What follows belongs to an exercise in optimizing a design on an open flow for small area; a production flow would make more cautious choices. At most, simulation tests tie the RTL to the original design; equivalence was not proved. The series may have gaps, and a smaller design here may also do less where the tests do not look. Only the layout flow was run in run 5; the RTL was not checked for function there. In every run shown here, the design's own scripts or RTL, not TritonCTS, make the clock network. The clock port is modelled as an ideal driver, which makes a skipped or thinned clock tree look cheaper than it is; a real chip needs a root buffer or a tree. Power is estimated from default activity; no workload was simulated.

**Run 1: placed cells, one color a class**

Scale bar: 50 um.
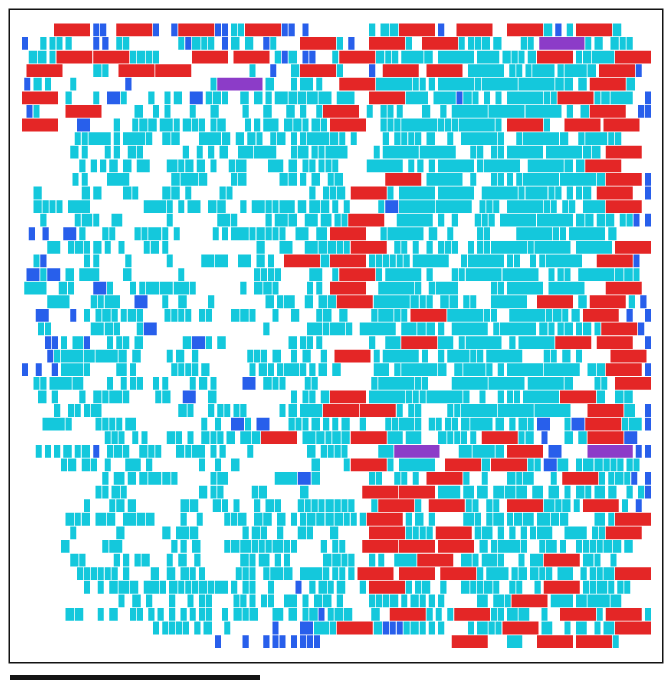
**Run 1: floorplan with the power grid**

Scale bar: 50 um. Pins as bars on the die edge. Tap cells in gray.
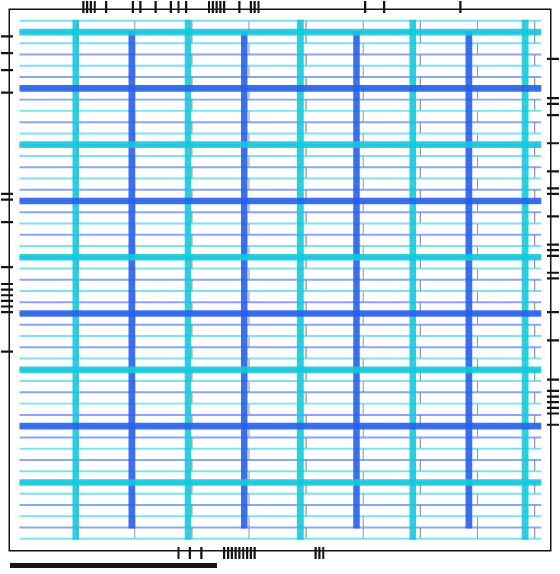
**Run 1: cell placement**

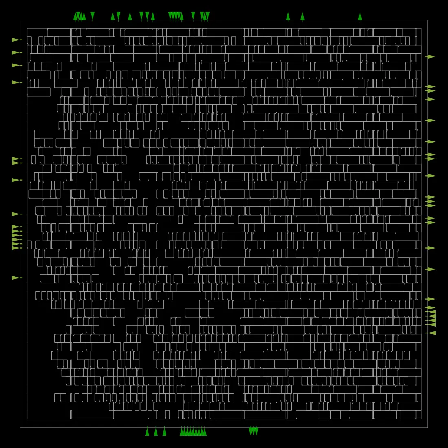
==> design/flow/design.v <==
module clk_slow (
    input  logic clk_in,
    input  logic rst,
    output logic tick_380,
    output logic tick_190,
    output logic tick_95,
    output logic tick_48
);
logic [7:0] clk_cntr;
logic [7:0] cntr_n;
logic [3:0] tk;
logic dv_23, dv_24, dv_25, dv_27, dv_28, dv_29, dv_31, dv_32, dv_33, dv_35, dv_36, dv_37, dv_39, dv_40, dv_41, dv_43, dv_44, dv_45, dv_48, dv_49;
assign cntr_n[0] = ~rst & ~clk_cntr[0];
assign dv_23 = clk_cntr[0] & clk_cntr[1];
assign dv_24 = ~clk_cntr[0] & ~clk_cntr[1];
assign dv_25 = ~rst & ~dv_24;
assign cntr_n[1] = ~dv_23 & dv_25;
assign dv_27 = clk_cntr[2] & dv_23;
assign dv_28 = ~clk_cntr[2] & ~dv_23;
assign dv_29 = ~rst & ~dv_28;
assign cntr_n[2] = ~dv_27 & dv_29;
assign dv_31 = clk_cntr[3] & dv_27;
assign dv_32 = ~clk_cntr[3] & ~dv_27;
assign dv_33 = ~rst & ~dv_32;
assign cntr_n[3] = ~dv_31 & dv_33;
assign dv_35 = ~clk_cntr[4] & ~dv_31;
assign dv_36 = clk_cntr[4] & dv_31;
assign dv_37 = ~rst & ~dv_36;
assign cntr_n[4] = ~dv_35 & dv_37;
assign dv_39 = ~clk_cntr[5] & ~dv_36;
assign dv_40 = clk_cntr[5] & dv_36;
assign dv_41 = ~rst & ~dv_40;
assign cntr_n[5] = ~dv_39 & dv_41;
assign dv_43 = ~clk_cntr[6] & ~dv_40;
assign dv_44 = clk_cntr[6] & dv_40;
assign dv_45 = ~rst & ~dv_44;
assign cntr_n[6] = ~dv_43 & dv_45;
assign tk[3] = ~clk_cntr[7] & dv_44;
assign dv_48 = clk_cntr[7] & ~dv_44;
assign dv_49 = ~tk[3] & ~dv_48;
assign cntr_n[7] = ~rst & ~dv_49;
assign tk[0] = ~clk_cntr[4] & dv_31;
assign tk[1] = ~clk_cntr[5] & dv_36;
assign tk[2] = ~clk_cntr[6] & dv_40;
always_ff @(posedge clk_in) begin
    clk_cntr <= cntr_n;
end
assign tick_380 = tk[0];
assign tick_190 = tk[1];
assign tick_95  = tk[2];
assign tick_48  = tk[3];
endmodule
module distortion (
    input  logic [31:0] x,
    output logic [31:0] y,
    input  logic clk_48,
    input  logic rst,
    input  logic [3:0] options,
    input  logic en
);
logic [31:0] nxt;
logic ds_70, ds_71, ds_72, ds_73, ds_74, ds_75, ds_76, ds_77, ds_78, ds_79, ds_80, ds_81, ds_82, ds_83, ds_84, ds_85, ds_86, ds_87, ds_88, ds_89, ds_90, ds_91, ds_92, ds_93, ds_94, ds_95, ds_96, ds_97, ds_98, ds_99, ds_100, ds_101, ds_102, ds_103, ds_104, ds_105, ds_106, ds_107, ds_108, ds_109, ds_110, ds_111, ds_112, ds_113, ds_114, ds_115, ds_116, ds_117, ds_118, ds_119, ds_120, ds_121, ds_122, ds_123, ds_124, ds_125, ds_126, ds_127, ds_128, ds_129, ds_130, ds_131, ds_132, ds_133, ds_134, ds_135, ds_136, ds_137, ds_138, ds_139, ds_140, ds_141, ds_142, ds_143, ds_144, ds_145, ds_146, ds_147, ds_148, ds_149, ds_150, ds_151, ds_152, ds_153, ds_154, ds_155, ds_156, ds_157, ds_158, ds_159, ds_160, ds_161, ds_162, ds_163, ds_164, ds_165, ds_166, ds_167, ds_168, ds_169, ds_170, ds_171, ds_172, ds_173, ds_174, ds_175, ds_176, ds_177, ds_178, ds_179, ds_180, ds_181, ds_182, ds_183, ds_184, ds_185, ds_186, ds_187, ds_188, ds_189, ds_190, ds_191, ds_192, ds_193, ds_194, ds_195, ds_196, ds_197, ds_198, ds_199, ds_200, ds_201, ds_202, ds_203, ds_204, ds_205, ds_206, ds_207, ds_208, ds_209, ds_210, ds_211, ds_214, ds_215, ds_216, ds_217, ds_218, ds_219, ds_220, ds_221, ds_222, ds_223, ds_224, ds_225, ds_226, ds_227, ds_228, ds_229, ds_230, ds_231, ds_232, ds_233, ds_234, ds_235, ds_236, ds_237, ds_238, ds_239, ds_240, ds_241, ds_242, ds_243, ds_244, ds_245, ds_246, ds_247, ds_248, ds_249, ds_250, ds_251, ds_252, ds_253, ds_254, ds_255, ds_256, ds_257, ds_258, ds_259, ds_260, ds_261, ds_262, ds_263, ds_264, ds_265, ds_266, ds_267, ds_268, ds_269, ds_270, ds_271, ds_272, ds_273, ds_274, ds_275, ds_276, ds_277, ds_278, ds_279, ds_280, ds_281, ds_282, ds_283, ds_284, ds_285, ds_286, ds_287, ds_288, ds_289, ds_290, ds_291, ds_292, ds_293, ds_294, ds_295, ds_296, ds_297, ds_298, ds_299, ds_300, ds_301, ds_302, ds_303, ds_304, ds_305, ds_306, ds_307, ds_308, ds_309, ds_310, ds_311, ds_312, ds_313, ds_314, ds_315, ds_316, ds_317, ds_318, ds_319, ds_320, ds_321, ds_322, ds_323, ds_324, ds_325, ds_326, ds_327, ds_328, ds_329, ds_330, ds_331, ds_332, ds_333, ds_334, ds_335, ds_336, ds_337, ds_338, ds_339, ds_340, ds_341, ds_342, ds_343, ds_344, ds_345, ds_346, ds_347, ds_348, ds_349, ds_350, ds_351, ds_352, ds_353, ds_354, ds_355, ds_356, ds_357, ds_358, ds_359, ds_360, ds_361, ds_362, ds_363, ds_364, ds_365, ds_366, ds_367, ds_368, ds_369, ds_370, ds_371, ds_372, ds_373, ds_374, ds_375, ds_376, ds_377, ds_378, ds_379, ds_380, ds_381, ds_382, ds_383, ds_384, ds_385, ds_386, ds_387, ds_388, ds_389, ds_390, ds_391, ds_392, ds_393, ds_394, ds_395, ds_396, ds_397, ds_398, ds_399, ds_400, ds_401, ds_402, ds_403, ds_404, ds_405, ds_406, ds_407, ds_408, ds_409, ds_410, ds_411, ds_412, ds_413, ds_414, ds_415, ds_416, ds_417, ds_418, ds_419, ds_420, ds_421, ds_422, ds_423, ds_424, ds_425, ds_426, ds_427, ds_428, ds_429, ds_430, ds_431, ds_432, ds_433, ds_434, ds_435, ds_436, ds_437, ds_438, ds_439, ds_440, ds_441, ds_442, ds_443, ds_444, ds_445, ds_446, ds_447, ds_448, ds_449, ds_450, ds_451, ds_452, ds_453, ds_454, ds_455, ds_456, ds_457, ds_458, ds_459, ds_460, ds_461, ds_462, ds_463, ds_464, ds_465, ds_466, ds_467, ds_468, ds_469, ds_470, ds_471, ds_472, ds_473, ds_474, ds_475, ds_476, ds_477, ds_478, ds_479, ds_480, ds_481, ds_482, ds_483, ds_484, ds_485, ds_486, ds_487, ds_488, ds_489, ds_490, ds_491, ds_492, ds_493, ds_494, ds_495, ds_496, ds_497, ds_498, ds_499, ds_500, ds_501, ds_502, ds_503, ds_504, ds_505, ds_506, ds_508, ds_509, ds_510, ds_511, ds_512, ds_513, ds_514, ds_515, ds_516, ds_517, ds_518, ds_519, ds_520, ds_521, ds_522, ds_523, ds_524, ds_525, ds_526, ds_527, ds_528, ds_529, ds_530, ds_531, ds_532, ds_533, ds_534, ds_535, ds_536, ds_537, ds_538, ds_539, ds_540, ds_541, ds_542, ds_543, ds_544, ds_545, ds_546, ds_547, ds_548, ds_549, ds_550, ds_551, ds_552, ds_553, ds_554, ds_555, ds_556, ds_557, ds_558, ds_559, ds_560, ds_561, ds_562, ds_563, ds_564, ds_565, ds_566, ds_567, ds_568, ds_569, ds_571, ds_572, ds_573, ds_574, ds_575, ds_576, ds_577, ds_578, ds_579, ds_580, ds_581, ds_582, ds_583, ds_584, ds_585, ds_586, ds_587, ds_588, ds_589, ds_590, ds_591, ds_592, ds_593, ds_594, ds_595, ds_596, ds_598, ds_599, ds_600, ds_601, ds_602, ds_603, ds_604, ds_605, ds_606, ds_607, ds_608, ds_609, ds_610, ds_611, ds_612, ds_613, ds_614, ds_615, ds_616, ds_617, ds_618, ds_619, ds_620, ds_621, ds_622, ds_623, ds_624, ds_625, ds_626, ds_627, ds_628, ds_629, ds_630, ds_632, ds_633, ds_634, ds_635, ds_636, ds_637, ds_638, ds_639, ds_640, ds_641, ds_642, ds_643, ds_644, ds_645, ds_646, ds_647, ds_648, ds_649, ds_650, ds_651, ds_652, ds_653, ds_654, ds_655, ds_656, ds_657, ds_658, ds_659, ds_660, ds_661, ds_662, ds_663, ds_664, ds_665, ds_666, ds_668, ds_669, ds_670, ds_671, ds_672, ds_673, ds_674, ds_675, ds_676, ds_677, ds_678, ds_679, ds_680, ds_681, ds_682, ds_683, ds_684, ds_685, ds_686, ds_687, ds_688, ds_689, ds_690, ds_691, ds_692, ds_693, ds_694, ds_695, ds_696, ds_697, ds_698, ds_699, ds_700, ds_701, ds_703, ds_704, ds_705, ds_706, ds_707, ds_708, ds_709, ds_710, ds_711, ds_712, ds_713, ds_714, ds_715, ds_716, ds_718, ds_719, ds_720, ds_721, ds_722, ds_723, ds_724, ds_725, ds_726, ds_727, ds_728, ds_729, ds_730, ds_731, ds_732, ds_733, ds_734, ds_735, ds_736, ds_737, ds_738, ds_739, ds_740, ds_742, ds_743, ds_744, ds_745, ds_746, ds_747, ds_748, ds_749, ds_750, ds_752, ds_753, ds_754, ds_755, ds_756, ds_757, ds_758, ds_759, ds_760, ds_761, ds_762, ds_763, ds_764, ds_765, ds_766, ds_767, ds_768, ds_769, ds_770, ds_771, ds_773, ds_774, ds_775, ds_776, ds_777, ds_778, ds_779, ds_780, ds_782, ds_783, ds_784, ds_785, ds_786, ds_787, ds_788, ds_789, ds_790, ds_791, ds_792, ds_793, ds_794, ds_795, ds_796, ds_797, ds_798, ds_799, ds_800, ds_801, ds_803, ds_804, ds_805, ds_806, ds_807, ds_808, ds_809, ds_810, ds_811, ds_812, ds_813, ds_814, ds_815, ds_816, ds_817, ds_818, ds_819, ds_820, ds_821, ds_823, ds_824, ds_825, ds_826, ds_827, ds_828, ds_829, ds_830, ds_831, ds_832, ds_833, ds_834, ds_835, ds_836, ds_837, ds_838, ds_839, ds_840, ds_841, ds_842, ds_843, ds_845, ds_846, ds_847, ds_848, ds_849, ds_850, ds_851, ds_852, ds_854, ds_855, ds_856, ds_857, ds_858, ds_859, ds_861, ds_862, ds_863, ds_864, ds_865, ds_866, ds_868, ds_869, ds_871, ds_873, ds_875, ds_877, ds_879, ds_881, ds_883, ds_885, ds_887, ds_889, ds_891;
assign ds_70 = x[21] & x[22];
assign ds_71 = x[23] & ds_70;
assign ds_72 = ~x[17] & ~x[18];
assign ds_73 = x[19] & x[20];
assign ds_74 = ~ds_72 & ds_73;
assign ds_75 = ds_71 & ds_74;
assign ds_76 = ~x[19] & ~x[20];
assign ds_77 = ~x[21] & ~x[22];
assign ds_78 = ~x[23] & ds_77;
assign ds_79 = ds_76 & ds_78;
assign ds_80 = ~ds_75 & ~ds_79;
assign ds_81 = ~x[0] & ~x[1];
assign ds_82 = ~x[2] & ~x[3];
assign ds_83 = ds_81 & ds_82;
assign ds_84 = ~x[4] & ds_83;
assign ds_85 = ~x[5] & ds_84;
assign ds_86 = ~x[6] & ds_85;
assign ds_87 = x[23] & ~ds_86;
assign ds_88 = x[7] & x[23];
assign ds_89 = ~ds_87 & ~ds_88;
assign ds_90 = ~x[8] & ds_89;
assign ds_91 = ~x[9] & ds_90;
assign ds_92 = ~x[10] & ds_91;
assign ds_93 = ~x[11] & ds_92;
assign ds_94 = ~x[11] & ~x[23];
assign ds_95 = x[11] & x[23];
assign ds_96 = ~ds_94 & ~ds_95;
assign ds_97 = ~ds_92 & ~ds_96;
assign ds_98 = ~ds_93 & ~ds_97;
assign ds_99 = x[23] & ~ds_91;
assign ds_100 = ~x[10] & ds_99;
assign ds_101 = x[10] & ~ds_99;
assign ds_102 = ~ds_100 & ~ds_101;
assign ds_103 = ~ds_98 & ds_102;
assign ds_104 = x[23] & ~ds_90;
assign ds_105 = ~x[9] & ds_104;
assign ds_106 = x[9] & ~ds_104;
assign ds_107 = ~ds_105 & ~ds_106;
assign ds_108 = ds_103 & ds_107;
assign ds_109 = x[23] & ~ds_93;
assign ds_110 = ~x[12] & ds_109;
assign ds_111 = x[12] & ~ds_109;
assign ds_112 = ~ds_110 & ~ds_111;
assign ds_113 = ds_108 & ds_112;
assign ds_114 = ~x[9] & ds_113;
assign ds_115 = x[23] & ~ds_114;
assign ds_116 = x[13] & x[23];
assign ds_117 = ~ds_115 & ~ds_116;
assign ds_118 = ~x[14] & ds_117;
assign ds_119 = x[23] & ~ds_118;
assign ds_120 = ~x[15] & ~ds_119;
assign ds_121 = x[23] & ~ds_120;
assign ds_122 = ~x[16] & ~ds_121;
assign ds_123 = x[23] & ~ds_122;
assign ds_124 = ~x[17] & ~ds_123;
assign ds_125 = x[18] & x[23];
assign ds_126 = ~ds_124 & ds_125;
assign ds_127 = ~x[18] & ~x[23];
assign ds_128 = ~ds_126 & ~ds_127;
assign ds_129 = ~ds_80 & ~ds_128;
assign ds_130 = x[17] & ds_123;
assign ds_131 = ~ds_124 & ~ds_130;
assign ds_132 = ds_129 & ~ds_131;
assign ds_133 = x[15] & ds_119;
assign ds_134 = ~ds_120 & ~ds_133;
assign ds_135 = ~x[6] & ~x[23];
assign ds_136 = x[6] & x[23];
assign ds_137 = ~ds_135 & ~ds_136;
assign ds_138 = ~ds_85 & ~ds_137;
assign ds_139 = ~ds_86 & ~ds_138;
assign ds_140 = x[7] & ds_87;
assign ds_141 = ~x[7] & ~ds_87;
assign ds_142 = ~ds_140 & ~ds_141;
assign ds_143 = ~ds_139 & ~ds_142;
assign ds_144 = x[8] & ~ds_89;
assign ds_145 = ~ds_90 & ~ds_144;
assign ds_146 = ~ds_143 & ds_145;
assign ds_147 = x[23] & ~ds_84;
assign ds_148 = ~x[5] & ds_147;
assign ds_149 = x[5] & ~ds_147;
assign ds_150 = ~ds_148 & ~ds_149;
assign ds_151 = x[23] & ~ds_83;
assign ds_152 = ~x[4] & ds_151;
assign ds_153 = x[4] & ~ds_151;
assign ds_154 = ~ds_152 & ~ds_153;
assign ds_155 = ~ds_150 & ~ds_154;
assign ds_156 = ~ds_142 & ~ds_155;
assign ds_157 = ds_146 & ~ds_156;
assign ds_158 = ds_107 & ~ds_157;
assign ds_159 = x[14] & ~ds_117;
assign ds_160 = ~ds_118 & ~ds_159;
assign ds_161 = ~x[13] & ~ds_115;
assign ds_162 = x[13] & ds_115;
assign ds_163 = ~ds_161 & ~ds_162;
assign ds_164 = ~ds_160 & ~ds_163;
assign ds_165 = ds_103 & ds_164;
assign ds_166 = ds_158 & ds_165;
assign ds_167 = ds_112 & ds_164;
assign ds_168 = ~ds_166 & ~ds_167;
assign ds_169 = ~ds_134 & ~ds_168;
assign ds_170 = x[16] & ds_121;
assign ds_171 = ~ds_122 & ~ds_170;
assign ds_172 = ~ds_169 & ds_171;
assign ds_173 = ds_132 & ~ds_172;
assign ds_174 = ~options[2] & ~options[3];
assign ds_175 = ds_173 & ~ds_174;
assign ds_176 = ~ds_80 & ~ds_171;
assign ds_177 = ~ds_131 & ds_176;
assign ds_178 = x[17] & x[18];
assign ds_179 = ~ds_72 & ~ds_178;
assign ds_180 = ds_177 & ~ds_179;
assign ds_181 = ds_134 & ds_160;
assign ds_182 = ds_150 & ds_154;
assign ds_183 = ds_137 & ~ds_182;
assign ds_184 = ~ds_102 & ~ds_107;
assign ds_185 = ds_142 & ds_145;
assign ds_186 = ds_184 & ds_185;
assign ds_187 = ds_183 & ds_186;
assign ds_188 = ~ds_98 & ds_112;
assign ds_189 = ~ds_163 & ds_188;
assign ds_190 = ~ds_187 & ds_189;
assign ds_191 = ds_102 & ~ds_142;
assign ds_192 = ~ds_183 & ds_191;
assign ds_193 = ds_102 & ds_107;
assign ds_194 = ds_102 & ~ds_145;
assign ds_195 = ~ds_193 & ~ds_194;
assign ds_196 = ~ds_192 & ds_195;
assign ds_197 = ds_190 & ~ds_196;
assign ds_198 = ds_181 & ~ds_197;
assign ds_199 = ds_180 & ~ds_198;
assign ds_200 = options[1] & ds_199;
assign ds_201 = ~ds_175 & ~ds_200;
assign ds_202 = ~options[1] & ds_174;
assign ds_203 = options[0] & ds_202;
assign ds_204 = options[1] & ~ds_174;
assign ds_205 = options[2] & options[3];
assign ds_206 = ~options[0] & ~ds_205;
assign ds_207 = ~ds_202 & ds_206;
assign ds_208 = ~ds_204 & ds_207;
assign ds_209 = ~ds_203 & ~ds_208;
assign ds_210 = en & ~ds_209;
assign ds_211 = ds_201 & ds_210;
assign nxt[0] = x[0] & ~ds_211;
assign nxt[1] = x[1] & ~ds_211;
assign ds_214 = x[2] & ~ds_211;
assign ds_215 = ~ds_112 & ds_163;
assign ds_216 = ~ds_139 & ds_156;
assign ds_217 = ds_145 & ~ds_216;
assign ds_218 = ds_107 & ~ds_217;
assign ds_219 = ~ds_98 & ds_218;
assign ds_220 = ~ds_103 & ~ds_219;
assign ds_221 = ds_215 & ds_220;
assign ds_222 = ~ds_134 & ~ds_160;
assign ds_223 = ds_180 & ds_222;
assign ds_224 = ~ds_163 & ds_223;
assign ds_225 = ds_98 & ds_184;
assign ds_226 = ds_146 & ds_225;
assign ds_227 = ds_224 & ~ds_226;
assign ds_228 = ds_145 & ds_184;
assign ds_229 = ds_143 & ds_182;
assign ds_230 = ds_228 & ~ds_229;
assign ds_231 = ~ds_139 & ds_150;
assign ds_232 = ~x[2] & ds_81;
assign ds_233 = x[23] & ~ds_232;
assign ds_234 = ~x[3] & ds_233;
assign ds_235 = x[3] & ~ds_233;
assign ds_236 = ~ds_234 & ~ds_235;
assign ds_237 = ds_154 & ds_236;
assign ds_238 = ~ds_139 & ds_237;
assign ds_239 = ~ds_231 & ~ds_238;
assign ds_240 = ds_191 & ~ds_239;
assign ds_241 = ds_195 & ~ds_240;
assign ds_242 = ds_188 & ds_241;
assign ds_243 = ~ds_230 & ds_242;
assign ds_244 = ds_163 & ds_243;
assign ds_245 = ~ds_227 & ~ds_244;
assign ds_246 = ds_98 & ~ds_112;
assign ds_247 = ds_196 & ds_246;
assign ds_248 = ~ds_236 & ds_247;
assign ds_249 = ds_137 & ~ds_150;
assign ds_250 = ds_191 & ~ds_249;
assign ds_251 = ds_247 & ~ds_250;
assign ds_252 = ~ds_163 & ~ds_251;
assign ds_253 = ~ds_248 & ds_252;
assign ds_254 = ds_223 & ds_253;
assign ds_255 = ds_157 & ds_184;
assign ds_256 = ds_150 & ds_237;
assign ds_257 = ~ds_139 & ds_256;
assign ds_258 = ds_185 & ~ds_257;
assign ds_259 = ds_102 & ~ds_258;
assign ds_260 = ~ds_193 & ~ds_259;
assign ds_261 = ~ds_112 & ds_260;
assign ds_262 = ~ds_255 & ds_261;
assign ds_263 = ds_98 & ~ds_193;
assign ds_264 = ~x[7] & ~x[23];
assign ds_265 = ~ds_88 & ~ds_264;
assign ds_266 = ds_139 & ds_265;
assign ds_267 = ~ds_154 & ~ds_236;
assign ds_268 = ds_142 & ds_267;
assign ds_269 = ~ds_231 & ds_268;
assign ds_270 = ~ds_266 & ~ds_269;
assign ds_271 = ds_102 & ds_270;
assign ds_272 = ~ds_194 & ~ds_271;
assign ds_273 = ds_263 & ds_272;
assign ds_274 = ds_112 & ~ds_273;
assign ds_275 = ~ds_231 & ds_265;
assign ds_276 = ~ds_145 & ~ds_275;
assign ds_277 = ~ds_268 & ds_276;
assign ds_278 = ~ds_107 & ~ds_277;
assign ds_279 = ds_249 & ds_278;
assign ds_280 = ds_185 & ds_279;
assign ds_281 = ~ds_237 & ds_280;
assign ds_282 = ds_107 & ~ds_145;
assign ds_283 = x[23] & ~ds_81;
assign ds_284 = x[2] & x[3];
assign ds_285 = ds_283 & ~ds_284;
assign ds_286 = ~ds_82 & ~ds_283;
assign ds_287 = ~ds_285 & ~ds_286;
assign ds_288 = ds_143 & ds_287;
assign ds_289 = x[0] & x[23];
assign ds_290 = ~x[1] & ds_289;
assign ds_291 = x[1] & ~ds_289;
assign ds_292 = ~ds_290 & ~ds_291;
assign ds_293 = ds_288 & ds_292;
assign ds_294 = ~ds_256 & ds_266;
assign ds_295 = ~ds_216 & ~ds_294;
assign ds_296 = ~ds_293 & ds_295;
assign ds_297 = ds_282 & ds_296;
assign ds_298 = ds_103 & ~ds_297;
assign ds_299 = ~ds_281 & ds_298;
assign ds_300 = ds_274 & ~ds_299;
assign ds_301 = ~ds_262 & ~ds_300;
assign ds_302 = ds_254 & ds_301;
assign ds_303 = ~ds_245 & ~ds_302;
assign ds_304 = ds_112 & ~ds_163;
assign ds_305 = ~ds_142 & ds_231;
assign ds_306 = ~ds_145 & ds_305;
assign ds_307 = ds_225 & ~ds_306;
assign ds_308 = ds_304 & ~ds_307;
assign ds_309 = ds_160 & ~ds_308;
assign ds_310 = ~ds_303 & ~ds_309;
assign ds_311 = ~ds_221 & ~ds_310;
assign ds_312 = ds_143 & ds_282;
assign ds_313 = ~ds_102 & ~ds_312;
assign ds_314 = ds_246 & ds_313;
assign ds_315 = ds_164 & ~ds_314;
assign ds_316 = ds_134 & ~ds_315;
assign ds_317 = ~ds_311 & ~ds_316;
assign ds_318 = ds_199 & ~ds_317;
assign ds_319 = ds_131 & ds_171;
assign ds_320 = ds_228 & ds_275;
assign ds_321 = ~ds_98 & ~ds_320;
assign ds_322 = ds_215 & ~ds_321;
assign ds_323 = ds_160 & ~ds_252;
assign ds_324 = ~ds_322 & ds_323;
assign ds_325 = ds_319 & ds_324;
assign ds_326 = ds_129 & ~ds_325;
assign ds_327 = ds_165 & ~ds_280;
assign ds_328 = ds_134 & ~ds_167;
assign ds_329 = ~ds_327 & ds_328;
assign ds_330 = ds_177 & ~ds_329;
assign ds_331 = ~ds_326 & ~ds_330;
assign ds_332 = ds_108 & ~ds_145;
assign ds_333 = ds_215 & ~ds_332;
assign ds_334 = ~ds_134 & ~ds_333;
assign ds_335 = ~ds_145 & ds_216;
assign ds_336 = ds_184 & ~ds_335;
assign ds_337 = ds_188 & ~ds_336;
assign ds_338 = ds_163 & ds_181;
assign ds_339 = ~ds_337 & ds_338;
assign ds_340 = ~ds_334 & ~ds_339;
assign ds_341 = ds_131 & ds_340;
assign ds_342 = ~ds_98 & ~ds_266;
assign ds_343 = ds_282 & ds_342;
assign ds_344 = ~ds_103 & ~ds_112;
assign ds_345 = ~ds_343 & ds_344;
assign ds_346 = ~ds_163 & ~ds_345;
assign ds_347 = ds_181 & ~ds_346;
assign ds_348 = ~ds_139 & ds_182;
assign ds_349 = ds_246 & ~ds_348;
assign ds_350 = ds_186 & ds_349;
assign ds_351 = ~ds_163 & ~ds_350;
assign ds_352 = ~ds_134 & ds_351;
assign ds_353 = ds_171 & ~ds_352;
assign ds_354 = ~ds_347 & ds_353;
assign ds_355 = ~ds_341 & ~ds_354;
assign ds_356 = ~ds_222 & ~ds_355;
assign ds_357 = ~ds_173 & ~ds_356;
assign ds_358 = ~ds_331 & ds_357;
assign ds_359 = ~ds_318 & ~ds_358;
assign ds_360 = ds_145 & ds_266;
assign ds_361 = ~ds_102 & ds_360;
assign ds_362 = ~ds_184 & ~ds_361;
assign ds_363 = ds_189 & ds_362;
assign ds_364 = ds_160 & ~ds_363;
assign ds_365 = ~ds_134 & ~ds_364;
assign ds_366 = ds_177 & ds_365;
assign ds_367 = ~ds_129 & ~ds_366;
assign ds_368 = ds_191 & ds_282;
assign ds_369 = ds_246 & ~ds_368;
assign ds_370 = ds_163 & ds_369;
assign ds_371 = ~ds_131 & ~ds_370;
assign ds_372 = ds_107 & ~ds_146;
assign ds_373 = ds_96 & ~ds_102;
assign ds_374 = ~ds_372 & ds_373;
assign ds_375 = ds_304 & ~ds_374;
assign ds_376 = ds_171 & ds_375;
assign ds_377 = ~ds_371 & ~ds_376;
assign ds_378 = ds_222 & ~ds_377;
assign ds_379 = ~ds_195 & ~ds_279;
assign ds_380 = ds_188 & ds_379;
assign ds_381 = ds_163 & ~ds_380;
assign ds_382 = ds_222 & ~ds_381;
assign ds_383 = ~ds_171 & ~ds_382;
assign ds_384 = ~ds_378 & ~ds_383;
assign ds_385 = x[2] & ~ds_81;
assign ds_386 = ds_234 & ~ds_385;
assign ds_387 = ~x[23] & ds_284;
assign ds_388 = ~ds_386 & ~ds_387;
assign ds_389 = ~ds_154 & ~ds_388;
assign ds_390 = ds_305 & ~ds_389;
assign ds_391 = ds_107 & ds_390;
assign ds_392 = ~ds_102 & ~ds_282;
assign ds_393 = ~ds_391 & ds_392;
assign ds_394 = ds_163 & ds_393;
assign ds_395 = ~ds_190 & ~ds_394;
assign ds_396 = ds_154 & ds_287;
assign ds_397 = ds_249 & ~ds_396;
assign ds_398 = ds_368 & ~ds_397;
assign ds_399 = ~ds_395 & ~ds_398;
assign ds_400 = ~ds_142 & ds_388;
assign ds_401 = ds_107 & ds_400;
assign ds_402 = ~ds_102 & ~ds_158;
assign ds_403 = ~ds_401 & ds_402;
assign ds_404 = ~ds_246 & ~ds_403;
assign ds_405 = ~ds_163 & ds_404;
assign ds_406 = ~ds_183 & ds_401;
assign ds_407 = ds_374 & ~ds_406;
assign ds_408 = ~ds_188 & ~ds_407;
assign ds_409 = ~ds_405 & ds_408;
assign ds_410 = ~ds_160 & ~ds_409;
assign ds_411 = ~ds_399 & ds_410;
assign ds_412 = ~ds_134 & ~ds_411;
assign ds_413 = ds_96 & ds_294;
assign ds_414 = ds_228 & ds_413;
assign ds_415 = ds_112 & ~ds_414;
assign ds_416 = ds_163 & ds_415;
assign ds_417 = ~ds_164 & ~ds_416;
assign ds_418 = ~ds_412 & ~ds_417;
assign ds_419 = ds_185 & ds_239;
assign ds_420 = ds_113 & ~ds_419;
assign ds_421 = ds_163 & ~ds_420;
assign ds_422 = ds_160 & ds_421;
assign ds_423 = ~ds_418 & ~ds_422;
assign ds_424 = ds_199 & ~ds_423;
assign ds_425 = ds_129 & ~ds_424;
assign ds_426 = ~ds_384 & ds_425;
assign ds_427 = ~ds_367 & ~ds_426;
assign ds_428 = ~ds_185 & ds_193;
assign ds_429 = ds_98 & ~ds_428;
assign ds_430 = ds_112 & ~ds_429;
assign ds_431 = ds_163 & ~ds_430;
assign ds_432 = ds_134 & ds_431;
assign ds_433 = ~ds_181 & ~ds_432;
assign ds_434 = ds_319 & ~ds_433;
assign ds_435 = ds_129 & ~ds_434;
assign ds_436 = ~ds_154 & ~ds_287;
assign ds_437 = ds_231 & ~ds_436;
assign ds_438 = ds_185 & ~ds_437;
assign ds_439 = ds_108 & ~ds_438;
assign ds_440 = ~ds_112 & ~ds_439;
assign ds_441 = ds_224 & ~ds_440;
assign ds_442 = ds_271 & ds_282;
assign ds_443 = ds_98 & ~ds_442;
assign ds_444 = ds_167 & ~ds_443;
assign ds_445 = ds_134 & ~ds_444;
assign ds_446 = ds_180 & ~ds_445;
assign ds_447 = ~ds_441 & ds_446;
assign ds_448 = ds_435 & ~ds_447;
assign ds_449 = ds_217 & ~ds_288;
assign ds_450 = ds_113 & ~ds_449;
assign ds_451 = ds_223 & ds_450;
assign ds_452 = ~ds_224 & ~ds_451;
assign ds_453 = ds_448 & ds_452;
assign ds_454 = ~ds_427 & ~ds_453;
assign ds_455 = ~ds_349 & ~ds_369;
assign ds_456 = ds_164 & ds_455;
assign ds_457 = ds_134 & ~ds_456;
assign ds_458 = ~ds_171 & ~ds_457;
assign ds_459 = ds_131 & ~ds_458;
assign ds_460 = ds_129 & ~ds_459;
assign ds_461 = ~ds_145 & ds_250;
assign ds_462 = ds_263 & ~ds_461;
assign ds_463 = ds_112 & ~ds_462;
assign ds_464 = ds_338 & ~ds_463;
assign ds_465 = ds_180 & ~ds_464;
assign ds_466 = ds_102 & ~ds_278;
assign ds_467 = ds_370 & ~ds_466;
assign ds_468 = ds_145 & ds_397;
assign ds_469 = ds_428 & ~ds_468;
assign ds_470 = ds_246 & ~ds_469;
assign ds_471 = ds_249 & ds_436;
assign ds_472 = ds_185 & ds_471;
assign ds_473 = ds_113 & ~ds_472;
assign ds_474 = ~ds_470 & ~ds_473;
assign ds_475 = ~ds_163 & ds_474;
assign ds_476 = ~ds_467 & ~ds_475;
assign ds_477 = ds_222 & ds_476;
assign ds_478 = ds_465 & ~ds_477;
assign ds_479 = ds_460 & ~ds_478;
assign ds_480 = ds_427 & ds_479;
assign ds_481 = ~ds_448 & ~ds_452;
assign ds_482 = ~ds_480 & ~ds_481;
assign ds_483 = ds_427 & ds_452;
assign ds_484 = ds_482 & ~ds_483;
assign ds_485 = ~ds_454 & ds_484;
assign ds_486 = ~ds_359 & ds_485;
assign ds_487 = ds_359 & ~ds_482;
assign ds_488 = ~ds_448 & ds_452;
assign ds_489 = ds_479 & ds_488;
assign ds_490 = ~ds_452 & ds_479;
assign ds_491 = ds_452 & ~ds_479;
assign ds_492 = ~ds_490 & ~ds_491;
assign ds_493 = ds_448 & ~ds_492;
assign ds_494 = ~ds_427 & ~ds_493;
assign ds_495 = ~ds_489 & ds_494;
assign ds_496 = ~ds_448 & ~ds_492;
assign ds_497 = ds_427 & ~ds_496;
assign ds_498 = ~ds_495 & ~ds_497;
assign ds_499 = ~ds_487 & ~ds_498;
assign ds_500 = ~ds_486 & ds_499;
assign ds_501 = ~ds_359 & ~ds_479;
assign ds_502 = ~ds_427 & ~ds_479;
assign ds_503 = ds_441 & ~ds_502;
assign ds_504 = ~ds_501 & ds_503;
assign ds_505 = ds_211 & ds_504;
assign ds_506 = ds_500 & ds_505;
assign nxt[2] = ds_214 | ds_506;
assign ds_508 = ds_184 & ~ds_276;
assign ds_509 = ds_189 & ~ds_508;
assign ds_510 = ds_134 & ~ds_509;
assign ds_511 = ~ds_181 & ~ds_510;
assign ds_512 = ds_171 & ~ds_511;
assign ds_513 = ds_132 & ~ds_512;
assign ds_514 = ~ds_359 & ds_479;
assign ds_515 = ~ds_480 & ~ds_514;
assign ds_516 = ds_441 & ~ds_515;
assign ds_517 = ds_479 & ds_485;
assign ds_518 = ds_359 & ds_427;
assign ds_519 = ~ds_359 & ~ds_427;
assign ds_520 = ~ds_518 & ~ds_519;
assign ds_521 = ~ds_479 & ds_520;
assign ds_522 = ~ds_517 & ~ds_521;
assign ds_523 = ~ds_516 & ds_522;
assign ds_524 = ds_513 & ~ds_523;
assign ds_525 = ~ds_427 & ~ds_448;
assign ds_526 = ds_359 & ds_525;
assign ds_527 = ~ds_460 & ~ds_526;
assign ds_528 = ~ds_446 & ~ds_527;
assign ds_529 = ds_427 & ~ds_528;
assign ds_530 = ~ds_514 & ~ds_529;
assign ds_531 = ~ds_488 & ~ds_513;
assign ds_532 = ~ds_227 & ds_513;
assign ds_533 = ~ds_448 & ds_532;
assign ds_534 = ~ds_531 & ~ds_533;
assign ds_535 = ~ds_530 & ~ds_534;
assign ds_536 = ~ds_524 & ~ds_535;
assign ds_537 = ds_479 & ds_536;
assign ds_538 = ds_513 & ~ds_537;
assign ds_539 = ~ds_427 & ~ds_538;
assign ds_540 = ds_427 & ~ds_479;
assign ds_541 = ds_513 & ds_540;
assign ds_542 = ~ds_441 & ~ds_541;
assign ds_543 = ~ds_359 & ds_542;
assign ds_544 = ~ds_539 & ds_543;
assign ds_545 = ds_488 & ds_518;
assign ds_546 = ~ds_452 & ds_540;
assign ds_547 = ~ds_358 & ~ds_427;
assign ds_548 = ~ds_318 & ds_547;
assign ds_549 = ~ds_465 & ds_548;
assign ds_550 = ~ds_546 & ~ds_549;
assign ds_551 = ~ds_545 & ds_550;
assign ds_552 = ~ds_544 & ds_551;
assign ds_553 = x[23] & ds_359;
assign ds_554 = ~ds_552 & ~ds_553;
assign ds_555 = ~x[23] & ~ds_412;
assign ds_556 = ~ds_359 & ds_555;
assign ds_557 = ds_552 & ~ds_556;
assign ds_558 = ~ds_554 & ~ds_557;
assign ds_559 = ds_359 & ds_448;
assign ds_560 = ~ds_514 & ~ds_559;
assign ds_561 = ~ds_453 & ~ds_520;
assign ds_562 = ds_560 & ds_561;
assign ds_563 = ds_453 & ds_520;
assign ds_564 = ds_180 & ds_211;
assign ds_565 = ~ds_563 & ds_564;
assign ds_566 = ~ds_562 & ds_565;
assign ds_567 = ~ds_537 & ds_566;
assign ds_568 = ~ds_558 & ds_567;
assign ds_569 = x[3] & ~ds_211;
assign nxt[3] = ds_568 | ds_569;
assign ds_571 = ~x[23] & ds_203;
assign ds_572 = ds_359 & ds_480;
assign ds_573 = ~ds_501 & ~ds_519;
assign ds_574 = ~ds_572 & ds_573;
assign ds_575 = x[16] & ~ds_574;
assign ds_576 = ~ds_441 & ~ds_491;
assign ds_577 = ~x[16] & ~ds_502;
assign ds_578 = ~ds_519 & ds_577;
assign ds_579 = ds_576 & ~ds_578;
assign ds_580 = ~ds_575 & ds_579;
assign ds_581 = ~ds_574 & ~ds_576;
assign ds_582 = ~ds_464 & ~ds_581;
assign ds_583 = ~ds_580 & ds_582;
assign ds_584 = ds_513 & ~ds_583;
assign ds_585 = ds_571 & ~ds_584;
assign ds_586 = x[23] & ds_203;
assign ds_587 = ~ds_500 & ds_586;
assign ds_588 = ~ds_585 & ~ds_587;
assign ds_589 = ds_448 & ds_502;
assign ds_590 = ~ds_513 & ~ds_589;
assign ds_591 = ~ds_588 & ~ds_590;
assign ds_592 = x[4] & ~ds_211;
assign ds_593 = ~options[0] & ds_211;
assign ds_594 = ~ds_592 & ~ds_593;
assign ds_595 = ~ds_591 & ds_594;
assign ds_596 = ~x[4] & ~ds_210;
assign nxt[4] = ~ds_595 & ~ds_596;
assign ds_598 = x[5] & ~ds_211;
assign ds_599 = ~x[23] & ds_531;
assign ds_600 = ~ds_460 & ~ds_599;
assign ds_601 = ~ds_520 & ds_600;
assign ds_602 = ds_520 & ds_531;
assign ds_603 = ds_203 & ~ds_602;
assign ds_604 = ~ds_601 & ds_603;
assign ds_605 = ds_359 & ~ds_479;
assign ds_606 = ~ds_514 & ~ds_605;
assign ds_607 = ds_531 & ds_586;
assign ds_608 = ~ds_606 & ds_607;
assign ds_609 = ~ds_604 & ~ds_608;
assign ds_610 = ds_500 & ~ds_583;
assign ds_611 = ~x[23] & ~ds_610;
assign ds_612 = ds_359 & ~ds_491;
assign ds_613 = ~ds_424 & ~ds_448;
assign ds_614 = ~ds_612 & ~ds_613;
assign ds_615 = ~ds_424 & ds_491;
assign ds_616 = ~ds_490 & ~ds_615;
assign ds_617 = ds_614 & ds_616;
assign ds_618 = ds_490 & ~ds_614;
assign ds_619 = ~ds_617 & ~ds_618;
assign ds_620 = ds_611 & ~ds_619;
assign ds_621 = ~ds_611 & ds_619;
assign ds_622 = ds_513 & ~ds_621;
assign ds_623 = ~ds_620 & ds_622;
assign ds_624 = ~ds_609 & ~ds_623;
assign ds_625 = ~x[23] & ~options[3];
assign ds_626 = x[23] & options[3];
assign ds_627 = ~ds_625 & ~ds_626;
assign ds_628 = ~ds_203 & ~ds_627;
assign ds_629 = ds_211 & ~ds_628;
assign ds_630 = ~ds_624 & ds_629;
assign nxt[5] = ds_598 | ds_630;
assign ds_632 = ~x[6] & ~ds_210;
assign ds_633 = ~ds_448 & ds_501;
assign ds_634 = ~ds_493 & ~ds_518;
assign ds_635 = ~ds_633 & ds_634;
assign ds_636 = ds_180 & ~ds_635;
assign ds_637 = ~ds_454 & ds_636;
assign ds_638 = ds_359 & ~ds_540;
assign ds_639 = ds_531 & ~ds_638;
assign ds_640 = ds_453 & ds_513;
assign ds_641 = ds_548 & ds_640;
assign ds_642 = ~ds_367 & ds_586;
assign ds_643 = ~ds_641 & ds_642;
assign ds_644 = ~ds_504 & ds_643;
assign ds_645 = ~ds_639 & ds_644;
assign ds_646 = ~ds_637 & ds_645;
assign ds_647 = ds_448 & ~ds_480;
assign ds_648 = ~ds_502 & ds_647;
assign ds_649 = ~ds_359 & ~ds_648;
assign ds_650 = ~ds_513 & ds_649;
assign ds_651 = ~ds_502 & ds_531;
assign ds_652 = ~ds_605 & ds_651;
assign ds_653 = ds_427 & ds_652;
assign ds_654 = ~ds_650 & ~ds_653;
assign ds_655 = ~ds_636 & ds_654;
assign ds_656 = ds_571 & ~ds_655;
assign ds_657 = x[6] & ~ds_201;
assign ds_658 = ~x[23] & options[1];
assign ds_659 = ~ds_199 & ds_658;
assign ds_660 = ds_210 & ~ds_659;
assign ds_661 = ~ds_174 & ds_627;
assign ds_662 = ds_201 & ds_661;
assign ds_663 = ds_660 & ~ds_662;
assign ds_664 = ~ds_657 & ds_663;
assign ds_665 = ~ds_656 & ds_664;
assign ds_666 = ~ds_646 & ds_665;
assign nxt[6] = ~ds_632 & ~ds_666;
assign ds_668 = ~x[7] & ~ds_210;
assign ds_669 = ds_515 & ~ds_521;
assign ds_670 = ds_488 & ds_669;
assign ds_671 = ds_224 & ds_274;
assign ds_672 = ds_513 & ~ds_671;
assign ds_673 = ~ds_670 & ds_672;
assign ds_674 = ~ds_590 & ~ds_673;
assign ds_675 = ~ds_518 & ~ds_649;
assign ds_676 = ~ds_674 & ~ds_675;
assign ds_677 = ~ds_636 & ds_673;
assign ds_678 = ds_571 & ~ds_677;
assign ds_679 = ~ds_676 & ds_678;
assign ds_680 = ds_448 & ds_520;
assign ds_681 = ~ds_651 & ~ds_680;
assign ds_682 = ds_515 & ~ds_681;
assign ds_683 = ds_586 & ~ds_682;
assign ds_684 = ~ds_674 & ds_683;
assign ds_685 = ~options[2] & ~ds_626;
assign ds_686 = options[2] & ~ds_625;
assign ds_687 = ~ds_685 & ~ds_686;
assign ds_688 = ds_201 & ~ds_687;
assign ds_689 = x[7] & ~ds_688;
assign ds_690 = ~options[0] & ~options[1];
assign ds_691 = ~ds_627 & ds_690;
assign ds_692 = ~ds_173 & ds_691;
assign ds_693 = x[23] & ~options[0];
assign ds_694 = options[1] & ~options[2];
assign ds_695 = ds_693 & ds_694;
assign ds_696 = ~ds_199 & ds_695;
assign ds_697 = ds_210 & ~ds_696;
assign ds_698 = ~ds_692 & ds_697;
assign ds_699 = ~ds_689 & ds_698;
assign ds_700 = ~ds_684 & ds_699;
assign ds_701 = ~ds_679 & ds_700;
assign nxt[7] = ~ds_668 & ~ds_701;
assign ds_703 = x[8] & ~ds_211;
assign ds_704 = ~ds_254 & ~ds_573;
assign ds_705 = ds_480 & ds_559;
assign ds_706 = ds_513 & ~ds_705;
assign ds_707 = ~ds_704 & ds_706;
assign ds_708 = ~ds_517 & ds_707;
assign ds_709 = ds_203 & ~ds_708;
assign ds_710 = x[23] & ~ds_709;
assign ds_711 = ds_571 & ~ds_652;
assign ds_712 = x[23] & ds_651;
assign ds_713 = ~ds_711 & ~ds_712;
assign ds_714 = ~ds_707 & ~ds_713;
assign ds_715 = ds_211 & ~ds_714;
assign ds_716 = ~ds_710 & ds_715;
assign nxt[8] = ds_703 | ds_716;
assign ds_718 = ~x[9] & ~ds_210;
assign ds_719 = ds_532 & ds_548;
assign ds_720 = ~ds_483 & ~ds_547;
assign ds_721 = ~ds_560 & ds_720;
assign ds_722 = ~ds_719 & ~ds_721;
assign ds_723 = ~ds_586 & ~ds_722;
assign ds_724 = ds_203 & ds_651;
assign ds_725 = ~ds_606 & ds_724;
assign ds_726 = ~ds_571 & ~ds_725;
assign ds_727 = ds_722 & ds_726;
assign ds_728 = ~ds_513 & ~ds_520;
assign ds_729 = ds_488 & ds_513;
assign ds_730 = ds_606 & ds_729;
assign ds_731 = ~ds_728 & ~ds_730;
assign ds_732 = ~ds_725 & ~ds_731;
assign ds_733 = ~ds_727 & ~ds_732;
assign ds_734 = ~ds_723 & ds_733;
assign ds_735 = ds_586 & ~ds_731;
assign ds_736 = ~x[9] & ~ds_692;
assign ds_737 = ~ds_688 & ~ds_736;
assign ds_738 = ds_660 & ~ds_737;
assign ds_739 = ~ds_735 & ds_738;
assign ds_740 = ~ds_734 & ds_739;
assign nxt[9] = ~ds_718 & ~ds_740;
assign ds_742 = ~x[10] & ~ds_210;
assign ds_743 = ds_359 & ~ds_435;
assign ds_744 = ds_536 & ~ds_743;
assign ds_745 = ds_586 & ~ds_744;
assign ds_746 = ds_571 & ds_744;
assign ds_747 = x[10] & ~ds_688;
assign ds_748 = ds_698 & ~ds_747;
assign ds_749 = ~ds_746 & ds_748;
assign ds_750 = ~ds_745 & ds_749;
assign nxt[10] = ~ds_742 & ~ds_750;
assign ds_752 = ~ds_528 & ~ds_589;
assign ds_753 = ~ds_446 & ds_606;
assign ds_754 = ~ds_728 & ds_753;
assign ds_755 = ~ds_752 & ~ds_754;
assign ds_756 = ~ds_573 & ds_674;
assign ds_757 = ds_573 & ~ds_674;
assign ds_758 = ~ds_448 & ~ds_757;
assign ds_759 = ~ds_756 & ds_758;
assign ds_760 = ~ds_755 & ~ds_759;
assign ds_761 = ds_586 & ds_760;
assign ds_762 = ds_571 & ~ds_760;
assign ds_763 = ~x[11] & ~ds_692;
assign ds_764 = ~ds_688 & ds_763;
assign ds_765 = x[11] & ~ds_210;
assign ds_766 = ~ds_695 & ~ds_765;
assign ds_767 = ds_688 & ds_766;
assign ds_768 = ~ds_764 & ~ds_767;
assign ds_769 = ~ds_762 & ~ds_768;
assign ds_770 = ~ds_761 & ds_769;
assign ds_771 = ~x[11] & ~en;
assign nxt[11] = ~ds_770 & ~ds_771;
assign ds_773 = ~x[12] & ~ds_211;
assign ds_774 = ~ds_552 & ~ds_726;
assign ds_775 = ds_552 & ds_586;
assign ds_776 = ~x[23] & ~ds_174;
assign ds_777 = ~ds_695 & ~ds_776;
assign ds_778 = ds_211 & ds_777;
assign ds_779 = ~ds_775 & ds_778;
assign ds_780 = ~ds_774 & ds_779;
assign nxt[12] = ~ds_773 & ~ds_780;
assign ds_782 = ds_452 & ds_605;
assign ds_783 = ~ds_453 & ~ds_782;
assign ds_784 = ~ds_524 & ~ds_783;
assign ds_785 = ~ds_520 & ~ds_784;
assign ds_786 = ds_224 & ~ds_677;
assign ds_787 = ~ds_518 & ~ds_783;
assign ds_788 = ~ds_640 & ~ds_787;
assign ds_789 = ds_605 & ~ds_788;
assign ds_790 = ~ds_653 & ~ds_789;
assign ds_791 = ~ds_786 & ds_790;
assign ds_792 = ~ds_785 & ds_791;
assign ds_793 = x[23] & ds_211;
assign ds_794 = ~ds_725 & ds_793;
assign ds_795 = ~ds_792 & ds_794;
assign ds_796 = ~x[23] & ~ds_203;
assign ds_797 = ~ds_586 & ~ds_796;
assign ds_798 = ds_211 & ds_797;
assign ds_799 = ds_792 & ds_798;
assign ds_800 = x[13] & ~ds_211;
assign ds_801 = ~ds_799 & ~ds_800;
assign nxt[13] = ds_795 | ~ds_801;
assign ds_803 = ~x[14] & ~ds_210;
assign ds_804 = ~x[14] & ~ds_692;
assign ds_805 = ~ds_688 & ~ds_804;
assign ds_806 = ~ds_571 & ~ds_805;
assign ds_807 = ds_651 & ds_669;
assign ds_808 = ds_489 & ~ds_614;
assign ds_809 = ds_453 & ~ds_638;
assign ds_810 = ~ds_254 & ds_513;
assign ds_811 = ~ds_809 & ds_810;
assign ds_812 = ~ds_808 & ds_811;
assign ds_813 = ds_203 & ~ds_812;
assign ds_814 = ~ds_807 & ds_813;
assign ds_815 = ~ds_650 & ds_814;
assign ds_816 = ~ds_806 & ~ds_815;
assign ds_817 = ~ds_479 & ds_650;
assign ds_818 = ds_806 & ~ds_817;
assign ds_819 = ds_814 & ds_818;
assign ds_820 = ds_660 & ~ds_819;
assign ds_821 = ~ds_816 & ds_820;
assign nxt[14] = ~ds_803 & ~ds_821;
assign ds_823 = ~ds_488 & ds_515;
assign ds_824 = ds_480 & ds_488;
assign ds_825 = ds_532 & ~ds_824;
assign ds_826 = ~ds_823 & ds_825;
assign ds_827 = ds_460 & ds_518;
assign ds_828 = ds_651 & ~ds_827;
assign ds_829 = ~ds_435 & ds_519;
assign ds_830 = ~ds_828 & ~ds_829;
assign ds_831 = ~ds_480 & ~ds_830;
assign ds_832 = ~ds_826 & ~ds_831;
assign ds_833 = ds_571 & ~ds_832;
assign ds_834 = ds_586 & ~ds_826;
assign ds_835 = ds_830 & ds_834;
assign ds_836 = x[23] & ~ds_174;
assign ds_837 = ds_201 & ds_836;
assign ds_838 = x[15] & ~ds_201;
assign ds_839 = ds_660 & ~ds_838;
assign ds_840 = ~ds_837 & ds_839;
assign ds_841 = ~ds_835 & ds_840;
assign ds_842 = ~ds_833 & ds_841;
assign ds_843 = ~x[15] & ~ds_210;
assign nxt[15] = ~ds_842 & ~ds_843;
assign ds_845 = ds_528 & ~ds_531;
assign ds_846 = ~ds_488 & ~ds_528;
assign ds_847 = ~ds_845 & ~ds_846;
assign ds_848 = ds_571 & ds_847;
assign ds_849 = ds_586 & ~ds_847;
assign ds_850 = ds_778 & ~ds_849;
assign ds_851 = ~ds_848 & ds_850;
assign ds_852 = ~x[16] & ~ds_211;
assign nxt[16] = ~ds_851 & ~ds_852;
assign ds_854 = x[17] & ~ds_210;
assign ds_855 = ds_203 & ds_528;
assign ds_856 = ~x[23] & ~ds_855;
assign ds_857 = ds_528 & ds_586;
assign ds_858 = ds_210 & ~ds_857;
assign ds_859 = ~ds_856 & ds_858;
assign nxt[17] = ds_854 | ds_859;
assign ds_861 = ds_210 & ~ds_460;
assign ds_862 = ~x[18] & ~ds_861;
assign ds_863 = ~x[23] & ds_202;
assign ds_864 = x[23] & ~ds_202;
assign ds_865 = ~ds_863 & ~ds_864;
assign ds_866 = ds_861 & ds_865;
assign nxt[18] = ~ds_862 & ~ds_866;
assign ds_868 = x[23] & ds_210;
assign ds_869 = x[19] & ~ds_210;
assign nxt[19] = ds_868 | ds_869;
assign ds_871 = x[20] & ~ds_210;
assign nxt[20] = ds_868 | ds_871;
assign ds_873 = x[21] & ~ds_210;
assign nxt[21] = ds_868 | ds_873;
assign ds_875 = x[22] & ~ds_210;
assign nxt[22] = ds_868 | ds_875;
assign ds_877 = x[24] & ~ds_211;
assign nxt[24] = ds_793 | ds_877;
assign ds_879 = x[25] & ~ds_211;
assign nxt[25] = ds_793 | ds_879;
assign ds_881 = x[26] & ~ds_211;
assign nxt[26] = ds_793 | ds_881;
assign ds_883 = x[27] & ~ds_211;
assign nxt[27] = ds_793 | ds_883;
assign ds_885 = x[28] & ~ds_211;
assign nxt[28] = ds_793 | ds_885;
assign ds_887 = x[29] & ~ds_211;
assign nxt[29] = ds_793 | ds_887;
assign ds_889 = x[30] & ~ds_211;
assign nxt[30] = ds_793 | ds_889;
assign ds_891 = x[31] & ~ds_211;
assign nxt[31] = ds_793 | ds_891;
assign nxt[23] = x[23];
always_ff @(posedge clk_48) begin
    if (rst) y <= 32'h00000000;
    else     y <= nxt;
end
endmodule
module trem (
    input  logic [31:0] x,
    output logic [31:0] y,
    input  logic clk_48,
    input  logic rst,
    input  logic clk_190,
    input  logic clk_380,
    input  logic clk_95,
    input  logic clk_48hz,
    input  logic [3:0] options,
    input  logic en
);
logic [4:0] count_int4, count_int2, count_int, count_int6;
logic       dir_s4_q, dir_s2_q, dir_q, dir_s6_q;
logic [4:0] c0_n, c1_n, c2_n, c3_n;
logic       d0_n, d1_n, d2_n, d3_n;
logic [3:0] tk;
logic [4:0] c0, c1, c2, c3;
logic       d0, d1, d2, d3;
assign tk = {clk_48hz, clk_95, clk_190, clk_380};
assign c0 = count_int4;  assign d0 = dir_s4_q;
assign c1 = count_int2;  assign d1 = dir_s2_q;
assign c2 = count_int;   assign d2 = dir_q;
assign c3 = count_int6;  assign d3 = dir_s6_q;
logic os_54, os_55, os_56, os_57, os_58, os_59, os_60, os_61, os_62, os_63, os_64, os_66, os_67, os_68, os_69, os_70, os_71, os_72, os_73, os_74, os_75, os_76, os_77, os_78, os_79, os_80, os_81, os_82, os_83, os_84, os_85, os_86, os_87, os_88, os_89, os_90, os_91, os_92, os_93, os_94, os_95, os_96, os_97, os_98, os_99, os_100, os_101, os_102, os_103, os_104, os_105, os_106, os_107, os_108, os_109, os_110, os_111, os_112, os_113, os_114, os_115, os_116, os_118, os_119, os_120, os_121, os_122, os_123, os_124, os_125, os_127, os_128, os_129, os_130, os_131, os_132, os_133, os_135, os_136, os_137, os_138, os_139, os_140, os_142, os_143, os_144, os_145, os_147, os_148, os_150, os_151, os_153, os_154, os_156, os_157, os_159, os_160, os_161, os_162, os_164, os_165, os_167, os_168, os_170, os_171, os_173, os_174, os_176, os_177, os_178, os_179, os_181, os_182, os_184, os_185, os_187, os_188, os_190, os_191, os_193, os_194, os_196, os_197, os_199, os_200, os_202, os_203;
assign os_54 = ~rst & tk[0];
assign os_55 = tk[2] & c2[0];
assign os_56 = tk[1] & c1[0];
assign os_57 = ~os_55 & ~os_56;
assign os_58 = tk[3] & c3[0];
assign os_59 = tk[0] & c0[0];
assign os_60 = ~os_58 & ~os_59;
assign os_61 = os_57 & os_60;
assign os_62 = os_54 & os_61;
assign os_63 = ~rst & ~tk[0];
assign os_64 = c0[0] & os_63;
assign c0_n[0] = os_62 | os_64;
assign os_66 = tk[1] & c1[1];
assign os_67 = tk[0] & c0[1];
assign os_68 = ~os_66 & ~os_67;
assign os_69 = tk[3] & c3[1];
assign os_70 = tk[2] & c2[1];
assign os_71 = ~os_69 & ~os_70;
assign os_72 = os_68 & os_71;
assign os_73 = os_61 & os_72;
assign os_74 = ~os_61 & ~os_72;
assign os_75 = ~os_73 & ~os_74;
assign os_76 = tk[2] & d2;
assign os_77 = tk[0] & d0;
assign os_78 = ~os_76 & ~os_77;
assign os_79 = tk[3] & d3;
assign os_80 = tk[1] & d1;
assign os_81 = ~os_79 & ~os_80;
assign os_82 = os_78 & os_81;
assign os_83 = tk[1] & c1[2];
assign os_84 = tk[0] & c0[2];
assign os_85 = ~os_83 & ~os_84;
assign os_86 = tk[3] & c3[2];
assign os_87 = tk[2] & c2[2];
assign os_88 = ~os_86 & ~os_87;
assign os_89 = os_85 & os_88;
assign os_90 = tk[1] & c1[3];
assign os_91 = tk[0] & c0[3];
assign os_92 = ~os_90 & ~os_91;
assign os_93 = tk[3] & c3[3];
assign os_94 = tk[2] & c2[3];
assign os_95 = ~os_93 & ~os_94;
assign os_96 = os_92 & os_95;
assign os_97 = os_89 & os_96;
assign os_98 = tk[1] & c1[4];
assign os_99 = tk[0] & c0[4];
assign os_100 = ~os_98 & ~os_99;
assign os_101 = tk[3] & c3[4];
assign os_102 = tk[2] & c2[4];
assign os_103 = ~os_101 & ~os_102;
assign os_104 = os_100 & os_103;
assign os_105 = os_72 & os_104;
assign os_106 = os_97 & os_105;
assign os_107 = ~os_82 & ~os_106;
assign os_108 = ~os_89 & ~os_96;
assign os_109 = ~os_72 & ~os_104;
assign os_110 = os_108 & os_109;
assign os_111 = ~os_107 & ~os_110;
assign os_112 = os_75 & ~os_111;
assign os_113 = ~os_75 & os_111;
assign os_114 = ~os_112 & ~os_113;
assign os_115 = os_54 & os_114;
assign os_116 = c0[1] & os_63;
assign c0_n[1] = os_115 | os_116;
assign os_118 = os_73 & ~os_111;
assign os_119 = os_74 & os_111;
assign os_120 = ~os_118 & ~os_119;
assign os_121 = os_89 & ~os_120;
assign os_122 = ~os_89 & os_120;
assign os_123 = ~os_121 & ~os_122;
assign os_124 = os_54 & ~os_123;
assign os_125 = c0[2] & os_63;
assign c0_n[2] = os_124 | os_125;
assign os_127 = ~os_118 & ~os_122;
assign os_128 = ~os_97 & ~os_108;
assign os_129 = ~os_127 & os_128;
assign os_130 = os_127 & ~os_128;
assign os_131 = ~os_129 & ~os_130;
assign os_132 = os_54 & os_131;
assign os_133 = c0[3] & os_63;
assign c0_n[3] = os_132 | os_133;
assign os_135 = os_108 & os_119;
assign os_136 = os_104 & ~os_135;
assign os_137 = os_97 & os_118;
assign os_138 = ~os_136 & ~os_137;
assign os_139 = os_54 & os_138;
assign os_140 = c0[4] & os_63;
assign c0_n[4] = os_139 | os_140;
assign os_142 = ~rst & tk[1];
assign os_143 = os_61 & os_142;
assign os_144 = ~rst & ~tk[1];
assign os_145 = c1[0] & os_144;
assign c1_n[0] = os_143 | os_145;
assign os_147 = os_114 & os_142;
assign os_148 = c1[1] & os_144;
assign c1_n[1] = os_147 | os_148;
assign os_150 = ~os_123 & os_142;
assign os_151 = c1[2] & os_144;
assign c1_n[2] = os_150 | os_151;
assign os_153 = os_131 & os_142;
assign os_154 = c1[3] & os_144;
assign c1_n[3] = os_153 | os_154;
assign os_156 = os_138 & os_142;
assign os_157 = c1[4] & os_144;
assign c1_n[4] = os_156 | os_157;
assign os_159 = ~rst & tk[2];
assign os_160 = os_61 & os_159;
assign os_161 = ~rst & ~tk[2];
assign os_162 = c2[0] & os_161;
assign c2_n[0] = os_160 | os_162;
assign os_164 = os_114 & os_159;
assign os_165 = c2[1] & os_161;
assign c2_n[1] = os_164 | os_165;
assign os_167 = ~os_123 & os_159;
assign os_168 = c2[2] & os_161;
assign c2_n[2] = os_167 | os_168;
assign os_170 = os_131 & os_159;
assign os_171 = c2[3] & os_161;
assign c2_n[3] = os_170 | os_171;
assign os_173 = os_138 & os_159;
assign os_174 = c2[4] & os_161;
assign c2_n[4] = os_173 | os_174;
assign os_176 = ~rst & tk[3];
assign os_177 = os_61 & os_176;
assign os_178 = ~rst & ~tk[3];
assign os_179 = c3[0] & os_178;
assign c3_n[0] = os_177 | os_179;
assign os_181 = os_114 & os_176;
assign os_182 = c3[1] & os_178;
assign c3_n[1] = os_181 | os_182;
assign os_184 = ~os_123 & os_176;
assign os_185 = c3[2] & os_178;
assign c3_n[2] = os_184 | os_185;
assign os_187 = os_131 & os_176;
assign os_188 = c3[3] & os_178;
assign c3_n[3] = os_187 | os_188;
assign os_190 = os_138 & os_176;
assign os_191 = c3[4] & os_178;
assign c3_n[4] = os_190 | os_191;
assign os_193 = os_54 & ~os_111;
assign os_194 = d0 & os_63;
assign d0_n = os_193 | os_194;
assign os_196 = ~os_111 & os_142;
assign os_197 = d1 & os_144;
assign d1_n = os_196 | os_197;
assign os_199 = ~os_111 & os_159;
assign os_200 = d2 & os_161;
assign d2_n = os_199 | os_200;
assign os_202 = ~os_111 & os_176;
assign os_203 = d3 & os_178;
assign d3_n = os_202 | os_203;
always_ff @(posedge clk_48) begin
    count_int4 <= c0_n;  dir_s4_q <= d0_n;
    count_int2 <= c1_n;  dir_s2_q <= d1_n;
    count_int  <= c2_n;  dir_q    <= d2_n;
    count_int6 <= c3_n;  dir_s6_q <= d3_n;
end
logic       active;
logic [4:0] c;
assign active = en & (options == 4'b1000 | options == 4'b0100 |
                      options == 4'b0010 | options == 4'b0001);
assign c = ({5{options[3]}} & count_int)  | ({5{options[2]}} & count_int2) |
           ({5{options[1]}} & count_int4) | ({5{options[0]}} & count_int6);
logic [23:0] mpp0; assign mpp0 = {24{c[0]}} & x[23:0];
logic [23:0] mpp1; assign mpp1 = {24{c[1]}} & x[23:0];
logic [23:0] mpp2; assign mpp2 = {24{c[2]}} & x[23:0];
logic [23:0] mpp3; assign mpp3 = {24{c[3]}} & x[23:0];
logic [23:0] mpp4; assign mpp4 = {24{c[4]}} & x[23:0];
logic m1, m2, m3, m4, m5, m6, m7, m8, m9, m10, m11, m12, m13, m14, m15, m16, m17, m18, m19, m20, m21, m22, m23, m24, m25, m26, m27, m28, m29, m30, m31, m32, m33, m34, m35, m36, m37, m38, m39, m40, m41, m42, m43, m44, m45, m46, m47, m48, m49, m50, m51, m52, m53, m54, m55, m56, m57, m58, m59, m60, m61, m62, m63, m64, m65, m66, m67, m68, m69, m70, m71, m72, m73, m74, m75, m76, m77, m78, m79, m80, m81, m82, m83, m84, m85, m86, m87, m88, m89, m90, m91, m92, m93, m94, m95, m96, m97, m98, m99, m100, m101, m102, m103, m104, m105, m106, m107, m108, m109, m110, m111, m112, m113, m114, m115, m116, m117, m118, m119, m120, m121, m122, m123, m124, m125, m126, m127, m128, m129, m130, m131, m132, m133, m134, m135, m136, m137, m138, m139, m140, m141, m142, m143, m144, m145, m146, m147, m148, m149, m150, m151, m152, m153, m154, m155, m156, m157, m158, m159, m160, m161, m162, m163, m164, m165, m166, m167, m168;
assign m1 = mpp0[4] ^ mpp1[3];
assign m2 = mpp0[4] & mpp1[3];
assign m3 = mpp0[5] ^ mpp1[4] ^ mpp2[3];
assign m4 = (mpp0[5] & mpp1[4]) | (mpp2[3] & (mpp0[5] ^ mpp1[4]));
assign m5 = mpp0[6] ^ mpp1[5] ^ mpp2[4];
assign m6 = (mpp0[6] & mpp1[5]) | (mpp2[4] & (mpp0[6] ^ mpp1[5]));
assign m7 = mpp0[7] ^ mpp1[6] ^ mpp2[5];
assign m8 = (mpp0[7] & mpp1[6]) | (mpp2[5] & (mpp0[7] ^ mpp1[6]));
assign m9 = mpp0[8] ^ mpp1[7] ^ mpp2[6];
assign m10 = (mpp0[8] & mpp1[7]) | (mpp2[6] & (mpp0[8] ^ mpp1[7]));
assign m11 = mpp0[9] ^ mpp1[8] ^ mpp2[7];
assign m12 = (mpp0[9] & mpp1[8]) | (mpp2[7] & (mpp0[9] ^ mpp1[8]));
assign m13 = mpp0[10] ^ mpp1[9] ^ mpp2[8];
assign m14 = (mpp0[10] & mpp1[9]) | (mpp2[8] & (mpp0[10] ^ mpp1[9]));
assign m15 = mpp0[11] ^ mpp1[10] ^ mpp2[9];
assign m16 = (mpp0[11] & mpp1[10]) | (mpp2[9] & (mpp0[11] ^ mpp1[10]));
assign m17 = mpp0[12] ^ mpp1[11] ^ mpp2[10];
assign m18 = (mpp0[12] & mpp1[11]) | (mpp2[10] & (mpp0[12] ^ mpp1[11]));
assign m19 = mpp0[13] ^ mpp1[12] ^ mpp2[11];
assign m20 = (mpp0[13] & mpp1[12]) | (mpp2[11] & (mpp0[13] ^ mpp1[12]));
assign m21 = mpp0[14] ^ mpp1[13] ^ mpp2[12];
assign m22 = (mpp0[14] & mpp1[13]) | (mpp2[12] & (mpp0[14] ^ mpp1[13]));
assign m23 = mpp0[15] ^ mpp1[14] ^ mpp2[13];
assign m24 = (mpp0[15] & mpp1[14]) | (mpp2[13] & (mpp0[15] ^ mpp1[14]));
assign m25 = mpp0[16] ^ mpp1[15] ^ mpp2[14];
assign m26 = (mpp0[16] & mpp1[15]) | (mpp2[14] & (mpp0[16] ^ mpp1[15]));
assign m27 = mpp0[17] ^ mpp1[16] ^ mpp2[15];
assign m28 = (mpp0[17] & mpp1[16]) | (mpp2[15] & (mpp0[17] ^ mpp1[16]));
assign m29 = mpp0[18] ^ mpp1[17] ^ mpp2[16];
assign m30 = (mpp0[18] & mpp1[17]) | (mpp2[16] & (mpp0[18] ^ mpp1[17]));
assign m31 = mpp0[19] ^ mpp1[18] ^ mpp2[17];
assign m32 = (mpp0[19] & mpp1[18]) | (mpp2[17] & (mpp0[19] ^ mpp1[18]));
assign m33 = mpp0[20] ^ mpp1[19] ^ mpp2[18];
assign m34 = (mpp0[20] & mpp1[19]) | (mpp2[18] & (mpp0[20] ^ mpp1[19]));
assign m35 = mpp0[21] ^ mpp1[20] ^ mpp2[19];
assign m36 = (mpp0[21] & mpp1[20]) | (mpp2[19] & (mpp0[21] ^ mpp1[20]));
assign m37 = mpp0[22] ^ mpp1[21] ^ mpp2[20];
assign m38 = (mpp0[22] & mpp1[21]) | (mpp2[20] & (mpp0[22] ^ mpp1[21]));
assign m39 = mpp0[23] ^ mpp1[22] ^ mpp2[21];
assign m40 = mpp0[3] ^ mpp1[2];
assign m41 = mpp0[3] & mpp1[2];
assign m42 = mpp2[2] ^ mpp3[1] ^ mpp4[0];
assign m43 = (mpp2[2] & mpp3[1]) | (mpp4[0] & (mpp2[2] ^ mpp3[1]));
assign m44 = m2 ^ mpp3[2] ^ mpp4[1];
assign m45 = (m2 & mpp3[2]) | (mpp4[1] & (m2 ^ mpp3[2]));
assign m46 = m4 ^ mpp3[3] ^ mpp4[2];
assign m47 = (m4 & mpp3[3]) | (mpp4[2] & (m4 ^ mpp3[3]));
assign m48 = m6 ^ mpp3[4] ^ mpp4[3];
assign m49 = (m6 & mpp3[4]) | (mpp4[3] & (m6 ^ mpp3[4]));
assign m50 = m8 ^ mpp3[5] ^ mpp4[4];
assign m51 = (m8 & mpp3[5]) | (mpp4[4] & (m8 ^ mpp3[5]));
assign m52 = m10 ^ mpp3[6] ^ mpp4[5];
assign m53 = (m10 & mpp3[6]) | (mpp4[5] & (m10 ^ mpp3[6]));
assign m54 = m12 ^ mpp3[7] ^ mpp4[6];
assign m55 = (m12 & mpp3[7]) | (mpp4[6] & (m12 ^ mpp3[7]));
assign m56 = m14 ^ mpp3[8] ^ mpp4[7];
assign m57 = (m14 & mpp3[8]) | (mpp4[7] & (m14 ^ mpp3[8]));
assign m58 = m16 ^ mpp3[9] ^ mpp4[8];
assign m59 = (m16 & mpp3[9]) | (mpp4[8] & (m16 ^ mpp3[9]));
assign m60 = m18 ^ mpp3[10] ^ mpp4[9];
assign m61 = (m18 & mpp3[10]) | (mpp4[9] & (m18 ^ mpp3[10]));
assign m62 = m20 ^ mpp3[11] ^ mpp4[10];
assign m63 = (m20 & mpp3[11]) | (mpp4[10] & (m20 ^ mpp3[11]));
assign m64 = m22 ^ mpp3[12] ^ mpp4[11];
assign m65 = (m22 & mpp3[12]) | (mpp4[11] & (m22 ^ mpp3[12]));
assign m66 = m24 ^ mpp3[13] ^ mpp4[12];
assign m67 = (m24 & mpp3[13]) | (mpp4[12] & (m24 ^ mpp3[13]));
assign m68 = m26 ^ mpp3[14] ^ mpp4[13];
assign m69 = (m26 & mpp3[14]) | (mpp4[13] & (m26 ^ mpp3[14]));
assign m70 = m28 ^ mpp3[15] ^ mpp4[14];
assign m71 = (m28 & mpp3[15]) | (mpp4[14] & (m28 ^ mpp3[15]));
assign m72 = m30 ^ mpp3[16] ^ mpp4[15];
assign m73 = (m30 & mpp3[16]) | (mpp4[15] & (m30 ^ mpp3[16]));
assign m74 = m32 ^ mpp3[17] ^ mpp4[16];
assign m75 = (m32 & mpp3[17]) | (mpp4[16] & (m32 ^ mpp3[17]));
assign m76 = m34 ^ mpp3[18] ^ mpp4[17];
assign m77 = (m34 & mpp3[18]) | (mpp4[17] & (m34 ^ mpp3[18]));
assign m78 = m36 ^ mpp3[19] ^ mpp4[18];
assign m79 = (m36 & mpp3[19]) | (mpp4[18] & (m36 ^ mpp3[19]));
assign m80 = m38 ^ m39 ^ mpp3[20];
assign m81 = mpp0[2] ^ mpp1[1];
assign m82 = mpp0[2] & mpp1[1];
assign m83 = mpp2[1] ^ mpp3[0] ^ m40;
assign m84 = (mpp2[1] & mpp3[0]) | (m40 & (mpp2[1] ^ mpp3[0]));
assign m85 = m41 ^ m1 ^ m42;
assign m86 = (m41 & m1) | (m42 & (m41 ^ m1));
assign m87 = m43 ^ m3 ^ m44;
assign m88 = (m43 & m3) | (m44 & (m43 ^ m3));
assign m89 = m45 ^ m5 ^ m46;
assign m90 = (m45 & m5) | (m46 & (m45 ^ m5));
assign m91 = m47 ^ m7 ^ m48;
assign m92 = (m47 & m7) | (m48 & (m47 ^ m7));
assign m93 = m49 ^ m9 ^ m50;
assign m94 = (m49 & m9) | (m50 & (m49 ^ m9));
assign m95 = m51 ^ m11 ^ m52;
assign m96 = (m51 & m11) | (m52 & (m51 ^ m11));
assign m97 = m53 ^ m13 ^ m54;
assign m98 = (m53 & m13) | (m54 & (m53 ^ m13));
assign m99 = m55 ^ m15 ^ m56;
assign m100 = (m55 & m15) | (m56 & (m55 ^ m15));
assign m101 = m57 ^ m17 ^ m58;
assign m102 = (m57 & m17) | (m58 & (m57 ^ m17));
assign m103 = m59 ^ m19 ^ m60;
assign m104 = (m59 & m19) | (m60 & (m59 ^ m19));
assign m105 = m61 ^ m21 ^ m62;
assign m106 = (m61 & m21) | (m62 & (m61 ^ m21));
assign m107 = m63 ^ m23 ^ m64;
assign m108 = (m63 & m23) | (m64 & (m63 ^ m23));
assign m109 = m65 ^ m25 ^ m66;
assign m110 = (m65 & m25) | (m66 & (m65 ^ m25));
assign m111 = m67 ^ m27 ^ m68;
assign m112 = (m67 & m27) | (m68 & (m67 ^ m27));
assign m113 = m69 ^ m29 ^ m70;
assign m114 = (m69 & m29) | (m70 & (m69 ^ m29));
assign m115 = m71 ^ m31 ^ m72;
assign m116 = (m71 & m31) | (m72 & (m71 ^ m31));
assign m117 = m73 ^ m33 ^ m74;
assign m118 = (m73 & m33) | (m74 & (m73 ^ m33));
assign m119 = m75 ^ m35 ^ m76;
assign m120 = (m75 & m35) | (m76 & (m75 ^ m35));
assign m121 = m77 ^ m37 ^ m78;
assign m122 = (m77 & m37) | (m78 & (m77 ^ m37));
assign m123 = m79 ^ m80 ^ mpp4[19];
assign m124 = mpp0[1] ^ mpp1[0];
assign m125 = mpp0[1] & mpp1[0];
assign m126 = mpp2[0] ^ m81 ^ m125;
assign m127 = (mpp2[0] & m81) | (m125 & (mpp2[0] ^ m81));
assign m128 = m82 ^ m83 ^ m127;
assign m129 = (m82 & m83) | (m127 & (m82 ^ m83));
assign m130 = m84 ^ m85 ^ m129;
assign m131 = (m84 & m85) | (m129 & (m84 ^ m85));
assign m132 = m86 ^ m87 ^ m131;
assign m133 = (m86 & m87) | (m131 & (m86 ^ m87));
assign m134 = m88 ^ m89 ^ m133;
assign m135 = (m88 & m89) | (m133 & (m88 ^ m89));
assign m136 = m90 ^ m91 ^ m135;
assign m137 = (m90 & m91) | (m135 & (m90 ^ m91));
assign m138 = m92 ^ m93 ^ m137;
assign m139 = (m92 & m93) | (m137 & (m92 ^ m93));
assign m140 = m94 ^ m95 ^ m139;
assign m141 = (m94 & m95) | (m139 & (m94 ^ m95));
assign m142 = m96 ^ m97 ^ m141;
assign m143 = (m96 & m97) | (m141 & (m96 ^ m97));
assign m144 = m98 ^ m99 ^ m143;
assign m145 = (m98 & m99) | (m143 & (m98 ^ m99));
assign m146 = m100 ^ m101;
assign m147 = m100 & m101;
assign m148 = m102 ^ m103 ^ m147;
assign m149 = (m102 & m103) | (m147 & (m102 ^ m103));
assign m150 = m104 ^ m105 ^ m149;
assign m151 = (m104 & m105) | (m149 & (m104 ^ m105));
assign m152 = m106 ^ m107 ^ m151;
assign m153 = (m106 & m107) | (m151 & (m106 ^ m107));
assign m154 = m108 ^ m109 ^ m153;
assign m155 = (m108 & m109) | (m153 & (m108 ^ m109));
assign m156 = m110 ^ m111 ^ m155;
assign m157 = (m110 & m111) | (m155 & (m110 ^ m111));
assign m158 = m112 ^ m113 ^ m157;
assign m159 = (m112 & m113) | (m157 & (m112 ^ m113));
assign m160 = m114 ^ m115 ^ m159;
assign m161 = (m114 & m115) | (m159 & (m114 ^ m115));
assign m162 = m116 ^ m117 ^ m161;
assign m163 = (m116 & m117) | (m161 & (m116 ^ m117));
assign m164 = m118 ^ m119 ^ m163;
assign m165 = (m118 & m119) | (m163 & (m118 ^ m119));
assign m166 = m120 ^ m121 ^ m165;
assign m167 = (m120 & m121) | (m165 & (m120 ^ m121));
assign m168 = m122 ^ m123 ^ m167;
logic [7:0]  p_lo;
logic [11:0] p_hi;
logic        p_c;
logic [11:0] p_hi_sum;   
logic [12:0] inc_c;
assign inc_c[0] = p_c;
genvar gi;
for (gi = 0; gi < 12; gi = gi + 1) begin : g_inc
    assign p_hi_sum[gi]  = p_hi[gi] ^ inc_c[gi];
    assign inc_c[gi + 1] = p_hi[gi] & inc_c[gi];
end
always_ff @(posedge clk_48) begin
    if (rst) begin
        p_lo <= 8'h0;
        p_hi <= 12'h0;
        p_c  <= 1'b0;
        y    <= 32'h0;
    end else if (active) begin
        p_lo <= {m144, m142, m140, m138, m136, m134, m132, m130};
        p_hi <= {m168, m166, m164, m162, m160, m158, m156, m154, m152, m150, m148, m146};
        p_c  <= m145;
        y    <= {12'h000, p_hi_sum, p_lo};
    end else begin
        y <= x;
    end
end
endmodule
module pedal (
    input  logic        clk,
    input  logic        rst,
    input  logic [31:0] x,
    input  logic [1:0]  en,
    input  logic [3:0]  dist_options,
    input  logic [3:0]  trem_options,
    output logic [31:0] y
);
logic [31:0] y_dist;
logic tick_380, tick_190, tick_95, tick_48;
clk_slow u_clk_slow (
    .clk_in   (clk),
    .rst      (rst),
    .tick_380 (tick_380),
    .tick_190 (tick_190),
    .tick_95  (tick_95),
    .tick_48  (tick_48)
);
distortion u_distortion (
    .x       (x),
    .y       (y_dist),
    .clk_48  (clk),
    .rst     (rst),
    .options (dist_options),
    .en      (en[0])
);
trem u_trem (
    .x        (y_dist),
    .y        (y),
    .clk_48   (clk),
    .rst      (rst),
    .clk_190  (tick_190),
    .clk_380  (tick_380),
    .clk_95   (tick_95),
    .clk_48hz (tick_48),
    .options  (trem_options),
    .en       (en[1])
);
endmodule
==> design/flow/flow/run.sh <==
#!/bin/bash
# The standard layout with these changes, none to the synthesis:
#  - the port buffers are the smallest buffer cell (buf_1);
#  - between synthesis and floorplan, flow/fixinv2.py picks the polarity of
#    each full adder so that the netlist needs the fewest inverters, and sets
#    each logic cell to the smallest drive of its kind (placement-time repair
#    sizes up what needs it); the logic function and registers are unchanged;
#  - the clock tree is built by flow/mycts.tcl (run as the CTS step's PRE hook):
#    the clock port drives four clkbuf_16, each at the centre of a cluster of
#    flip-flops, so every flip-flop is one buffer from the port;
#  - after global routing, non-critical cells are sized down (RECOVER_POWER).
# Each tool's output goes to a log here.
set -euo pipefail
HERE=$(pwd)
ARGS=("BUFFER_PORTS_ARGS=-buffer_cell sky130_fd_sc_hd__buf_1"
      "PRE_CTS_TCL=$HERE/flow/mycts.tcl"
      "RECOVER_POWER=100")
R=orfs/results/sky130hd/pedal/base
bash standard.sh "${ARGS[@]}" synth > synth.log 2>&1
cp $R/1_2_yosys.v 1_2_yosys.synth.v
python3 flow/fixinv2.py 1_2_yosys.synth.v $R/1_2_yosys.v --downsize > fixinv.log 2>&1
rm -f $R/1_synth.odb
bash standard.sh "${ARGS[@]}" finish > standard.log 2>&1
==> design/flow/flow/fixinv2.py <==
#!/usr/bin/env python3
"""Chooses the polarity of every full adder in a gate-level netlist written by
yosys (write_verilog -noattr) so that the fewest inverters are needed.

A full adder with all three inputs inverted gives both outputs inverted, so
each adder may work on the true or the inverted signals. The netlist's
inverters are first folded into polarity marks on the pins they feed; then a
local search picks each adder's polarity; then one inverter is added for each
signal that some pin needs inverted. The logic function is unchanged. Signals
that touch a port or an assign are left as they are.

usage: fixinv2.py IN.v OUT.v"""
import re, sys, random

INV = {"sky130_fd_sc_hd__inv_1", "sky130_fd_sc_hd__inv_2", "sky130_fd_sc_hd__inv_4",
       "sky130_fd_sc_hd__inv_6", "sky130_fd_sc_hd__inv_8",
       "sky130_fd_sc_hd__clkinv_1", "sky130_fd_sc_hd__clkinv_2", "sky130_fd_sc_hd__clkinv_4"}
FA = {"sky130_fd_sc_hd__fa_1", "sky130_fd_sc_hd__fa_2", "sky130_fd_sc_hd__fa_4"}
OUTPINS = {"X", "Y", "Q", "Q_N", "SUM", "COUT"}

text = open(sys.argv[1]).read()
m = re.search(r'^module\s+(\S+)\s*\((.*?)\);', text, re.S | re.M)
head_end = m.end()
endm = text.rindex("endmodule")
body = text[head_end:endm]
inst_re = re.compile(r'^\s*(sky130_fd_sc_hd__\w+)\s+(\S+)\s*\((.*?)\);\s*$', re.S | re.M)
insts = []
for mm in inst_re.finditer(body):
    conns = {}
    for p, n in re.findall(r'\.(\w+)\(([^()]*)\)', mm.group(3)):
        conns[p] = n.strip()
    insts.append({"type": mm.group(1), "name": mm.group(2), "conns": conns})
decl = inst_re.sub("", body)
ports = set()
for kind in ("input", "output", "inout"):
    for mm in re.finditer(r'^\s*%s\s+(?:\[[^\]]*\]\s*)?(.*?);' % kind, decl, re.M):
        for n in mm.group(1).split(","):
            ports.add(n.strip())
assign_nets = set()
for l, r in re.findall(r'^\s*assign\s+(.*?)\s*=\s*(.*?);', decl, re.M):
    for tok in re.findall(r'(\\\S+|[A-Za-z_][\w$.]*)', l + " " + r):
        assign_nets.add(tok)
def base(n):
    return re.sub(r'\s*\[\d+\]$', '', n).strip()
def protected(n):
    return base(n) in ports or base(n) in assign_nets or base(n + " ") in assign_nets or "'" in n

drv = {}
for i in insts:
    for p, n in i["conns"].items():
        if p in OUTPINS:
            drv[n] = (i, p)
def is_inv(i):
    return i["type"] in INV

# fold inverter chains: net -> (root net, parity)
memo = {}
def root(n):
    if n in memo:
        return memo[n]
    d = drv.get(n)
    if d and is_inv(d[0]) and not protected(n):
        r, par = root(d[0]["conns"]["A"])
        memo[n] = (r, par ^ 1)
    else:
        memo[n] = (n, 0)
    return memo[n]

# every signal: consumers (inst, pin, parity needed relative to root)
cons = {}
for i in insts:
    if is_inv(i) and not protected(i["conns"]["Y"]):
        continue
    for p, n in i["conns"].items():
        if p in OUTPINS:
            continue
        r, par = root(n)
        cons.setdefault(r, []).append((i, p, par))
# frozen signals: any protected net in the fold (root protected, or inverter chain via protected)
frozen = set()
for n, (r, par) in list(memo.items()):
    if protected(n) or protected(r):
        frozen.add(r)
for r in cons:
    if protected(r):
        frozen.add(r)

fas = [i for i in insts if i["type"] in FA]
for idx, f in enumerate(fas):
    f["id"] = idx
fixed_fa = set()
for f in fas:
    for p, n in f["conns"].items():
        r = root(n)[0] if p not in OUTPINS else n
        if r in frozen:
            fixed_fa.add(f["id"])
# the signals each adder touches
sig_of = {f["id"]: set() for f in fas}
for r, lst in cons.items():
    for (i, p, par) in lst:
        if i["type"] in FA:
            sig_of[i["id"]].add(r)
src_fa = {}
for f in fas:
    for p in ("SUM", "COUT"):
        src_fa[f["conns"][p]] = f["id"]
        sig_of[f["id"]].add(f["conns"][p])

x = [0] * len(fas)
def cost(r):
    if r in frozen:
        return 0
    sp = x[src_fa[r]] if r in src_fa else 0
    for (i, p, par) in cons.get(r, []):
        need = par ^ (x[i["id"]] if i["type"] in FA else 0)
        if need != sp:
            return 1
    return 0
def total():
    return sum(cost(r) for r in set(cons) | set(src_fa))
best_x, best = list(x), total()
random.seed(1)
for restart in range(30):
    if restart:
        x = [random.randint(0, 1) if j not in fixed_fa else 0 for j in range(len(fas))]
    improved = True
    while improved:
        improved = False
        for j in range(len(fas)):
            if j in fixed_fa:
                continue
            sigs = sig_of[j]
            before = sum(cost(r) for r in sigs)
            x[j] ^= 1
            after = sum(cost(r) for r in sigs)
            if after < before:
                improved = True
            else:
                x[j] ^= 1
    t = total()
    if t < best:
        best, best_x = t, list(x)
x = best_x
init_x = [0] * len(fas)

# rebuild: one inverter per signal that some pin needs inverted
newcnt = [0]
wires = []
out_insts = []
inv_of = {}
def inverted(r, sp):
    # net carrying ~(polarity sp of r)
    key = r
    if key not in inv_of:
        newcnt[0] += 1
        y = "_pol_n%d_" % newcnt[0]
        wires.append(y)
        out_insts.append({"type": "sky130_fd_sc_hd__inv_1", "name": "_pol_i%d_" % newcnt[0],
                          "conns": {"A": r, "Y": y}})
        inv_of[key] = y
    return inv_of[key]
nflip = 0
for i in insts:
    if is_inv(i) and not protected(i["conns"]["Y"]):
        r, par = root(i["conns"]["Y"])
        if r in frozen:
            out_insts.append(i)
        continue
    c = dict(i["conns"])
    if i["type"] in FA and x[i["id"]]:
        nflip += 1
    for p, n in i["conns"].items():
        if p in OUTPINS:
            continue
        r, par = root(n)
        if r in frozen:
            continue
        sp = x[src_fa[r]] if r in src_fa else 0
        need = par ^ (x[i["id"]] if i["type"] in FA else 0)
        c[p] = r if need == sp else inverted(r, sp)
    i2 = dict(i); i2["conns"] = c
    out_insts.append(i2)
# optional: every logic cell to the smallest cell of its family (same pins);
# placement-time repair sizes up what timing, slew or load needs
ndown = 0
if "--downsize" in sys.argv:
    LIB = "/OpenROAD-flow-scripts/flow/platforms/sky130hd/lib/sky130_fd_sc_hd__tt_025C_1v80.lib"
    import os
    if "FLOW_HOME" in os.environ:
        LIB = os.path.join(os.environ["FLOW_HOME"], "platforms/sky130hd/lib/sky130_fd_sc_hd__tt_025C_1v80.lib")
    area = {}
    cur = None
    for line in open(LIB):
        mm = re.match(r'\s*cell\s*\(\s*"?(\w+)"?\s*\)', line)
        if mm:
            cur = mm.group(1)
        mm = re.match(r'\s*area\s*:\s*([\d.]+)', line)
        if mm and cur:
            area[cur] = float(mm.group(1)); cur = None
    fam = {}
    for c in area:
        mm = re.match(r'(sky130_fd_sc_hd__[a-z0-9]+?)_(\d+)$', c)
        if mm and "lpflow" not in c and "probe" not in c:
            fam.setdefault(mm.group(1), []).append((area[c], c))
    for i in out_insts:
        mm = re.match(r'(sky130_fd_sc_hd__[a-z0-9]+?)_(\d+)$', i["type"])
        if not mm or "buf" in i["type"] or i["type"].startswith("sky130_fd_sc_hd__df") \
                or "clk" in i["type"] or "dly" in i["type"]:
            continue
        best = min(fam[mm.group(1)])[1]
        if best != i["type"]:
            i["type"] = best
            ndown += 1
print("fixinv2: %d cells downsized" % ndown)
out = [text[:head_end], decl.rstrip("\n") + "\n"]
for w in wires:
    out.append("  wire %s;\n" % w)
fmt = lambda n: n + " " if n.startswith("\\") else n
for i in out_insts:
    out.append("  %s %s (\n%s\n  );\n" % (i["type"], i["name"],
               ",\n".join("    .%s(%s)" % (p, fmt(n)) for p, n in i["conns"].items())))
out.append(text[endm:])
open(sys.argv[2], "w").write("".join(out))
old = sum(1 for i in insts if is_inv(i))
new = sum(1 for i in out_insts if is_inv(i))
print("fixinv2: inverters %d -> %d, adders flipped %d of %d" % (old, new, nflip, len(fas)))
==> design/flow/flow/mycts.tcl <==
# PRE_CTS hook: a clock tree built by hand. The clock port drives NBUF
# clock buffers (clkbuf_16), each placed at the centre of a cluster of flip-flops (k-means
# on their places) and driving that cluster's clock pins; all flip-flops are
# one buffer from the port. TritonCTS is then skipped.
set nbuf 4
if { [info exists ::env(MYCTS_NBUF)] } { set nbuf $::env(MYCTS_NBUF) }
set block [ord::get_db_block]
set clknet [$block findNet clk]
set sinks {}
set xs {}
set ys {}
foreach it [$clknet getITerms] {
  set inst [$it getInst]
  set bb [$inst getBBox]
  lappend sinks $it
  lappend xs [expr {([$bb xMin] + [$bb xMax]) / 2.0}]
  lappend ys [expr {([$bb yMin] + [$bb yMax]) / 2.0}]
}
set n [llength $sinks]
puts "mycts: $n clock sinks, $nbuf buffers"
# k-means, seeded by sorting on x then y
set order [lsort -indices -real $xs]
set cx {}
set cy {}
for {set k 0} {$k < $nbuf} {incr k} {
  set i [lindex $order [expr {int(($k + 0.5) * $n / $nbuf)}]]
  lappend cx [lindex $xs $i]
  lappend cy [lindex $ys $i]
}
set assign [lrepeat $n 0]
for {set iter 0} {$iter < 50} {incr iter} {
  for {set i 0} {$i < $n} {incr i} {
    set best 0
    set bd 1e30
    for {set k 0} {$k < $nbuf} {incr k} {
      set d [expr {abs([lindex $xs $i] - [lindex $cx $k]) + abs([lindex $ys $i] - [lindex $cy $k])}]
      if {$d < $bd} { set bd $d; set best $k }
    }
    lset assign $i $best
  }
  for {set k 0} {$k < $nbuf} {incr k} {
    set sx 0.0; set sy 0.0; set c 0
    for {set i 0} {$i < $n} {incr i} {
      if {[lindex $assign $i] == $k} { set sx [expr {$sx + [lindex $xs $i]}]; set sy [expr {$sy + [lindex $ys $i]}]; incr c }
    }
    if {$c > 0} { lset cx $k [expr {$sx / $c}]; lset cy $k [expr {$sy / $c}] }
  }
}
set cell sky130_fd_sc_hd__clkbuf_16
if { [info exists ::env(MYCTS_CELL)] } { set cell $::env(MYCTS_CELL) }
set master [[ord::get_db] findMaster $cell]
for {set k 0} {$k < $nbuf} {incr k} {
  set inst [odb::dbInst_create $block $master "clkbuf_m$k"]
  $inst setLocation [expr {int([lindex $cx $k])}] [expr {int([lindex $cy $k])}]
  $inst setPlacementStatus PLACED
  set net [odb::dbNet_create $block "clknet_m$k"]
  $net setSigType CLOCK
  [$inst findITerm A] connect $clknet
  [$inst findITerm X] connect $net
  set c 0
  for {set i 0} {$i < $n} {incr i} {
    if {[lindex $assign $i] == $k} {
      set it [lindex $sinks $i]
      $it disconnect
      $it connect $net
      incr c
    }
  }
  puts "mycts: clkbuf_m$k drives $c sinks"
}
$clknet setSigType CLOCK
set_propagated_clock [all_clocks]
rename clock_tree_synthesis orig_clock_tree_synthesis
proc clock_tree_synthesis { args } {
  puts "mycts: clock tree built by hand, TritonCTS skipped"
}
==> design/flow/standard.sh <==
#!/bin/bash
# synth_recipe.tcl (not shown) runs the flow's synth.tcl, then flattens the netlist and writes it again
# the make line also repeats each setting of config.mk as NAME=value (left out here)
make -C /OpenROAD-flow-scripts/flow DESIGN_CONFIG=/design/flow/config.mk WORK_HOME=/design/flow/orfs CLKGATE_MAP_FILE= SYNTH_SCRIPT=/design/flow/synth_recipe.tcl "${@:-finish}"
==> design/flow/config.mk <==
export PLATFORM = sky130hd
export DESIGN_NAME = pedal
export DESIGN_NICKNAME = pedal
export VERILOG_FILES = /design/flow/design.v
export SDC_FILE = /design/flow/constraint.sdc
export NUM_CORES = 4
export LEC_CHECK = 0
export ABC_AREA = 1
export CAP_MARGIN = 0
export CORE_MARGIN = 2
export CORE_UTILIZATION = 60
export CTS_BUF_LIST = sky130_fd_sc_hd__clkbuf_8
export CTS_CLUSTER_SIZE = 30
export SLEW_MARGIN = 0
==> design/flow/constraint.sdc <==
create_clock -name core_clock -period 10.0 [get_ports {clk}]
set_input_delay 2.0000 -clock core_clock [delete_from_list [all_inputs] [get_ports {clk}]]
set_output_delay 2.0000 -clock core_clock [all_outputs]
set_load 0.01 [all_outputs]
==> run summary, run 1 <==
- Outcome: failed layout checks
- SO Faults: capacitance limit, slew limit
- Req. time, crit path: 10.05 ns
- Die H: 130.5 um
- Worst vdd ir: 0.1480 mV
- Total congestion overflow: 0
- Number of remaining DRC errors: 0
- Synth Warn #: 3
- Filler cell count in the final layout: 1426
- Crit start category: input port
- Critical path depth: 23
- Layout cells sized above 1: 1.832%
- Worst setup path start: trem_options[2]
- Multi-input logic area: 6231 um^2
- Vias in the first global route: 9260
- Comb power frac: 24.6%
- Final hold slack: 0.4143 ns
- Slowest cell on crit path: clkbuf_1
- Leak: 0.005137 uW
- Die Area: 17020 um^2
- RSZ-0062 raised after global routing: false
- Fin. max-slew vios: 60
- Initial Util: 60.84%
- P per Cell Area: 89.55 nW/um^2
- Via Count: 9894
- Crit Path Class: input port to register
- Placed cell area: 10170 um^2
- Routed WL: 29.45 mm
- Sequential power: 501 uW
- Slowest stage delay, CP: 0.72 ns
- Sequential share of cell area: 22.83%
- Top Usage Layer GRT: met2
- Area Overhead vs Synth: 6.911%
- Worst Hold Path EP: u_trem.y[25]$_SDFF_PP0_
- Syn_area_per_cell: 6.819 um^2
- Post-CTS setup buffer count: 0
- Arrival @ worst endpoint: 9.48 ns
- Share of power burned in registers: 54.6%
- Met3 usage: 3.339%
- Ports: 76
- Slew margin rel.: -51.82%
- Buffers & Inverters on Critical Path: 3
- Worst path most repeated cell: fa_1
- Ant. Diodes: 0
- Design area: 10260 um^2
- Via density: 5.854
- Final TNS setup: 0 ns
- Max power group: registers
- Hold path start: u_distortion.y[25]$_SDFF_PP0_
- Pwr Total: 918.5 uW
- Iteration-0 DRC Markers: 1162
- Largest regs: u_distortion.y x32, u_trem.y x32, u_trem.p_hi x12
- Cts hold-fix bufs: 0
- WL met2: 14.04 mm
- Met1 wire length: 11.87 mm
- Max Cap Viol: 1
- Gp weighted congestion: 1.001
- DP Wirelength: 23.33 mm
- Pre-CTS setup slack: 0.5833 ns
- Endpoints failing setup: 0
- Setup crit end kind: register
- Inverters: 226
- Crit path capture: u_trem.p_hi[11]$_SDFFE_PP0P_
- Avg WL per Cell: 17.43 um
- Register area: 2342 um^2
- Largest area class, layout: multi-input gates
- Worst path top cell family by delay: adder cells
- Syn Nets: 1568
- Hold Crit Class: register to register
- Leading cell type in the layout, fill and taps excluded: nand2_1
- First-pass GRT wire length: 46.69 mm
- Worst skew pair latency: 0.18 ns
- Cell Chain, Critical Path: buf_1, inv_1, o22ai_1, nor2_1, clkbuf_1, nor2_1, fa_1, fa_1, fa_1, fa_1, fa_1, fa_1, fa_1, fa_1, fa_1, fa_1, fa_1, fa_1, xnor2_1, xor2_1, xor2_1, xor2_1, a21oi_1
- Port buffer count: 75
- GR Layer Usage met1: 45.03%
- Register-to-Register Path Depth: 22
- Post-Layout Cell Count: 1690
- Hold path depth: 2
- Clk_skew: 0.02453 ns
- Number of tapcells: 216
- Post-cts sizing count: 0
- Met3 WL: 2.267 mm
- Top Metal Used: met4
- Clock Pin Slew Worst Setup and Hold Paths: 0.12 ns
- Final Worst Setup Slack: 0.5710 ns
- ANT nets after route: 0
- Switching part of the total: 31.60%
- Placed insts: 1686
- Max FO, Critical Path: 17
- Final hold vios: 0
- TritonRoute pass-1 iters: 5
- Max Clk Rate: 0.1061 GHz
- Largest net degree at the start of global routing: 60
- Post-Syn Area: 9594 um^2
- Nets: 1637
- Post-layout minimum cycle time: 9.429 ns
- #MultiIn Comb: 1026
- Final period utilization: 94.29%
- Comb pwr: 226 uW
- Pint: 628.3 uW
- Highest-count cells in the layout ignoring fill and taps: nand2_1, nor2_1, inv_1
- Initial antenna violation count: 0
- FF-to-FF setup slack: 2.19 ns
- Net switching power: 290.3 uW
- Met2 Use GR: 59.84%
- Slew @ Worst Pin: 2.277 ns
- Critical R2R Launch: u_trem.count_int4[1]$_DFF_P_
- DIE WIDTH: 130.5 um
- Total track usage: 34.46%
- Clk power: 191 uW
- RR Endpoint: u_trem.p_hi[11]$_SDFFE_PP0P_
- Clock network fraction of design power: 20.8%
- Multi-input combinational area share: 60.75%
- Cells after synthesis: 1407
## Picture notes: 'placed cells, one color a class'
purple -> cells driving clock nets  # cells 4
blue -> other buffers and delay cells  # cells 101
cyan -> all other logic  # cells 1252
red -> flops  # cells 117

## Picture notes: 'floorplan with the power grid'
cyan -> VSS
blue -> VDD
tap cells = 216
rows = 46
signal pins = 76
met1 rails = 47

## Picture notes: 'cell placement'
Core ar.: 15770 um^2
row count: 46
final core utilization: 65.04%
Seq Cell Count: 117

## Run 2: what changed since run 1
--- a/design/flow/design.v
+++ b/design/flow/design.v
@@ -2,4 +2,5 @@
     input  logic clk_in,
     input  logic rst,
+    input  logic [2:0] par,
     output logic tick_380,
     output logic tick_190,
@@ -7,40 +8,31 @@
     output logic tick_48
 );
-logic [7:0] clk_cntr;
-logic [7:0] cntr_n;
+logic [4:0] clk_cntr;
+logic [4:0] cntr_n;
 logic [3:0] tk;
-logic dv_23, dv_24, dv_25, dv_27, dv_28, dv_29, dv_31, dv_32, dv_33, dv_35, dv_36, dv_37, dv_39, dv_40, dv_41, dv_43, dv_44, dv_45, dv_48, dv_49;
+logic dv_20, dv_21, dv_22, dv_24, dv_25, dv_26, dv_28, dv_29, dv_30, dv_32, dv_33, dv_34, dv_38, dv_40;
 assign cntr_n[0] = ~rst & ~clk_cntr[0];
-assign dv_23 = clk_cntr[0] & clk_cntr[1];
-assign dv_24 = ~clk_cntr[0] & ~clk_cntr[1];
-assign dv_25 = ~rst & ~dv_24;
-assign cntr_n[1] = ~dv_23 & dv_25;
-assign dv_27 = clk_cntr[2] & dv_23;
-assign dv_28 = ~clk_cntr[2] & ~dv_23;
-assign dv_29 = ~rst & ~dv_28;
-assign cntr_n[2] = ~dv_27 & dv_29;
-assign dv_31 = clk_cntr[3] & dv_27;
-assign dv_32 = ~clk_cntr[3] & ~dv_27;
-assign dv_33 = ~rst & ~dv_32;
-assign cntr_n[3] = ~dv_31 & dv_33;
-assign dv_35 = ~clk_cntr[4] & ~dv_31;
-assign dv_36 = clk_cntr[4] & dv_31;
-assign dv_37 = ~rst & ~dv_36;
-assign cntr_n[4] = ~dv_35 & dv_37;
-assign dv_39 = ~clk_cntr[5] & ~dv_36;
-assign dv_40 = clk_cntr[5] & dv_36;
-assign dv_41 = ~rst & ~dv_40;
-assign cntr_n[5] = ~dv_39 & dv_41;
-assign dv_43 = ~clk_cntr[6] & ~dv_40;
-assign dv_44 = clk_cntr[6] & dv_40;
-assign dv_45 = ~rst & ~dv_44;
-assign cntr_n[6] = ~dv_43 & dv_45;
-assign tk[3] = ~clk_cntr[7] & dv_44;
-assign dv_48 = clk_cntr[7] & ~dv_44;
-assign dv_49 = ~tk[3] & ~dv_48;
-assign cntr_n[7] = ~rst & ~dv_49;
-assign tk[0] = ~clk_cntr[4] & dv_31;
-assign tk[1] = ~clk_cntr[5] & dv_36;
-assign tk[2] = ~clk_cntr[6] & dv_40;
+assign dv_20 = ~clk_cntr[0] & ~clk_cntr[1];
+assign dv_21 = clk_cntr[0] & clk_cntr[1];
+assign dv_22 = ~rst & ~dv_21;
+assign cntr_n[1] = ~dv_20 & dv_22;
+assign dv_24 = ~clk_cntr[2] & ~dv_21;
+assign dv_25 = clk_cntr[2] & dv_21;
+assign dv_26 = ~rst & ~dv_25;
+assign cntr_n[2] = ~dv_24 & dv_26;
+assign dv_28 = ~clk_cntr[3] & ~dv_25;
+assign dv_29 = clk_cntr[3] & dv_25;
+assign dv_30 = ~rst & ~dv_29;
+assign cntr_n[3] = ~dv_28 & dv_30;
+assign dv_32 = ~clk_cntr[4] & ~dv_29;
+assign dv_33 = clk_cntr[4] & dv_29;
+assign dv_34 = ~rst & ~dv_33;
+assign cntr_n[4] = ~dv_32 & dv_34;
+assign tk[0] = ~clk_cntr[4] & dv_29;
+assign tk[1] = par[0] & dv_33;
+assign dv_38 = ~par[0] & dv_33;
+assign tk[2] = par[1] & dv_38;
+assign dv_40 = ~par[1] & par[2];
+assign tk[3] = dv_38 & dv_40;
 always_ff @(posedge clk_in) begin
     clk_cntr <= cntr_n;
@@ -900,5 +892,6 @@
     input  logic clk_48hz,
     input  logic [3:0] options,
-    input  logic en
+    input  logic en,
+    output logic [2:0] par    
 );
 logic [4:0] count_int4, count_int2, count_int, count_int6;
@@ -914,4 +907,5 @@
 assign c2 = count_int;   assign d2 = dir_q;
 assign c3 = count_int6;  assign d3 = dir_s6_q;
+assign par = {count_int[0], count_int2[0], count_int4[0]};
 logic os_54, os_55, os_56, os_57, os_58, os_59, os_60, os_61, os_62, os_63, os_64, os_66, os_67, os_68, os_69, os_70, os_71, os_72, os_73, os_74, os_75, os_76, os_77, os_78, os_79, os_80, os_81, os_82, os_83, os_84, os_85, os_86, os_87, os_88, os_89, os_90, os_91, os_92, os_93, os_94, os_95, os_96, os_97, os_98, os_99, os_100, os_101, os_102, os_103, os_104, os_105, os_106, os_107, os_108, os_109, os_110, os_111, os_112, os_113, os_114, os_115, os_116, os_118, os_119, os_120, os_121, os_122, os_123, os_124, os_125, os_127, os_128, os_129, os_130, os_131, os_132, os_133, os_135, os_136, os_137, os_138, os_139, os_140, os_142, os_143, os_144, os_145, os_147, os_148, os_150, os_151, os_153, os_154, os_156, os_157, os_159, os_160, os_161, os_162, os_164, os_165, os_167, os_168, os_170, os_171, os_173, os_174, os_176, os_177, os_178, os_179, os_181, os_182, os_184, os_185, os_187, os_188, os_190, os_191, os_193, os_194, os_196, os_197, os_199, os_200, os_202, os_203;
 assign os_54 = ~rst & tk[0];
@@ -1076,6 +1070,6 @@
 assign active = en & (options == 4'b1000 | options == 4'b0100 |
                       options == 4'b0010 | options == 4'b0001);
-assign c = ({5{options[3]}} & count_int)  | ({5{options[2]}} & count_int2) |
-           ({5{options[1]}} & count_int4) | ({5{options[0]}} & count_int6);
+assign c = (({5{options[3]}} & count_int)  | ({5{options[2]}} & count_int2) |
+            ({5{options[1]}} & count_int4) | ({5{options[0]}} & count_int6));
 logic [23:0] mpp0; assign mpp0 = {24{c[0]}} & x[23:0];
 logic [23:0] mpp1; assign mpp1 = {24{c[1]}} & x[23:0];
@@ -1290,7 +1284,9 @@
 logic [31:0] y_dist;
 logic tick_380, tick_190, tick_95, tick_48;
+logic [2:0] par;    
 clk_slow u_clk_slow (
     .clk_in   (clk),
     .rst      (rst),
+    .par      (par),
     .tick_380 (tick_380),
     .tick_190 (tick_190),
@@ -1316,5 +1312,6 @@
     .clk_48hz (tick_48),
     .options  (trem_options),
-    .en       (en[1])
+    .en       (en[1]),
+    .par      (par)
 );
 endmodule
--- a/design/flow/flow/run.sh
+++ b/design/flow/flow/run.sh
@@ -9,5 +9,5 @@
 #    the clock port drives four clkbuf_16, each at the centre of a cluster of
 #    flip-flops, so every flip-flop is one buffer from the port;
-#  - after global routing, non-critical cells are sized down (RECOVER_POWER).
+#  - after CTS, flow/recover.tcl sizes down cells off the critical paths.
 # Each tool's output goes to a log here.
 set -euo pipefail
@@ -15,5 +15,5 @@
 ARGS=("BUFFER_PORTS_ARGS=-buffer_cell sky130_fd_sc_hd__buf_1"
       "PRE_CTS_TCL=$HERE/flow/mycts.tcl"
-      "RECOVER_POWER=100")
+      "POST_CTS_TCL=$HERE/flow/recover.tcl")
 R=orfs/results/sky130hd/pedal/base
 bash standard.sh "${ARGS[@]}" synth > synth.log 2>&1
==> design/flow/flow/recover.tcl (new file) <==
# POST_CTS hook: size down cells off the critical paths (repair_timing
# -recover_power) with placement parasitics; the global-route stage's
# repair_design and repair_timing then fix any slew, load or timing this leaves.
estimate_parasitics -placement
repair_timing -recover_power 100 -verbose
detailed_placement
==> run 2 against run 1 <==
The run now finishes clean. Die area fell by 1.4%. Setup slack better by 0.13 ns. Fmax is 1.4% higher. Flip-flop and latch count fell by 3. Final cell count is 2.0% lower. Critical path depth grew 1. Via count is 2.3% lower. Worst hold slack gained 0.0027 ns. Area after synthesis shrank 1.4%. Utilization grew 0.70 points. Combinational power hardly changed. Sequential power is 2% lower. Largest cell class unchanged.
==> run summary, run 2 <==
- Ports: 76 (unchanged)
- Leak: 0.005061 uW (-1.5%)
- Syn_area_per_cell: 6.830 um^2 (+0.16%)
- Nets: 1607 (-1.8%)
- Crit start category: input port
- Port buffer count: 75 (unchanged)
- Met2 Use GR: 57.50% (-2.3 points)
- Met3 usage: 3.633% (+0.29 points)
- Total congestion overflow: 0 (unchanged)
- Final TNS setup: 0 ns (unchanged)
- Buffers & Inverters on Critical Path: 2 (-1)
- Comb pwr: 225 uW (about the same)
- Pwr Total: 899.8 uW (-2.0%)
- Met3 WL: 2.412 mm (+6.4%)
- Die Area: 16790 um^2 (-1.4%)
- Clock network fraction of design power: 20.7% (about the same)
- Top Usage Layer GRT: met2
- Crit path capture: u_trem.p_hi[11]$_SDFFE_PP0P_
- Post-Syn Area: 9459 um^2 (-1.4%)
- Initial Util: 61.76% (+0.93 points)
- Layout cells sized above 1: 1.246% (-0.59 points)
- Highest-count cells in the layout ignoring fill and taps: nand2_1, nor2_1, inv_1
- Worst path top cell family by delay: adder cells
- Worst skew pair latency: 0.18 ns (about the same)
- Fin. max-slew vios: 0 (-100%)
- Met1 wire length: 11.42 mm (-3.8%)
- Endpoints failing setup: 0 (unchanged)
- FF-to-FF setup slack: 2.34 ns (+0.15 ns)
- Max FO, Critical Path: 6 (-11)
- ANT nets after route: 0 (unchanged)
- Largest net degree at the start of global routing: 70 (+17%)
- Outcome: timing/DRC/antenna clean
- TritonRoute pass-1 iters: 6 (+1)
- Max Clk Rate: 0.1076 GHz (+1.4%)
- Largest regs: u_distortion.y x32, u_trem.y x32, u_trem.p_hi x12
- RR Endpoint: u_trem.p_hi[11]$_SDFFE_PP0P_
- Register area: 2282 um^2 (-2.6%)
- Avg WL per Cell: 17.09 um (-1.9%)
- Worst vdd ir: 0.1413 mV (-4.5%)
- Post-Layout Cell Count: 1656 (-2.0%)
- WL met2: 13.24 mm (-5.7%)
- Final period utilization: 92.96% (-1.3 points)
- Slowest stage delay, CP: 0.56 ns (-0.16 ns)
- Worst setup path start: trem_options[2]
- Critical R2R Launch: u_trem.count_int2[0]$_DFF_P_
- P per Cell Area: 89.37 nW/um^2 (-0.20%)
- Largest area class, layout: multi-input gates
- Clk power: 186 uW (-3%)
- Number of remaining DRC errors: 0 (unchanged)
- Design area: 10070 um^2 (-1.8%)
- Max Cap Viol: 0 (-1)
- Multi-input combinational area share: 61.40% (+0.66 points)
- Critical path depth: 24 (+4.3%)
- Initial antenna violation count: 0 (unchanged)
- Via Count: 9670 (-2.3%)
- Gp weighted congestion: 1.036 (+3.5%)
- Crit Path Class: input port to register
- Arrival @ worst endpoint: 9.32 ns (-0.16 ns)
- Placed cell area: 9971 um^2 (-1.9%)
- Iteration-0 DRC Markers: 1153 (-0.77%)
- Switching part of the total: 31.68% (+0.076 points)
- Total track usage: 33.87% (-0.59 points)
- Clk_skew: 0.01868 ns (-0.005851 ns)
- Sequential power: 489 uW (-2%)
- Final Worst Setup Slack: 0.7037 ns (+0.1327 ns)
- First-pass GRT wire length: 45.38 mm (-2.8%)
- Share of power burned in registers: 54.3% (-0.3 points)
- DP Wirelength: 22.43 mm (-3.8%)
- Pre-CTS setup slack: 0.4981 ns (-0.08523 ns)
- Final hold slack: 0.4171 ns (+0.002729 ns)
- Setup crit end kind: register
- GR Layer Usage met1: 45.39% (+0.36 points)
- Hold path depth: 2 (unchanged)
- Top Metal Used: met4
- Vias in the first global route: 8993 (-2.9%)
- Req. time, crit path: 10.03 ns (-0.02 ns)
- Hold Crit Class: register to register
- Net switching power: 285.0 uW (-1.8%)
- Sequential share of cell area: 22.67% (-0.17 points)
- Multi-input logic area: 6182 um^2 (-0.78%)
- Synth Warn #: 3 (unchanged)
- Post-layout minimum cycle time: 9.296 ns (-0.1327 ns)
- Leading cell type in the layout, fill and taps excluded: nand2_1
- Inverters: 222 (-1.8%)
- Pint: 614.8 uW (-2.1%)
- Slew margin rel.: 33.49% (+85 points)
- RSZ-0062 raised after global routing: false
- Area Overhead vs Synth: 6.442%
- Die H: 129.6 um (-0.68%)
- Max power group: registers
- Routed WL: 28.30 mm (-3.9%)
- Slowest cell on crit path: fa_1
- Via density: 5.839 (-0.26%)
- Worst Hold Path EP: u_trem.y[29]$_SDFF_PP0_
- DIE WIDTH: 129.6 um (-0.68%)
- Ant. Diodes: 0 (unchanged)
- Cells after synthesis: 1385 (-1.6%)
- Number of tapcells: 211 (-2.3%)
- Placed insts: 1651 (-2.1%)
- Hold path start: u_distortion.y[29]$_SDFF_PP0_
- Slew @ Worst Pin: 0.9977 ns (-1.280 ns)
- Clock Pin Slew Worst Setup and Hold Paths: 0.12 ns (about the same)
- Syn Nets: 1545 (-1.5%)
- Register-to-Register Path Depth: 23 (+4.5%)
- Final hold vios: 0 (unchanged)
- Comb power frac: 25.0% (+0.4 points)
- Worst path most repeated cell: fa_1
- #MultiIn Comb: 1012 (-1.4%)
- Cell Chain, Critical Path: buf_1, inv_1, o22ai_1, nor2_1, nor2_1, fa_1, fa_1, fa_1, ha_1, fa_1, fa_1, fa_1, fa_1, fa_1, fa_1, fa_1, fa_1, fa_1, fa_1, xor2_1, xor2_1, xor2_1, xor2_1, a21oi_1
**Run 2: routed clock nets over the placement**

Scale bar: 50 um.
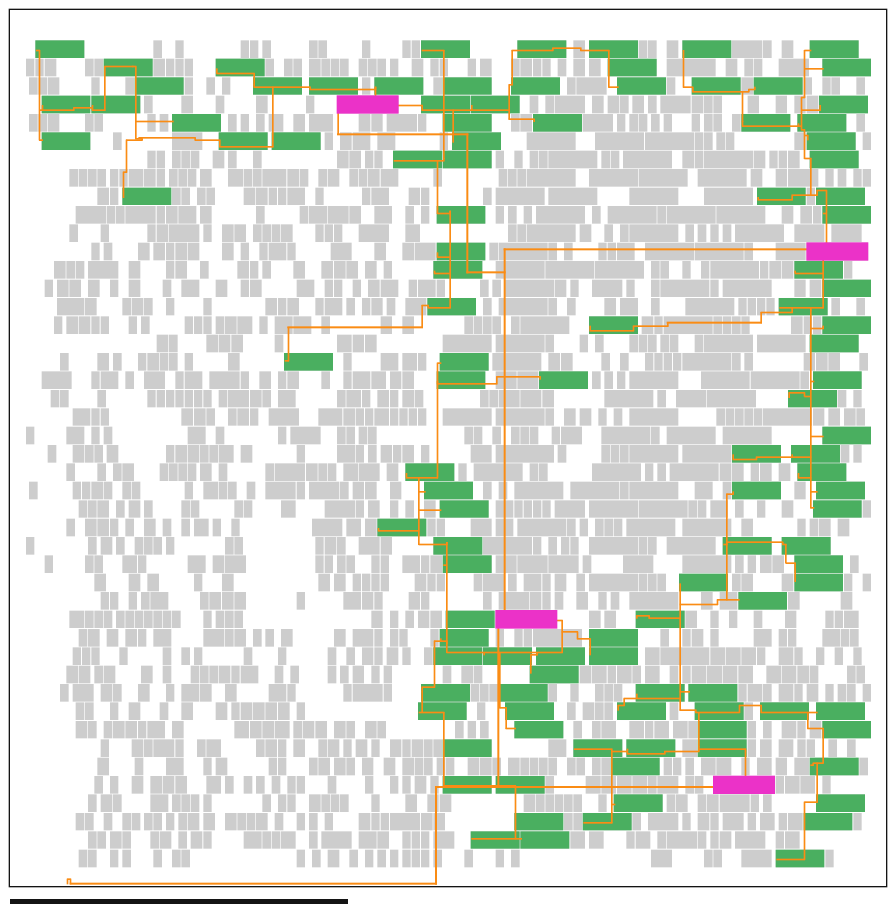
green -> flip-flops  # count 114
orange -> clock wires  # length 1130 um
magenta -> cells driving clock nets  # count 4
flops lie = all over the die
routed clock nets = 5

**Run 2: placed cells, one color a class**

Scale bar: 50 um.
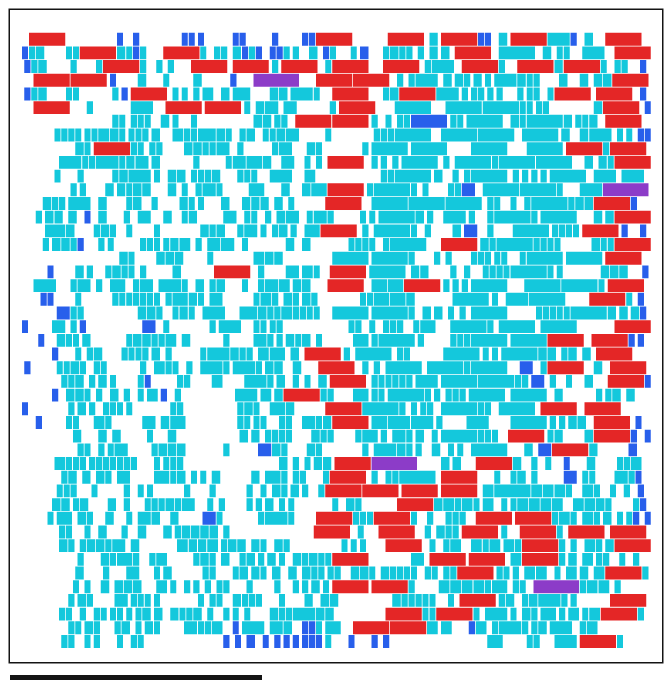
cyan -> all other logic  # cells 1234
blue -> other buffers and delay cells  # cells 93
purple -> cells driving clock nets  # cells 4
red -> flops  # cells 114

**Run 2: cell placement**

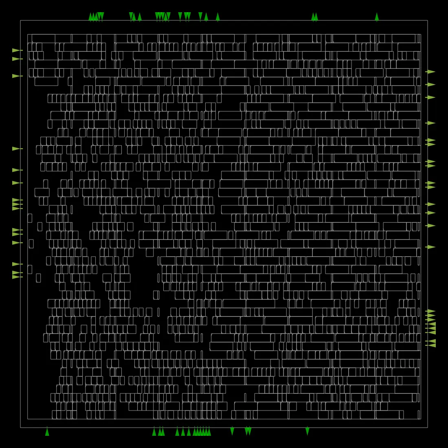
row count: 45
final core utilization: 65.74%
Core ar.: 15310 um^2
filler cell count in the final layout: 1443
Seq Cell Count: 114

## Run 3: what changed since run 2
--- a/design/flow/flow/run.sh
+++ b/design/flow/flow/run.sh
@@ -8,12 +8,10 @@
 #  - the clock tree is built by flow/mycts.tcl (run as the CTS step's PRE hook):
 #    the clock port drives four clkbuf_16, each at the centre of a cluster of
-#    flip-flops, so every flip-flop is one buffer from the port;
-#  - after CTS, flow/recover.tcl sizes down cells off the critical paths.
+#    flip-flops, so every flip-flop is one buffer from the port.
 # Each tool's output goes to a log here.
 set -euo pipefail
 HERE=$(pwd)
 ARGS=("BUFFER_PORTS_ARGS=-buffer_cell sky130_fd_sc_hd__buf_1"
-      "PRE_CTS_TCL=$HERE/flow/mycts.tcl"
-      "POST_CTS_TCL=$HERE/flow/recover.tcl")
+      "PRE_CTS_TCL=$HERE/flow/mycts.tcl")
 R=orfs/results/sky130hd/pedal/base
 bash standard.sh "${ARGS[@]}" synth > synth.log 2>&1
removed: design/flow/flow/recover.tcl
==> run 3 against run 2 <==
Highest routed layer unchanged. Global-route usage about the same. Flip-flop and latch count stayed put. Critical path depth is the same. Sequential share of layout area about the same. Critical path type unchanged. Design area barely moved. Via count down 0.43%. Still clean on timing, DRC and antenna. Clock skew about the same. Routed wire length shrank 0.11%. Worst hold slack worse by 0.00067 ns. Synthesized cell count did not move. Utilization hardly changed. Die area did not move.
==> run summary, run 3 <==
- Final Worst Setup Slack: 0.7078 ns (+0.004155 ns)
- Fin. max-slew vios: 0 (unchanged)
- Final core utilization: 65.76% (about the same)
- Layout cells sized above 1: 1.524% (+0.28 points)
- Post-CTS setup buffer count: 0
- Largest regs: u_distortion.y x32, u_trem.y x32, u_trem.p_hi x12
- Synth Warn #: 3 (unchanged)
- Cell Chain, Critical Path: buf_1, inv_1, o22ai_1, nor2_1, nor2_1, fa_1, fa_1, fa_1, ha_1, fa_1, fa_1, fa_1, fa_1, fa_1, fa_1, fa_1, fa_1, fa_1, fa_1, xor2_1, xor2_1, xor2_1, xor2_1, a21oi_1
- P per Cell Area: 89.27 nW/um^2 (-0.11%)
- Max FO, Critical Path: 6 (unchanged)
- RR Endpoint: u_trem.p_hi[11]$_SDFFE_PP0P_
- Die Area: 16790 um^2 (unchanged)
- Crit path capture: u_trem.p_hi[11]$_SDFFE_PP0P_
- Hold path start: u_distortion.y[29]$_SDFF_PP0_
- Worst path most repeated cell: fa_1
- Met1 wire length: 11.34 mm (-0.75%)
- Arrival @ worst endpoint: 9.32 ns (about the same)
- Register area: 2282 um^2 (unchanged)
- Met3 usage: 3.633% (unchanged)
- Cells after synthesis: 1385 (unchanged)
- Clock Pin Slew Worst Setup and Hold Paths: 0.12 ns (about the same)
- First-pass GRT wire length: 45.35 mm (about the same)
- Cts hold-fix bufs: 0
- Worst Hold Path EP: u_trem.y[29]$_SDFF_PP0_
- Gp weighted congestion: 1.036 (unchanged)
- Max power group: registers
- Iteration-0 DRC Markers: 1062 (-7.9%)
- Worst setup path start: trem_options[2]
- Critical path depth: 24 (unchanged)
- Hold path depth: 2 (unchanged)
- RSZ-0062 raised after global routing: false
- Req. time, crit path: 10.03 ns (about the same)
- #MultiIn Comb: 1012 (unchanged)
- Post-layout minimum cycle time: 9.292 ns (-0.004155 ns)
- Inverters: 222 (unchanged)
- Worst vdd ir: 0.1396 mV (-1.2%)
- Placed insts: 1651 (unchanged)
- Top Metal Used: met4
- Slew @ Worst Pin: 1.015 ns (+0.01740 ns)
- Row count: 45 (unchanged)
- DIE WIDTH: 129.6 um (unchanged)
- Leak: 0.005071 uW (+0.19%)
- Vias in the first global route: 8993 (unchanged)
- TritonRoute pass-1 iters: 8 (+2)
- Initial Util: 61.76% (unchanged)
- Final hold vios: 0 (unchanged)
- Port buffer count: 75 (unchanged)
- Multi-input logic area: 6182 um^2 (unchanged)
- Syn_area_per_cell: 6.830 um^2 (unchanged)
- Pre-CTS setup slack: 0.4981 ns (unchanged)
- Worst path top cell family by delay: adder cells
- Final TNS setup: 0 ns (unchanged)
- Routed WL: 28.27 mm (-0.11%)
- Post-Syn Area: 9459 um^2 (unchanged)
- Largest net degree at the start of global routing: 70 (unchanged)
- Multi-input combinational area share: 61.39% (about the same)
- Ant. Diodes: 0 (unchanged)
- Met3 WL: 2.483 mm (+2.9%)
- Total track usage: 33.85% (about the same)
- Critical R2R Launch: u_trem.count_int4[0]$_DFF_P_
- ANT nets after route: 0 (unchanged)
- Leading cell type in the layout, fill and taps excluded: nand2_1
- Slew margin rel.: 32.33% (-1.2 points)
- Sequential power: 489 uW (about the same)
- Outcome: timing/DRC/antenna clean
- Avg WL per Cell: 17.08 um (about the same)
- Via Count: 9628 (-0.43%)
- Endpoints failing setup: 0 (unchanged)
- Ports: 76 (unchanged)
- Placed cell area: 9971 um^2 (unchanged)
- Met2 Use GR: 57.50% (unchanged)
- Final hold slack: 0.4164 ns (-0.0006660 ns)
- Pwr Total: 899.0 uW (about the same)
- Nets: 1606 (-0.062%)
- Max Cap Viol: 0 (unchanged)
- Slowest cell on crit path: fa_1
- GR Layer Usage met1: 45.34% (-0.053 points)
- Total congestion overflow: 0 (unchanged)
- Design area: 10070 um^2 (about the same)
- Initial antenna violation count: 0 (unchanged)
- Buffers & Inverters on Critical Path: 2 (unchanged)
- Pint: 614.4 uW (about the same)
- Highest-count cells in the layout ignoring fill and taps: nand2_1, nor2_1, inv_1
- Number of remaining DRC errors: 0 (unchanged)
- Filler cell count in the final layout: 1441 (-0.14%)
- DP Wirelength: 22.43 mm (unchanged)
- Comb power frac: 24.9% (about the same)
- FF-to-FF setup slack: 2.34 ns (about the same)
- Post-Layout Cell Count: 1655 (-0.060%)
- Crit start category: input port
- Syn Nets: 1545 (unchanged)
- Number of tapcells: 211 (unchanged)
- WL met2: 13.30 mm (+0.42%)
- Seq Cell Count: 114 (unchanged)
- Final period utilization: 92.92% (about the same)
- Largest area class, layout: multi-input gates
- Die H: 129.6 um (unchanged)
- Max Clk Rate: 0.1076 GHz (about the same)
- Setup crit end kind: register
- Hold Crit Class: register to register
- Comb pwr: 224 uW (about the same)
- Area Overhead vs Synth: 6.468% (about the same)
- Sequential share of cell area: 22.66% (about the same)
- Top Usage Layer GRT: met2
- Net switching power: 284.5 uW (-0.17%)
- Share of power burned in registers: 54.4% (about the same)
- Core ar.: 15310 um^2 (unchanged)
- Via density: 5.818 (-0.37%)
- Slowest stage delay, CP: 0.56 ns (about the same)
- Post-cts sizing count: 0
- Crit Path Class: input port to register
- Register-to-Register Path Depth: 23 (unchanged)
- Switching part of the total: 31.65% (about the same)
**Run 3: wiring by layer**

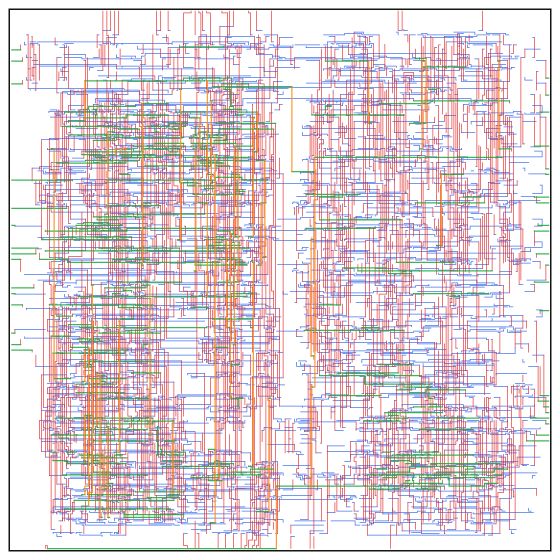
green -> met3  # wire length 2480 um
orange -> met4  # wire length 1150 um
blue -> met1  # wire length 11300 um
red -> met2  # wire length 13300 um

**Run 3: clock routing**

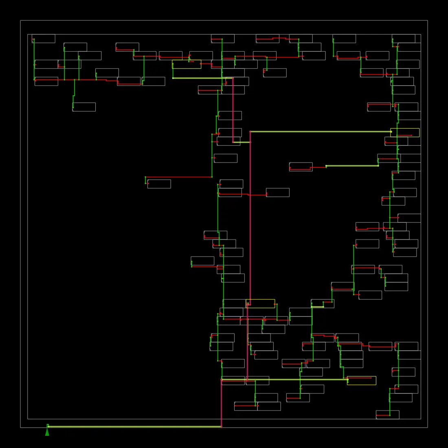
Clk power: 186 uW
worst skew pair latency: 0.18 ns

**Run 3: routed clock nets over the placement**

Scale bar: 50 um.
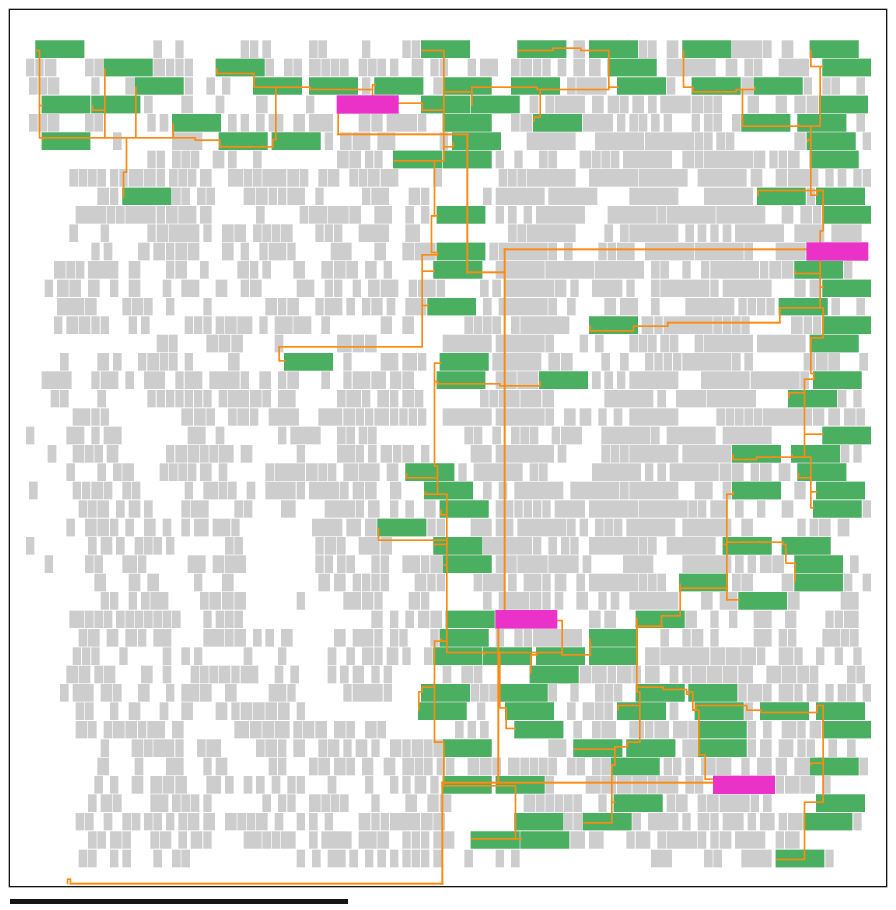
magenta -> cells driving clock nets  # count 4
green -> flip-flops  # count 114
orange -> clock wires  # length 1130 um
routed clock nets = 5
flops lie = all over the die
clock network fraction of design power: 20.7%
clk_skew: 0.01823 ns

## Run 4: what changed since run 3
--- a/design/flow/config.mk
+++ b/design/flow/config.mk
@@ -9,6 +9,5 @@
 export CAP_MARGIN = 0
 export CORE_MARGIN = 2
-export CORE_UTILIZATION = 60
-export CTS_BUF_LIST = sky130_fd_sc_hd__clkbuf_8
-export CTS_CLUSTER_SIZE = 30
+export CORE_UTILIZATION = 75
+export PLACE_DENSITY = 0.8
 export SLEW_MARGIN = 0
==> run 4 against run 3 <==
Critical path depth did not move. Clock skew rose by 0.0082 ns. Setup slack lost 0.076 ns. Fmax down 0.81%. Sequential power hardly changed. Worst hold slack got worse by 0.0016 ns. Utilization rose by 14 points. Sequential share of layout area rose by 0.18 points. Largest power group unchanged.
==> run summary, run 4 <==
- DIE WIDTH: 116.3 um (-10%)
- Max FO, Critical Path: 6 (unchanged)
- Layout cells sized above 1: 1.181% (-0.34 points)
- Syn_area_per_cell: 6.830 um^2 (unchanged)
- RSZ-0062 raised after global routing: false
- Post-Syn Area: 9459 um^2 (unchanged)
- Leak: 0.005047 uW (-0.47%)
- Clock network fraction of design power: 20.6% (about the same)
- Final hold vios: 0 (unchanged)
- Number of remaining DRC errors: 0 (unchanged)
- Max Cap Viol: 0 (unchanged)
- Largest net degree at the start of global routing: 58 (-17%)
- Core ar.: 12470 um^2 (-19%)
- Cells after synthesis: 1385 (unchanged)
- Outcome: timing/DRC/antenna clean
- Share of power burned in registers: 54.7% (+0.3 points)
- Placed insts: 1608 (-2.6%)
- Final hold slack: 0.4149 ns (-0.001555 ns)
- Slowest cell on crit path: fa_1
- Highest-count cells in the layout ignoring fill and taps: nand2_1, nor2_1, inv_1
- Worst Hold Path EP: u_trem.y[27]$_SDFF_PP0_
- Total track usage: 41.82% (+8.0 points)
- Max Clk Rate: 0.1067 GHz (-0.81%)
- Cts hold-fix bufs: 0 (unchanged)
- Die H: 116.3 um (-10%)
- Largest area class, layout: multi-input gates
- Final TNS setup: 0 ns (unchanged)
- Inverters: 222 (unchanged)
- Via Count: 9964 (+3.5%)
- Critical path depth: 24 (unchanged)
- Die Area: 13530 um^2 (-19%)
- Top Usage Layer GRT: met2
- Synth Warn #: 3 (unchanged)
- Sequential power: 490 uW (about the same)
- Final period utilization: 93.68% (+0.76 points)
- Req. time, crit path: 10.04 ns (about the same)
- Comb pwr: 221 uW (about the same)
- Pre-CTS setup slack: 0.5376 ns (+0.03950 ns)
- Hold Crit Class: register to register
- Met2 Use GR: 69.46% (+12 points)
- Number of tapcells: 172 (-18%)
- Initial antenna violation count: 0 (unchanged)
- First-pass GRT wire length: 44.96 mm (-0.85%)
- Crit path capture: u_trem.p_hi[11]$_SDFFE_PP0P_
- Pwr Total: 895.9 uW (-0.35%)
- Max power group: registers
- Hold path start: u_distortion.y[27]$_SDFF_PP0_
- Vias in the first global route: 9474 (+5.3%)
- Worst skew pair latency: 0.18 ns (about the same)
- Setup crit end kind: register
- Worst path top cell family by delay: adder cells
- Crit Path Class: input port to register
- FF-to-FF setup slack: 2.23 ns (-0.11 ns)
- Hold path depth: 2 (unchanged)
- RR Endpoint: u_trem.p_hi[11]$_SDFFE_PP0P_
- Arrival @ worst endpoint: 9.41 ns (+0.09 ns)
- Crit start category: input port
- Worst setup path start: trem_options[0]
- Area Overhead vs Synth: 5.635%
- Register area: 2282 um^2 (unchanged)
- Register-to-Register Path Depth: 23 (unchanged)
- WL met2: 13.06 mm (-1.8%)
- Cell Chain, Critical Path: buf_1, inv_1, o22ai_1, nor2_1, nor2_1, fa_1, fa_1, fa_1, ha_1, fa_1, fa_1, fa_1, fa_1, fa_1, fa_1, fa_1, fa_1, fa_1, fa_1, xor2_1, xor2_1, xor2_1, xor2_1, a21oi_1
- Endpoints failing setup: 0 (unchanged)
- Fin. max-slew vios: 0 (unchanged)
- Met3 WL: 2.998 mm (+21%)
- Slew @ Worst Pin: 0.9060 ns (-0.1091 ns)
- GR Layer Usage met1: 52.45% (+7.1 points)
- Critical R2R Launch: u_trem.count_int2[0]$_DFF_P_
- Post-CTS setup buffer count: 0 (unchanged)
- Design area: 9992 um^2 (-0.78%)
- Post-cts sizing count: 0 (unchanged)
- Met1 wire length: 10.07 mm (-11%)
- TritonRoute pass-1 iters: 9 (+1)
**Run 4: clock routing**

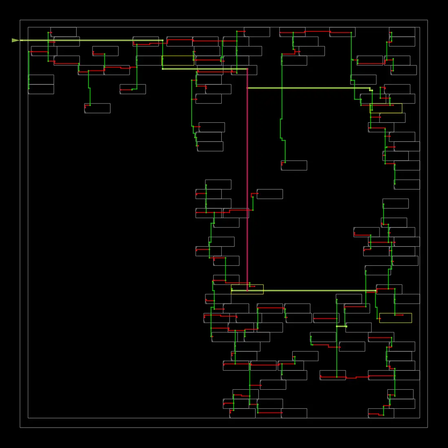
clk_skew: 0.02640 ns
Clk power: 185 uW

**Run 4: placed cells, one color a class**

Scale bar: 20 um.
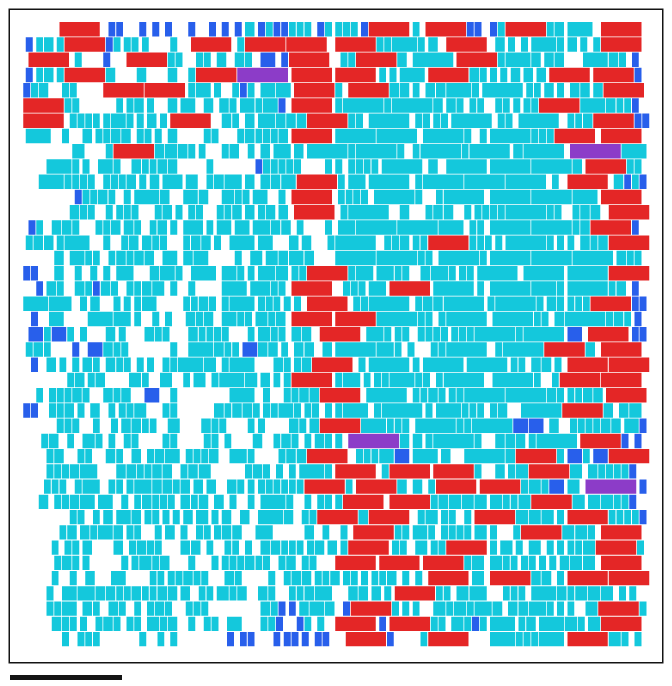
cyan -> all other logic  # cells 1234
blue -> other buffers and delay cells  # cells 88
red -> flops  # cells 114
purple -> cells driving clock nets  # cells 4
final core utilization: 80.16%
row count: 41
sequential share of cell area: 22.84%

**Run 4: wiring by layer**

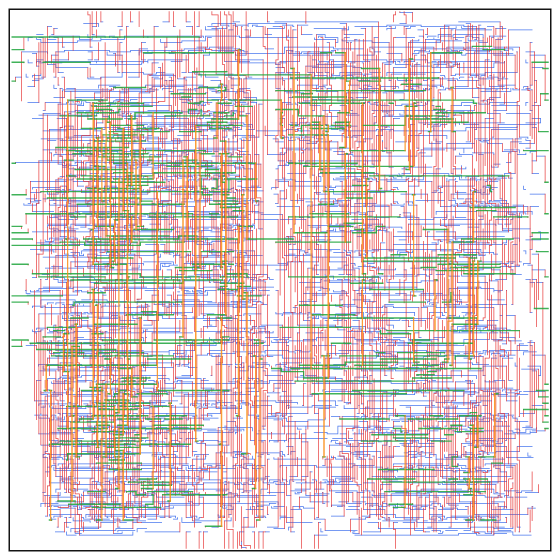
orange -> met4  # wire length 1920 um
red -> met2  # wire length 13100 um
blue -> met1  # wire length 10100 um
green -> met3  # wire length 3000 um

## Run 5: what changed since run 4
--- a/design/flow/design.v
+++ b/design/flow/design.v
@@ -1223,6 +1223,6 @@
 assign m144 = m98 ^ m99 ^ m143;
 assign m145 = (m98 & m99) | (m143 & (m98 ^ m99));
-assign m146 = m100 ^ m101;
-assign m147 = m100 & m101;
+assign m146 = m100 ^ m101 ^ m145;
+assign m147 = (m100 & m101) | (m145 & (m100 ^ m101));
 assign m148 = m102 ^ m103 ^ m147;
 assign m149 = (m102 & m103) | (m147 & (m102 ^ m103));
@@ -1235,6 +1235,6 @@
 assign m156 = m110 ^ m111 ^ m155;
 assign m157 = (m110 & m111) | (m155 & (m110 ^ m111));
-assign m158 = m112 ^ m113 ^ m157;
-assign m159 = (m112 & m113) | (m157 & (m112 ^ m113));
+assign m158 = m112 ^ m113;
+assign m159 = m112 & m113;
 assign m160 = m114 ^ m115 ^ m159;
 assign m161 = (m114 & m115) | (m159 & (m114 ^ m115));
@@ -1246,12 +1246,12 @@
 assign m167 = (m120 & m121) | (m165 & (m120 ^ m121));
 assign m168 = m122 ^ m123 ^ m167;
-logic [7:0]  p_lo;
-logic [11:0] p_hi;
+logic [13:0]  p_lo;
+logic [5:0] p_hi;
 logic        p_c;
-logic [11:0] p_hi_sum;   
-logic [12:0] inc_c;
+logic [5:0] p_hi_sum;   
+logic [6:0] inc_c;
 assign inc_c[0] = p_c;
 genvar gi;
-for (gi = 0; gi < 12; gi = gi + 1) begin : g_inc
+for (gi = 0; gi < 6; gi = gi + 1) begin : g_inc
     assign p_hi_sum[gi]  = p_hi[gi] ^ inc_c[gi];
     assign inc_c[gi + 1] = p_hi[gi] & inc_c[gi];
@@ -1259,12 +1259,12 @@
 always_ff @(posedge clk_48) begin
     if (rst) begin
-        p_lo <= 8'h0;
-        p_hi <= 12'h0;
+        p_lo <= 14'h0;
+        p_hi <= 6'h0;
         p_c  <= 1'b0;
         y    <= 32'h0;
     end else if (active) begin
-        p_lo <= {m144, m142, m140, m138, m136, m134, m132, m130};
-        p_hi <= {m168, m166, m164, m162, m160, m158, m156, m154, m152, m150, m148, m146};
-        p_c  <= m145;
+        p_lo <= {m156, m154, m152, m150, m148, m146, m144, m142, m140, m138, m136, m134, m132, m130};
+        p_hi <= {m168, m166, m164, m162, m160, m158};
+        p_c  <= m157;
         y    <= {12'h000, p_hi_sum, p_lo};
     end else begin
--- a/design/flow/flow/mycts.tcl
+++ b/design/flow/flow/mycts.tcl
@@ -1,5 +1,6 @@
 # PRE_CTS hook: a clock tree built by hand. The clock port drives NBUF
 # clock buffers (clkbuf_16), each placed at the centre of a cluster of flip-flops (k-means
-# on their places) and driving that cluster's clock pins; all flip-flops are
+# on their places, at most ceil(sinks/NBUF) per cluster) and driving that
+# cluster's clock pins; all flip-flops are
 # one buffer from the port. TritonCTS is then skipped.
 set nbuf 4
@@ -29,13 +30,23 @@
 }
 set assign [lrepeat $n 0]
+# capacity-limited k-means: each cluster takes at most cap sinks, nearest first
+set cap [expr {($n + $nbuf - 1) / $nbuf}]
 for {set iter 0} {$iter < 50} {incr iter} {
+  set pairs {}
   for {set i 0} {$i < $n} {incr i} {
-    set best 0
-    set bd 1e30
     for {set k 0} {$k < $nbuf} {incr k} {
       set d [expr {abs([lindex $xs $i] - [lindex $cx $k]) + abs([lindex $ys $i] - [lindex $cy $k])}]
-      if {$d < $bd} { set bd $d; set best $k }
+      lappend pairs [list $d $i $k]
     }
-    lset assign $i $best
+  }
+  set pairs [lsort -real -index 0 $pairs]
+  set done [lrepeat $n 0]
+  set cnt [lrepeat $nbuf 0]
+  foreach p $pairs {
+    lassign $p d i k
+    if {[lindex $done $i] || [lindex $cnt $k] >= $cap} { continue }
+    lset assign $i $k
+    lset done $i 1
+    lset cnt $k [expr {[lindex $cnt $k] + 1}]
   }
   for {set k 0} {$k < $nbuf} {incr k} {
--- a/design/flow/config.mk
+++ b/design/flow/config.mk
@@ -9,5 +9,6 @@
 export CAP_MARGIN = 0
 export CORE_MARGIN = 2
-export CORE_UTILIZATION = 75
-export PLACE_DENSITY = 0.8
+export CORE_UTILIZATION = 60
+export CTS_BUF_LIST = sky130_fd_sc_hd__clkbuf_8
+export CTS_CLUSTER_SIZE = 30
 export SLEW_MARGIN = 0
==> run 5 against run 4 <==
Area after synthesis fell by 1.4%. Clock skew down 0.0047 ns. Final cell count up 0.50%. Critical endpoint is now u_trem.p_lo[13]$_SDFFE_PP0P_. Largest cell class unchanged.
==> run summary, run 5 <==
- Outcome: timing/DRC/antenna clean
- Multi-input logic area: 6085 um^2
- Worst setup path start: trem_options[3]
- Slowest cell on crit path: fa_1
- Register-to-Register Path Depth: 27 (+17%)
- Worst path top cell family by delay: adder cells
- Max Clk Rate: 0.1053 GHz (-1.3%)
- Net switching power: 288.0 uW
- Fin. max-slew vios: 0 (unchanged)
- Total congestion overflow: 0
- Inverters: 213 (-4.1%)
- Max power group: registers
- Cts hold-fix bufs: 0 (unchanged)
- Met2 Use GR: 57.45% (-12 points)
- Final Worst Setup Slack: 0.5035 ns
- Avg WL per Cell: 17.05 um
- Multi-input combinational area share: 61.07%
- Largest regs: u_distortion.y x32, u_trem.y x32, u_trem.p_lo x14
- Comb pwr: 224 uW (about the same)
- Comb power frac: 24.7%
- DP Wirelength: 22.07 mm
- Largest area class, layout: multi-input gates
- Met3 WL: 2.091 mm (-30%)
- Via Count: 9562 (-4.0%)
- Share of power burned in registers: 53.9% (-0.8 points)
- Syn_area_per_cell: 6.828 um^2 (about the same)
- DIE WIDTH: 128.7 um (+11%)
- Max FO, Critical Path: 5 (-1)
- Met3 usage: 3.202%
- Endpoints failing setup: 0 (unchanged)
- Final period utilization: 94.96% (+1.3 points)
- WL met2: 12.86 mm (-1.6%)
- Layout cells sized above 1: 1.955% (+0.77 points)
- Synth Warn #: 3 (unchanged)
- Worst Hold Path EP: u_trem.y[28]$_SDFF_PP0_
- Crit start category: input port
- RR Endpoint: u_trem.p_lo[13]$_SDFFE_PP0P_
- Vias in the first global route: 9023 (-4.8%)
- Post-cts sizing count: 0 (unchanged)
- Met1 wire length: 11.26 mm (+12%)
- Sequential power: 487 uW (about the same)
- Initial Util: 61.36%
- Core ar.: 15200 um^2 (+22%)
- Req. time, crit path: 10.07 ns (+0.03 ns)
- Slew @ Worst Pin: 0.8467 ns (-0.05929 ns)
- Slew margin rel.: 43.49%
- Crit path capture: u_trem.p_lo[13]$_SDFFE_PP0P_
- Final hold slack: 0.3995 ns (-0.01534 ns)
- Slowest stage delay, CP: 0.47 ns
- Die Area: 16560 um^2 (+22%)
- #MultiIn Comb: 1002
- Final TNS setup: 0 ns (unchanged)
- Routed WL: 27.61 mm
- Arrival @ worst endpoint: 9.56 ns (+0.15 ns)
- P per Cell Area: 90.72 nW/um^2
- Number of remaining DRC errors: 0 (unchanged)
- Critical R2R Launch: u_trem.count_int2[0]$_DFF_P_
- Hold Crit Class: register to register
- GR Layer Usage met1: 44.23% (-8.2 points)
- Gp weighted congestion: 1.007
- Iteration-0 DRC Markers: 1033
- Leading cell type in the layout, fill and taps excluded: nand2_1
- Highest-count cells in the layout ignoring fill and taps: nand2_1, nor2_1, inv_1
- Hold path depth: 2 (unchanged)
- Total track usage: 33.68% (-8.1 points)
- Filler cell count in the final layout: 1367
- Cells after synthesis: 1366 (-1.4%)
- Syn Nets: 1520
- Critical path depth: 28 (+17%)
- Pre-CTS setup slack: 0.3784 ns (-0.1592 ns)
- Placed insts: 1616 (+0.50%)
- FF-to-FF setup slack: 2.10 ns (-0.13 ns)
- Worst skew pair latency: 0.18 ns (about the same)
- Clock Pin Slew Worst Setup and Hold Paths: 0.12 ns
- Final hold vios: 0 (unchanged)
- Top Metal Used: met4
- Post-Syn Area: 9328 um^2 (-1.4%)
- Port buffer count: 75
- Seq Cell Count: 114
- ANT nets after route: 0
- Pint: 615.9 uW
- TritonRoute pass-1 iters: 6 (-3)
- RSZ-0062 raised after global routing: false
- Worst vdd ir: 0.1295 mV
- Pwr Total: 903.9 uW (+0.90%)
- Ant. Diodes: 0
- Design area: 9963 um^2 (-0.29%)
- Setup crit end kind: register
- First-pass GRT wire length: 45.22 mm (+0.58%)
- Largest net degree at the start of global routing: 58 (unchanged)
- Top Usage Layer GRT: met2
- Die H: 128.7 um (+11%)
- Crit Path Class: input port to register
- Via density: 5.902
- Post-Layout Cell Count: 1620
- Leak: 0.004935 uW (-2.2%)
- Nets: 1588
- Area Overhead vs Synth: 6.814%
- Register area: 2282 um^2 (unchanged)
- Post-CTS setup buffer count: 0 (unchanged)
- Initial antenna violation count: 0 (unchanged)
- Placed cell area: 9863 um^2
- Switching part of the total: 31.86%
- Hold path start: u_distortion.y[28]$_SDFF_PP0_
- Ports: 76
- Max Cap Viol: 0 (unchanged)
- Worst path most repeated cell: fa_1
- Buffers & Inverters on Critical Path: 5
- Post-layout minimum cycle time: 9.496 ns
**Run 5: wiring by layer**

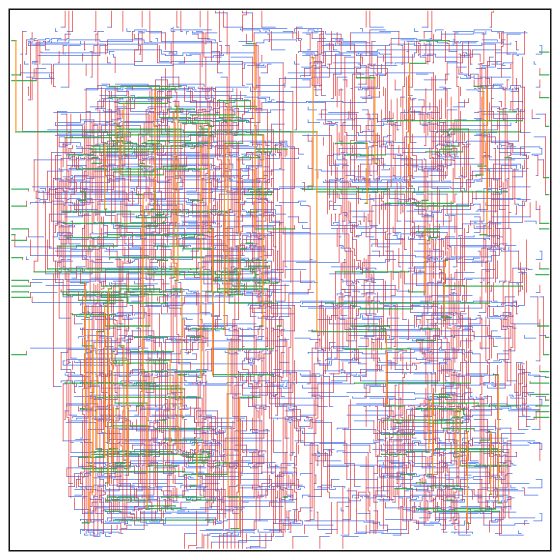
red -> met2  # wire length 12900 um
blue -> met1  # wire length 11300 um
orange -> met4  # wire length 1400 um
green -> met3  # wire length 2090 um

**Run 5: cell placement**

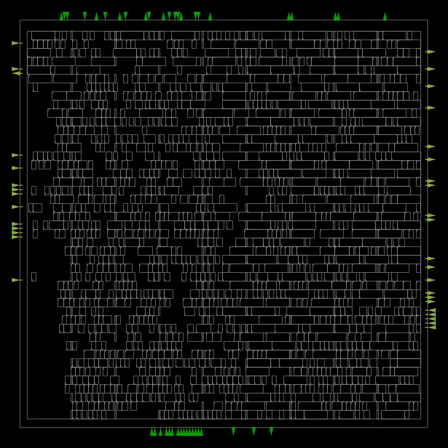
row count: 45
sequential share of cell area: 22.91%
final core utilization: 65.54%
number of tapcells: 188

**Run 5: routed clock nets over the placement**

Scale bar: 50 um.
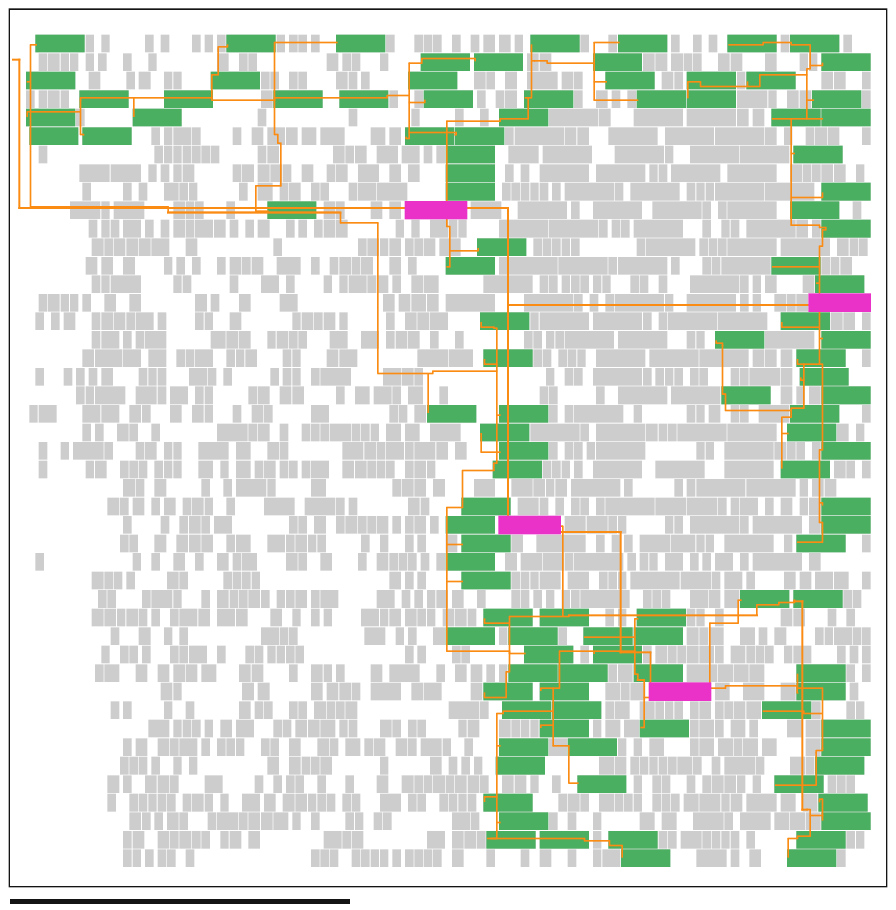
magenta -> cells driving clock nets  # count 4
orange -> clock wires  # length 1200 um
green -> flip-flops  # count 114
flops lie = all over the die
routed clock nets = 5
clock network fraction of design power: 21.4%
clk_skew: 0.02173 ns
Clk power: 194 uW

## Run 6: what changed since run 5
--- a/design/flow/design.v
+++ b/design/flow/design.v
@@ -1231,10 +1231,10 @@
 assign m152 = m106 ^ m107 ^ m151;
 assign m153 = (m106 & m107) | (m151 & (m106 ^ m107));
-assign m154 = m108 ^ m109 ^ m153;
-assign m155 = (m108 & m109) | (m153 & (m108 ^ m109));
+assign m154 = m108 ^ m109;
+assign m155 = m108 & m109;
 assign m156 = m110 ^ m111 ^ m155;
 assign m157 = (m110 & m111) | (m155 & (m110 ^ m111));
-assign m158 = m112 ^ m113;
-assign m159 = m112 & m113;
+assign m158 = m112 ^ m113 ^ m157;
+assign m159 = (m112 & m113) | (m157 & (m112 ^ m113));
 assign m160 = m114 ^ m115 ^ m159;
 assign m161 = (m114 & m115) | (m159 & (m114 ^ m115));
@@ -1246,12 +1246,12 @@
 assign m167 = (m120 & m121) | (m165 & (m120 ^ m121));
 assign m168 = m122 ^ m123 ^ m167;
-logic [13:0]  p_lo;
-logic [5:0] p_hi;
+logic [11:0]  p_lo;
+logic [7:0] p_hi;
 logic        p_c;
-logic [5:0] p_hi_sum;   
-logic [6:0] inc_c;
+logic [7:0] p_hi_sum;   
+logic [8:0] inc_c;
 assign inc_c[0] = p_c;
 genvar gi;
-for (gi = 0; gi < 6; gi = gi + 1) begin : g_inc
+for (gi = 0; gi < 8; gi = gi + 1) begin : g_inc
     assign p_hi_sum[gi]  = p_hi[gi] ^ inc_c[gi];
     assign inc_c[gi + 1] = p_hi[gi] & inc_c[gi];
@@ -1259,12 +1259,12 @@
 always_ff @(posedge clk_48) begin
     if (rst) begin
-        p_lo <= 14'h0;
-        p_hi <= 6'h0;
+        p_lo <= 12'h0;
+        p_hi <= 8'h0;
         p_c  <= 1'b0;
         y    <= 32'h0;
     end else if (active) begin
-        p_lo <= {m156, m154, m152, m150, m148, m146, m144, m142, m140, m138, m136, m134, m132, m130};
-        p_hi <= {m168, m166, m164, m162, m160, m158};
-        p_c  <= m157;
+        p_lo <= {m152, m150, m148, m146, m144, m142, m140, m138, m136, m134, m132, m130};
+        p_hi <= {m168, m166, m164, m162, m160, m158, m156, m154};
+        p_c  <= m153;
         y    <= {12'h000, p_hi_sum, p_lo};
     end else begin
==> run 6 against run 5 <==
Final cell count decreased by 0.56%. Sequential share of layout area rose by 0.13 points. Clock skew is 0.0095 ns lower. Routed wire length up 4.6%. Total power down 0.49%. First-iteration DRC count increased by 17%. Via count rose by 1.6%. Die area up 0.29%. Fmax grew 3.5%. Synthesized cell count up 0.15%. Critical endpoint is now u_distortion.y[13]$_SDFF_PP0_. Largest cell class unchanged. Largest power group unchanged. Highest routed layer unchanged.
==> run summary, run 6 <==
- Outcome: timing/DRC/antenna clean
- Routed WL: 28.90 mm (+4.6%)
- Largest regs: u_distortion.y x32, u_trem.y x32, u_trem.p_lo x12
- Row count: 45 (unchanged)
- Total track usage: 34.65% (+0.97 points)
- Final hold slack: 0.4193 ns (+0.01974 ns)
- Met1 wire length: 11.38 mm (+1.0%)
- Multi-input logic area: 6142 um^2 (+0.95%)
- Pint: 613.4 uW (-0.40%)
- Total congestion overflow: 0 (unchanged)
- Crit Path Class: input port to register
- Worst setup path start: x[0]
- Seq Cell Count: 114 (unchanged)
- Highest-count cells in the layout ignoring fill and taps: nand2_1, nor2_1, inv_1
- #MultiIn Comb: 1013 (+1.1%)
- Iteration-0 DRC Markers: 1212 (+17%)
- Switching part of the total: 31.80% (-0.059 points)
- Max Clk Rate: 0.1090 GHz (+3.5%)
- Slew margin rel.: 30.78% (-13 points)
- Largest net degree at the start of global routing: 70 (+21%)
- RSZ-0062 raised after global routing: false
- Via density: 6.033 (+2.2%)
- Worst path top cell family by delay: simple AND/OR/NAND/NOR gates
- Syn Nets: 1524 (+0.26%)
- GR Layer Usage met1: 45.78% (+1.5 points)
- Slowest stage delay, CP: 0.37 ns (-0.10 ns)
- Final period utilization: 91.73% (-3.2 points)
- Avg WL per Cell: 17.94 um (+5.2%)
- Final Worst Setup Slack: 0.8267 ns (+0.3232 ns)
- Final hold vios: 0 (unchanged)
- Die Area: 16610 um^2 (+0.29%)
- Port buffer count: 75 (unchanged)
- Syn_area_per_cell: 6.839 um^2 (+0.15%)
- Via Count: 9719 (+1.6%)
- Buffers & Inverters on Critical Path: 7 (+2)
- WL met2: 13.31 mm (+3.5%)
- Post-cts sizing count: 0 (unchanged)
- Hold path depth: 2 (unchanged)
- Crit path capture: u_distortion.y[13]$_SDFF_PP0_
- Leak: 0.004867 uW (-1.4%)
- Clock Pin Slew Worst Setup and Hold Paths: 0.11 ns (about the same)
- Largest area class, layout: multi-input gates
- Number of remaining DRC errors: 0 (unchanged)
- P per Cell Area: 90.78 nW/um^2 (about the same)
- FF-to-FF setup slack: 2.64 ns (+0.54 ns)
- Met3 usage: 2.911% (-0.29 points)
- Arrival @ worst endpoint: 9.24 ns (-0.32 ns)
- Placed cell area: 9808 um^2 (-0.56%)
- Worst Hold Path EP: u_trem.y[29]$_SDFF_PP0_
- Final TNS setup: 0 ns (unchanged)
- Gp weighted congestion: 1.127 (+12%)
- Area Overhead vs Synth: 5.911%
- TritonRoute pass-1 iters: 9 (+3)
- Layout cells sized above 1: 1.335% (-0.62 points)
- Fin. max-slew vios: 0 (unchanged)
- Hold path start: u_distortion.y[29]$_SDFF_PP0_
- Register area: 2282 um^2 (unchanged)
- Crit start category: input port
- Post-Layout Cell Count: 1611 (-0.56%)
- Post-Syn Area: 9355 um^2 (+0.30%)
- Initial antenna violation count: 0 (unchanged)
- Cells after synthesis: 1368 (+0.15%)
- Sequential power: 489 uW (about the same)
- Critical R2R Launch: u_trem.count_int2[0]$_DFF_P_
- Inverters: 203 (-4.7%)
- Req. time, crit path: 10.07 ns (about the same)
- Met3 WL: 2.526 mm (+21%)
- Vias in the first global route: 8947 (-0.84%)
- Leading cell type in the layout, fill and taps excluded: nand2_1
- Comb pwr: 224 uW (about the same)
- Max Cap Viol: 0 (unchanged)
- Net switching power: 286.1 uW (-0.67%)
- Register-to-Register Path Depth: 26 (-3.7%)
- Share of power burned in registers: 54.3% (+0.4 points)
- Nets: 1581 (-0.44%)
- Cts hold-fix bufs: 0 (unchanged)
- Max FO, Critical Path: 12 (+7)
- Ant. Diodes: 0 (unchanged)
- Filler cell count in the final layout: 1375 (+0.59%)
- Met2 Use GR: 58.45% (+1.0 points)
- Post-CTS setup buffer count: 0 (unchanged)
- Critical path depth: 49 (+75%)
- Multi-input combinational area share: 61.99% (+0.92 points)
- RR Endpoint: u_trem.p_lo[11]$_SDFFE_PP0P_
- Initial Util: 61.54% (+0.18 points)
- ANT nets after route: 0 (unchanged)
- Worst path most repeated cell: nand2_1
- DP Wirelength: 22.72 mm (+3.0%)
- Max power group: registers
- Design area: 9908 um^2 (-0.55%)
- Placed insts: 1607 (-0.56%)
- First-pass GRT wire length: 45.79 mm (+1.3%)
- Post-layout minimum cycle time: 9.173 ns (-0.3232 ns)
- Slew @ Worst Pin: 1.037 ns (+0.1901 ns)
- Synth Warn #: 3 (unchanged)
- Pre-CTS setup slack: 0.7144 ns (+0.3361 ns)
- Top Metal Used: met4
- Hold Crit Class: register to register
- Comb power frac: 24.9% (+0.2 points)
- Pwr Total: 899.5 uW (-0.49%)
- Setup crit end kind: register
- Top Usage Layer GRT: met2
- Ports: 76 (unchanged)
- Slowest cell on crit path: a211oi_1
- Number of tapcells: 188 (unchanged)
- Endpoints failing setup: 0 (unchanged)
**Run 6: cell placement**

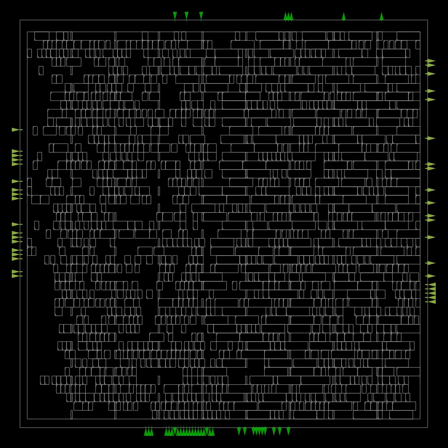
final core utilization: 65.18%
Core ar.: 15200 um^2
sequential share of cell area: 23.03%

**Run 6: routed clock nets over the placement**

Scale bar: 50 um.
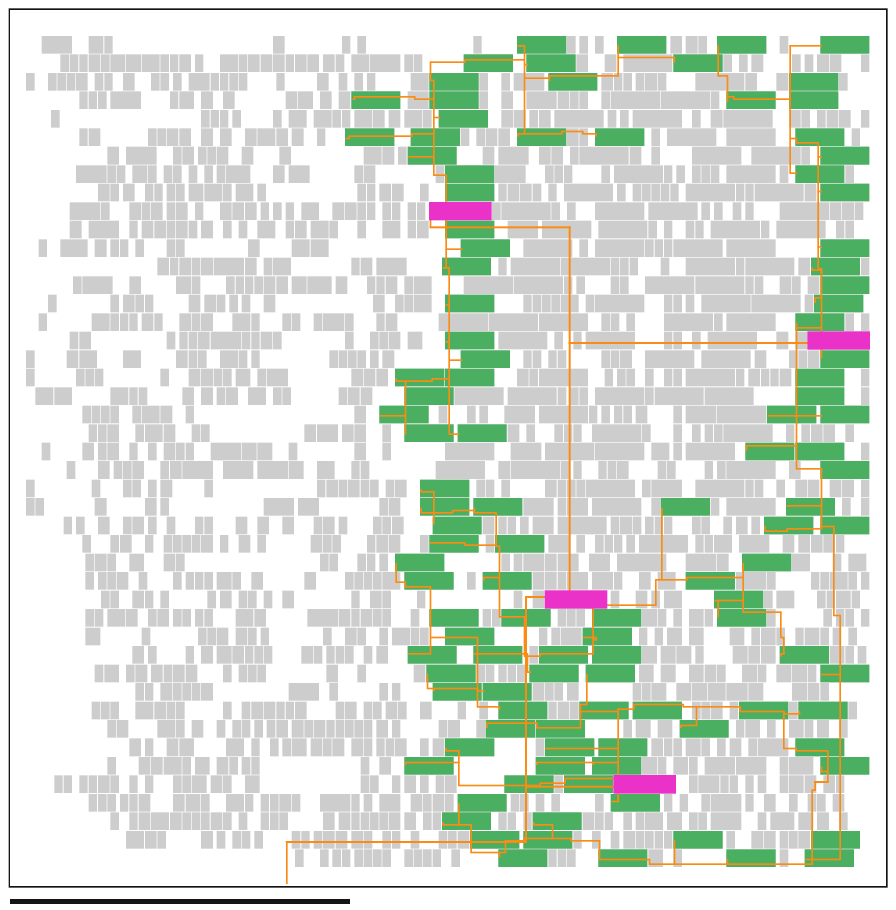
magenta -> cells driving clock nets  # count 4
green -> flip-flops  # count 114
orange -> clock wires  # length 1080 um
routed clock nets = 5
clock network fraction of design power: 20.7%
Clk power: 186 uW
worst skew pair latency: 0.17 ns
clk_skew: 0.01226 ns

**Run 6: floorplan with the power grid**

Scale bar: 50 um. Pins as bars on the die edge. Tap cells in gray.
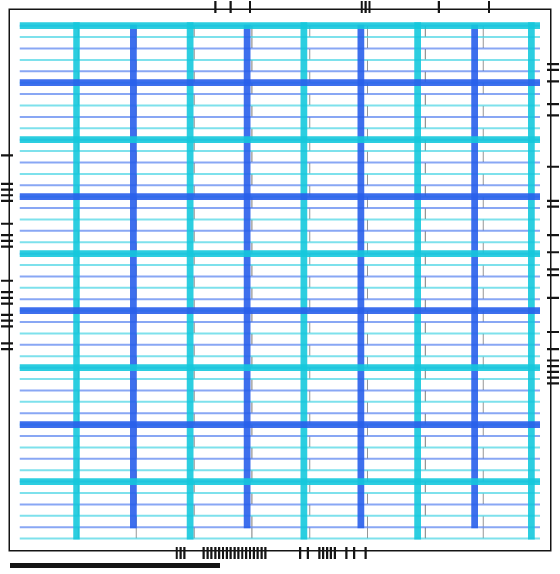
cyan -> VSS
blue -> VDD
met5 straps = 9
met1 rails = 46
tap cells = 188
signal pins = 76
met4 straps = 9
worst vdd ir: 0.1229 mV
Die H: 128.9 um
DIE WIDTH: 128.9 um

## Run 7: what changed since run 6
--- a/design/flow/flow/run.sh
+++ b/design/flow/flow/run.sh
@@ -8,5 +8,6 @@
 #  - the clock tree is built by flow/mycts.tcl (run as the CTS step's PRE hook):
 #    the clock port drives four clkbuf_16, each at the centre of a cluster of
-#    flip-flops, so every flip-flop is one buffer from the port.
+#    flip-flops (k-means with equal-sized clusters), so every flip-flop is one
+#    buffer from the port.
 # Each tool's output goes to a log here.
 set -euo pipefail
==> run 7 against run 6 <==
Utilization stayed put. Via count unchanged. Flip-flop and latch count stayed put. Highest routed layer unchanged. Clock skew unchanged. Setup slack is the same. Routed wire length did not move. First-iteration DRC count did not move. Sequential power is essentially flat. Design area stayed put. Die area is the same. Clock power about the same. Total power unchanged.
==> run summary, run 7 <==
- Register area: 2282 um^2 (unchanged)
- Largest area class, layout: multi-input gates
- Ports: 76 (unchanged)
- Synth Warn #: 3 (unchanged)
- Arrival @ worst endpoint: 9.24 ns (about the same)
- Comb pwr: 224 uW (about the same)
- Crit Path Class: input port to register
- Post-Layout Cell Count: 1611 (unchanged)
- Avg WL per Cell: 17.94 um (unchanged)
- Hold path start: u_distortion.y[29]$_SDFF_PP0_
- Register-to-Register Path Depth: 26 (unchanged)
- Number of remaining DRC errors: 0 (unchanged)
- Die Area: 16610 um^2 (unchanged)
- Placed cell area: 9808 um^2 (unchanged)
- DP Wirelength: 22.72 mm (unchanged)
- Post-cts sizing count: 0 (unchanged)
- Slew margin rel.: 30.78% (unchanged)
- Max Clk Rate: 0.1090 GHz (unchanged)
- P per Cell Area: 90.78 nW/um^2 (unchanged)
- #MultiIn Comb: 1013 (unchanged)
- Req. time, crit path: 10.07 ns (about the same)
- Critical R2R Launch: u_trem.count_int2[0]$_DFF_P_
- Post-CTS setup buffer count: 0 (unchanged)
- Port buffer count: 75 (unchanged)
- Worst path most repeated cell: nand2_1
- Buffers & Inverters on Critical Path: 7 (unchanged)
- Setup crit end kind: register
- Final period utilization: 91.73% (unchanged)
- Top Metal Used: met4
- RR Endpoint: u_trem.p_lo[11]$_SDFFE_PP0P_
- Final hold slack: 0.4193 ns (unchanged)
- Die H: 128.9 um (unchanged)
- Largest net degree at the start of global routing: 70 (unchanged)
- Largest regs: u_distortion.y x32, u_trem.y x32, u_trem.p_lo x12
- Routed WL: 28.90 mm (unchanged)
- Endpoints failing setup: 0 (unchanged)
- Net switching power: 286.1 uW (unchanged)
- Pint: 613.4 uW (unchanged)
- Seq Cell Count: 114 (unchanged)
- Pre-CTS setup slack: 0.7144 ns (unchanged)
- Worst path top cell family by delay: simple AND/OR/NAND/NOR gates
- Final TNS setup: 0 ns (unchanged)
- Leading cell type in the layout, fill and taps excluded: nand2_1
- Worst setup path start: x[0]
- TritonRoute pass-1 iters: 9 (unchanged)
- Share of power burned in registers: 54.3% (about the same)
- Clock Pin Slew Worst Setup and Hold Paths: 0.11 ns (about the same)
- DIE WIDTH: 128.9 um (unchanged)
- Inverters: 203 (unchanged)
- Met3 usage: 2.911% (unchanged)
- Clk power: 186 uW (about the same)
- Post-Syn Area: 9355 um^2 (unchanged)
- FF-to-FF setup slack: 2.64 ns (about the same)
- Design area: 9908 um^2 (unchanged)
- Post-layout minimum cycle time: 9.173 ns (unchanged)
- Total track usage: 34.65% (unchanged)
- Leak: 0.004867 uW (unchanged)
- Cells after synthesis: 1368 (unchanged)
- Worst vdd ir: 0.1229 mV (unchanged)
- Slowest stage delay, CP: 0.37 ns (about the same)
- Total congestion overflow: 0 (unchanged)
- Final Worst Setup Slack: 0.8267 ns (unchanged)
- Crit start category: input port
- Ant. Diodes: 0 (unchanged)
- Gp weighted congestion: 1.127 (unchanged)
- Max power group: registers
- Worst skew pair latency: 0.17 ns (about the same)
- Slew @ Worst Pin: 1.037 ns (unchanged)
- Outcome: timing/DRC/antenna clean
- Multi-input logic area: 6142 um^2 (unchanged)
- Initial antenna violation count: 0 (unchanged)
- RSZ-0062 raised after global routing: false
- Fin. max-slew vios: 0 (unchanged)
- Layout cells sized above 1: 1.335% (unchanged)
**Run 7: clock routing**

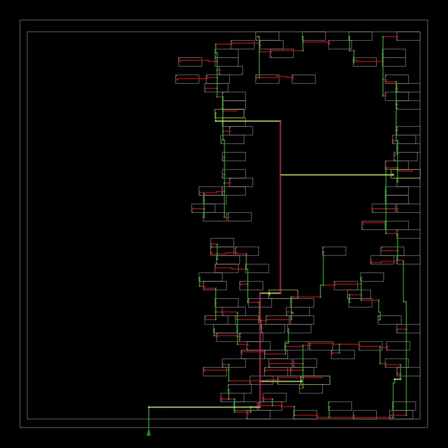

**Run 7: wiring by layer**

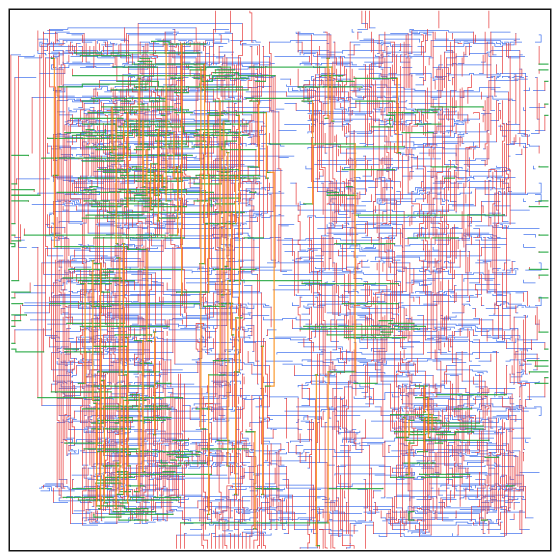
green -> met3  # wire length 2530 um
blue -> met1  # wire length 11400 um
red -> met2  # wire length 13300 um
orange -> met4  # wire length 1680 um

**Run 7: placed cells, one color a class**

Scale bar: 50 um.
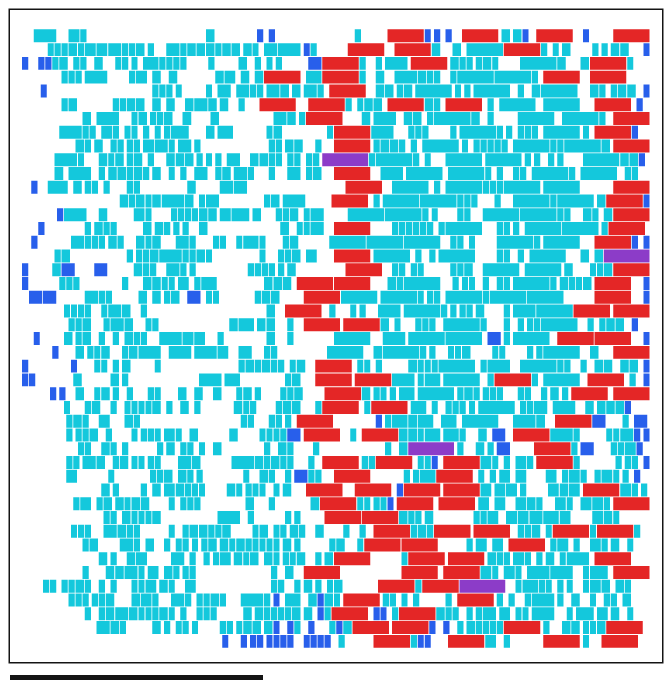
red -> flops  # cells 114
cyan -> all other logic  # cells 1216
blue -> other buffers and delay cells  # cells 89
purple -> cells driving clock nets  # cells 4

==> run 8: too many edits to list; what changed since run 7 <==
design/flow/design.v: 1317 -> 1240 lines; modules unchanged: 3
  distortion: edited, 839 -> 762 lines
==> run 8 against run 7 <==
Utilization increased by 0.17 points. Global-route usage down 1.6 points. Final cell count decreased by 4.2%. Design area decreased by 3.8%. Clock skew decreased by 0.0035 ns. Critical path depth decreased by 25. Clock power is essentially flat. Highest routed layer unchanged.
==> run summary, run 8 <==
- Outcome: timing/DRC/antenna clean
- Register-to-Register Path Depth: 25 (-3.8%)
- Final TNS setup: 0 ns (unchanged)
- Top Usage Layer GRT: met2
- Leak: 0.004659 uW (-4.3%)
- DP Wirelength: 20.97 mm (-7.7%)
- Top Metal Used: met4
- Critical R2R Launch: u_trem.count_int2[0]$_DFF_P_
- Final hold slack: 0.4136 ns (-0.005614 ns)
- Pre-CTS setup slack: 0.9830 ns (+0.2685 ns)
- Post-Syn Area: 9026 um^2 (-3.5%)
- Seq Cell Count: 114 (unchanged)
- Port buffer count: 75 (unchanged)
- DIE WIDTH: 126.7 um (-1.7%)
- Met3 usage: 2.531% (-0.38 points)
- Largest net degree at the start of global routing: 65 (-7.1%)
- Post-CTS setup buffer count: 0 (unchanged)
- Multi-input logic area: 5844 um^2 (-4.8%)
- Worst setup path start: trem_options[1]
- RR Endpoint: u_trem.p_lo[11]$_SDFFE_PP0P_
- Buffers & Inverters on Critical Path: 3 (-4)
- Arrival @ worst endpoint: 8.97 ns (-0.27 ns)
- Slew margin rel.: 33.93% (+3.1 points)
- Crit start category: input port
- Final Worst Setup Slack: 1.091 ns (+0.2644 ns)
- Final period utilization: 89.09% (-2.6 points)
- Hold Crit Class: register to register
- Post-layout minimum cycle time: 8.909 ns (-0.2644 ns)
- Comb pwr: 214 uW (-4%)
- Gp weighted congestion: 1.033 (-8.3%)
- Die H: 126.7 um (-1.7%)
- Worst skew pair latency: 0.17 ns (about the same)
- Hold path start: u_distortion.y[29]$_SDFF_PP0_
- Cells after synthesis: 1307 (-4.5%)
- Register area: 2282 um^2 (unchanged)
- Placed cell area: 9434 um^2 (-3.8%)
- Post-cts sizing count: 0 (unchanged)
- FF-to-FF setup slack: 2.66 ns (+0.02 ns)
- Worst path most repeated cell: fa_1
- RSZ-0062 raised after global routing: false
- P per Cell Area: 93.54 nW/um^2 (+3.0%)
- Ant. Diodes: 0 (unchanged)
- Total congestion overflow: 0 (unchanged)
- Slowest stage delay, CP: 0.44 ns (+0.07 ns)
- Routed WL: 26.78 mm (-7.3%)
- Final core utilization: 65.35%
- ANT nets after route: 0
- Clock network fraction of design power: 21.2%
- Area Overhead vs Synth: 5.628%
- WL met2: 12.50 mm
- Setup crit end kind: register
- Core ar.: 14590 um^2
- Design area: 9534 um^2 (-3.8%)
- Number of remaining DRC errors: 0 (unchanged)
- Ports: 76 (unchanged)
- Req. time, crit path: 10.07 ns (about the same)
- Placed insts: 1540
- Fin. max-slew vios: 0 (unchanged)
- Inverters: 188 (-7.4%)
- First-pass GRT wire length: 43.36 mm
- Largest area class, layout: multi-input gates
- Net switching power: 281.4 uW (-1.6%)
- Clock Pin Slew Worst Setup and Hold Paths: 0.10 ns (about the same)
- Max power group: registers
- Largest regs: u_distortion.y x32, u_trem.y x32, u_trem.p_lo x12
- Pint: 610.4 uW (-0.49%)
- Endpoints failing setup: 0 (unchanged)
- Switching part of the total: 31.55%
- Die Area: 16040 um^2 (-3.4%)
- Max Clk Rate: 0.1122 GHz (+3.0%)
- Synth Warn #: 3 (unchanged)
- Worst path top cell family by delay: adder cells
- Layout cells sized above 1: 1.176% (-0.16 points)
- Leading cell type in the layout, fill and taps excluded: nor2_1
- #MultiIn Comb: 967 (-4.5%)
- TritonRoute pass-1 iters: 6 (-3)
- Initial antenna violation count: 0 (unchanged)
- Worst vdd ir: 0.08916 mV (-27%)
- Share of power burned in registers: 54.8% (+0.5 points)
- Post-Layout Cell Count: 1544 (-4.2%)
- Crit Path Class: input port to register
- Slew @ Worst Pin: 0.9840 ns (-0.05278 ns)
- Worst Hold Path EP: u_trem.y[29]$_SDFF_PP0_
**Run 8: clock routing**

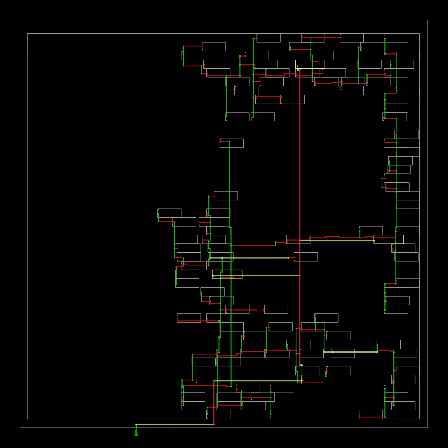
clk_skew: 0.008719 ns
Clk power: 189 uW

**Run 8: routed clock nets over the placement**

Scale bar: 50 um.
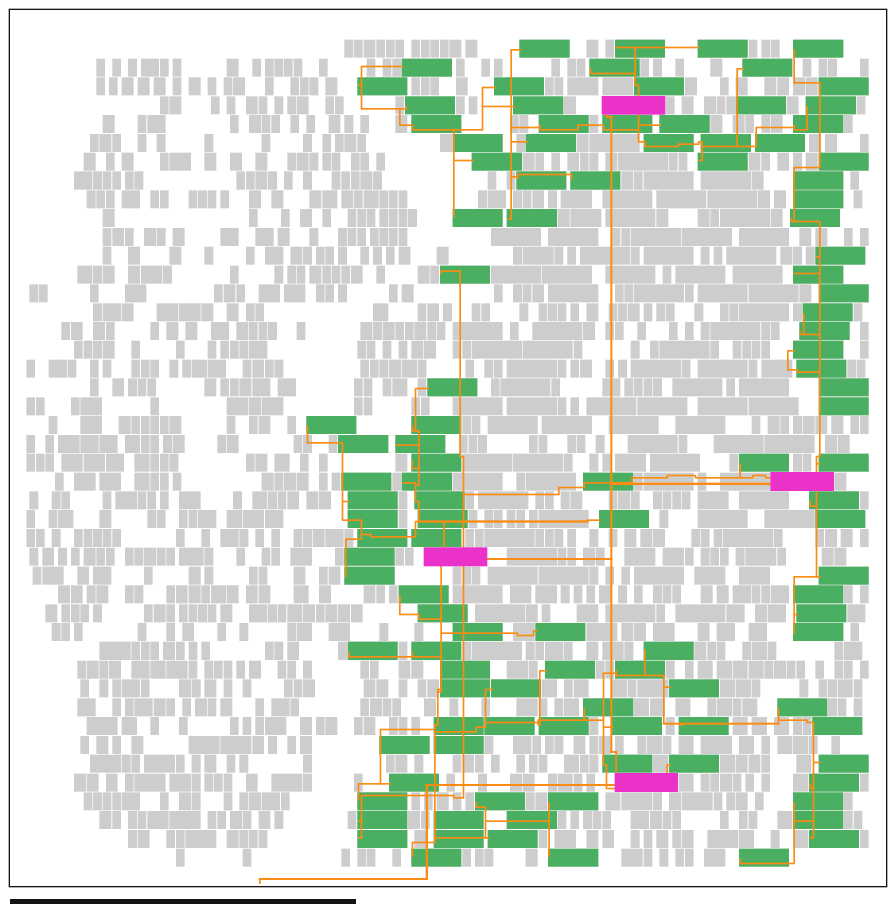
magenta -> cells driving clock nets  # count 4
green -> flip-flops  # count 114
orange -> clock wires  # length 1110 um
routed clock nets = 5

**Run 8: wiring by layer**

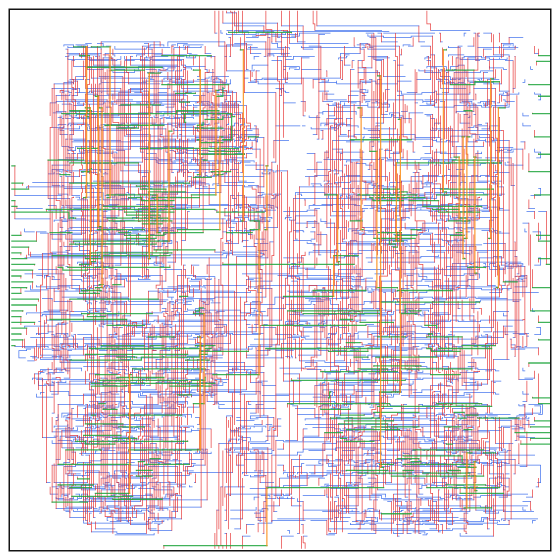
blue -> met1  # wire length 10800 um
orange -> met4  # wire length 994 um
red -> met2  # wire length 12500 um
green -> met3  # wire length 2470 um
Via Count: 9192
total track usage: 33.05%
Avg WL per Cell: 17.34 um

## Run 9: large edit since run 8, in outline
design/flow/design.v: 1240 -> 1246 lines; modules unchanged: 3
  distortion: edited, 762 -> 768 lines
--- a/design/flow/config.mk
+++ b/design/flow/config.mk
@@ -9,6 +9,4 @@
 export CAP_MARGIN = 0
 export CORE_MARGIN = 2
-export CORE_UTILIZATION = 60
-export CTS_BUF_LIST = sky130_fd_sc_hd__clkbuf_8
-export CTS_CLUSTER_SIZE = 30
+export CORE_UTILIZATION = 70
 export SLEW_MARGIN = 0
==> run 9 against run 8 <==
Still clean on timing, DRC and antenna. Critical path depth down 1. Sequential power is essentially flat. Total power is 0.57% lower. Utilization rose by 10 points. Largest cell class unchanged.
==> run summary, run 9 <==
- Hold Crit Class: register to register
- Clock Pin Slew Worst Setup and Hold Paths: 0.10 ns (about the same)
- Max FO, Critical Path: 9
- Post-Syn Area: 8965 um^2 (-0.68%)
- Pre-CTS setup slack: 0.9605 ns (-0.02243 ns)
- WL met2: 12.13 mm (-3.0%)
- Arrival @ worst endpoint: 9.05 ns (+0.08 ns)
- Pint: 609.8 uW (-0.10%)
- Net switching power: 276.9 uW (-1.6%)
- Largest area class, layout: multi-input gates
- Total track usage: 38.19% (+5.1 points)
- Worst path most repeated cell: fa_1
- Worst vdd ir: 0.07667 mV (-14%)
- Max power group: registers
- Number of remaining DRC errors: 0 (unchanged)
- Post-Layout Cell Count: 1499 (-2.9%)
- Buffers & Inverters on Critical Path: 5 (+2)
- Inverters: 180 (-4.3%)
- Gp weighted congestion: 1.039 (+0.57%)
- Avg WL per Cell: 17.46 um (+0.67%)
- Routed WL: 26.17 mm (-2.3%)
- Comb power frac: 23.2%
- Cells after synthesis: 1271 (-2.8%)
- Slew @ Worst Pin: 0.8492 ns (-0.1348 ns)
- Largest net degree at the start of global routing: 59 (-9.2%)
- Nets: 1481
- DP Wirelength: 20.43 mm (-2.6%)
- Pwr Total: 886.7 uW
- Initial antenna violation count: 0 (unchanged)
- Die Area: 13730 um^2 (-14%)
- Req. time, crit path: 10.09 ns (+0.02 ns)
- Ant. Diodes: 0 (unchanged)
- Crit start category: input port
- Critical path depth: 23
- Fin. max-slew vios: 0 (unchanged)
- Seq Cell Count: 114 (unchanged)
- Final period utilization: 89.51% (+0.42 points)
- RSZ-0062 raised after global routing: false
- Highest-count cells in the layout ignoring fill and taps: nor2_1, nand2_1, inv_1
- Top Usage Layer GRT: met2
- Filler cell count in the final layout: 958
- TritonRoute pass-1 iters: 6 (unchanged)
- RR Endpoint: u_trem.p_lo[11]$_SDFFE_PP0P_
- Ports: 76 (unchanged)
- Met3 usage: 4.480% (+1.9 points)
- Syn Nets: 1423
- Syn_area_per_cell: 7.053 um^2
- Comb pwr: 206 uW (-4%)
- Max Clk Rate: 0.1117 GHz (-0.47%)
- Row count: 41
- Worst setup path start: trem_options[0]
- Setup crit end kind: register
- Layout cells sized above 1: 1.281% (+0.10 points)
- Outcome: timing/DRC/antenna clean
- Final hold vios: 0
- Number of tapcells: 172
- Endpoints failing setup: 0 (unchanged)
- P per Cell Area: 93.57 nW/um^2 (about the same)
- Iteration-0 DRC Markers: 1130
- Slowest stage delay, CP: 0.59 ns (+0.15 ns)
- Switching part of the total: 31.22% (-0.32 points)
- Placed insts: 1495 (-2.9%)
- ANT nets after route: 0 (unchanged)
- Via Count: 9117 (-0.82%)
- Port buffer count: 75 (unchanged)
- Multi-input logic area: 5824 um^2 (-0.34%)
- Final hold slack: 0.4161 ns (+0.002501 ns)
- Met3 WL: 2.744 mm
- Leak: 0.004538 uW (-2.6%)
- FF-to-FF setup slack: 2.70 ns (+0.04 ns)
- Design area: 9477 um^2 (-0.60%)
- Slew margin rel.: 43.33% (+9.4 points)
- GR Layer Usage met1: 50.63%
- Initial Util: 71.33%
- Cell Chain, Critical Path: buf_1, inv_1, o22ai_1, nor2_1, nor2_1, fa_1, fa_1, inv_1, fa_1, inv_1, fa_1, fa_1, fa_1, fa_1, fa_1, fa_1, fa_1, fa_1, fa_1, fa_1, fa_1, inv_1, a21oi_1
- #MultiIn Comb: 941 (-2.7%)
- First-pass GRT wire length: 41.19 mm (-5.0%)
- Worst Hold Path EP: u_trem.y[31]$_SDFF_PP0_
- Post-CTS setup buffer count: 0 (unchanged)
- Crit path capture: u_trem.p_lo[11]$_SDFFE_PP0P_
- Die H: 117.2 um (-7.5%)
- Placed cell area: 9376 um^2 (-0.61%)
- Core ar.: 12570 um^2 (-14%)
- Final TNS setup: 0 ns (unchanged)
- Via density: 6.082
- Final core utilization: 75.40% (+10 points)
- Register area: 2282 um^2 (unchanged)
- Hold path start: u_distortion.y[31]$_SDFF_PP0_
- Worst path top cell family by delay: adder cells
- Share of power burned in registers: 55.2% (+0.4 points)
- Register-to-Register Path Depth: 26 (+4.0%)
- Sequential share of cell area: 24.08%
- Met2 Use GR: 63.30%
- DIE WIDTH: 117.2 um (-7.5%)
- Post-layout minimum cycle time: 8.951 ns (+0.04208 ns)
- Sequential power: 489 uW
- Vias in the first global route: 8475
- Hold path depth: 2
- Top Metal Used: met4
- Crit Path Class: input port to register
- Multi-input combinational area share: 61.46%
- Area Overhead vs Synth: 5.708% (about the same)
- Synth Warn #: 3 (unchanged)
- Cts hold-fix bufs: 0
- Total congestion overflow: 0 (unchanged)
- Critical R2R Launch: u_trem.count_int6[1]$_DFF_P_
- Met1 wire length: 10.04 mm
- Post-cts sizing count: 0 (unchanged)
- Leading cell type in the layout, fill and taps excluded: nor2_1
- Max Cap Viol: 0
- Largest regs: u_distortion.y x32, u_trem.y x32, u_trem.p_lo x12
- Final Worst Setup Slack: 1.049 ns (-0.04208 ns)
- Slowest cell on crit path: fa_1
**Run 9: routed clock nets over the placement**

Scale bar: 20 um.
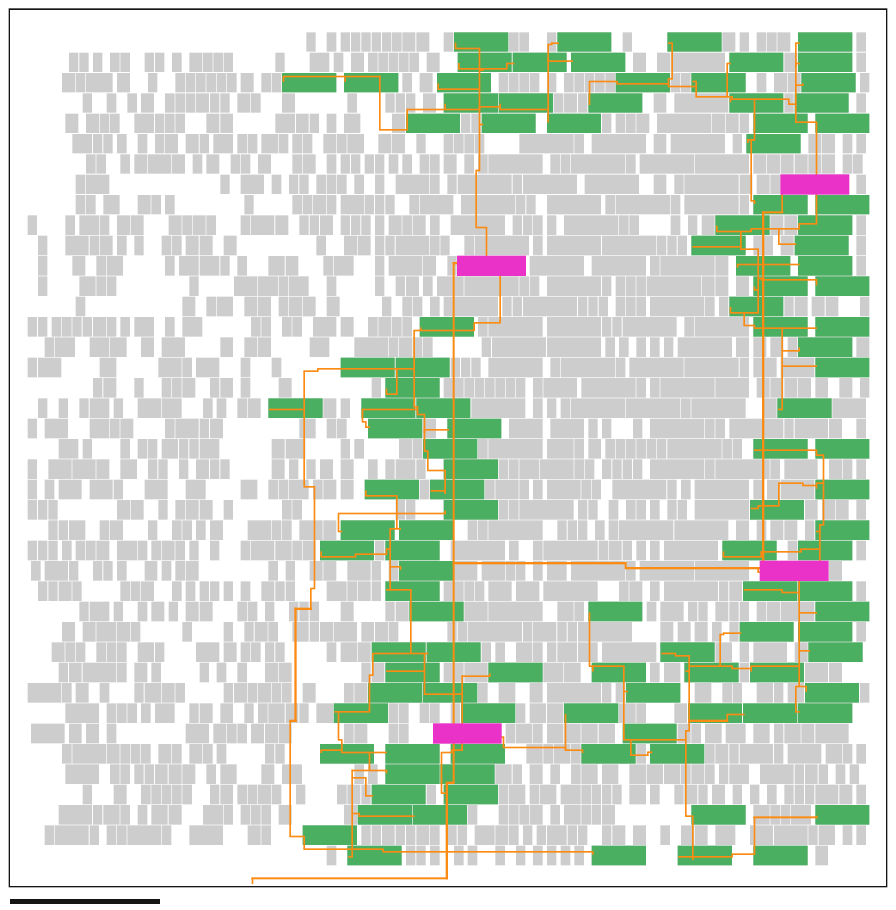
green -> flip-flops  # count 114
orange -> clock wires  # length 1110 um
magenta -> cells driving clock nets  # count 4
routed clock nets = 5
Clk power: 191 uW
clock network fraction of design power: 21.6%
clk_skew: 0.01932 ns
worst skew pair latency: 0.18 ns

**Run 9: wiring by layer**

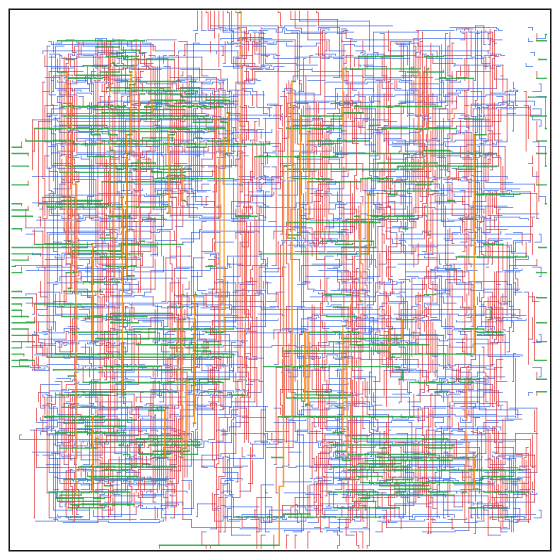
red -> met2  # wire length 12100 um
orange -> met4  # wire length 1260 um
blue -> met1  # wire length 10000 um
green -> met3  # wire length 2740 um

**Run 9: placed cells, one color a class**

Scale bar: 20 um.
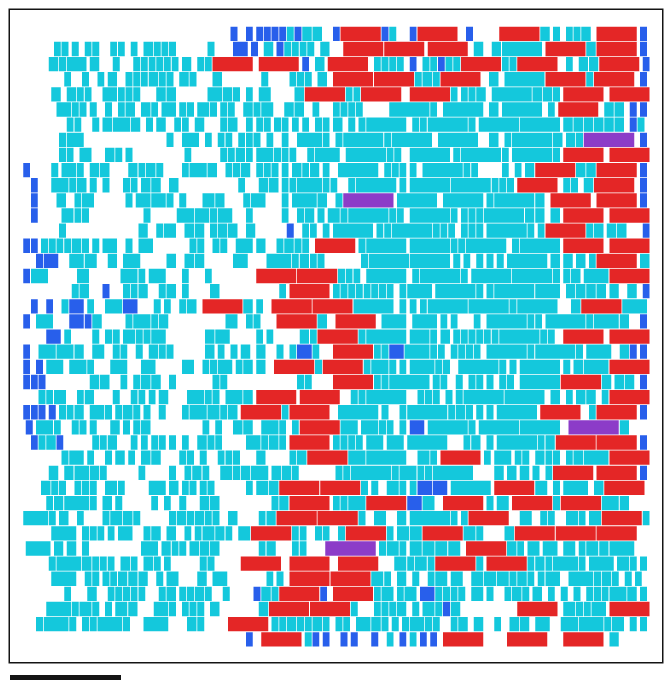
blue -> other buffers and delay cells  # cells 88
purple -> cells driving clock nets  # cells 4
cyan -> all other logic  # cells 1121
red -> flops  # cells 114

## Run 10: what changed since run 9
--- a/design/flow/design.v
+++ b/design/flow/design.v
@@ -1010,168 +1010,168 @@
 assign m2 = mpp0[4] & mpp1[3];
 assign m3 = mpp0[5] ^ mpp1[4] ^ mpp2[3];
-assign m4 = (mpp0[5] & mpp1[4]) | (mpp2[3] & (mpp0[5] ^ mpp1[4]));
+assign m4 = (mpp0[5] & mpp1[4]) | (mpp0[5] & mpp2[3]) | (mpp1[4] & mpp2[3]);
 assign m5 = mpp0[6] ^ mpp1[5] ^ mpp2[4];
-assign m6 = (mpp0[6] & mpp1[5]) | (mpp2[4] & (mpp0[6] ^ mpp1[5]));
+assign m6 = (mpp0[6] & mpp1[5]) | (mpp0[6] & mpp2[4]) | (mpp1[5] & mpp2[4]);
 assign m7 = mpp0[7] ^ mpp1[6] ^ mpp2[5];
-assign m8 = (mpp0[7] & mpp1[6]) | (mpp2[5] & (mpp0[7] ^ mpp1[6]));
+assign m8 = (mpp0[7] & mpp1[6]) | (mpp0[7] & mpp2[5]) | (mpp1[6] & mpp2[5]);
 assign m9 = mpp0[8] ^ mpp1[7] ^ mpp2[6];
-assign m10 = (mpp0[8] & mpp1[7]) | (mpp2[6] & (mpp0[8] ^ mpp1[7]));
+assign m10 = (mpp0[8] & mpp1[7]) | (mpp0[8] & mpp2[6]) | (mpp1[7] & mpp2[6]);
 assign m11 = mpp0[9] ^ mpp1[8] ^ mpp2[7];
-assign m12 = (mpp0[9] & mpp1[8]) | (mpp2[7] & (mpp0[9] ^ mpp1[8]));
+assign m12 = (mpp0[9] & mpp1[8]) | (mpp0[9] & mpp2[7]) | (mpp1[8] & mpp2[7]);
 assign m13 = mpp0[10] ^ mpp1[9] ^ mpp2[8];
-assign m14 = (mpp0[10] & mpp1[9]) | (mpp2[8] & (mpp0[10] ^ mpp1[9]));
+assign m14 = (mpp0[10] & mpp1[9]) | (mpp0[10] & mpp2[8]) | (mpp1[9] & mpp2[8]);
 assign m15 = mpp0[11] ^ mpp1[10] ^ mpp2[9];
-assign m16 = (mpp0[11] & mpp1[10]) | (mpp2[9] & (mpp0[11] ^ mpp1[10]));
+assign m16 = (mpp0[11] & mpp1[10]) | (mpp0[11] & mpp2[9]) | (mpp1[10] & mpp2[9]);
 assign m17 = mpp0[12] ^ mpp1[11] ^ mpp2[10];
-assign m18 = (mpp0[12] & mpp1[11]) | (mpp2[10] & (mpp0[12] ^ mpp1[11]));
+assign m18 = (mpp0[12] & mpp1[11]) | (mpp0[12] & mpp2[10]) | (mpp1[11] & mpp2[10]);
 assign m19 = mpp0[13] ^ mpp1[12] ^ mpp2[11];
-assign m20 = (mpp0[13] & mpp1[12]) | (mpp2[11] & (mpp0[13] ^ mpp1[12]));
+assign m20 = (mpp0[13] & mpp1[12]) | (mpp0[13] & mpp2[11]) | (mpp1[12] & mpp2[11]);
 assign m21 = mpp0[14] ^ mpp1[13] ^ mpp2[12];
-assign m22 = (mpp0[14] & mpp1[13]) | (mpp2[12] & (mpp0[14] ^ mpp1[13]));
+assign m22 = (mpp0[14] & mpp1[13]) | (mpp0[14] & mpp2[12]) | (mpp1[13] & mpp2[12]);
 assign m23 = mpp0[15] ^ mpp1[14] ^ mpp2[13];
-assign m24 = (mpp0[15] & mpp1[14]) | (mpp2[13] & (mpp0[15] ^ mpp1[14]));
+assign m24 = (mpp0[15] & mpp1[14]) | (mpp0[15] & mpp2[13]) | (mpp1[14] & mpp2[13]);
 assign m25 = mpp0[16] ^ mpp1[15] ^ mpp2[14];
-assign m26 = (mpp0[16] & mpp1[15]) | (mpp2[14] & (mpp0[16] ^ mpp1[15]));
+assign m26 = (mpp0[16] & mpp1[15]) | (mpp0[16] & mpp2[14]) | (mpp1[15] & mpp2[14]);
 assign m27 = mpp0[17] ^ mpp1[16] ^ mpp2[15];
-assign m28 = (mpp0[17] & mpp1[16]) | (mpp2[15] & (mpp0[17] ^ mpp1[16]));
+assign m28 = (mpp0[17] & mpp1[16]) | (mpp0[17] & mpp2[15]) | (mpp1[16] & mpp2[15]);
 assign m29 = mpp0[18] ^ mpp1[17] ^ mpp2[16];
-assign m30 = (mpp0[18] & mpp1[17]) | (mpp2[16] & (mpp0[18] ^ mpp1[17]));
+assign m30 = (mpp0[18] & mpp1[17]) | (mpp0[18] & mpp2[16]) | (mpp1[17] & mpp2[16]);
 assign m31 = mpp0[19] ^ mpp1[18] ^ mpp2[17];
-assign m32 = (mpp0[19] & mpp1[18]) | (mpp2[17] & (mpp0[19] ^ mpp1[18]));
+assign m32 = (mpp0[19] & mpp1[18]) | (mpp0[19] & mpp2[17]) | (mpp1[18] & mpp2[17]);
 assign m33 = mpp0[20] ^ mpp1[19] ^ mpp2[18];
-assign m34 = (mpp0[20] & mpp1[19]) | (mpp2[18] & (mpp0[20] ^ mpp1[19]));
+assign m34 = (mpp0[20] & mpp1[19]) | (mpp0[20] & mpp2[18]) | (mpp1[19] & mpp2[18]);
 assign m35 = mpp0[21] ^ mpp1[20] ^ mpp2[19];
-assign m36 = (mpp0[21] & mpp1[20]) | (mpp2[19] & (mpp0[21] ^ mpp1[20]));
+assign m36 = (mpp0[21] & mpp1[20]) | (mpp0[21] & mpp2[19]) | (mpp1[20] & mpp2[19]);
 assign m37 = mpp0[22] ^ mpp1[21] ^ mpp2[20];
-assign m38 = (mpp0[22] & mpp1[21]) | (mpp2[20] & (mpp0[22] ^ mpp1[21]));
+assign m38 = (mpp0[22] & mpp1[21]) | (mpp0[22] & mpp2[20]) | (mpp1[21] & mpp2[20]);
 assign m39 = mpp0[23] ^ mpp1[22] ^ mpp2[21];
 assign m40 = mpp0[3] ^ mpp1[2];
 assign m41 = mpp0[3] & mpp1[2];
 assign m42 = mpp2[2] ^ mpp3[1] ^ mpp4[0];
-assign m43 = (mpp2[2] & mpp3[1]) | (mpp4[0] & (mpp2[2] ^ mpp3[1]));
+assign m43 = (mpp2[2] & mpp3[1]) | (mpp2[2] & mpp4[0]) | (mpp3[1] & mpp4[0]);
 assign m44 = m2 ^ mpp3[2] ^ mpp4[1];
-assign m45 = (m2 & mpp3[2]) | (mpp4[1] & (m2 ^ mpp3[2]));
+assign m45 = (m2 & mpp3[2]) | (m2 & mpp4[1]) | (mpp3[2] & mpp4[1]);
 assign m46 = m4 ^ mpp3[3] ^ mpp4[2];
-assign m47 = (m4 & mpp3[3]) | (mpp4[2] & (m4 ^ mpp3[3]));
+assign m47 = (m4 & mpp3[3]) | (m4 & mpp4[2]) | (mpp3[3] & mpp4[2]);
 assign m48 = m6 ^ mpp3[4] ^ mpp4[3];
-assign m49 = (m6 & mpp3[4]) | (mpp4[3] & (m6 ^ mpp3[4]));
+assign m49 = (m6 & mpp3[4]) | (m6 & mpp4[3]) | (mpp3[4] & mpp4[3]);
 assign m50 = m8 ^ mpp3[5] ^ mpp4[4];
-assign m51 = (m8 & mpp3[5]) | (mpp4[4] & (m8 ^ mpp3[5]));
+assign m51 = (m8 & mpp3[5]) | (m8 & mpp4[4]) | (mpp3[5] & mpp4[4]);
 assign m52 = m10 ^ mpp3[6] ^ mpp4[5];
-assign m53 = (m10 & mpp3[6]) | (mpp4[5] & (m10 ^ mpp3[6]));
+assign m53 = (m10 & mpp3[6]) | (m10 & mpp4[5]) | (mpp3[6] & mpp4[5]);
 assign m54 = m12 ^ mpp3[7] ^ mpp4[6];
-assign m55 = (m12 & mpp3[7]) | (mpp4[6] & (m12 ^ mpp3[7]));
+assign m55 = (m12 & mpp3[7]) | (m12 & mpp4[6]) | (mpp3[7] & mpp4[6]);
 assign m56 = m14 ^ mpp3[8] ^ mpp4[7];
-assign m57 = (m14 & mpp3[8]) | (mpp4[7] & (m14 ^ mpp3[8]));
+assign m57 = (m14 & mpp3[8]) | (m14 & mpp4[7]) | (mpp3[8] & mpp4[7]);
 assign m58 = m16 ^ mpp3[9] ^ mpp4[8];
-assign m59 = (m16 & mpp3[9]) | (mpp4[8] & (m16 ^ mpp3[9]));
+assign m59 = (m16 & mpp3[9]) | (m16 & mpp4[8]) | (mpp3[9] & mpp4[8]);
 assign m60 = m18 ^ mpp3[10] ^ mpp4[9];
-assign m61 = (m18 & mpp3[10]) | (mpp4[9] & (m18 ^ mpp3[10]));
+assign m61 = (m18 & mpp3[10]) | (m18 & mpp4[9]) | (mpp3[10] & mpp4[9]);
 assign m62 = m20 ^ mpp3[11] ^ mpp4[10];
-assign m63 = (m20 & mpp3[11]) | (mpp4[10] & (m20 ^ mpp3[11]));
+assign m63 = (m20 & mpp3[11]) | (m20 & mpp4[10]) | (mpp3[11] & mpp4[10]);
 assign m64 = m22 ^ mpp3[12] ^ mpp4[11];
-assign m65 = (m22 & mpp3[12]) | (mpp4[11] & (m22 ^ mpp3[12]));
+assign m65 = (m22 & mpp3[12]) | (m22 & mpp4[11]) | (mpp3[12] & mpp4[11]);
 assign m66 = m24 ^ mpp3[13] ^ mpp4[12];
-assign m67 = (m24 & mpp3[13]) | (mpp4[12] & (m24 ^ mpp3[13]));
+assign m67 = (m24 & mpp3[13]) | (m24 & mpp4[12]) | (mpp3[13] & mpp4[12]);
 assign m68 = m26 ^ mpp3[14] ^ mpp4[13];
-assign m69 = (m26 & mpp3[14]) | (mpp4[13] & (m26 ^ mpp3[14]));
+assign m69 = (m26 & mpp3[14]) | (m26 & mpp4[13]) | (mpp3[14] & mpp4[13]);
 assign m70 = m28 ^ mpp3[15] ^ mpp4[14];
-assign m71 = (m28 & mpp3[15]) | (mpp4[14] & (m28 ^ mpp3[15]));
+assign m71 = (m28 & mpp3[15]) | (m28 & mpp4[14]) | (mpp3[15] & mpp4[14]);
 assign m72 = m30 ^ mpp3[16] ^ mpp4[15];
-assign m73 = (m30 & mpp3[16]) | (mpp4[15] & (m30 ^ mpp3[16]));
+assign m73 = (m30 & mpp3[16]) | (m30 & mpp4[15]) | (mpp3[16] & mpp4[15]);
 assign m74 = m32 ^ mpp3[17] ^ mpp4[16];
-assign m75 = (m32 & mpp3[17]) | (mpp4[16] & (m32 ^ mpp3[17]));
+assign m75 = (m32 & mpp3[17]) | (m32 & mpp4[16]) | (mpp3[17] & mpp4[16]);
 assign m76 = m34 ^ mpp3[18] ^ mpp4[17];
-assign m77 = (m34 & mpp3[18]) | (mpp4[17] & (m34 ^ mpp3[18]));
+assign m77 = (m34 & mpp3[18]) | (m34 & mpp4[17]) | (mpp3[18] & mpp4[17]);
 assign m78 = m36 ^ mpp3[19] ^ mpp4[18];
-assign m79 = (m36 & mpp3[19]) | (mpp4[18] & (m36 ^ mpp3[19]));
+assign m79 = (m36 & mpp3[19]) | (m36 & mpp4[18]) | (mpp3[19] & mpp4[18]);
 assign m80 = m38 ^ m39 ^ mpp3[20];
 assign m81 = mpp0[2] ^ mpp1[1];
 assign m82 = mpp0[2] & mpp1[1];
 assign m83 = mpp2[1] ^ mpp3[0] ^ m40;
-assign m84 = (mpp2[1] & mpp3[0]) | (m40 & (mpp2[1] ^ mpp3[0]));
+assign m84 = (mpp2[1] & mpp3[0]) | (mpp2[1] & m40) | (mpp3[0] & m40);
 assign m85 = m41 ^ m1 ^ m42;
-assign m86 = (m41 & m1) | (m42 & (m41 ^ m1));
+assign m86 = (m41 & m1) | (m41 & m42) | (m1 & m42);
 assign m87 = m43 ^ m3 ^ m44;
-assign m88 = (m43 & m3) | (m44 & (m43 ^ m3));
+assign m88 = (m43 & m3) | (m43 & m44) | (m3 & m44);
 assign m89 = m45 ^ m5 ^ m46;
-assign m90 = (m45 & m5) | (m46 & (m45 ^ m5));
+assign m90 = (m45 & m5) | (m45 & m46) | (m5 & m46);
 assign m91 = m47 ^ m7 ^ m48;
-assign m92 = (m47 & m7) | (m48 & (m47 ^ m7));
+assign m92 = (m47 & m7) | (m47 & m48) | (m7 & m48);
 assign m93 = m49 ^ m9 ^ m50;
-assign m94 = (m49 & m9) | (m50 & (m49 ^ m9));
+assign m94 = (m49 & m9) | (m49 & m50) | (m9 & m50);
 assign m95 = m51 ^ m11 ^ m52;
-assign m96 = (m51 & m11) | (m52 & (m51 ^ m11));
+assign m96 = (m51 & m11) | (m51 & m52) | (m11 & m52);
 assign m97 = m53 ^ m13 ^ m54;
-assign m98 = (m53 & m13) | (m54 & (m53 ^ m13));
+assign m98 = (m53 & m13) | (m53 & m54) | (m13 & m54);
 assign m99 = m55 ^ m15 ^ m56;
-assign m100 = (m55 & m15) | (m56 & (m55 ^ m15));
+assign m100 = (m55 & m15) | (m55 & m56) | (m15 & m56);
 assign m101 = m57 ^ m17 ^ m58;
-assign m102 = (m57 & m17) | (m58 & (m57 ^ m17));
+assign m102 = (m57 & m17) | (m57 & m58) | (m17 & m58);
 assign m103 = m59 ^ m19 ^ m60;
-assign m104 = (m59 & m19) | (m60 & (m59 ^ m19));
+assign m104 = (m59 & m19) | (m59 & m60) | (m19 & m60);
 assign m105 = m61 ^ m21 ^ m62;
-assign m106 = (m61 & m21) | (m62 & (m61 ^ m21));
+assign m106 = (m61 & m21) | (m61 & m62) | (m21 & m62);
 assign m107 = m63 ^ m23 ^ m64;
-assign m108 = (m63 & m23) | (m64 & (m63 ^ m23));
+assign m108 = (m63 & m23) | (m63 & m64) | (m23 & m64);
 assign m109 = m65 ^ m25 ^ m66;
-assign m110 = (m65 & m25) | (m66 & (m65 ^ m25));
+assign m110 = (m65 & m25) | (m65 & m66) | (m25 & m66);
 assign m111 = m67 ^ m27 ^ m68;
-assign m112 = (m67 & m27) | (m68 & (m67 ^ m27));
+assign m112 = (m67 & m27) | (m67 & m68) | (m27 & m68);
 assign m113 = m69 ^ m29 ^ m70;
-assign m114 = (m69 & m29) | (m70 & (m69 ^ m29));
+assign m114 = (m69 & m29) | (m69 & m70) | (m29 & m70);
 assign m115 = m71 ^ m31 ^ m72;
-assign m116 = (m71 & m31) | (m72 & (m71 ^ m31));
+assign m116 = (m71 & m31) | (m71 & m72) | (m31 & m72);
 assign m117 = m73 ^ m33 ^ m74;
-assign m118 = (m73 & m33) | (m74 & (m73 ^ m33));
+assign m118 = (m73 & m33) | (m73 & m74) | (m33 & m74);
 assign m119 = m75 ^ m35 ^ m76;
-assign m120 = (m75 & m35) | (m76 & (m75 ^ m35));
+assign m120 = (m75 & m35) | (m75 & m76) | (m35 & m76);
 assign m121 = m77 ^ m37 ^ m78;
-assign m122 = (m77 & m37) | (m78 & (m77 ^ m37));
+assign m122 = (m77 & m37) | (m77 & m78) | (m37 & m78);
 assign m123 = m79 ^ m80 ^ mpp4[19];
 assign m124 = mpp0[1] ^ mpp1[0];
 assign m125 = mpp0[1] & mpp1[0];
 assign m126 = mpp2[0] ^ m81 ^ m125;
-assign m127 = (mpp2[0] & m81) | (m125 & (mpp2[0] ^ m81));
+assign m127 = (mpp2[0] & m81) | (mpp2[0] & m125) | (m81 & m125);
 assign m128 = m82 ^ m83 ^ m127;
-assign m129 = (m82 & m83) | (m127 & (m82 ^ m83));
+assign m129 = (m82 & m83) | (m82 & m127) | (m83 & m127);
 assign m130 = m84 ^ m85 ^ m129;
-assign m131 = (m84 & m85) | (m129 & (m84 ^ m85));
+assign m131 = (m84 & m85) | (m84 & m129) | (m85 & m129);
 assign m132 = m86 ^ m87 ^ m131;
-assign m133 = (m86 & m87) | (m131 & (m86 ^ m87));
+assign m133 = (m86 & m87) | (m86 & m131) | (m87 & m131);
 assign m134 = m88 ^ m89 ^ m133;
-assign m135 = (m88 & m89) | (m133 & (m88 ^ m89));
+assign m135 = (m88 & m89) | (m88 & m133) | (m89 & m133);
 assign m136 = m90 ^ m91 ^ m135;
-assign m137 = (m90 & m91) | (m135 & (m90 ^ m91));
+assign m137 = (m90 & m91) | (m90 & m135) | (m91 & m135);
 assign m138 = m92 ^ m93 ^ m137;
-assign m139 = (m92 & m93) | (m137 & (m92 ^ m93));
+assign m139 = (m92 & m93) | (m92 & m137) | (m93 & m137);
 assign m140 = m94 ^ m95 ^ m139;
-assign m141 = (m94 & m95) | (m139 & (m94 ^ m95));
+assign m141 = (m94 & m95) | (m94 & m139) | (m95 & m139);
 assign m142 = m96 ^ m97 ^ m141;
-assign m143 = (m96 & m97) | (m141 & (m96 ^ m97));
+assign m143 = (m96 & m97) | (m96 & m141) | (m97 & m141);
 assign m144 = m98 ^ m99 ^ m143;
-assign m145 = (m98 & m99) | (m143 & (m98 ^ m99));
+assign m145 = (m98 & m99) | (m98 & m143) | (m99 & m143);
 assign m146 = m100 ^ m101 ^ m145;
-assign m147 = (m100 & m101) | (m145 & (m100 ^ m101));
+assign m147 = (m100 & m101) | (m100 & m145) | (m101 & m145);
 assign m148 = m102 ^ m103 ^ m147;
-assign m149 = (m102 & m103) | (m147 & (m102 ^ m103));
+assign m149 = (m102 & m103) | (m102 & m147) | (m103 & m147);
 assign m150 = m104 ^ m105 ^ m149;
-assign m151 = (m104 & m105) | (m149 & (m104 ^ m105));
+assign m151 = (m104 & m105) | (m104 & m149) | (m105 & m149);
 assign m152 = m106 ^ m107 ^ m151;
-assign m153 = (m106 & m107) | (m151 & (m106 ^ m107));
+assign m153 = (m106 & m107) | (m106 & m151) | (m107 & m151);
 assign m154 = m108 ^ m109;
 assign m155 = m108 & m109;
 assign m156 = m110 ^ m111 ^ m155;
-assign m157 = (m110 & m111) | (m155 & (m110 ^ m111));
+assign m157 = (m110 & m111) | (m110 & m155) | (m111 & m155);
 assign m158 = m112 ^ m113 ^ m157;
-assign m159 = (m112 & m113) | (m157 & (m112 ^ m113));
+assign m159 = (m112 & m113) | (m112 & m157) | (m113 & m157);
 assign m160 = m114 ^ m115 ^ m159;
-assign m161 = (m114 & m115) | (m159 & (m114 ^ m115));
+assign m161 = (m114 & m115) | (m114 & m159) | (m115 & m159);
 assign m162 = m116 ^ m117 ^ m161;
-assign m163 = (m116 & m117) | (m161 & (m116 ^ m117));
+assign m163 = (m116 & m117) | (m116 & m161) | (m117 & m161);
 assign m164 = m118 ^ m119 ^ m163;
-assign m165 = (m118 & m119) | (m163 & (m118 ^ m119));
+assign m165 = (m118 & m119) | (m118 & m163) | (m119 & m163);
 assign m166 = m120 ^ m121 ^ m165;
-assign m167 = (m120 & m121) | (m165 & (m120 ^ m121));
+assign m167 = (m120 & m121) | (m120 & m165) | (m121 & m165);
 assign m168 = m122 ^ m123 ^ m167;
 logic [11:0]  p_lo;
==> run 10 against run 9 <==
Global-route usage is 1.8 points higher. Critical path depth rose by 3. First-iteration DRC count rose by 13%. Sequential share of layout area hardly changed. Fmax down 2.7%. Register-to-register slack worse by 0.21 ns. Synthesized cell count is 0.71% higher. Largest power group unchanged.
==> run summary, run 10 <==
- Number of remaining DRC errors: 0 (unchanged)
- Comb power frac: 23.8% (+0.6 points)
- Crit path capture: u_trem.p_lo[11]$_SDFFE_PP0P_
- Register area: 2282 um^2 (unchanged)
- Vias in the first global route: 8713 (+2.8%)
- Iteration-0 DRC Markers: 1277 (+13%)
- Post-Syn Area: 8966 um^2 (about the same)
- Die Area: 13730 um^2 (about the same)
- Outcome: timing/DRC/antenna clean
- Top Usage Layer GRT: met2
- Multi-input combinational area share: 61.62% (+0.16 points)
- DIE WIDTH: 117.2 um (about the same)
- Final hold vios: 0 (unchanged)
- Syn Nets: 1430 (+0.49%)
- Fin. max-slew vios: 0 (unchanged)
- Filler cell count in the final layout: 931 (-2.8%)
- Core ar.: 12570 um^2 (unchanged)
- Max FO, Critical Path: 18 (+9)
- Design area: 9478 um^2 (about the same)
- Initial Util: 71.34% (about the same)
- Post-CTS setup buffer count: 0 (unchanged)
- Total congestion overflow: 0 (unchanged)
- Highest-count cells in the layout ignoring fill and taps: nor2_1, nand2_1, inv_1
- Clock Pin Slew Worst Setup and Hold Paths: 0.10 ns (about the same)
- Hold path start: u_distortion.y[27]$_SDFF_PP0_
- Max Clk Rate: 0.1087 GHz (-2.7%)
- Max Cap Viol: 0 (unchanged)
- Via density: 6.181 (+1.6%)
- Ant. Diodes: 0 (unchanged)
- Post-layout minimum cycle time: 9.196 ns (+0.2452 ns)
- Post-Layout Cell Count: 1509 (+0.67%)
- Cts hold-fix bufs: 0 (unchanged)
- Syn_area_per_cell: 7.005 um^2 (-0.69%)
- Inverters: 178 (-1.1%)
- Placed insts: 1505 (+0.67%)
- Clk power: 191 uW (about the same)
- Largest area class, layout: multi-input gates
- Sequential power: 488 uW (about the same)
- Die H: 117.2 um (about the same)
- Buffers & Inverters on Critical Path: 6 (+1)
- Sequential share of cell area: 24.08% (about the same)
- Met3 usage: 6.746% (+2.3 points)
- Final hold slack: 0.4151 ns (-0.001065 ns)
- Critical path depth: 26 (+13%)
- Slowest stage delay, CP: 0.55 ns (-0.04 ns)
- First-pass GRT wire length: 43.04 mm (+4.5%)
- TritonRoute pass-1 iters: 6 (unchanged)
- Setup crit end kind: register
- Register-to-Register Path Depth: 25 (-3.8%)
- Hold Crit Class: register to register
- Number of tapcells: 172 (unchanged)
- Max power group: registers
- RR Endpoint: u_trem.p_lo[11]$_SDFFE_PP0P_
- Leading cell type in the layout, fill and taps excluded: nor2_1
- Final TNS setup: 0 ns (unchanged)
- Hold path depth: 2 (unchanged)
- #MultiIn Comb: 954 (+1.4%)
- Avg WL per Cell: 18.09 um (+3.6%)
- Initial antenna violation count: 1 (+1)
- Ports: 76 (unchanged)
- Crit start category: input port
- Largest regs: u_distortion.y x32, u_trem.y x32, u_trem.p_lo x12
- Pre-CTS setup slack: 0.8348 ns (-0.1257 ns)
- ANT nets after route: 0 (unchanged)
- GR Layer Usage met1: 48.64% (-2.0 points)
- Area Overhead vs Synth: 5.708% (about the same)
- Met2 Use GR: 67.70% (+4.4 points)
- Met3 WL: 2.519 mm (-8.2%)
- Cells after synthesis: 1280 (+0.71%)
- Net switching power: 281.1 uW (+1.5%)
- Post-cts sizing count: 0 (unchanged)
- RSZ-0062 raised after global routing: false
- Critical R2R Launch: u_trem.count_int4[2]$_DFF_P_
- Worst path top cell family by delay: adder cells
- Placed cell area: 9378 um^2 (about the same)
- Gp weighted congestion: 1.086 (+4.5%)
- Slowest cell on crit path: fa_1
- Share of power burned in registers: 54.7% (-0.5 points)
- Multi-input logic area: 5841 um^2 (+0.28%)
- FF-to-FF setup slack: 2.49 ns (-0.21 ns)
- Largest net degree at the start of global routing: 58 (-1.7%)
- Layout cells sized above 1: 1.197% (-0.084 points)
- Leak: 0.004479 uW (-1.3%)
- Met1 wire length: 9.975 mm (-0.68%)
- Worst path most repeated cell: fa_1
- Worst setup path start: trem_options[0]
- Slew margin rel.: 36.30% (-7.0 points)
- Seq Cell Count: 114 (unchanged)
- Worst Hold Path EP: u_trem.y[27]$_SDFF_PP0_
- Pint: 610.5 uW (+0.11%)
- Nets: 1489 (+0.54%)
- Port buffer count: 75 (unchanged)
- P per Cell Area: 94.07 nW/um^2 (+0.54%)
- Final period utilization: 91.96% (+2.5 points)
- Arrival @ worst endpoint: 9.27 ns (+0.22 ns)
- Switching part of the total: 31.53% (+0.31 points)
- DP Wirelength: 20.86 mm (+2.1%)
- Req. time, crit path: 10.07 ns (-0.02 ns)
- Crit Path Class: input port to register
- Final Worst Setup Slack: 0.8038 ns (-0.2452 ns)
- Comb pwr: 213 uW (+3%)
- WL met2: 12.88 mm (+6.2%)
- Pwr Total: 891.6 uW (+0.56%)
- Worst vdd ir: 0.08772 mV (+14%)
- Endpoints failing setup: 0 (unchanged)
- Top Metal Used: met5
- Synth Warn #: 3 (unchanged)
- Slew @ Worst Pin: 0.9522 ns (+0.1031 ns)
**Run 10: cell placement**

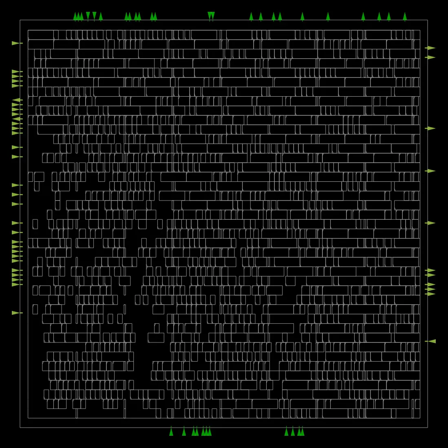
row count: 41
final core utilization: 75.41%

**Run 10: wiring by layer**

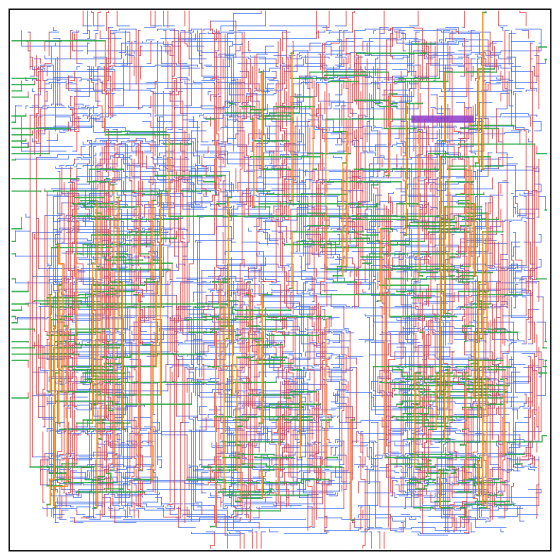
red -> met2  # wire length 12900 um
blue -> met1  # wire length 9980 um
green -> met3  # wire length 2520 um
orange -> met4  # wire length 1910 um
purple -> met5  # wire length 12.0 um
total track usage: 39.99%
Via Count: 9327
Routed WL: 27.30 mm

**Run 10: routed clock nets over the placement**

Scale bar: 20 um.
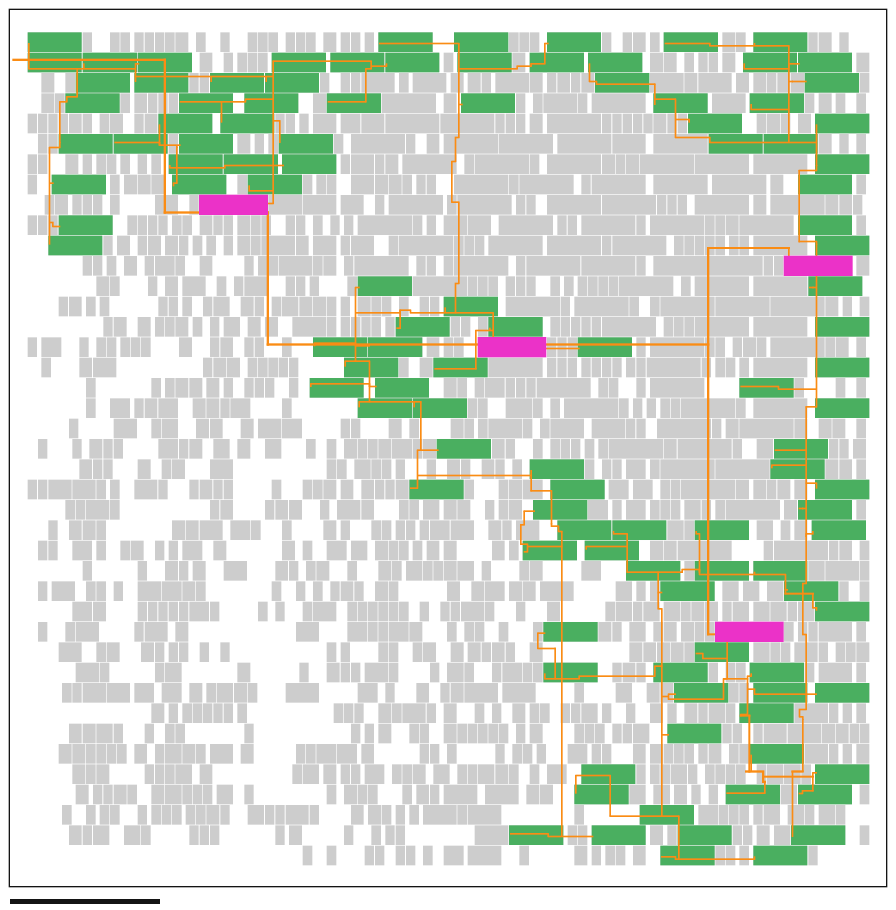
green -> flip-flops  # count 114
magenta -> cells driving clock nets  # count 4
orange -> clock wires  # length 1100 um
flops lie = all over the die
worst skew pair latency: 0.17 ns
clock network fraction of design power: 21.4%
clk_skew: 0.01649 ns

## Run 11: what changed since run 10
--- a/design/flow/config.mk
+++ b/design/flow/config.mk
@@ -9,4 +9,4 @@
 export CAP_MARGIN = 0
 export CORE_MARGIN = 2
-export CORE_UTILIZATION = 70
+export CORE_UTILIZATION = 80
 export SLEW_MARGIN = 0
==> run 11 against run 10 <==
Total power is 0.51% lower. Clock power hardly changed. Critical path type unchanged. Largest cell class unchanged. Sequential share of layout area is 0.16 points higher. Clock skew is 0.0061 ns higher. Area after synthesis stayed put.
==> run summary, run 11 <==
- Outcome: timing/DRC/antenna clean
- Comb power frac: 23.2% (-0.6 points)
- Final core utilization: 86.47% (+11 points)
- RSZ-0062 raised after global routing: false
- Multi-input combinational area share: 62.03% (+0.41 points)
- Post-cts sizing count: 0 (unchanged)
- Cells after synthesis: 1280 (unchanged)
- Die H: 109.9 um (-6.2%)
- Crit start category: input port
- Final Worst Setup Slack: 0.9997 ns (+0.1959 ns)
- Pint: 609.1 uW (-0.23%)
- Core ar.: 10890 um^2 (-13%)
- Slowest cell on crit path: fa_1
- Hold Crit Class: register to register
- Arrival @ worst endpoint: 9.07 ns (-0.20 ns)
- Slew @ Worst Pin: 1.108 ns (+0.1560 ns)
- Ant. Diodes: 0 (unchanged)
- GR Layer Usage met1: 53.12% (+4.5 points)
- Worst setup path start: trem_options[0]
- Post-Syn Area: 8966 um^2 (unchanged)
- Register-to-Register Path Depth: 25 (unchanged)
- Crit path capture: u_trem.p_lo[11]$_SDFFE_PP0P_
- Top Usage Layer GRT: met2
- Syn_area_per_cell: 7.005 um^2 (unchanged)
- Number of tapcells: 140 (-19%)
- Post-CTS setup buffer count: 0 (unchanged)
- Iteration-0 DRC Markers: 1431 (+12%)
- Met1 wire length: 8.956 mm (-10%)
- Buffers & Inverters on Critical Path: 6 (unchanged)
- Row count: 38 (-7.3%)
- Syn Nets: 1430 (unchanged)
- Leak: 0.004465 uW (-0.32%)
- #MultiIn Comb: 954 (unchanged)
- Pwr Total: 887.1 uW (-0.51%)
- Met2 Use GR: 70.42% (+2.7 points)
- Max FO, Critical Path: 18 (unchanged)
- Total congestion overflow: 0 (unchanged)
- Top Metal Used: met4
- Slew margin rel.: 25.59% (-11 points)
- Max Cap Viol: 0 (unchanged)
- Cts hold-fix bufs: 0 (unchanged)
- Clock network fraction of design power: 21.8% (+0.4 points)
- Max power group: registers
- Design area: 9415 um^2 (-0.66%)
- Endpoints failing setup: 0 (unchanged)
- Met3 usage: 7.587% (+0.84 points)
- Largest area class, layout: multi-input gates
- Ports: 76 (unchanged)
- Vias in the first global route: 8836 (+1.4%)
- Multi-input logic area: 5841 um^2 (unchanged)
- TritonRoute pass-1 iters: 13 (+7)
- Post-Layout Cell Count: 1474 (-2.3%)
- Final hold vios: 0 (unchanged)
- Worst path most repeated cell: fa_1
- Max Clk Rate: 0.1111 GHz (+2.2%)
- Largest net degree at the start of global routing: 58 (unchanged)
- Number of remaining DRC errors: 0 (unchanged)
- Initial antenna violation count: 0 (-1)
- Area Overhead vs Synth: 5.010%
- Net switching power: 278.0 uW (-1.1%)
- Leading cell type in the layout, fill and taps excluded: nor2_1
- Share of power burned in registers: 55.0% (+0.3 points)
- FF-to-FF setup slack: 2.74 ns (+0.25 ns)
- Sequential power: 488 uW (about the same)
- Final period utilization: 90.00% (-2.0 points)
- DP Wirelength: 18.99 mm (-9.0%)
- Initial Util: 82.35% (+11 points)
- Critical path depth: 26 (unchanged)
- Inverters: 178 (unchanged)
- Register area: 2282 um^2 (unchanged)
- Worst vdd ir: 0.1601 mV (+83%)
- Layout cells sized above 1: 0.9745% (-0.22 points)
- P per Cell Area: 94.22 nW/um^2 (+0.15%)
- Clock Pin Slew Worst Setup and Hold Paths: 0.11 ns (about the same)
- Sequential share of cell area: 24.24% (+0.16 points)
- Gp weighted congestion: 1.163 (+7.1%)
**Run 11: clock routing**

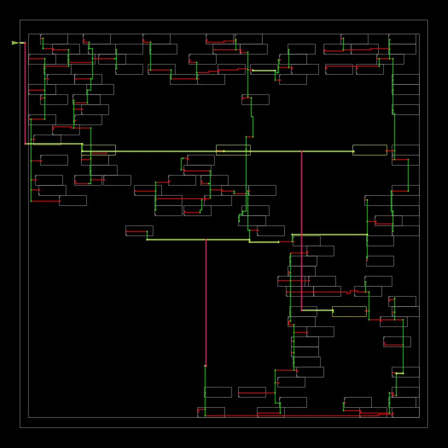
Clk power: 193 uW
worst skew pair latency: 0.18 ns
clk_skew: 0.02255 ns

**Run 11: routed clock nets over the placement**

Scale bar: 20 um.
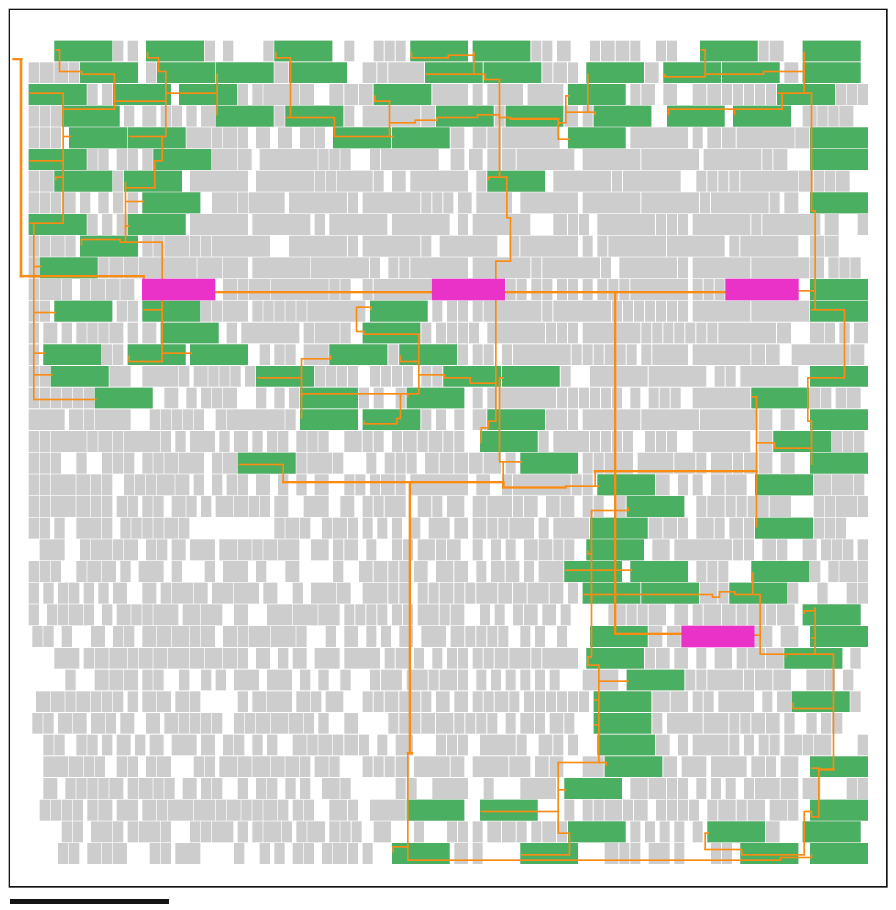
magenta -> cells driving clock nets  # count 4
orange -> clock wires  # length 1100 um
green -> flip-flops  # count 114
flops lie = all over the die
routed clock nets = 5

**Run 11: wiring by layer**

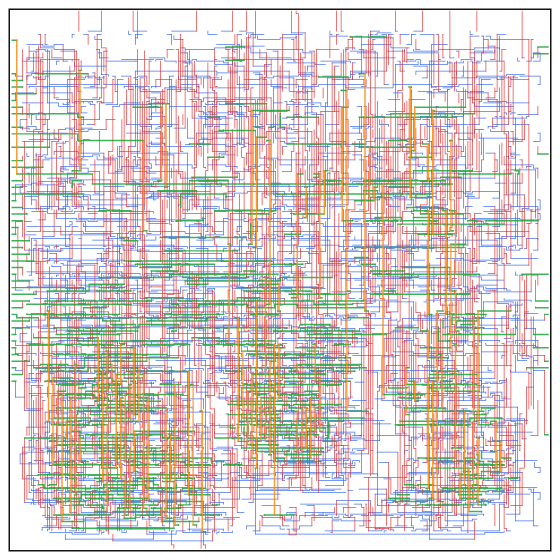
red -> met2  # wire length 11600 um
orange -> met4  # wire length 1660 um
blue -> met1  # wire length 8960 um
green -> met3  # wire length 3150 um
total track usage: 42.33%
Routed WL: 25.36 mm
Via Count: 9465
Avg WL per Cell: 17.20 um


==> notes/layouts.md <==
Pictures saved along the way, in no particular order.

Floorplan with the power grid.
image #1
Scale bar: 20 um. Pins as bars on the die edge. Tap cells in gray.
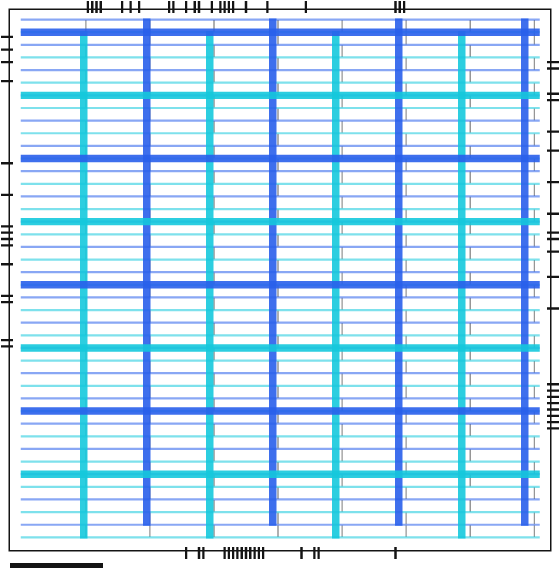
image #2
Scale bar: 50 um. Pins as bars on the die edge. Tap cells in gray.
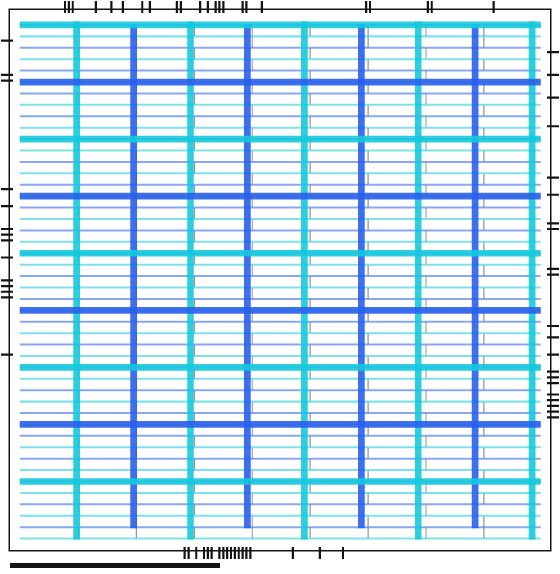
image #3
Scale bar: 20 um. Pins as bars on the die edge. Tap cells in gray.
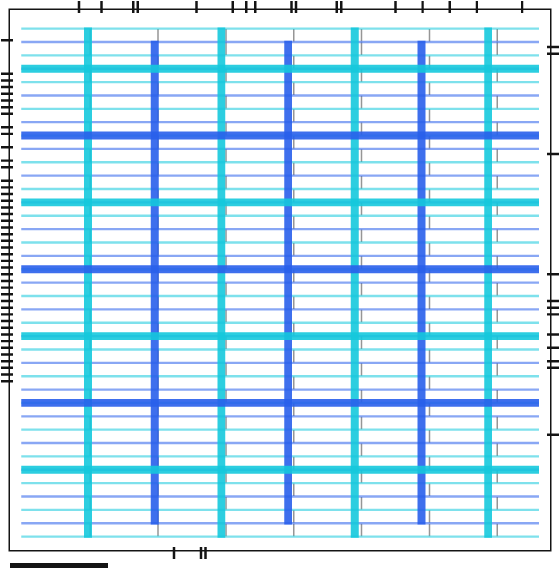
- image #1 = run 4
- image #2 = run 5
- image #3 = run 11

Key to image #3:
cyan -> VSS
blue -> VDD
met1 rails = 39
tap cells = 140
met4 straps = 7


## Gallery

Cell placement.
panel A
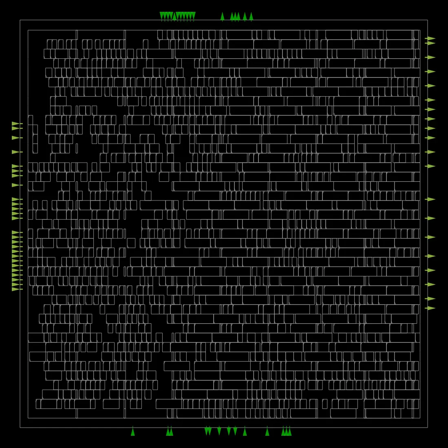
panel B
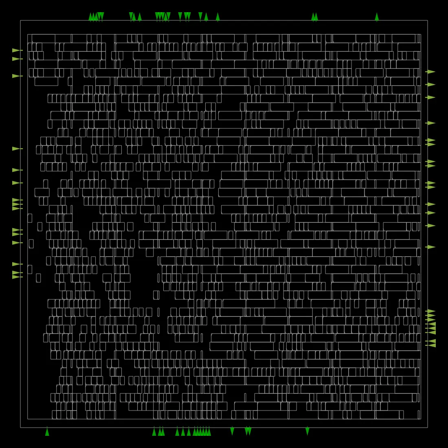
panel C
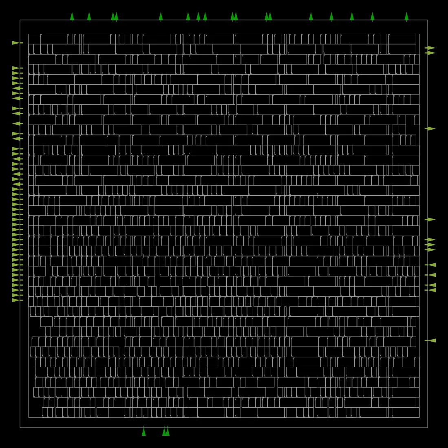
For run 11, see panel C.
For run 9, see panel A.
For run 3, see panel B.

-- port drivers added, routing unchanged --
The flow's constraints put no driver on any port. The routed layouts listed below were extracted and timed again, unchanged, in two steps.
Step 1 (the two cells are an assumption about what drives the block):
set clk [get_ports {clk}]
set_driving_cell -lib_cell sky130_fd_sc_hd__clkbuf_16 $clk
set_driving_cell -lib_cell sky130_fd_sc_hd__buf_2 [delete_from_list [all_inputs] $clk]
Step 2 also shifts input and output timing later by t, the mid clock arrival at the registers, as if the neighbouring blocks saw the same clock.
Slacks: no drivers / after step 1 / after step 2; pairs: no drivers / after step 1.
run	t (ns)	slack for setup (ns)	hold slack, ns
run 1	0.261	0.571 / 0.641 / 0.381	0.414 / 0.414 / 0.414
run 2	0.266	0.704 / 0.781 / 0.515	0.417 / 0.417 / 0.417
run 3	0.266	0.708 / 0.786 / 0.520	0.416 / 0.416 / 0.416
run 4	0.259	0.632 / 0.702 / 0.443	0.415 / 0.415 / 0.415
run 5	0.269	0.504 / 0.579 / 0.309	0.400 / 0.400 / 0.400
run 6	0.256	0.827 / 0.895 / 0.639	0.419 / 0.419 / 0.419
run 7	0.256	0.827 / 0.895 / 0.639	0.419 / 0.419 / 0.419
run 8	0.255	1.091 / 1.156 / 0.902	0.414 / 0.414 / 0.414
run 9	0.255	1.049 / 1.116 / 0.861	0.416 / 0.416 / 0.416
run 10	0.258	0.804 / 0.851 / 0.593	0.415 / 0.415 / 0.415
run 11	0.257	1.000 / 1.057 / 0.800	0.416 / 0.416 / 0.416
The setup slack of run 10, which loses most, moves by +0.047 ns with the drivers and by -0.211 ns with both steps.
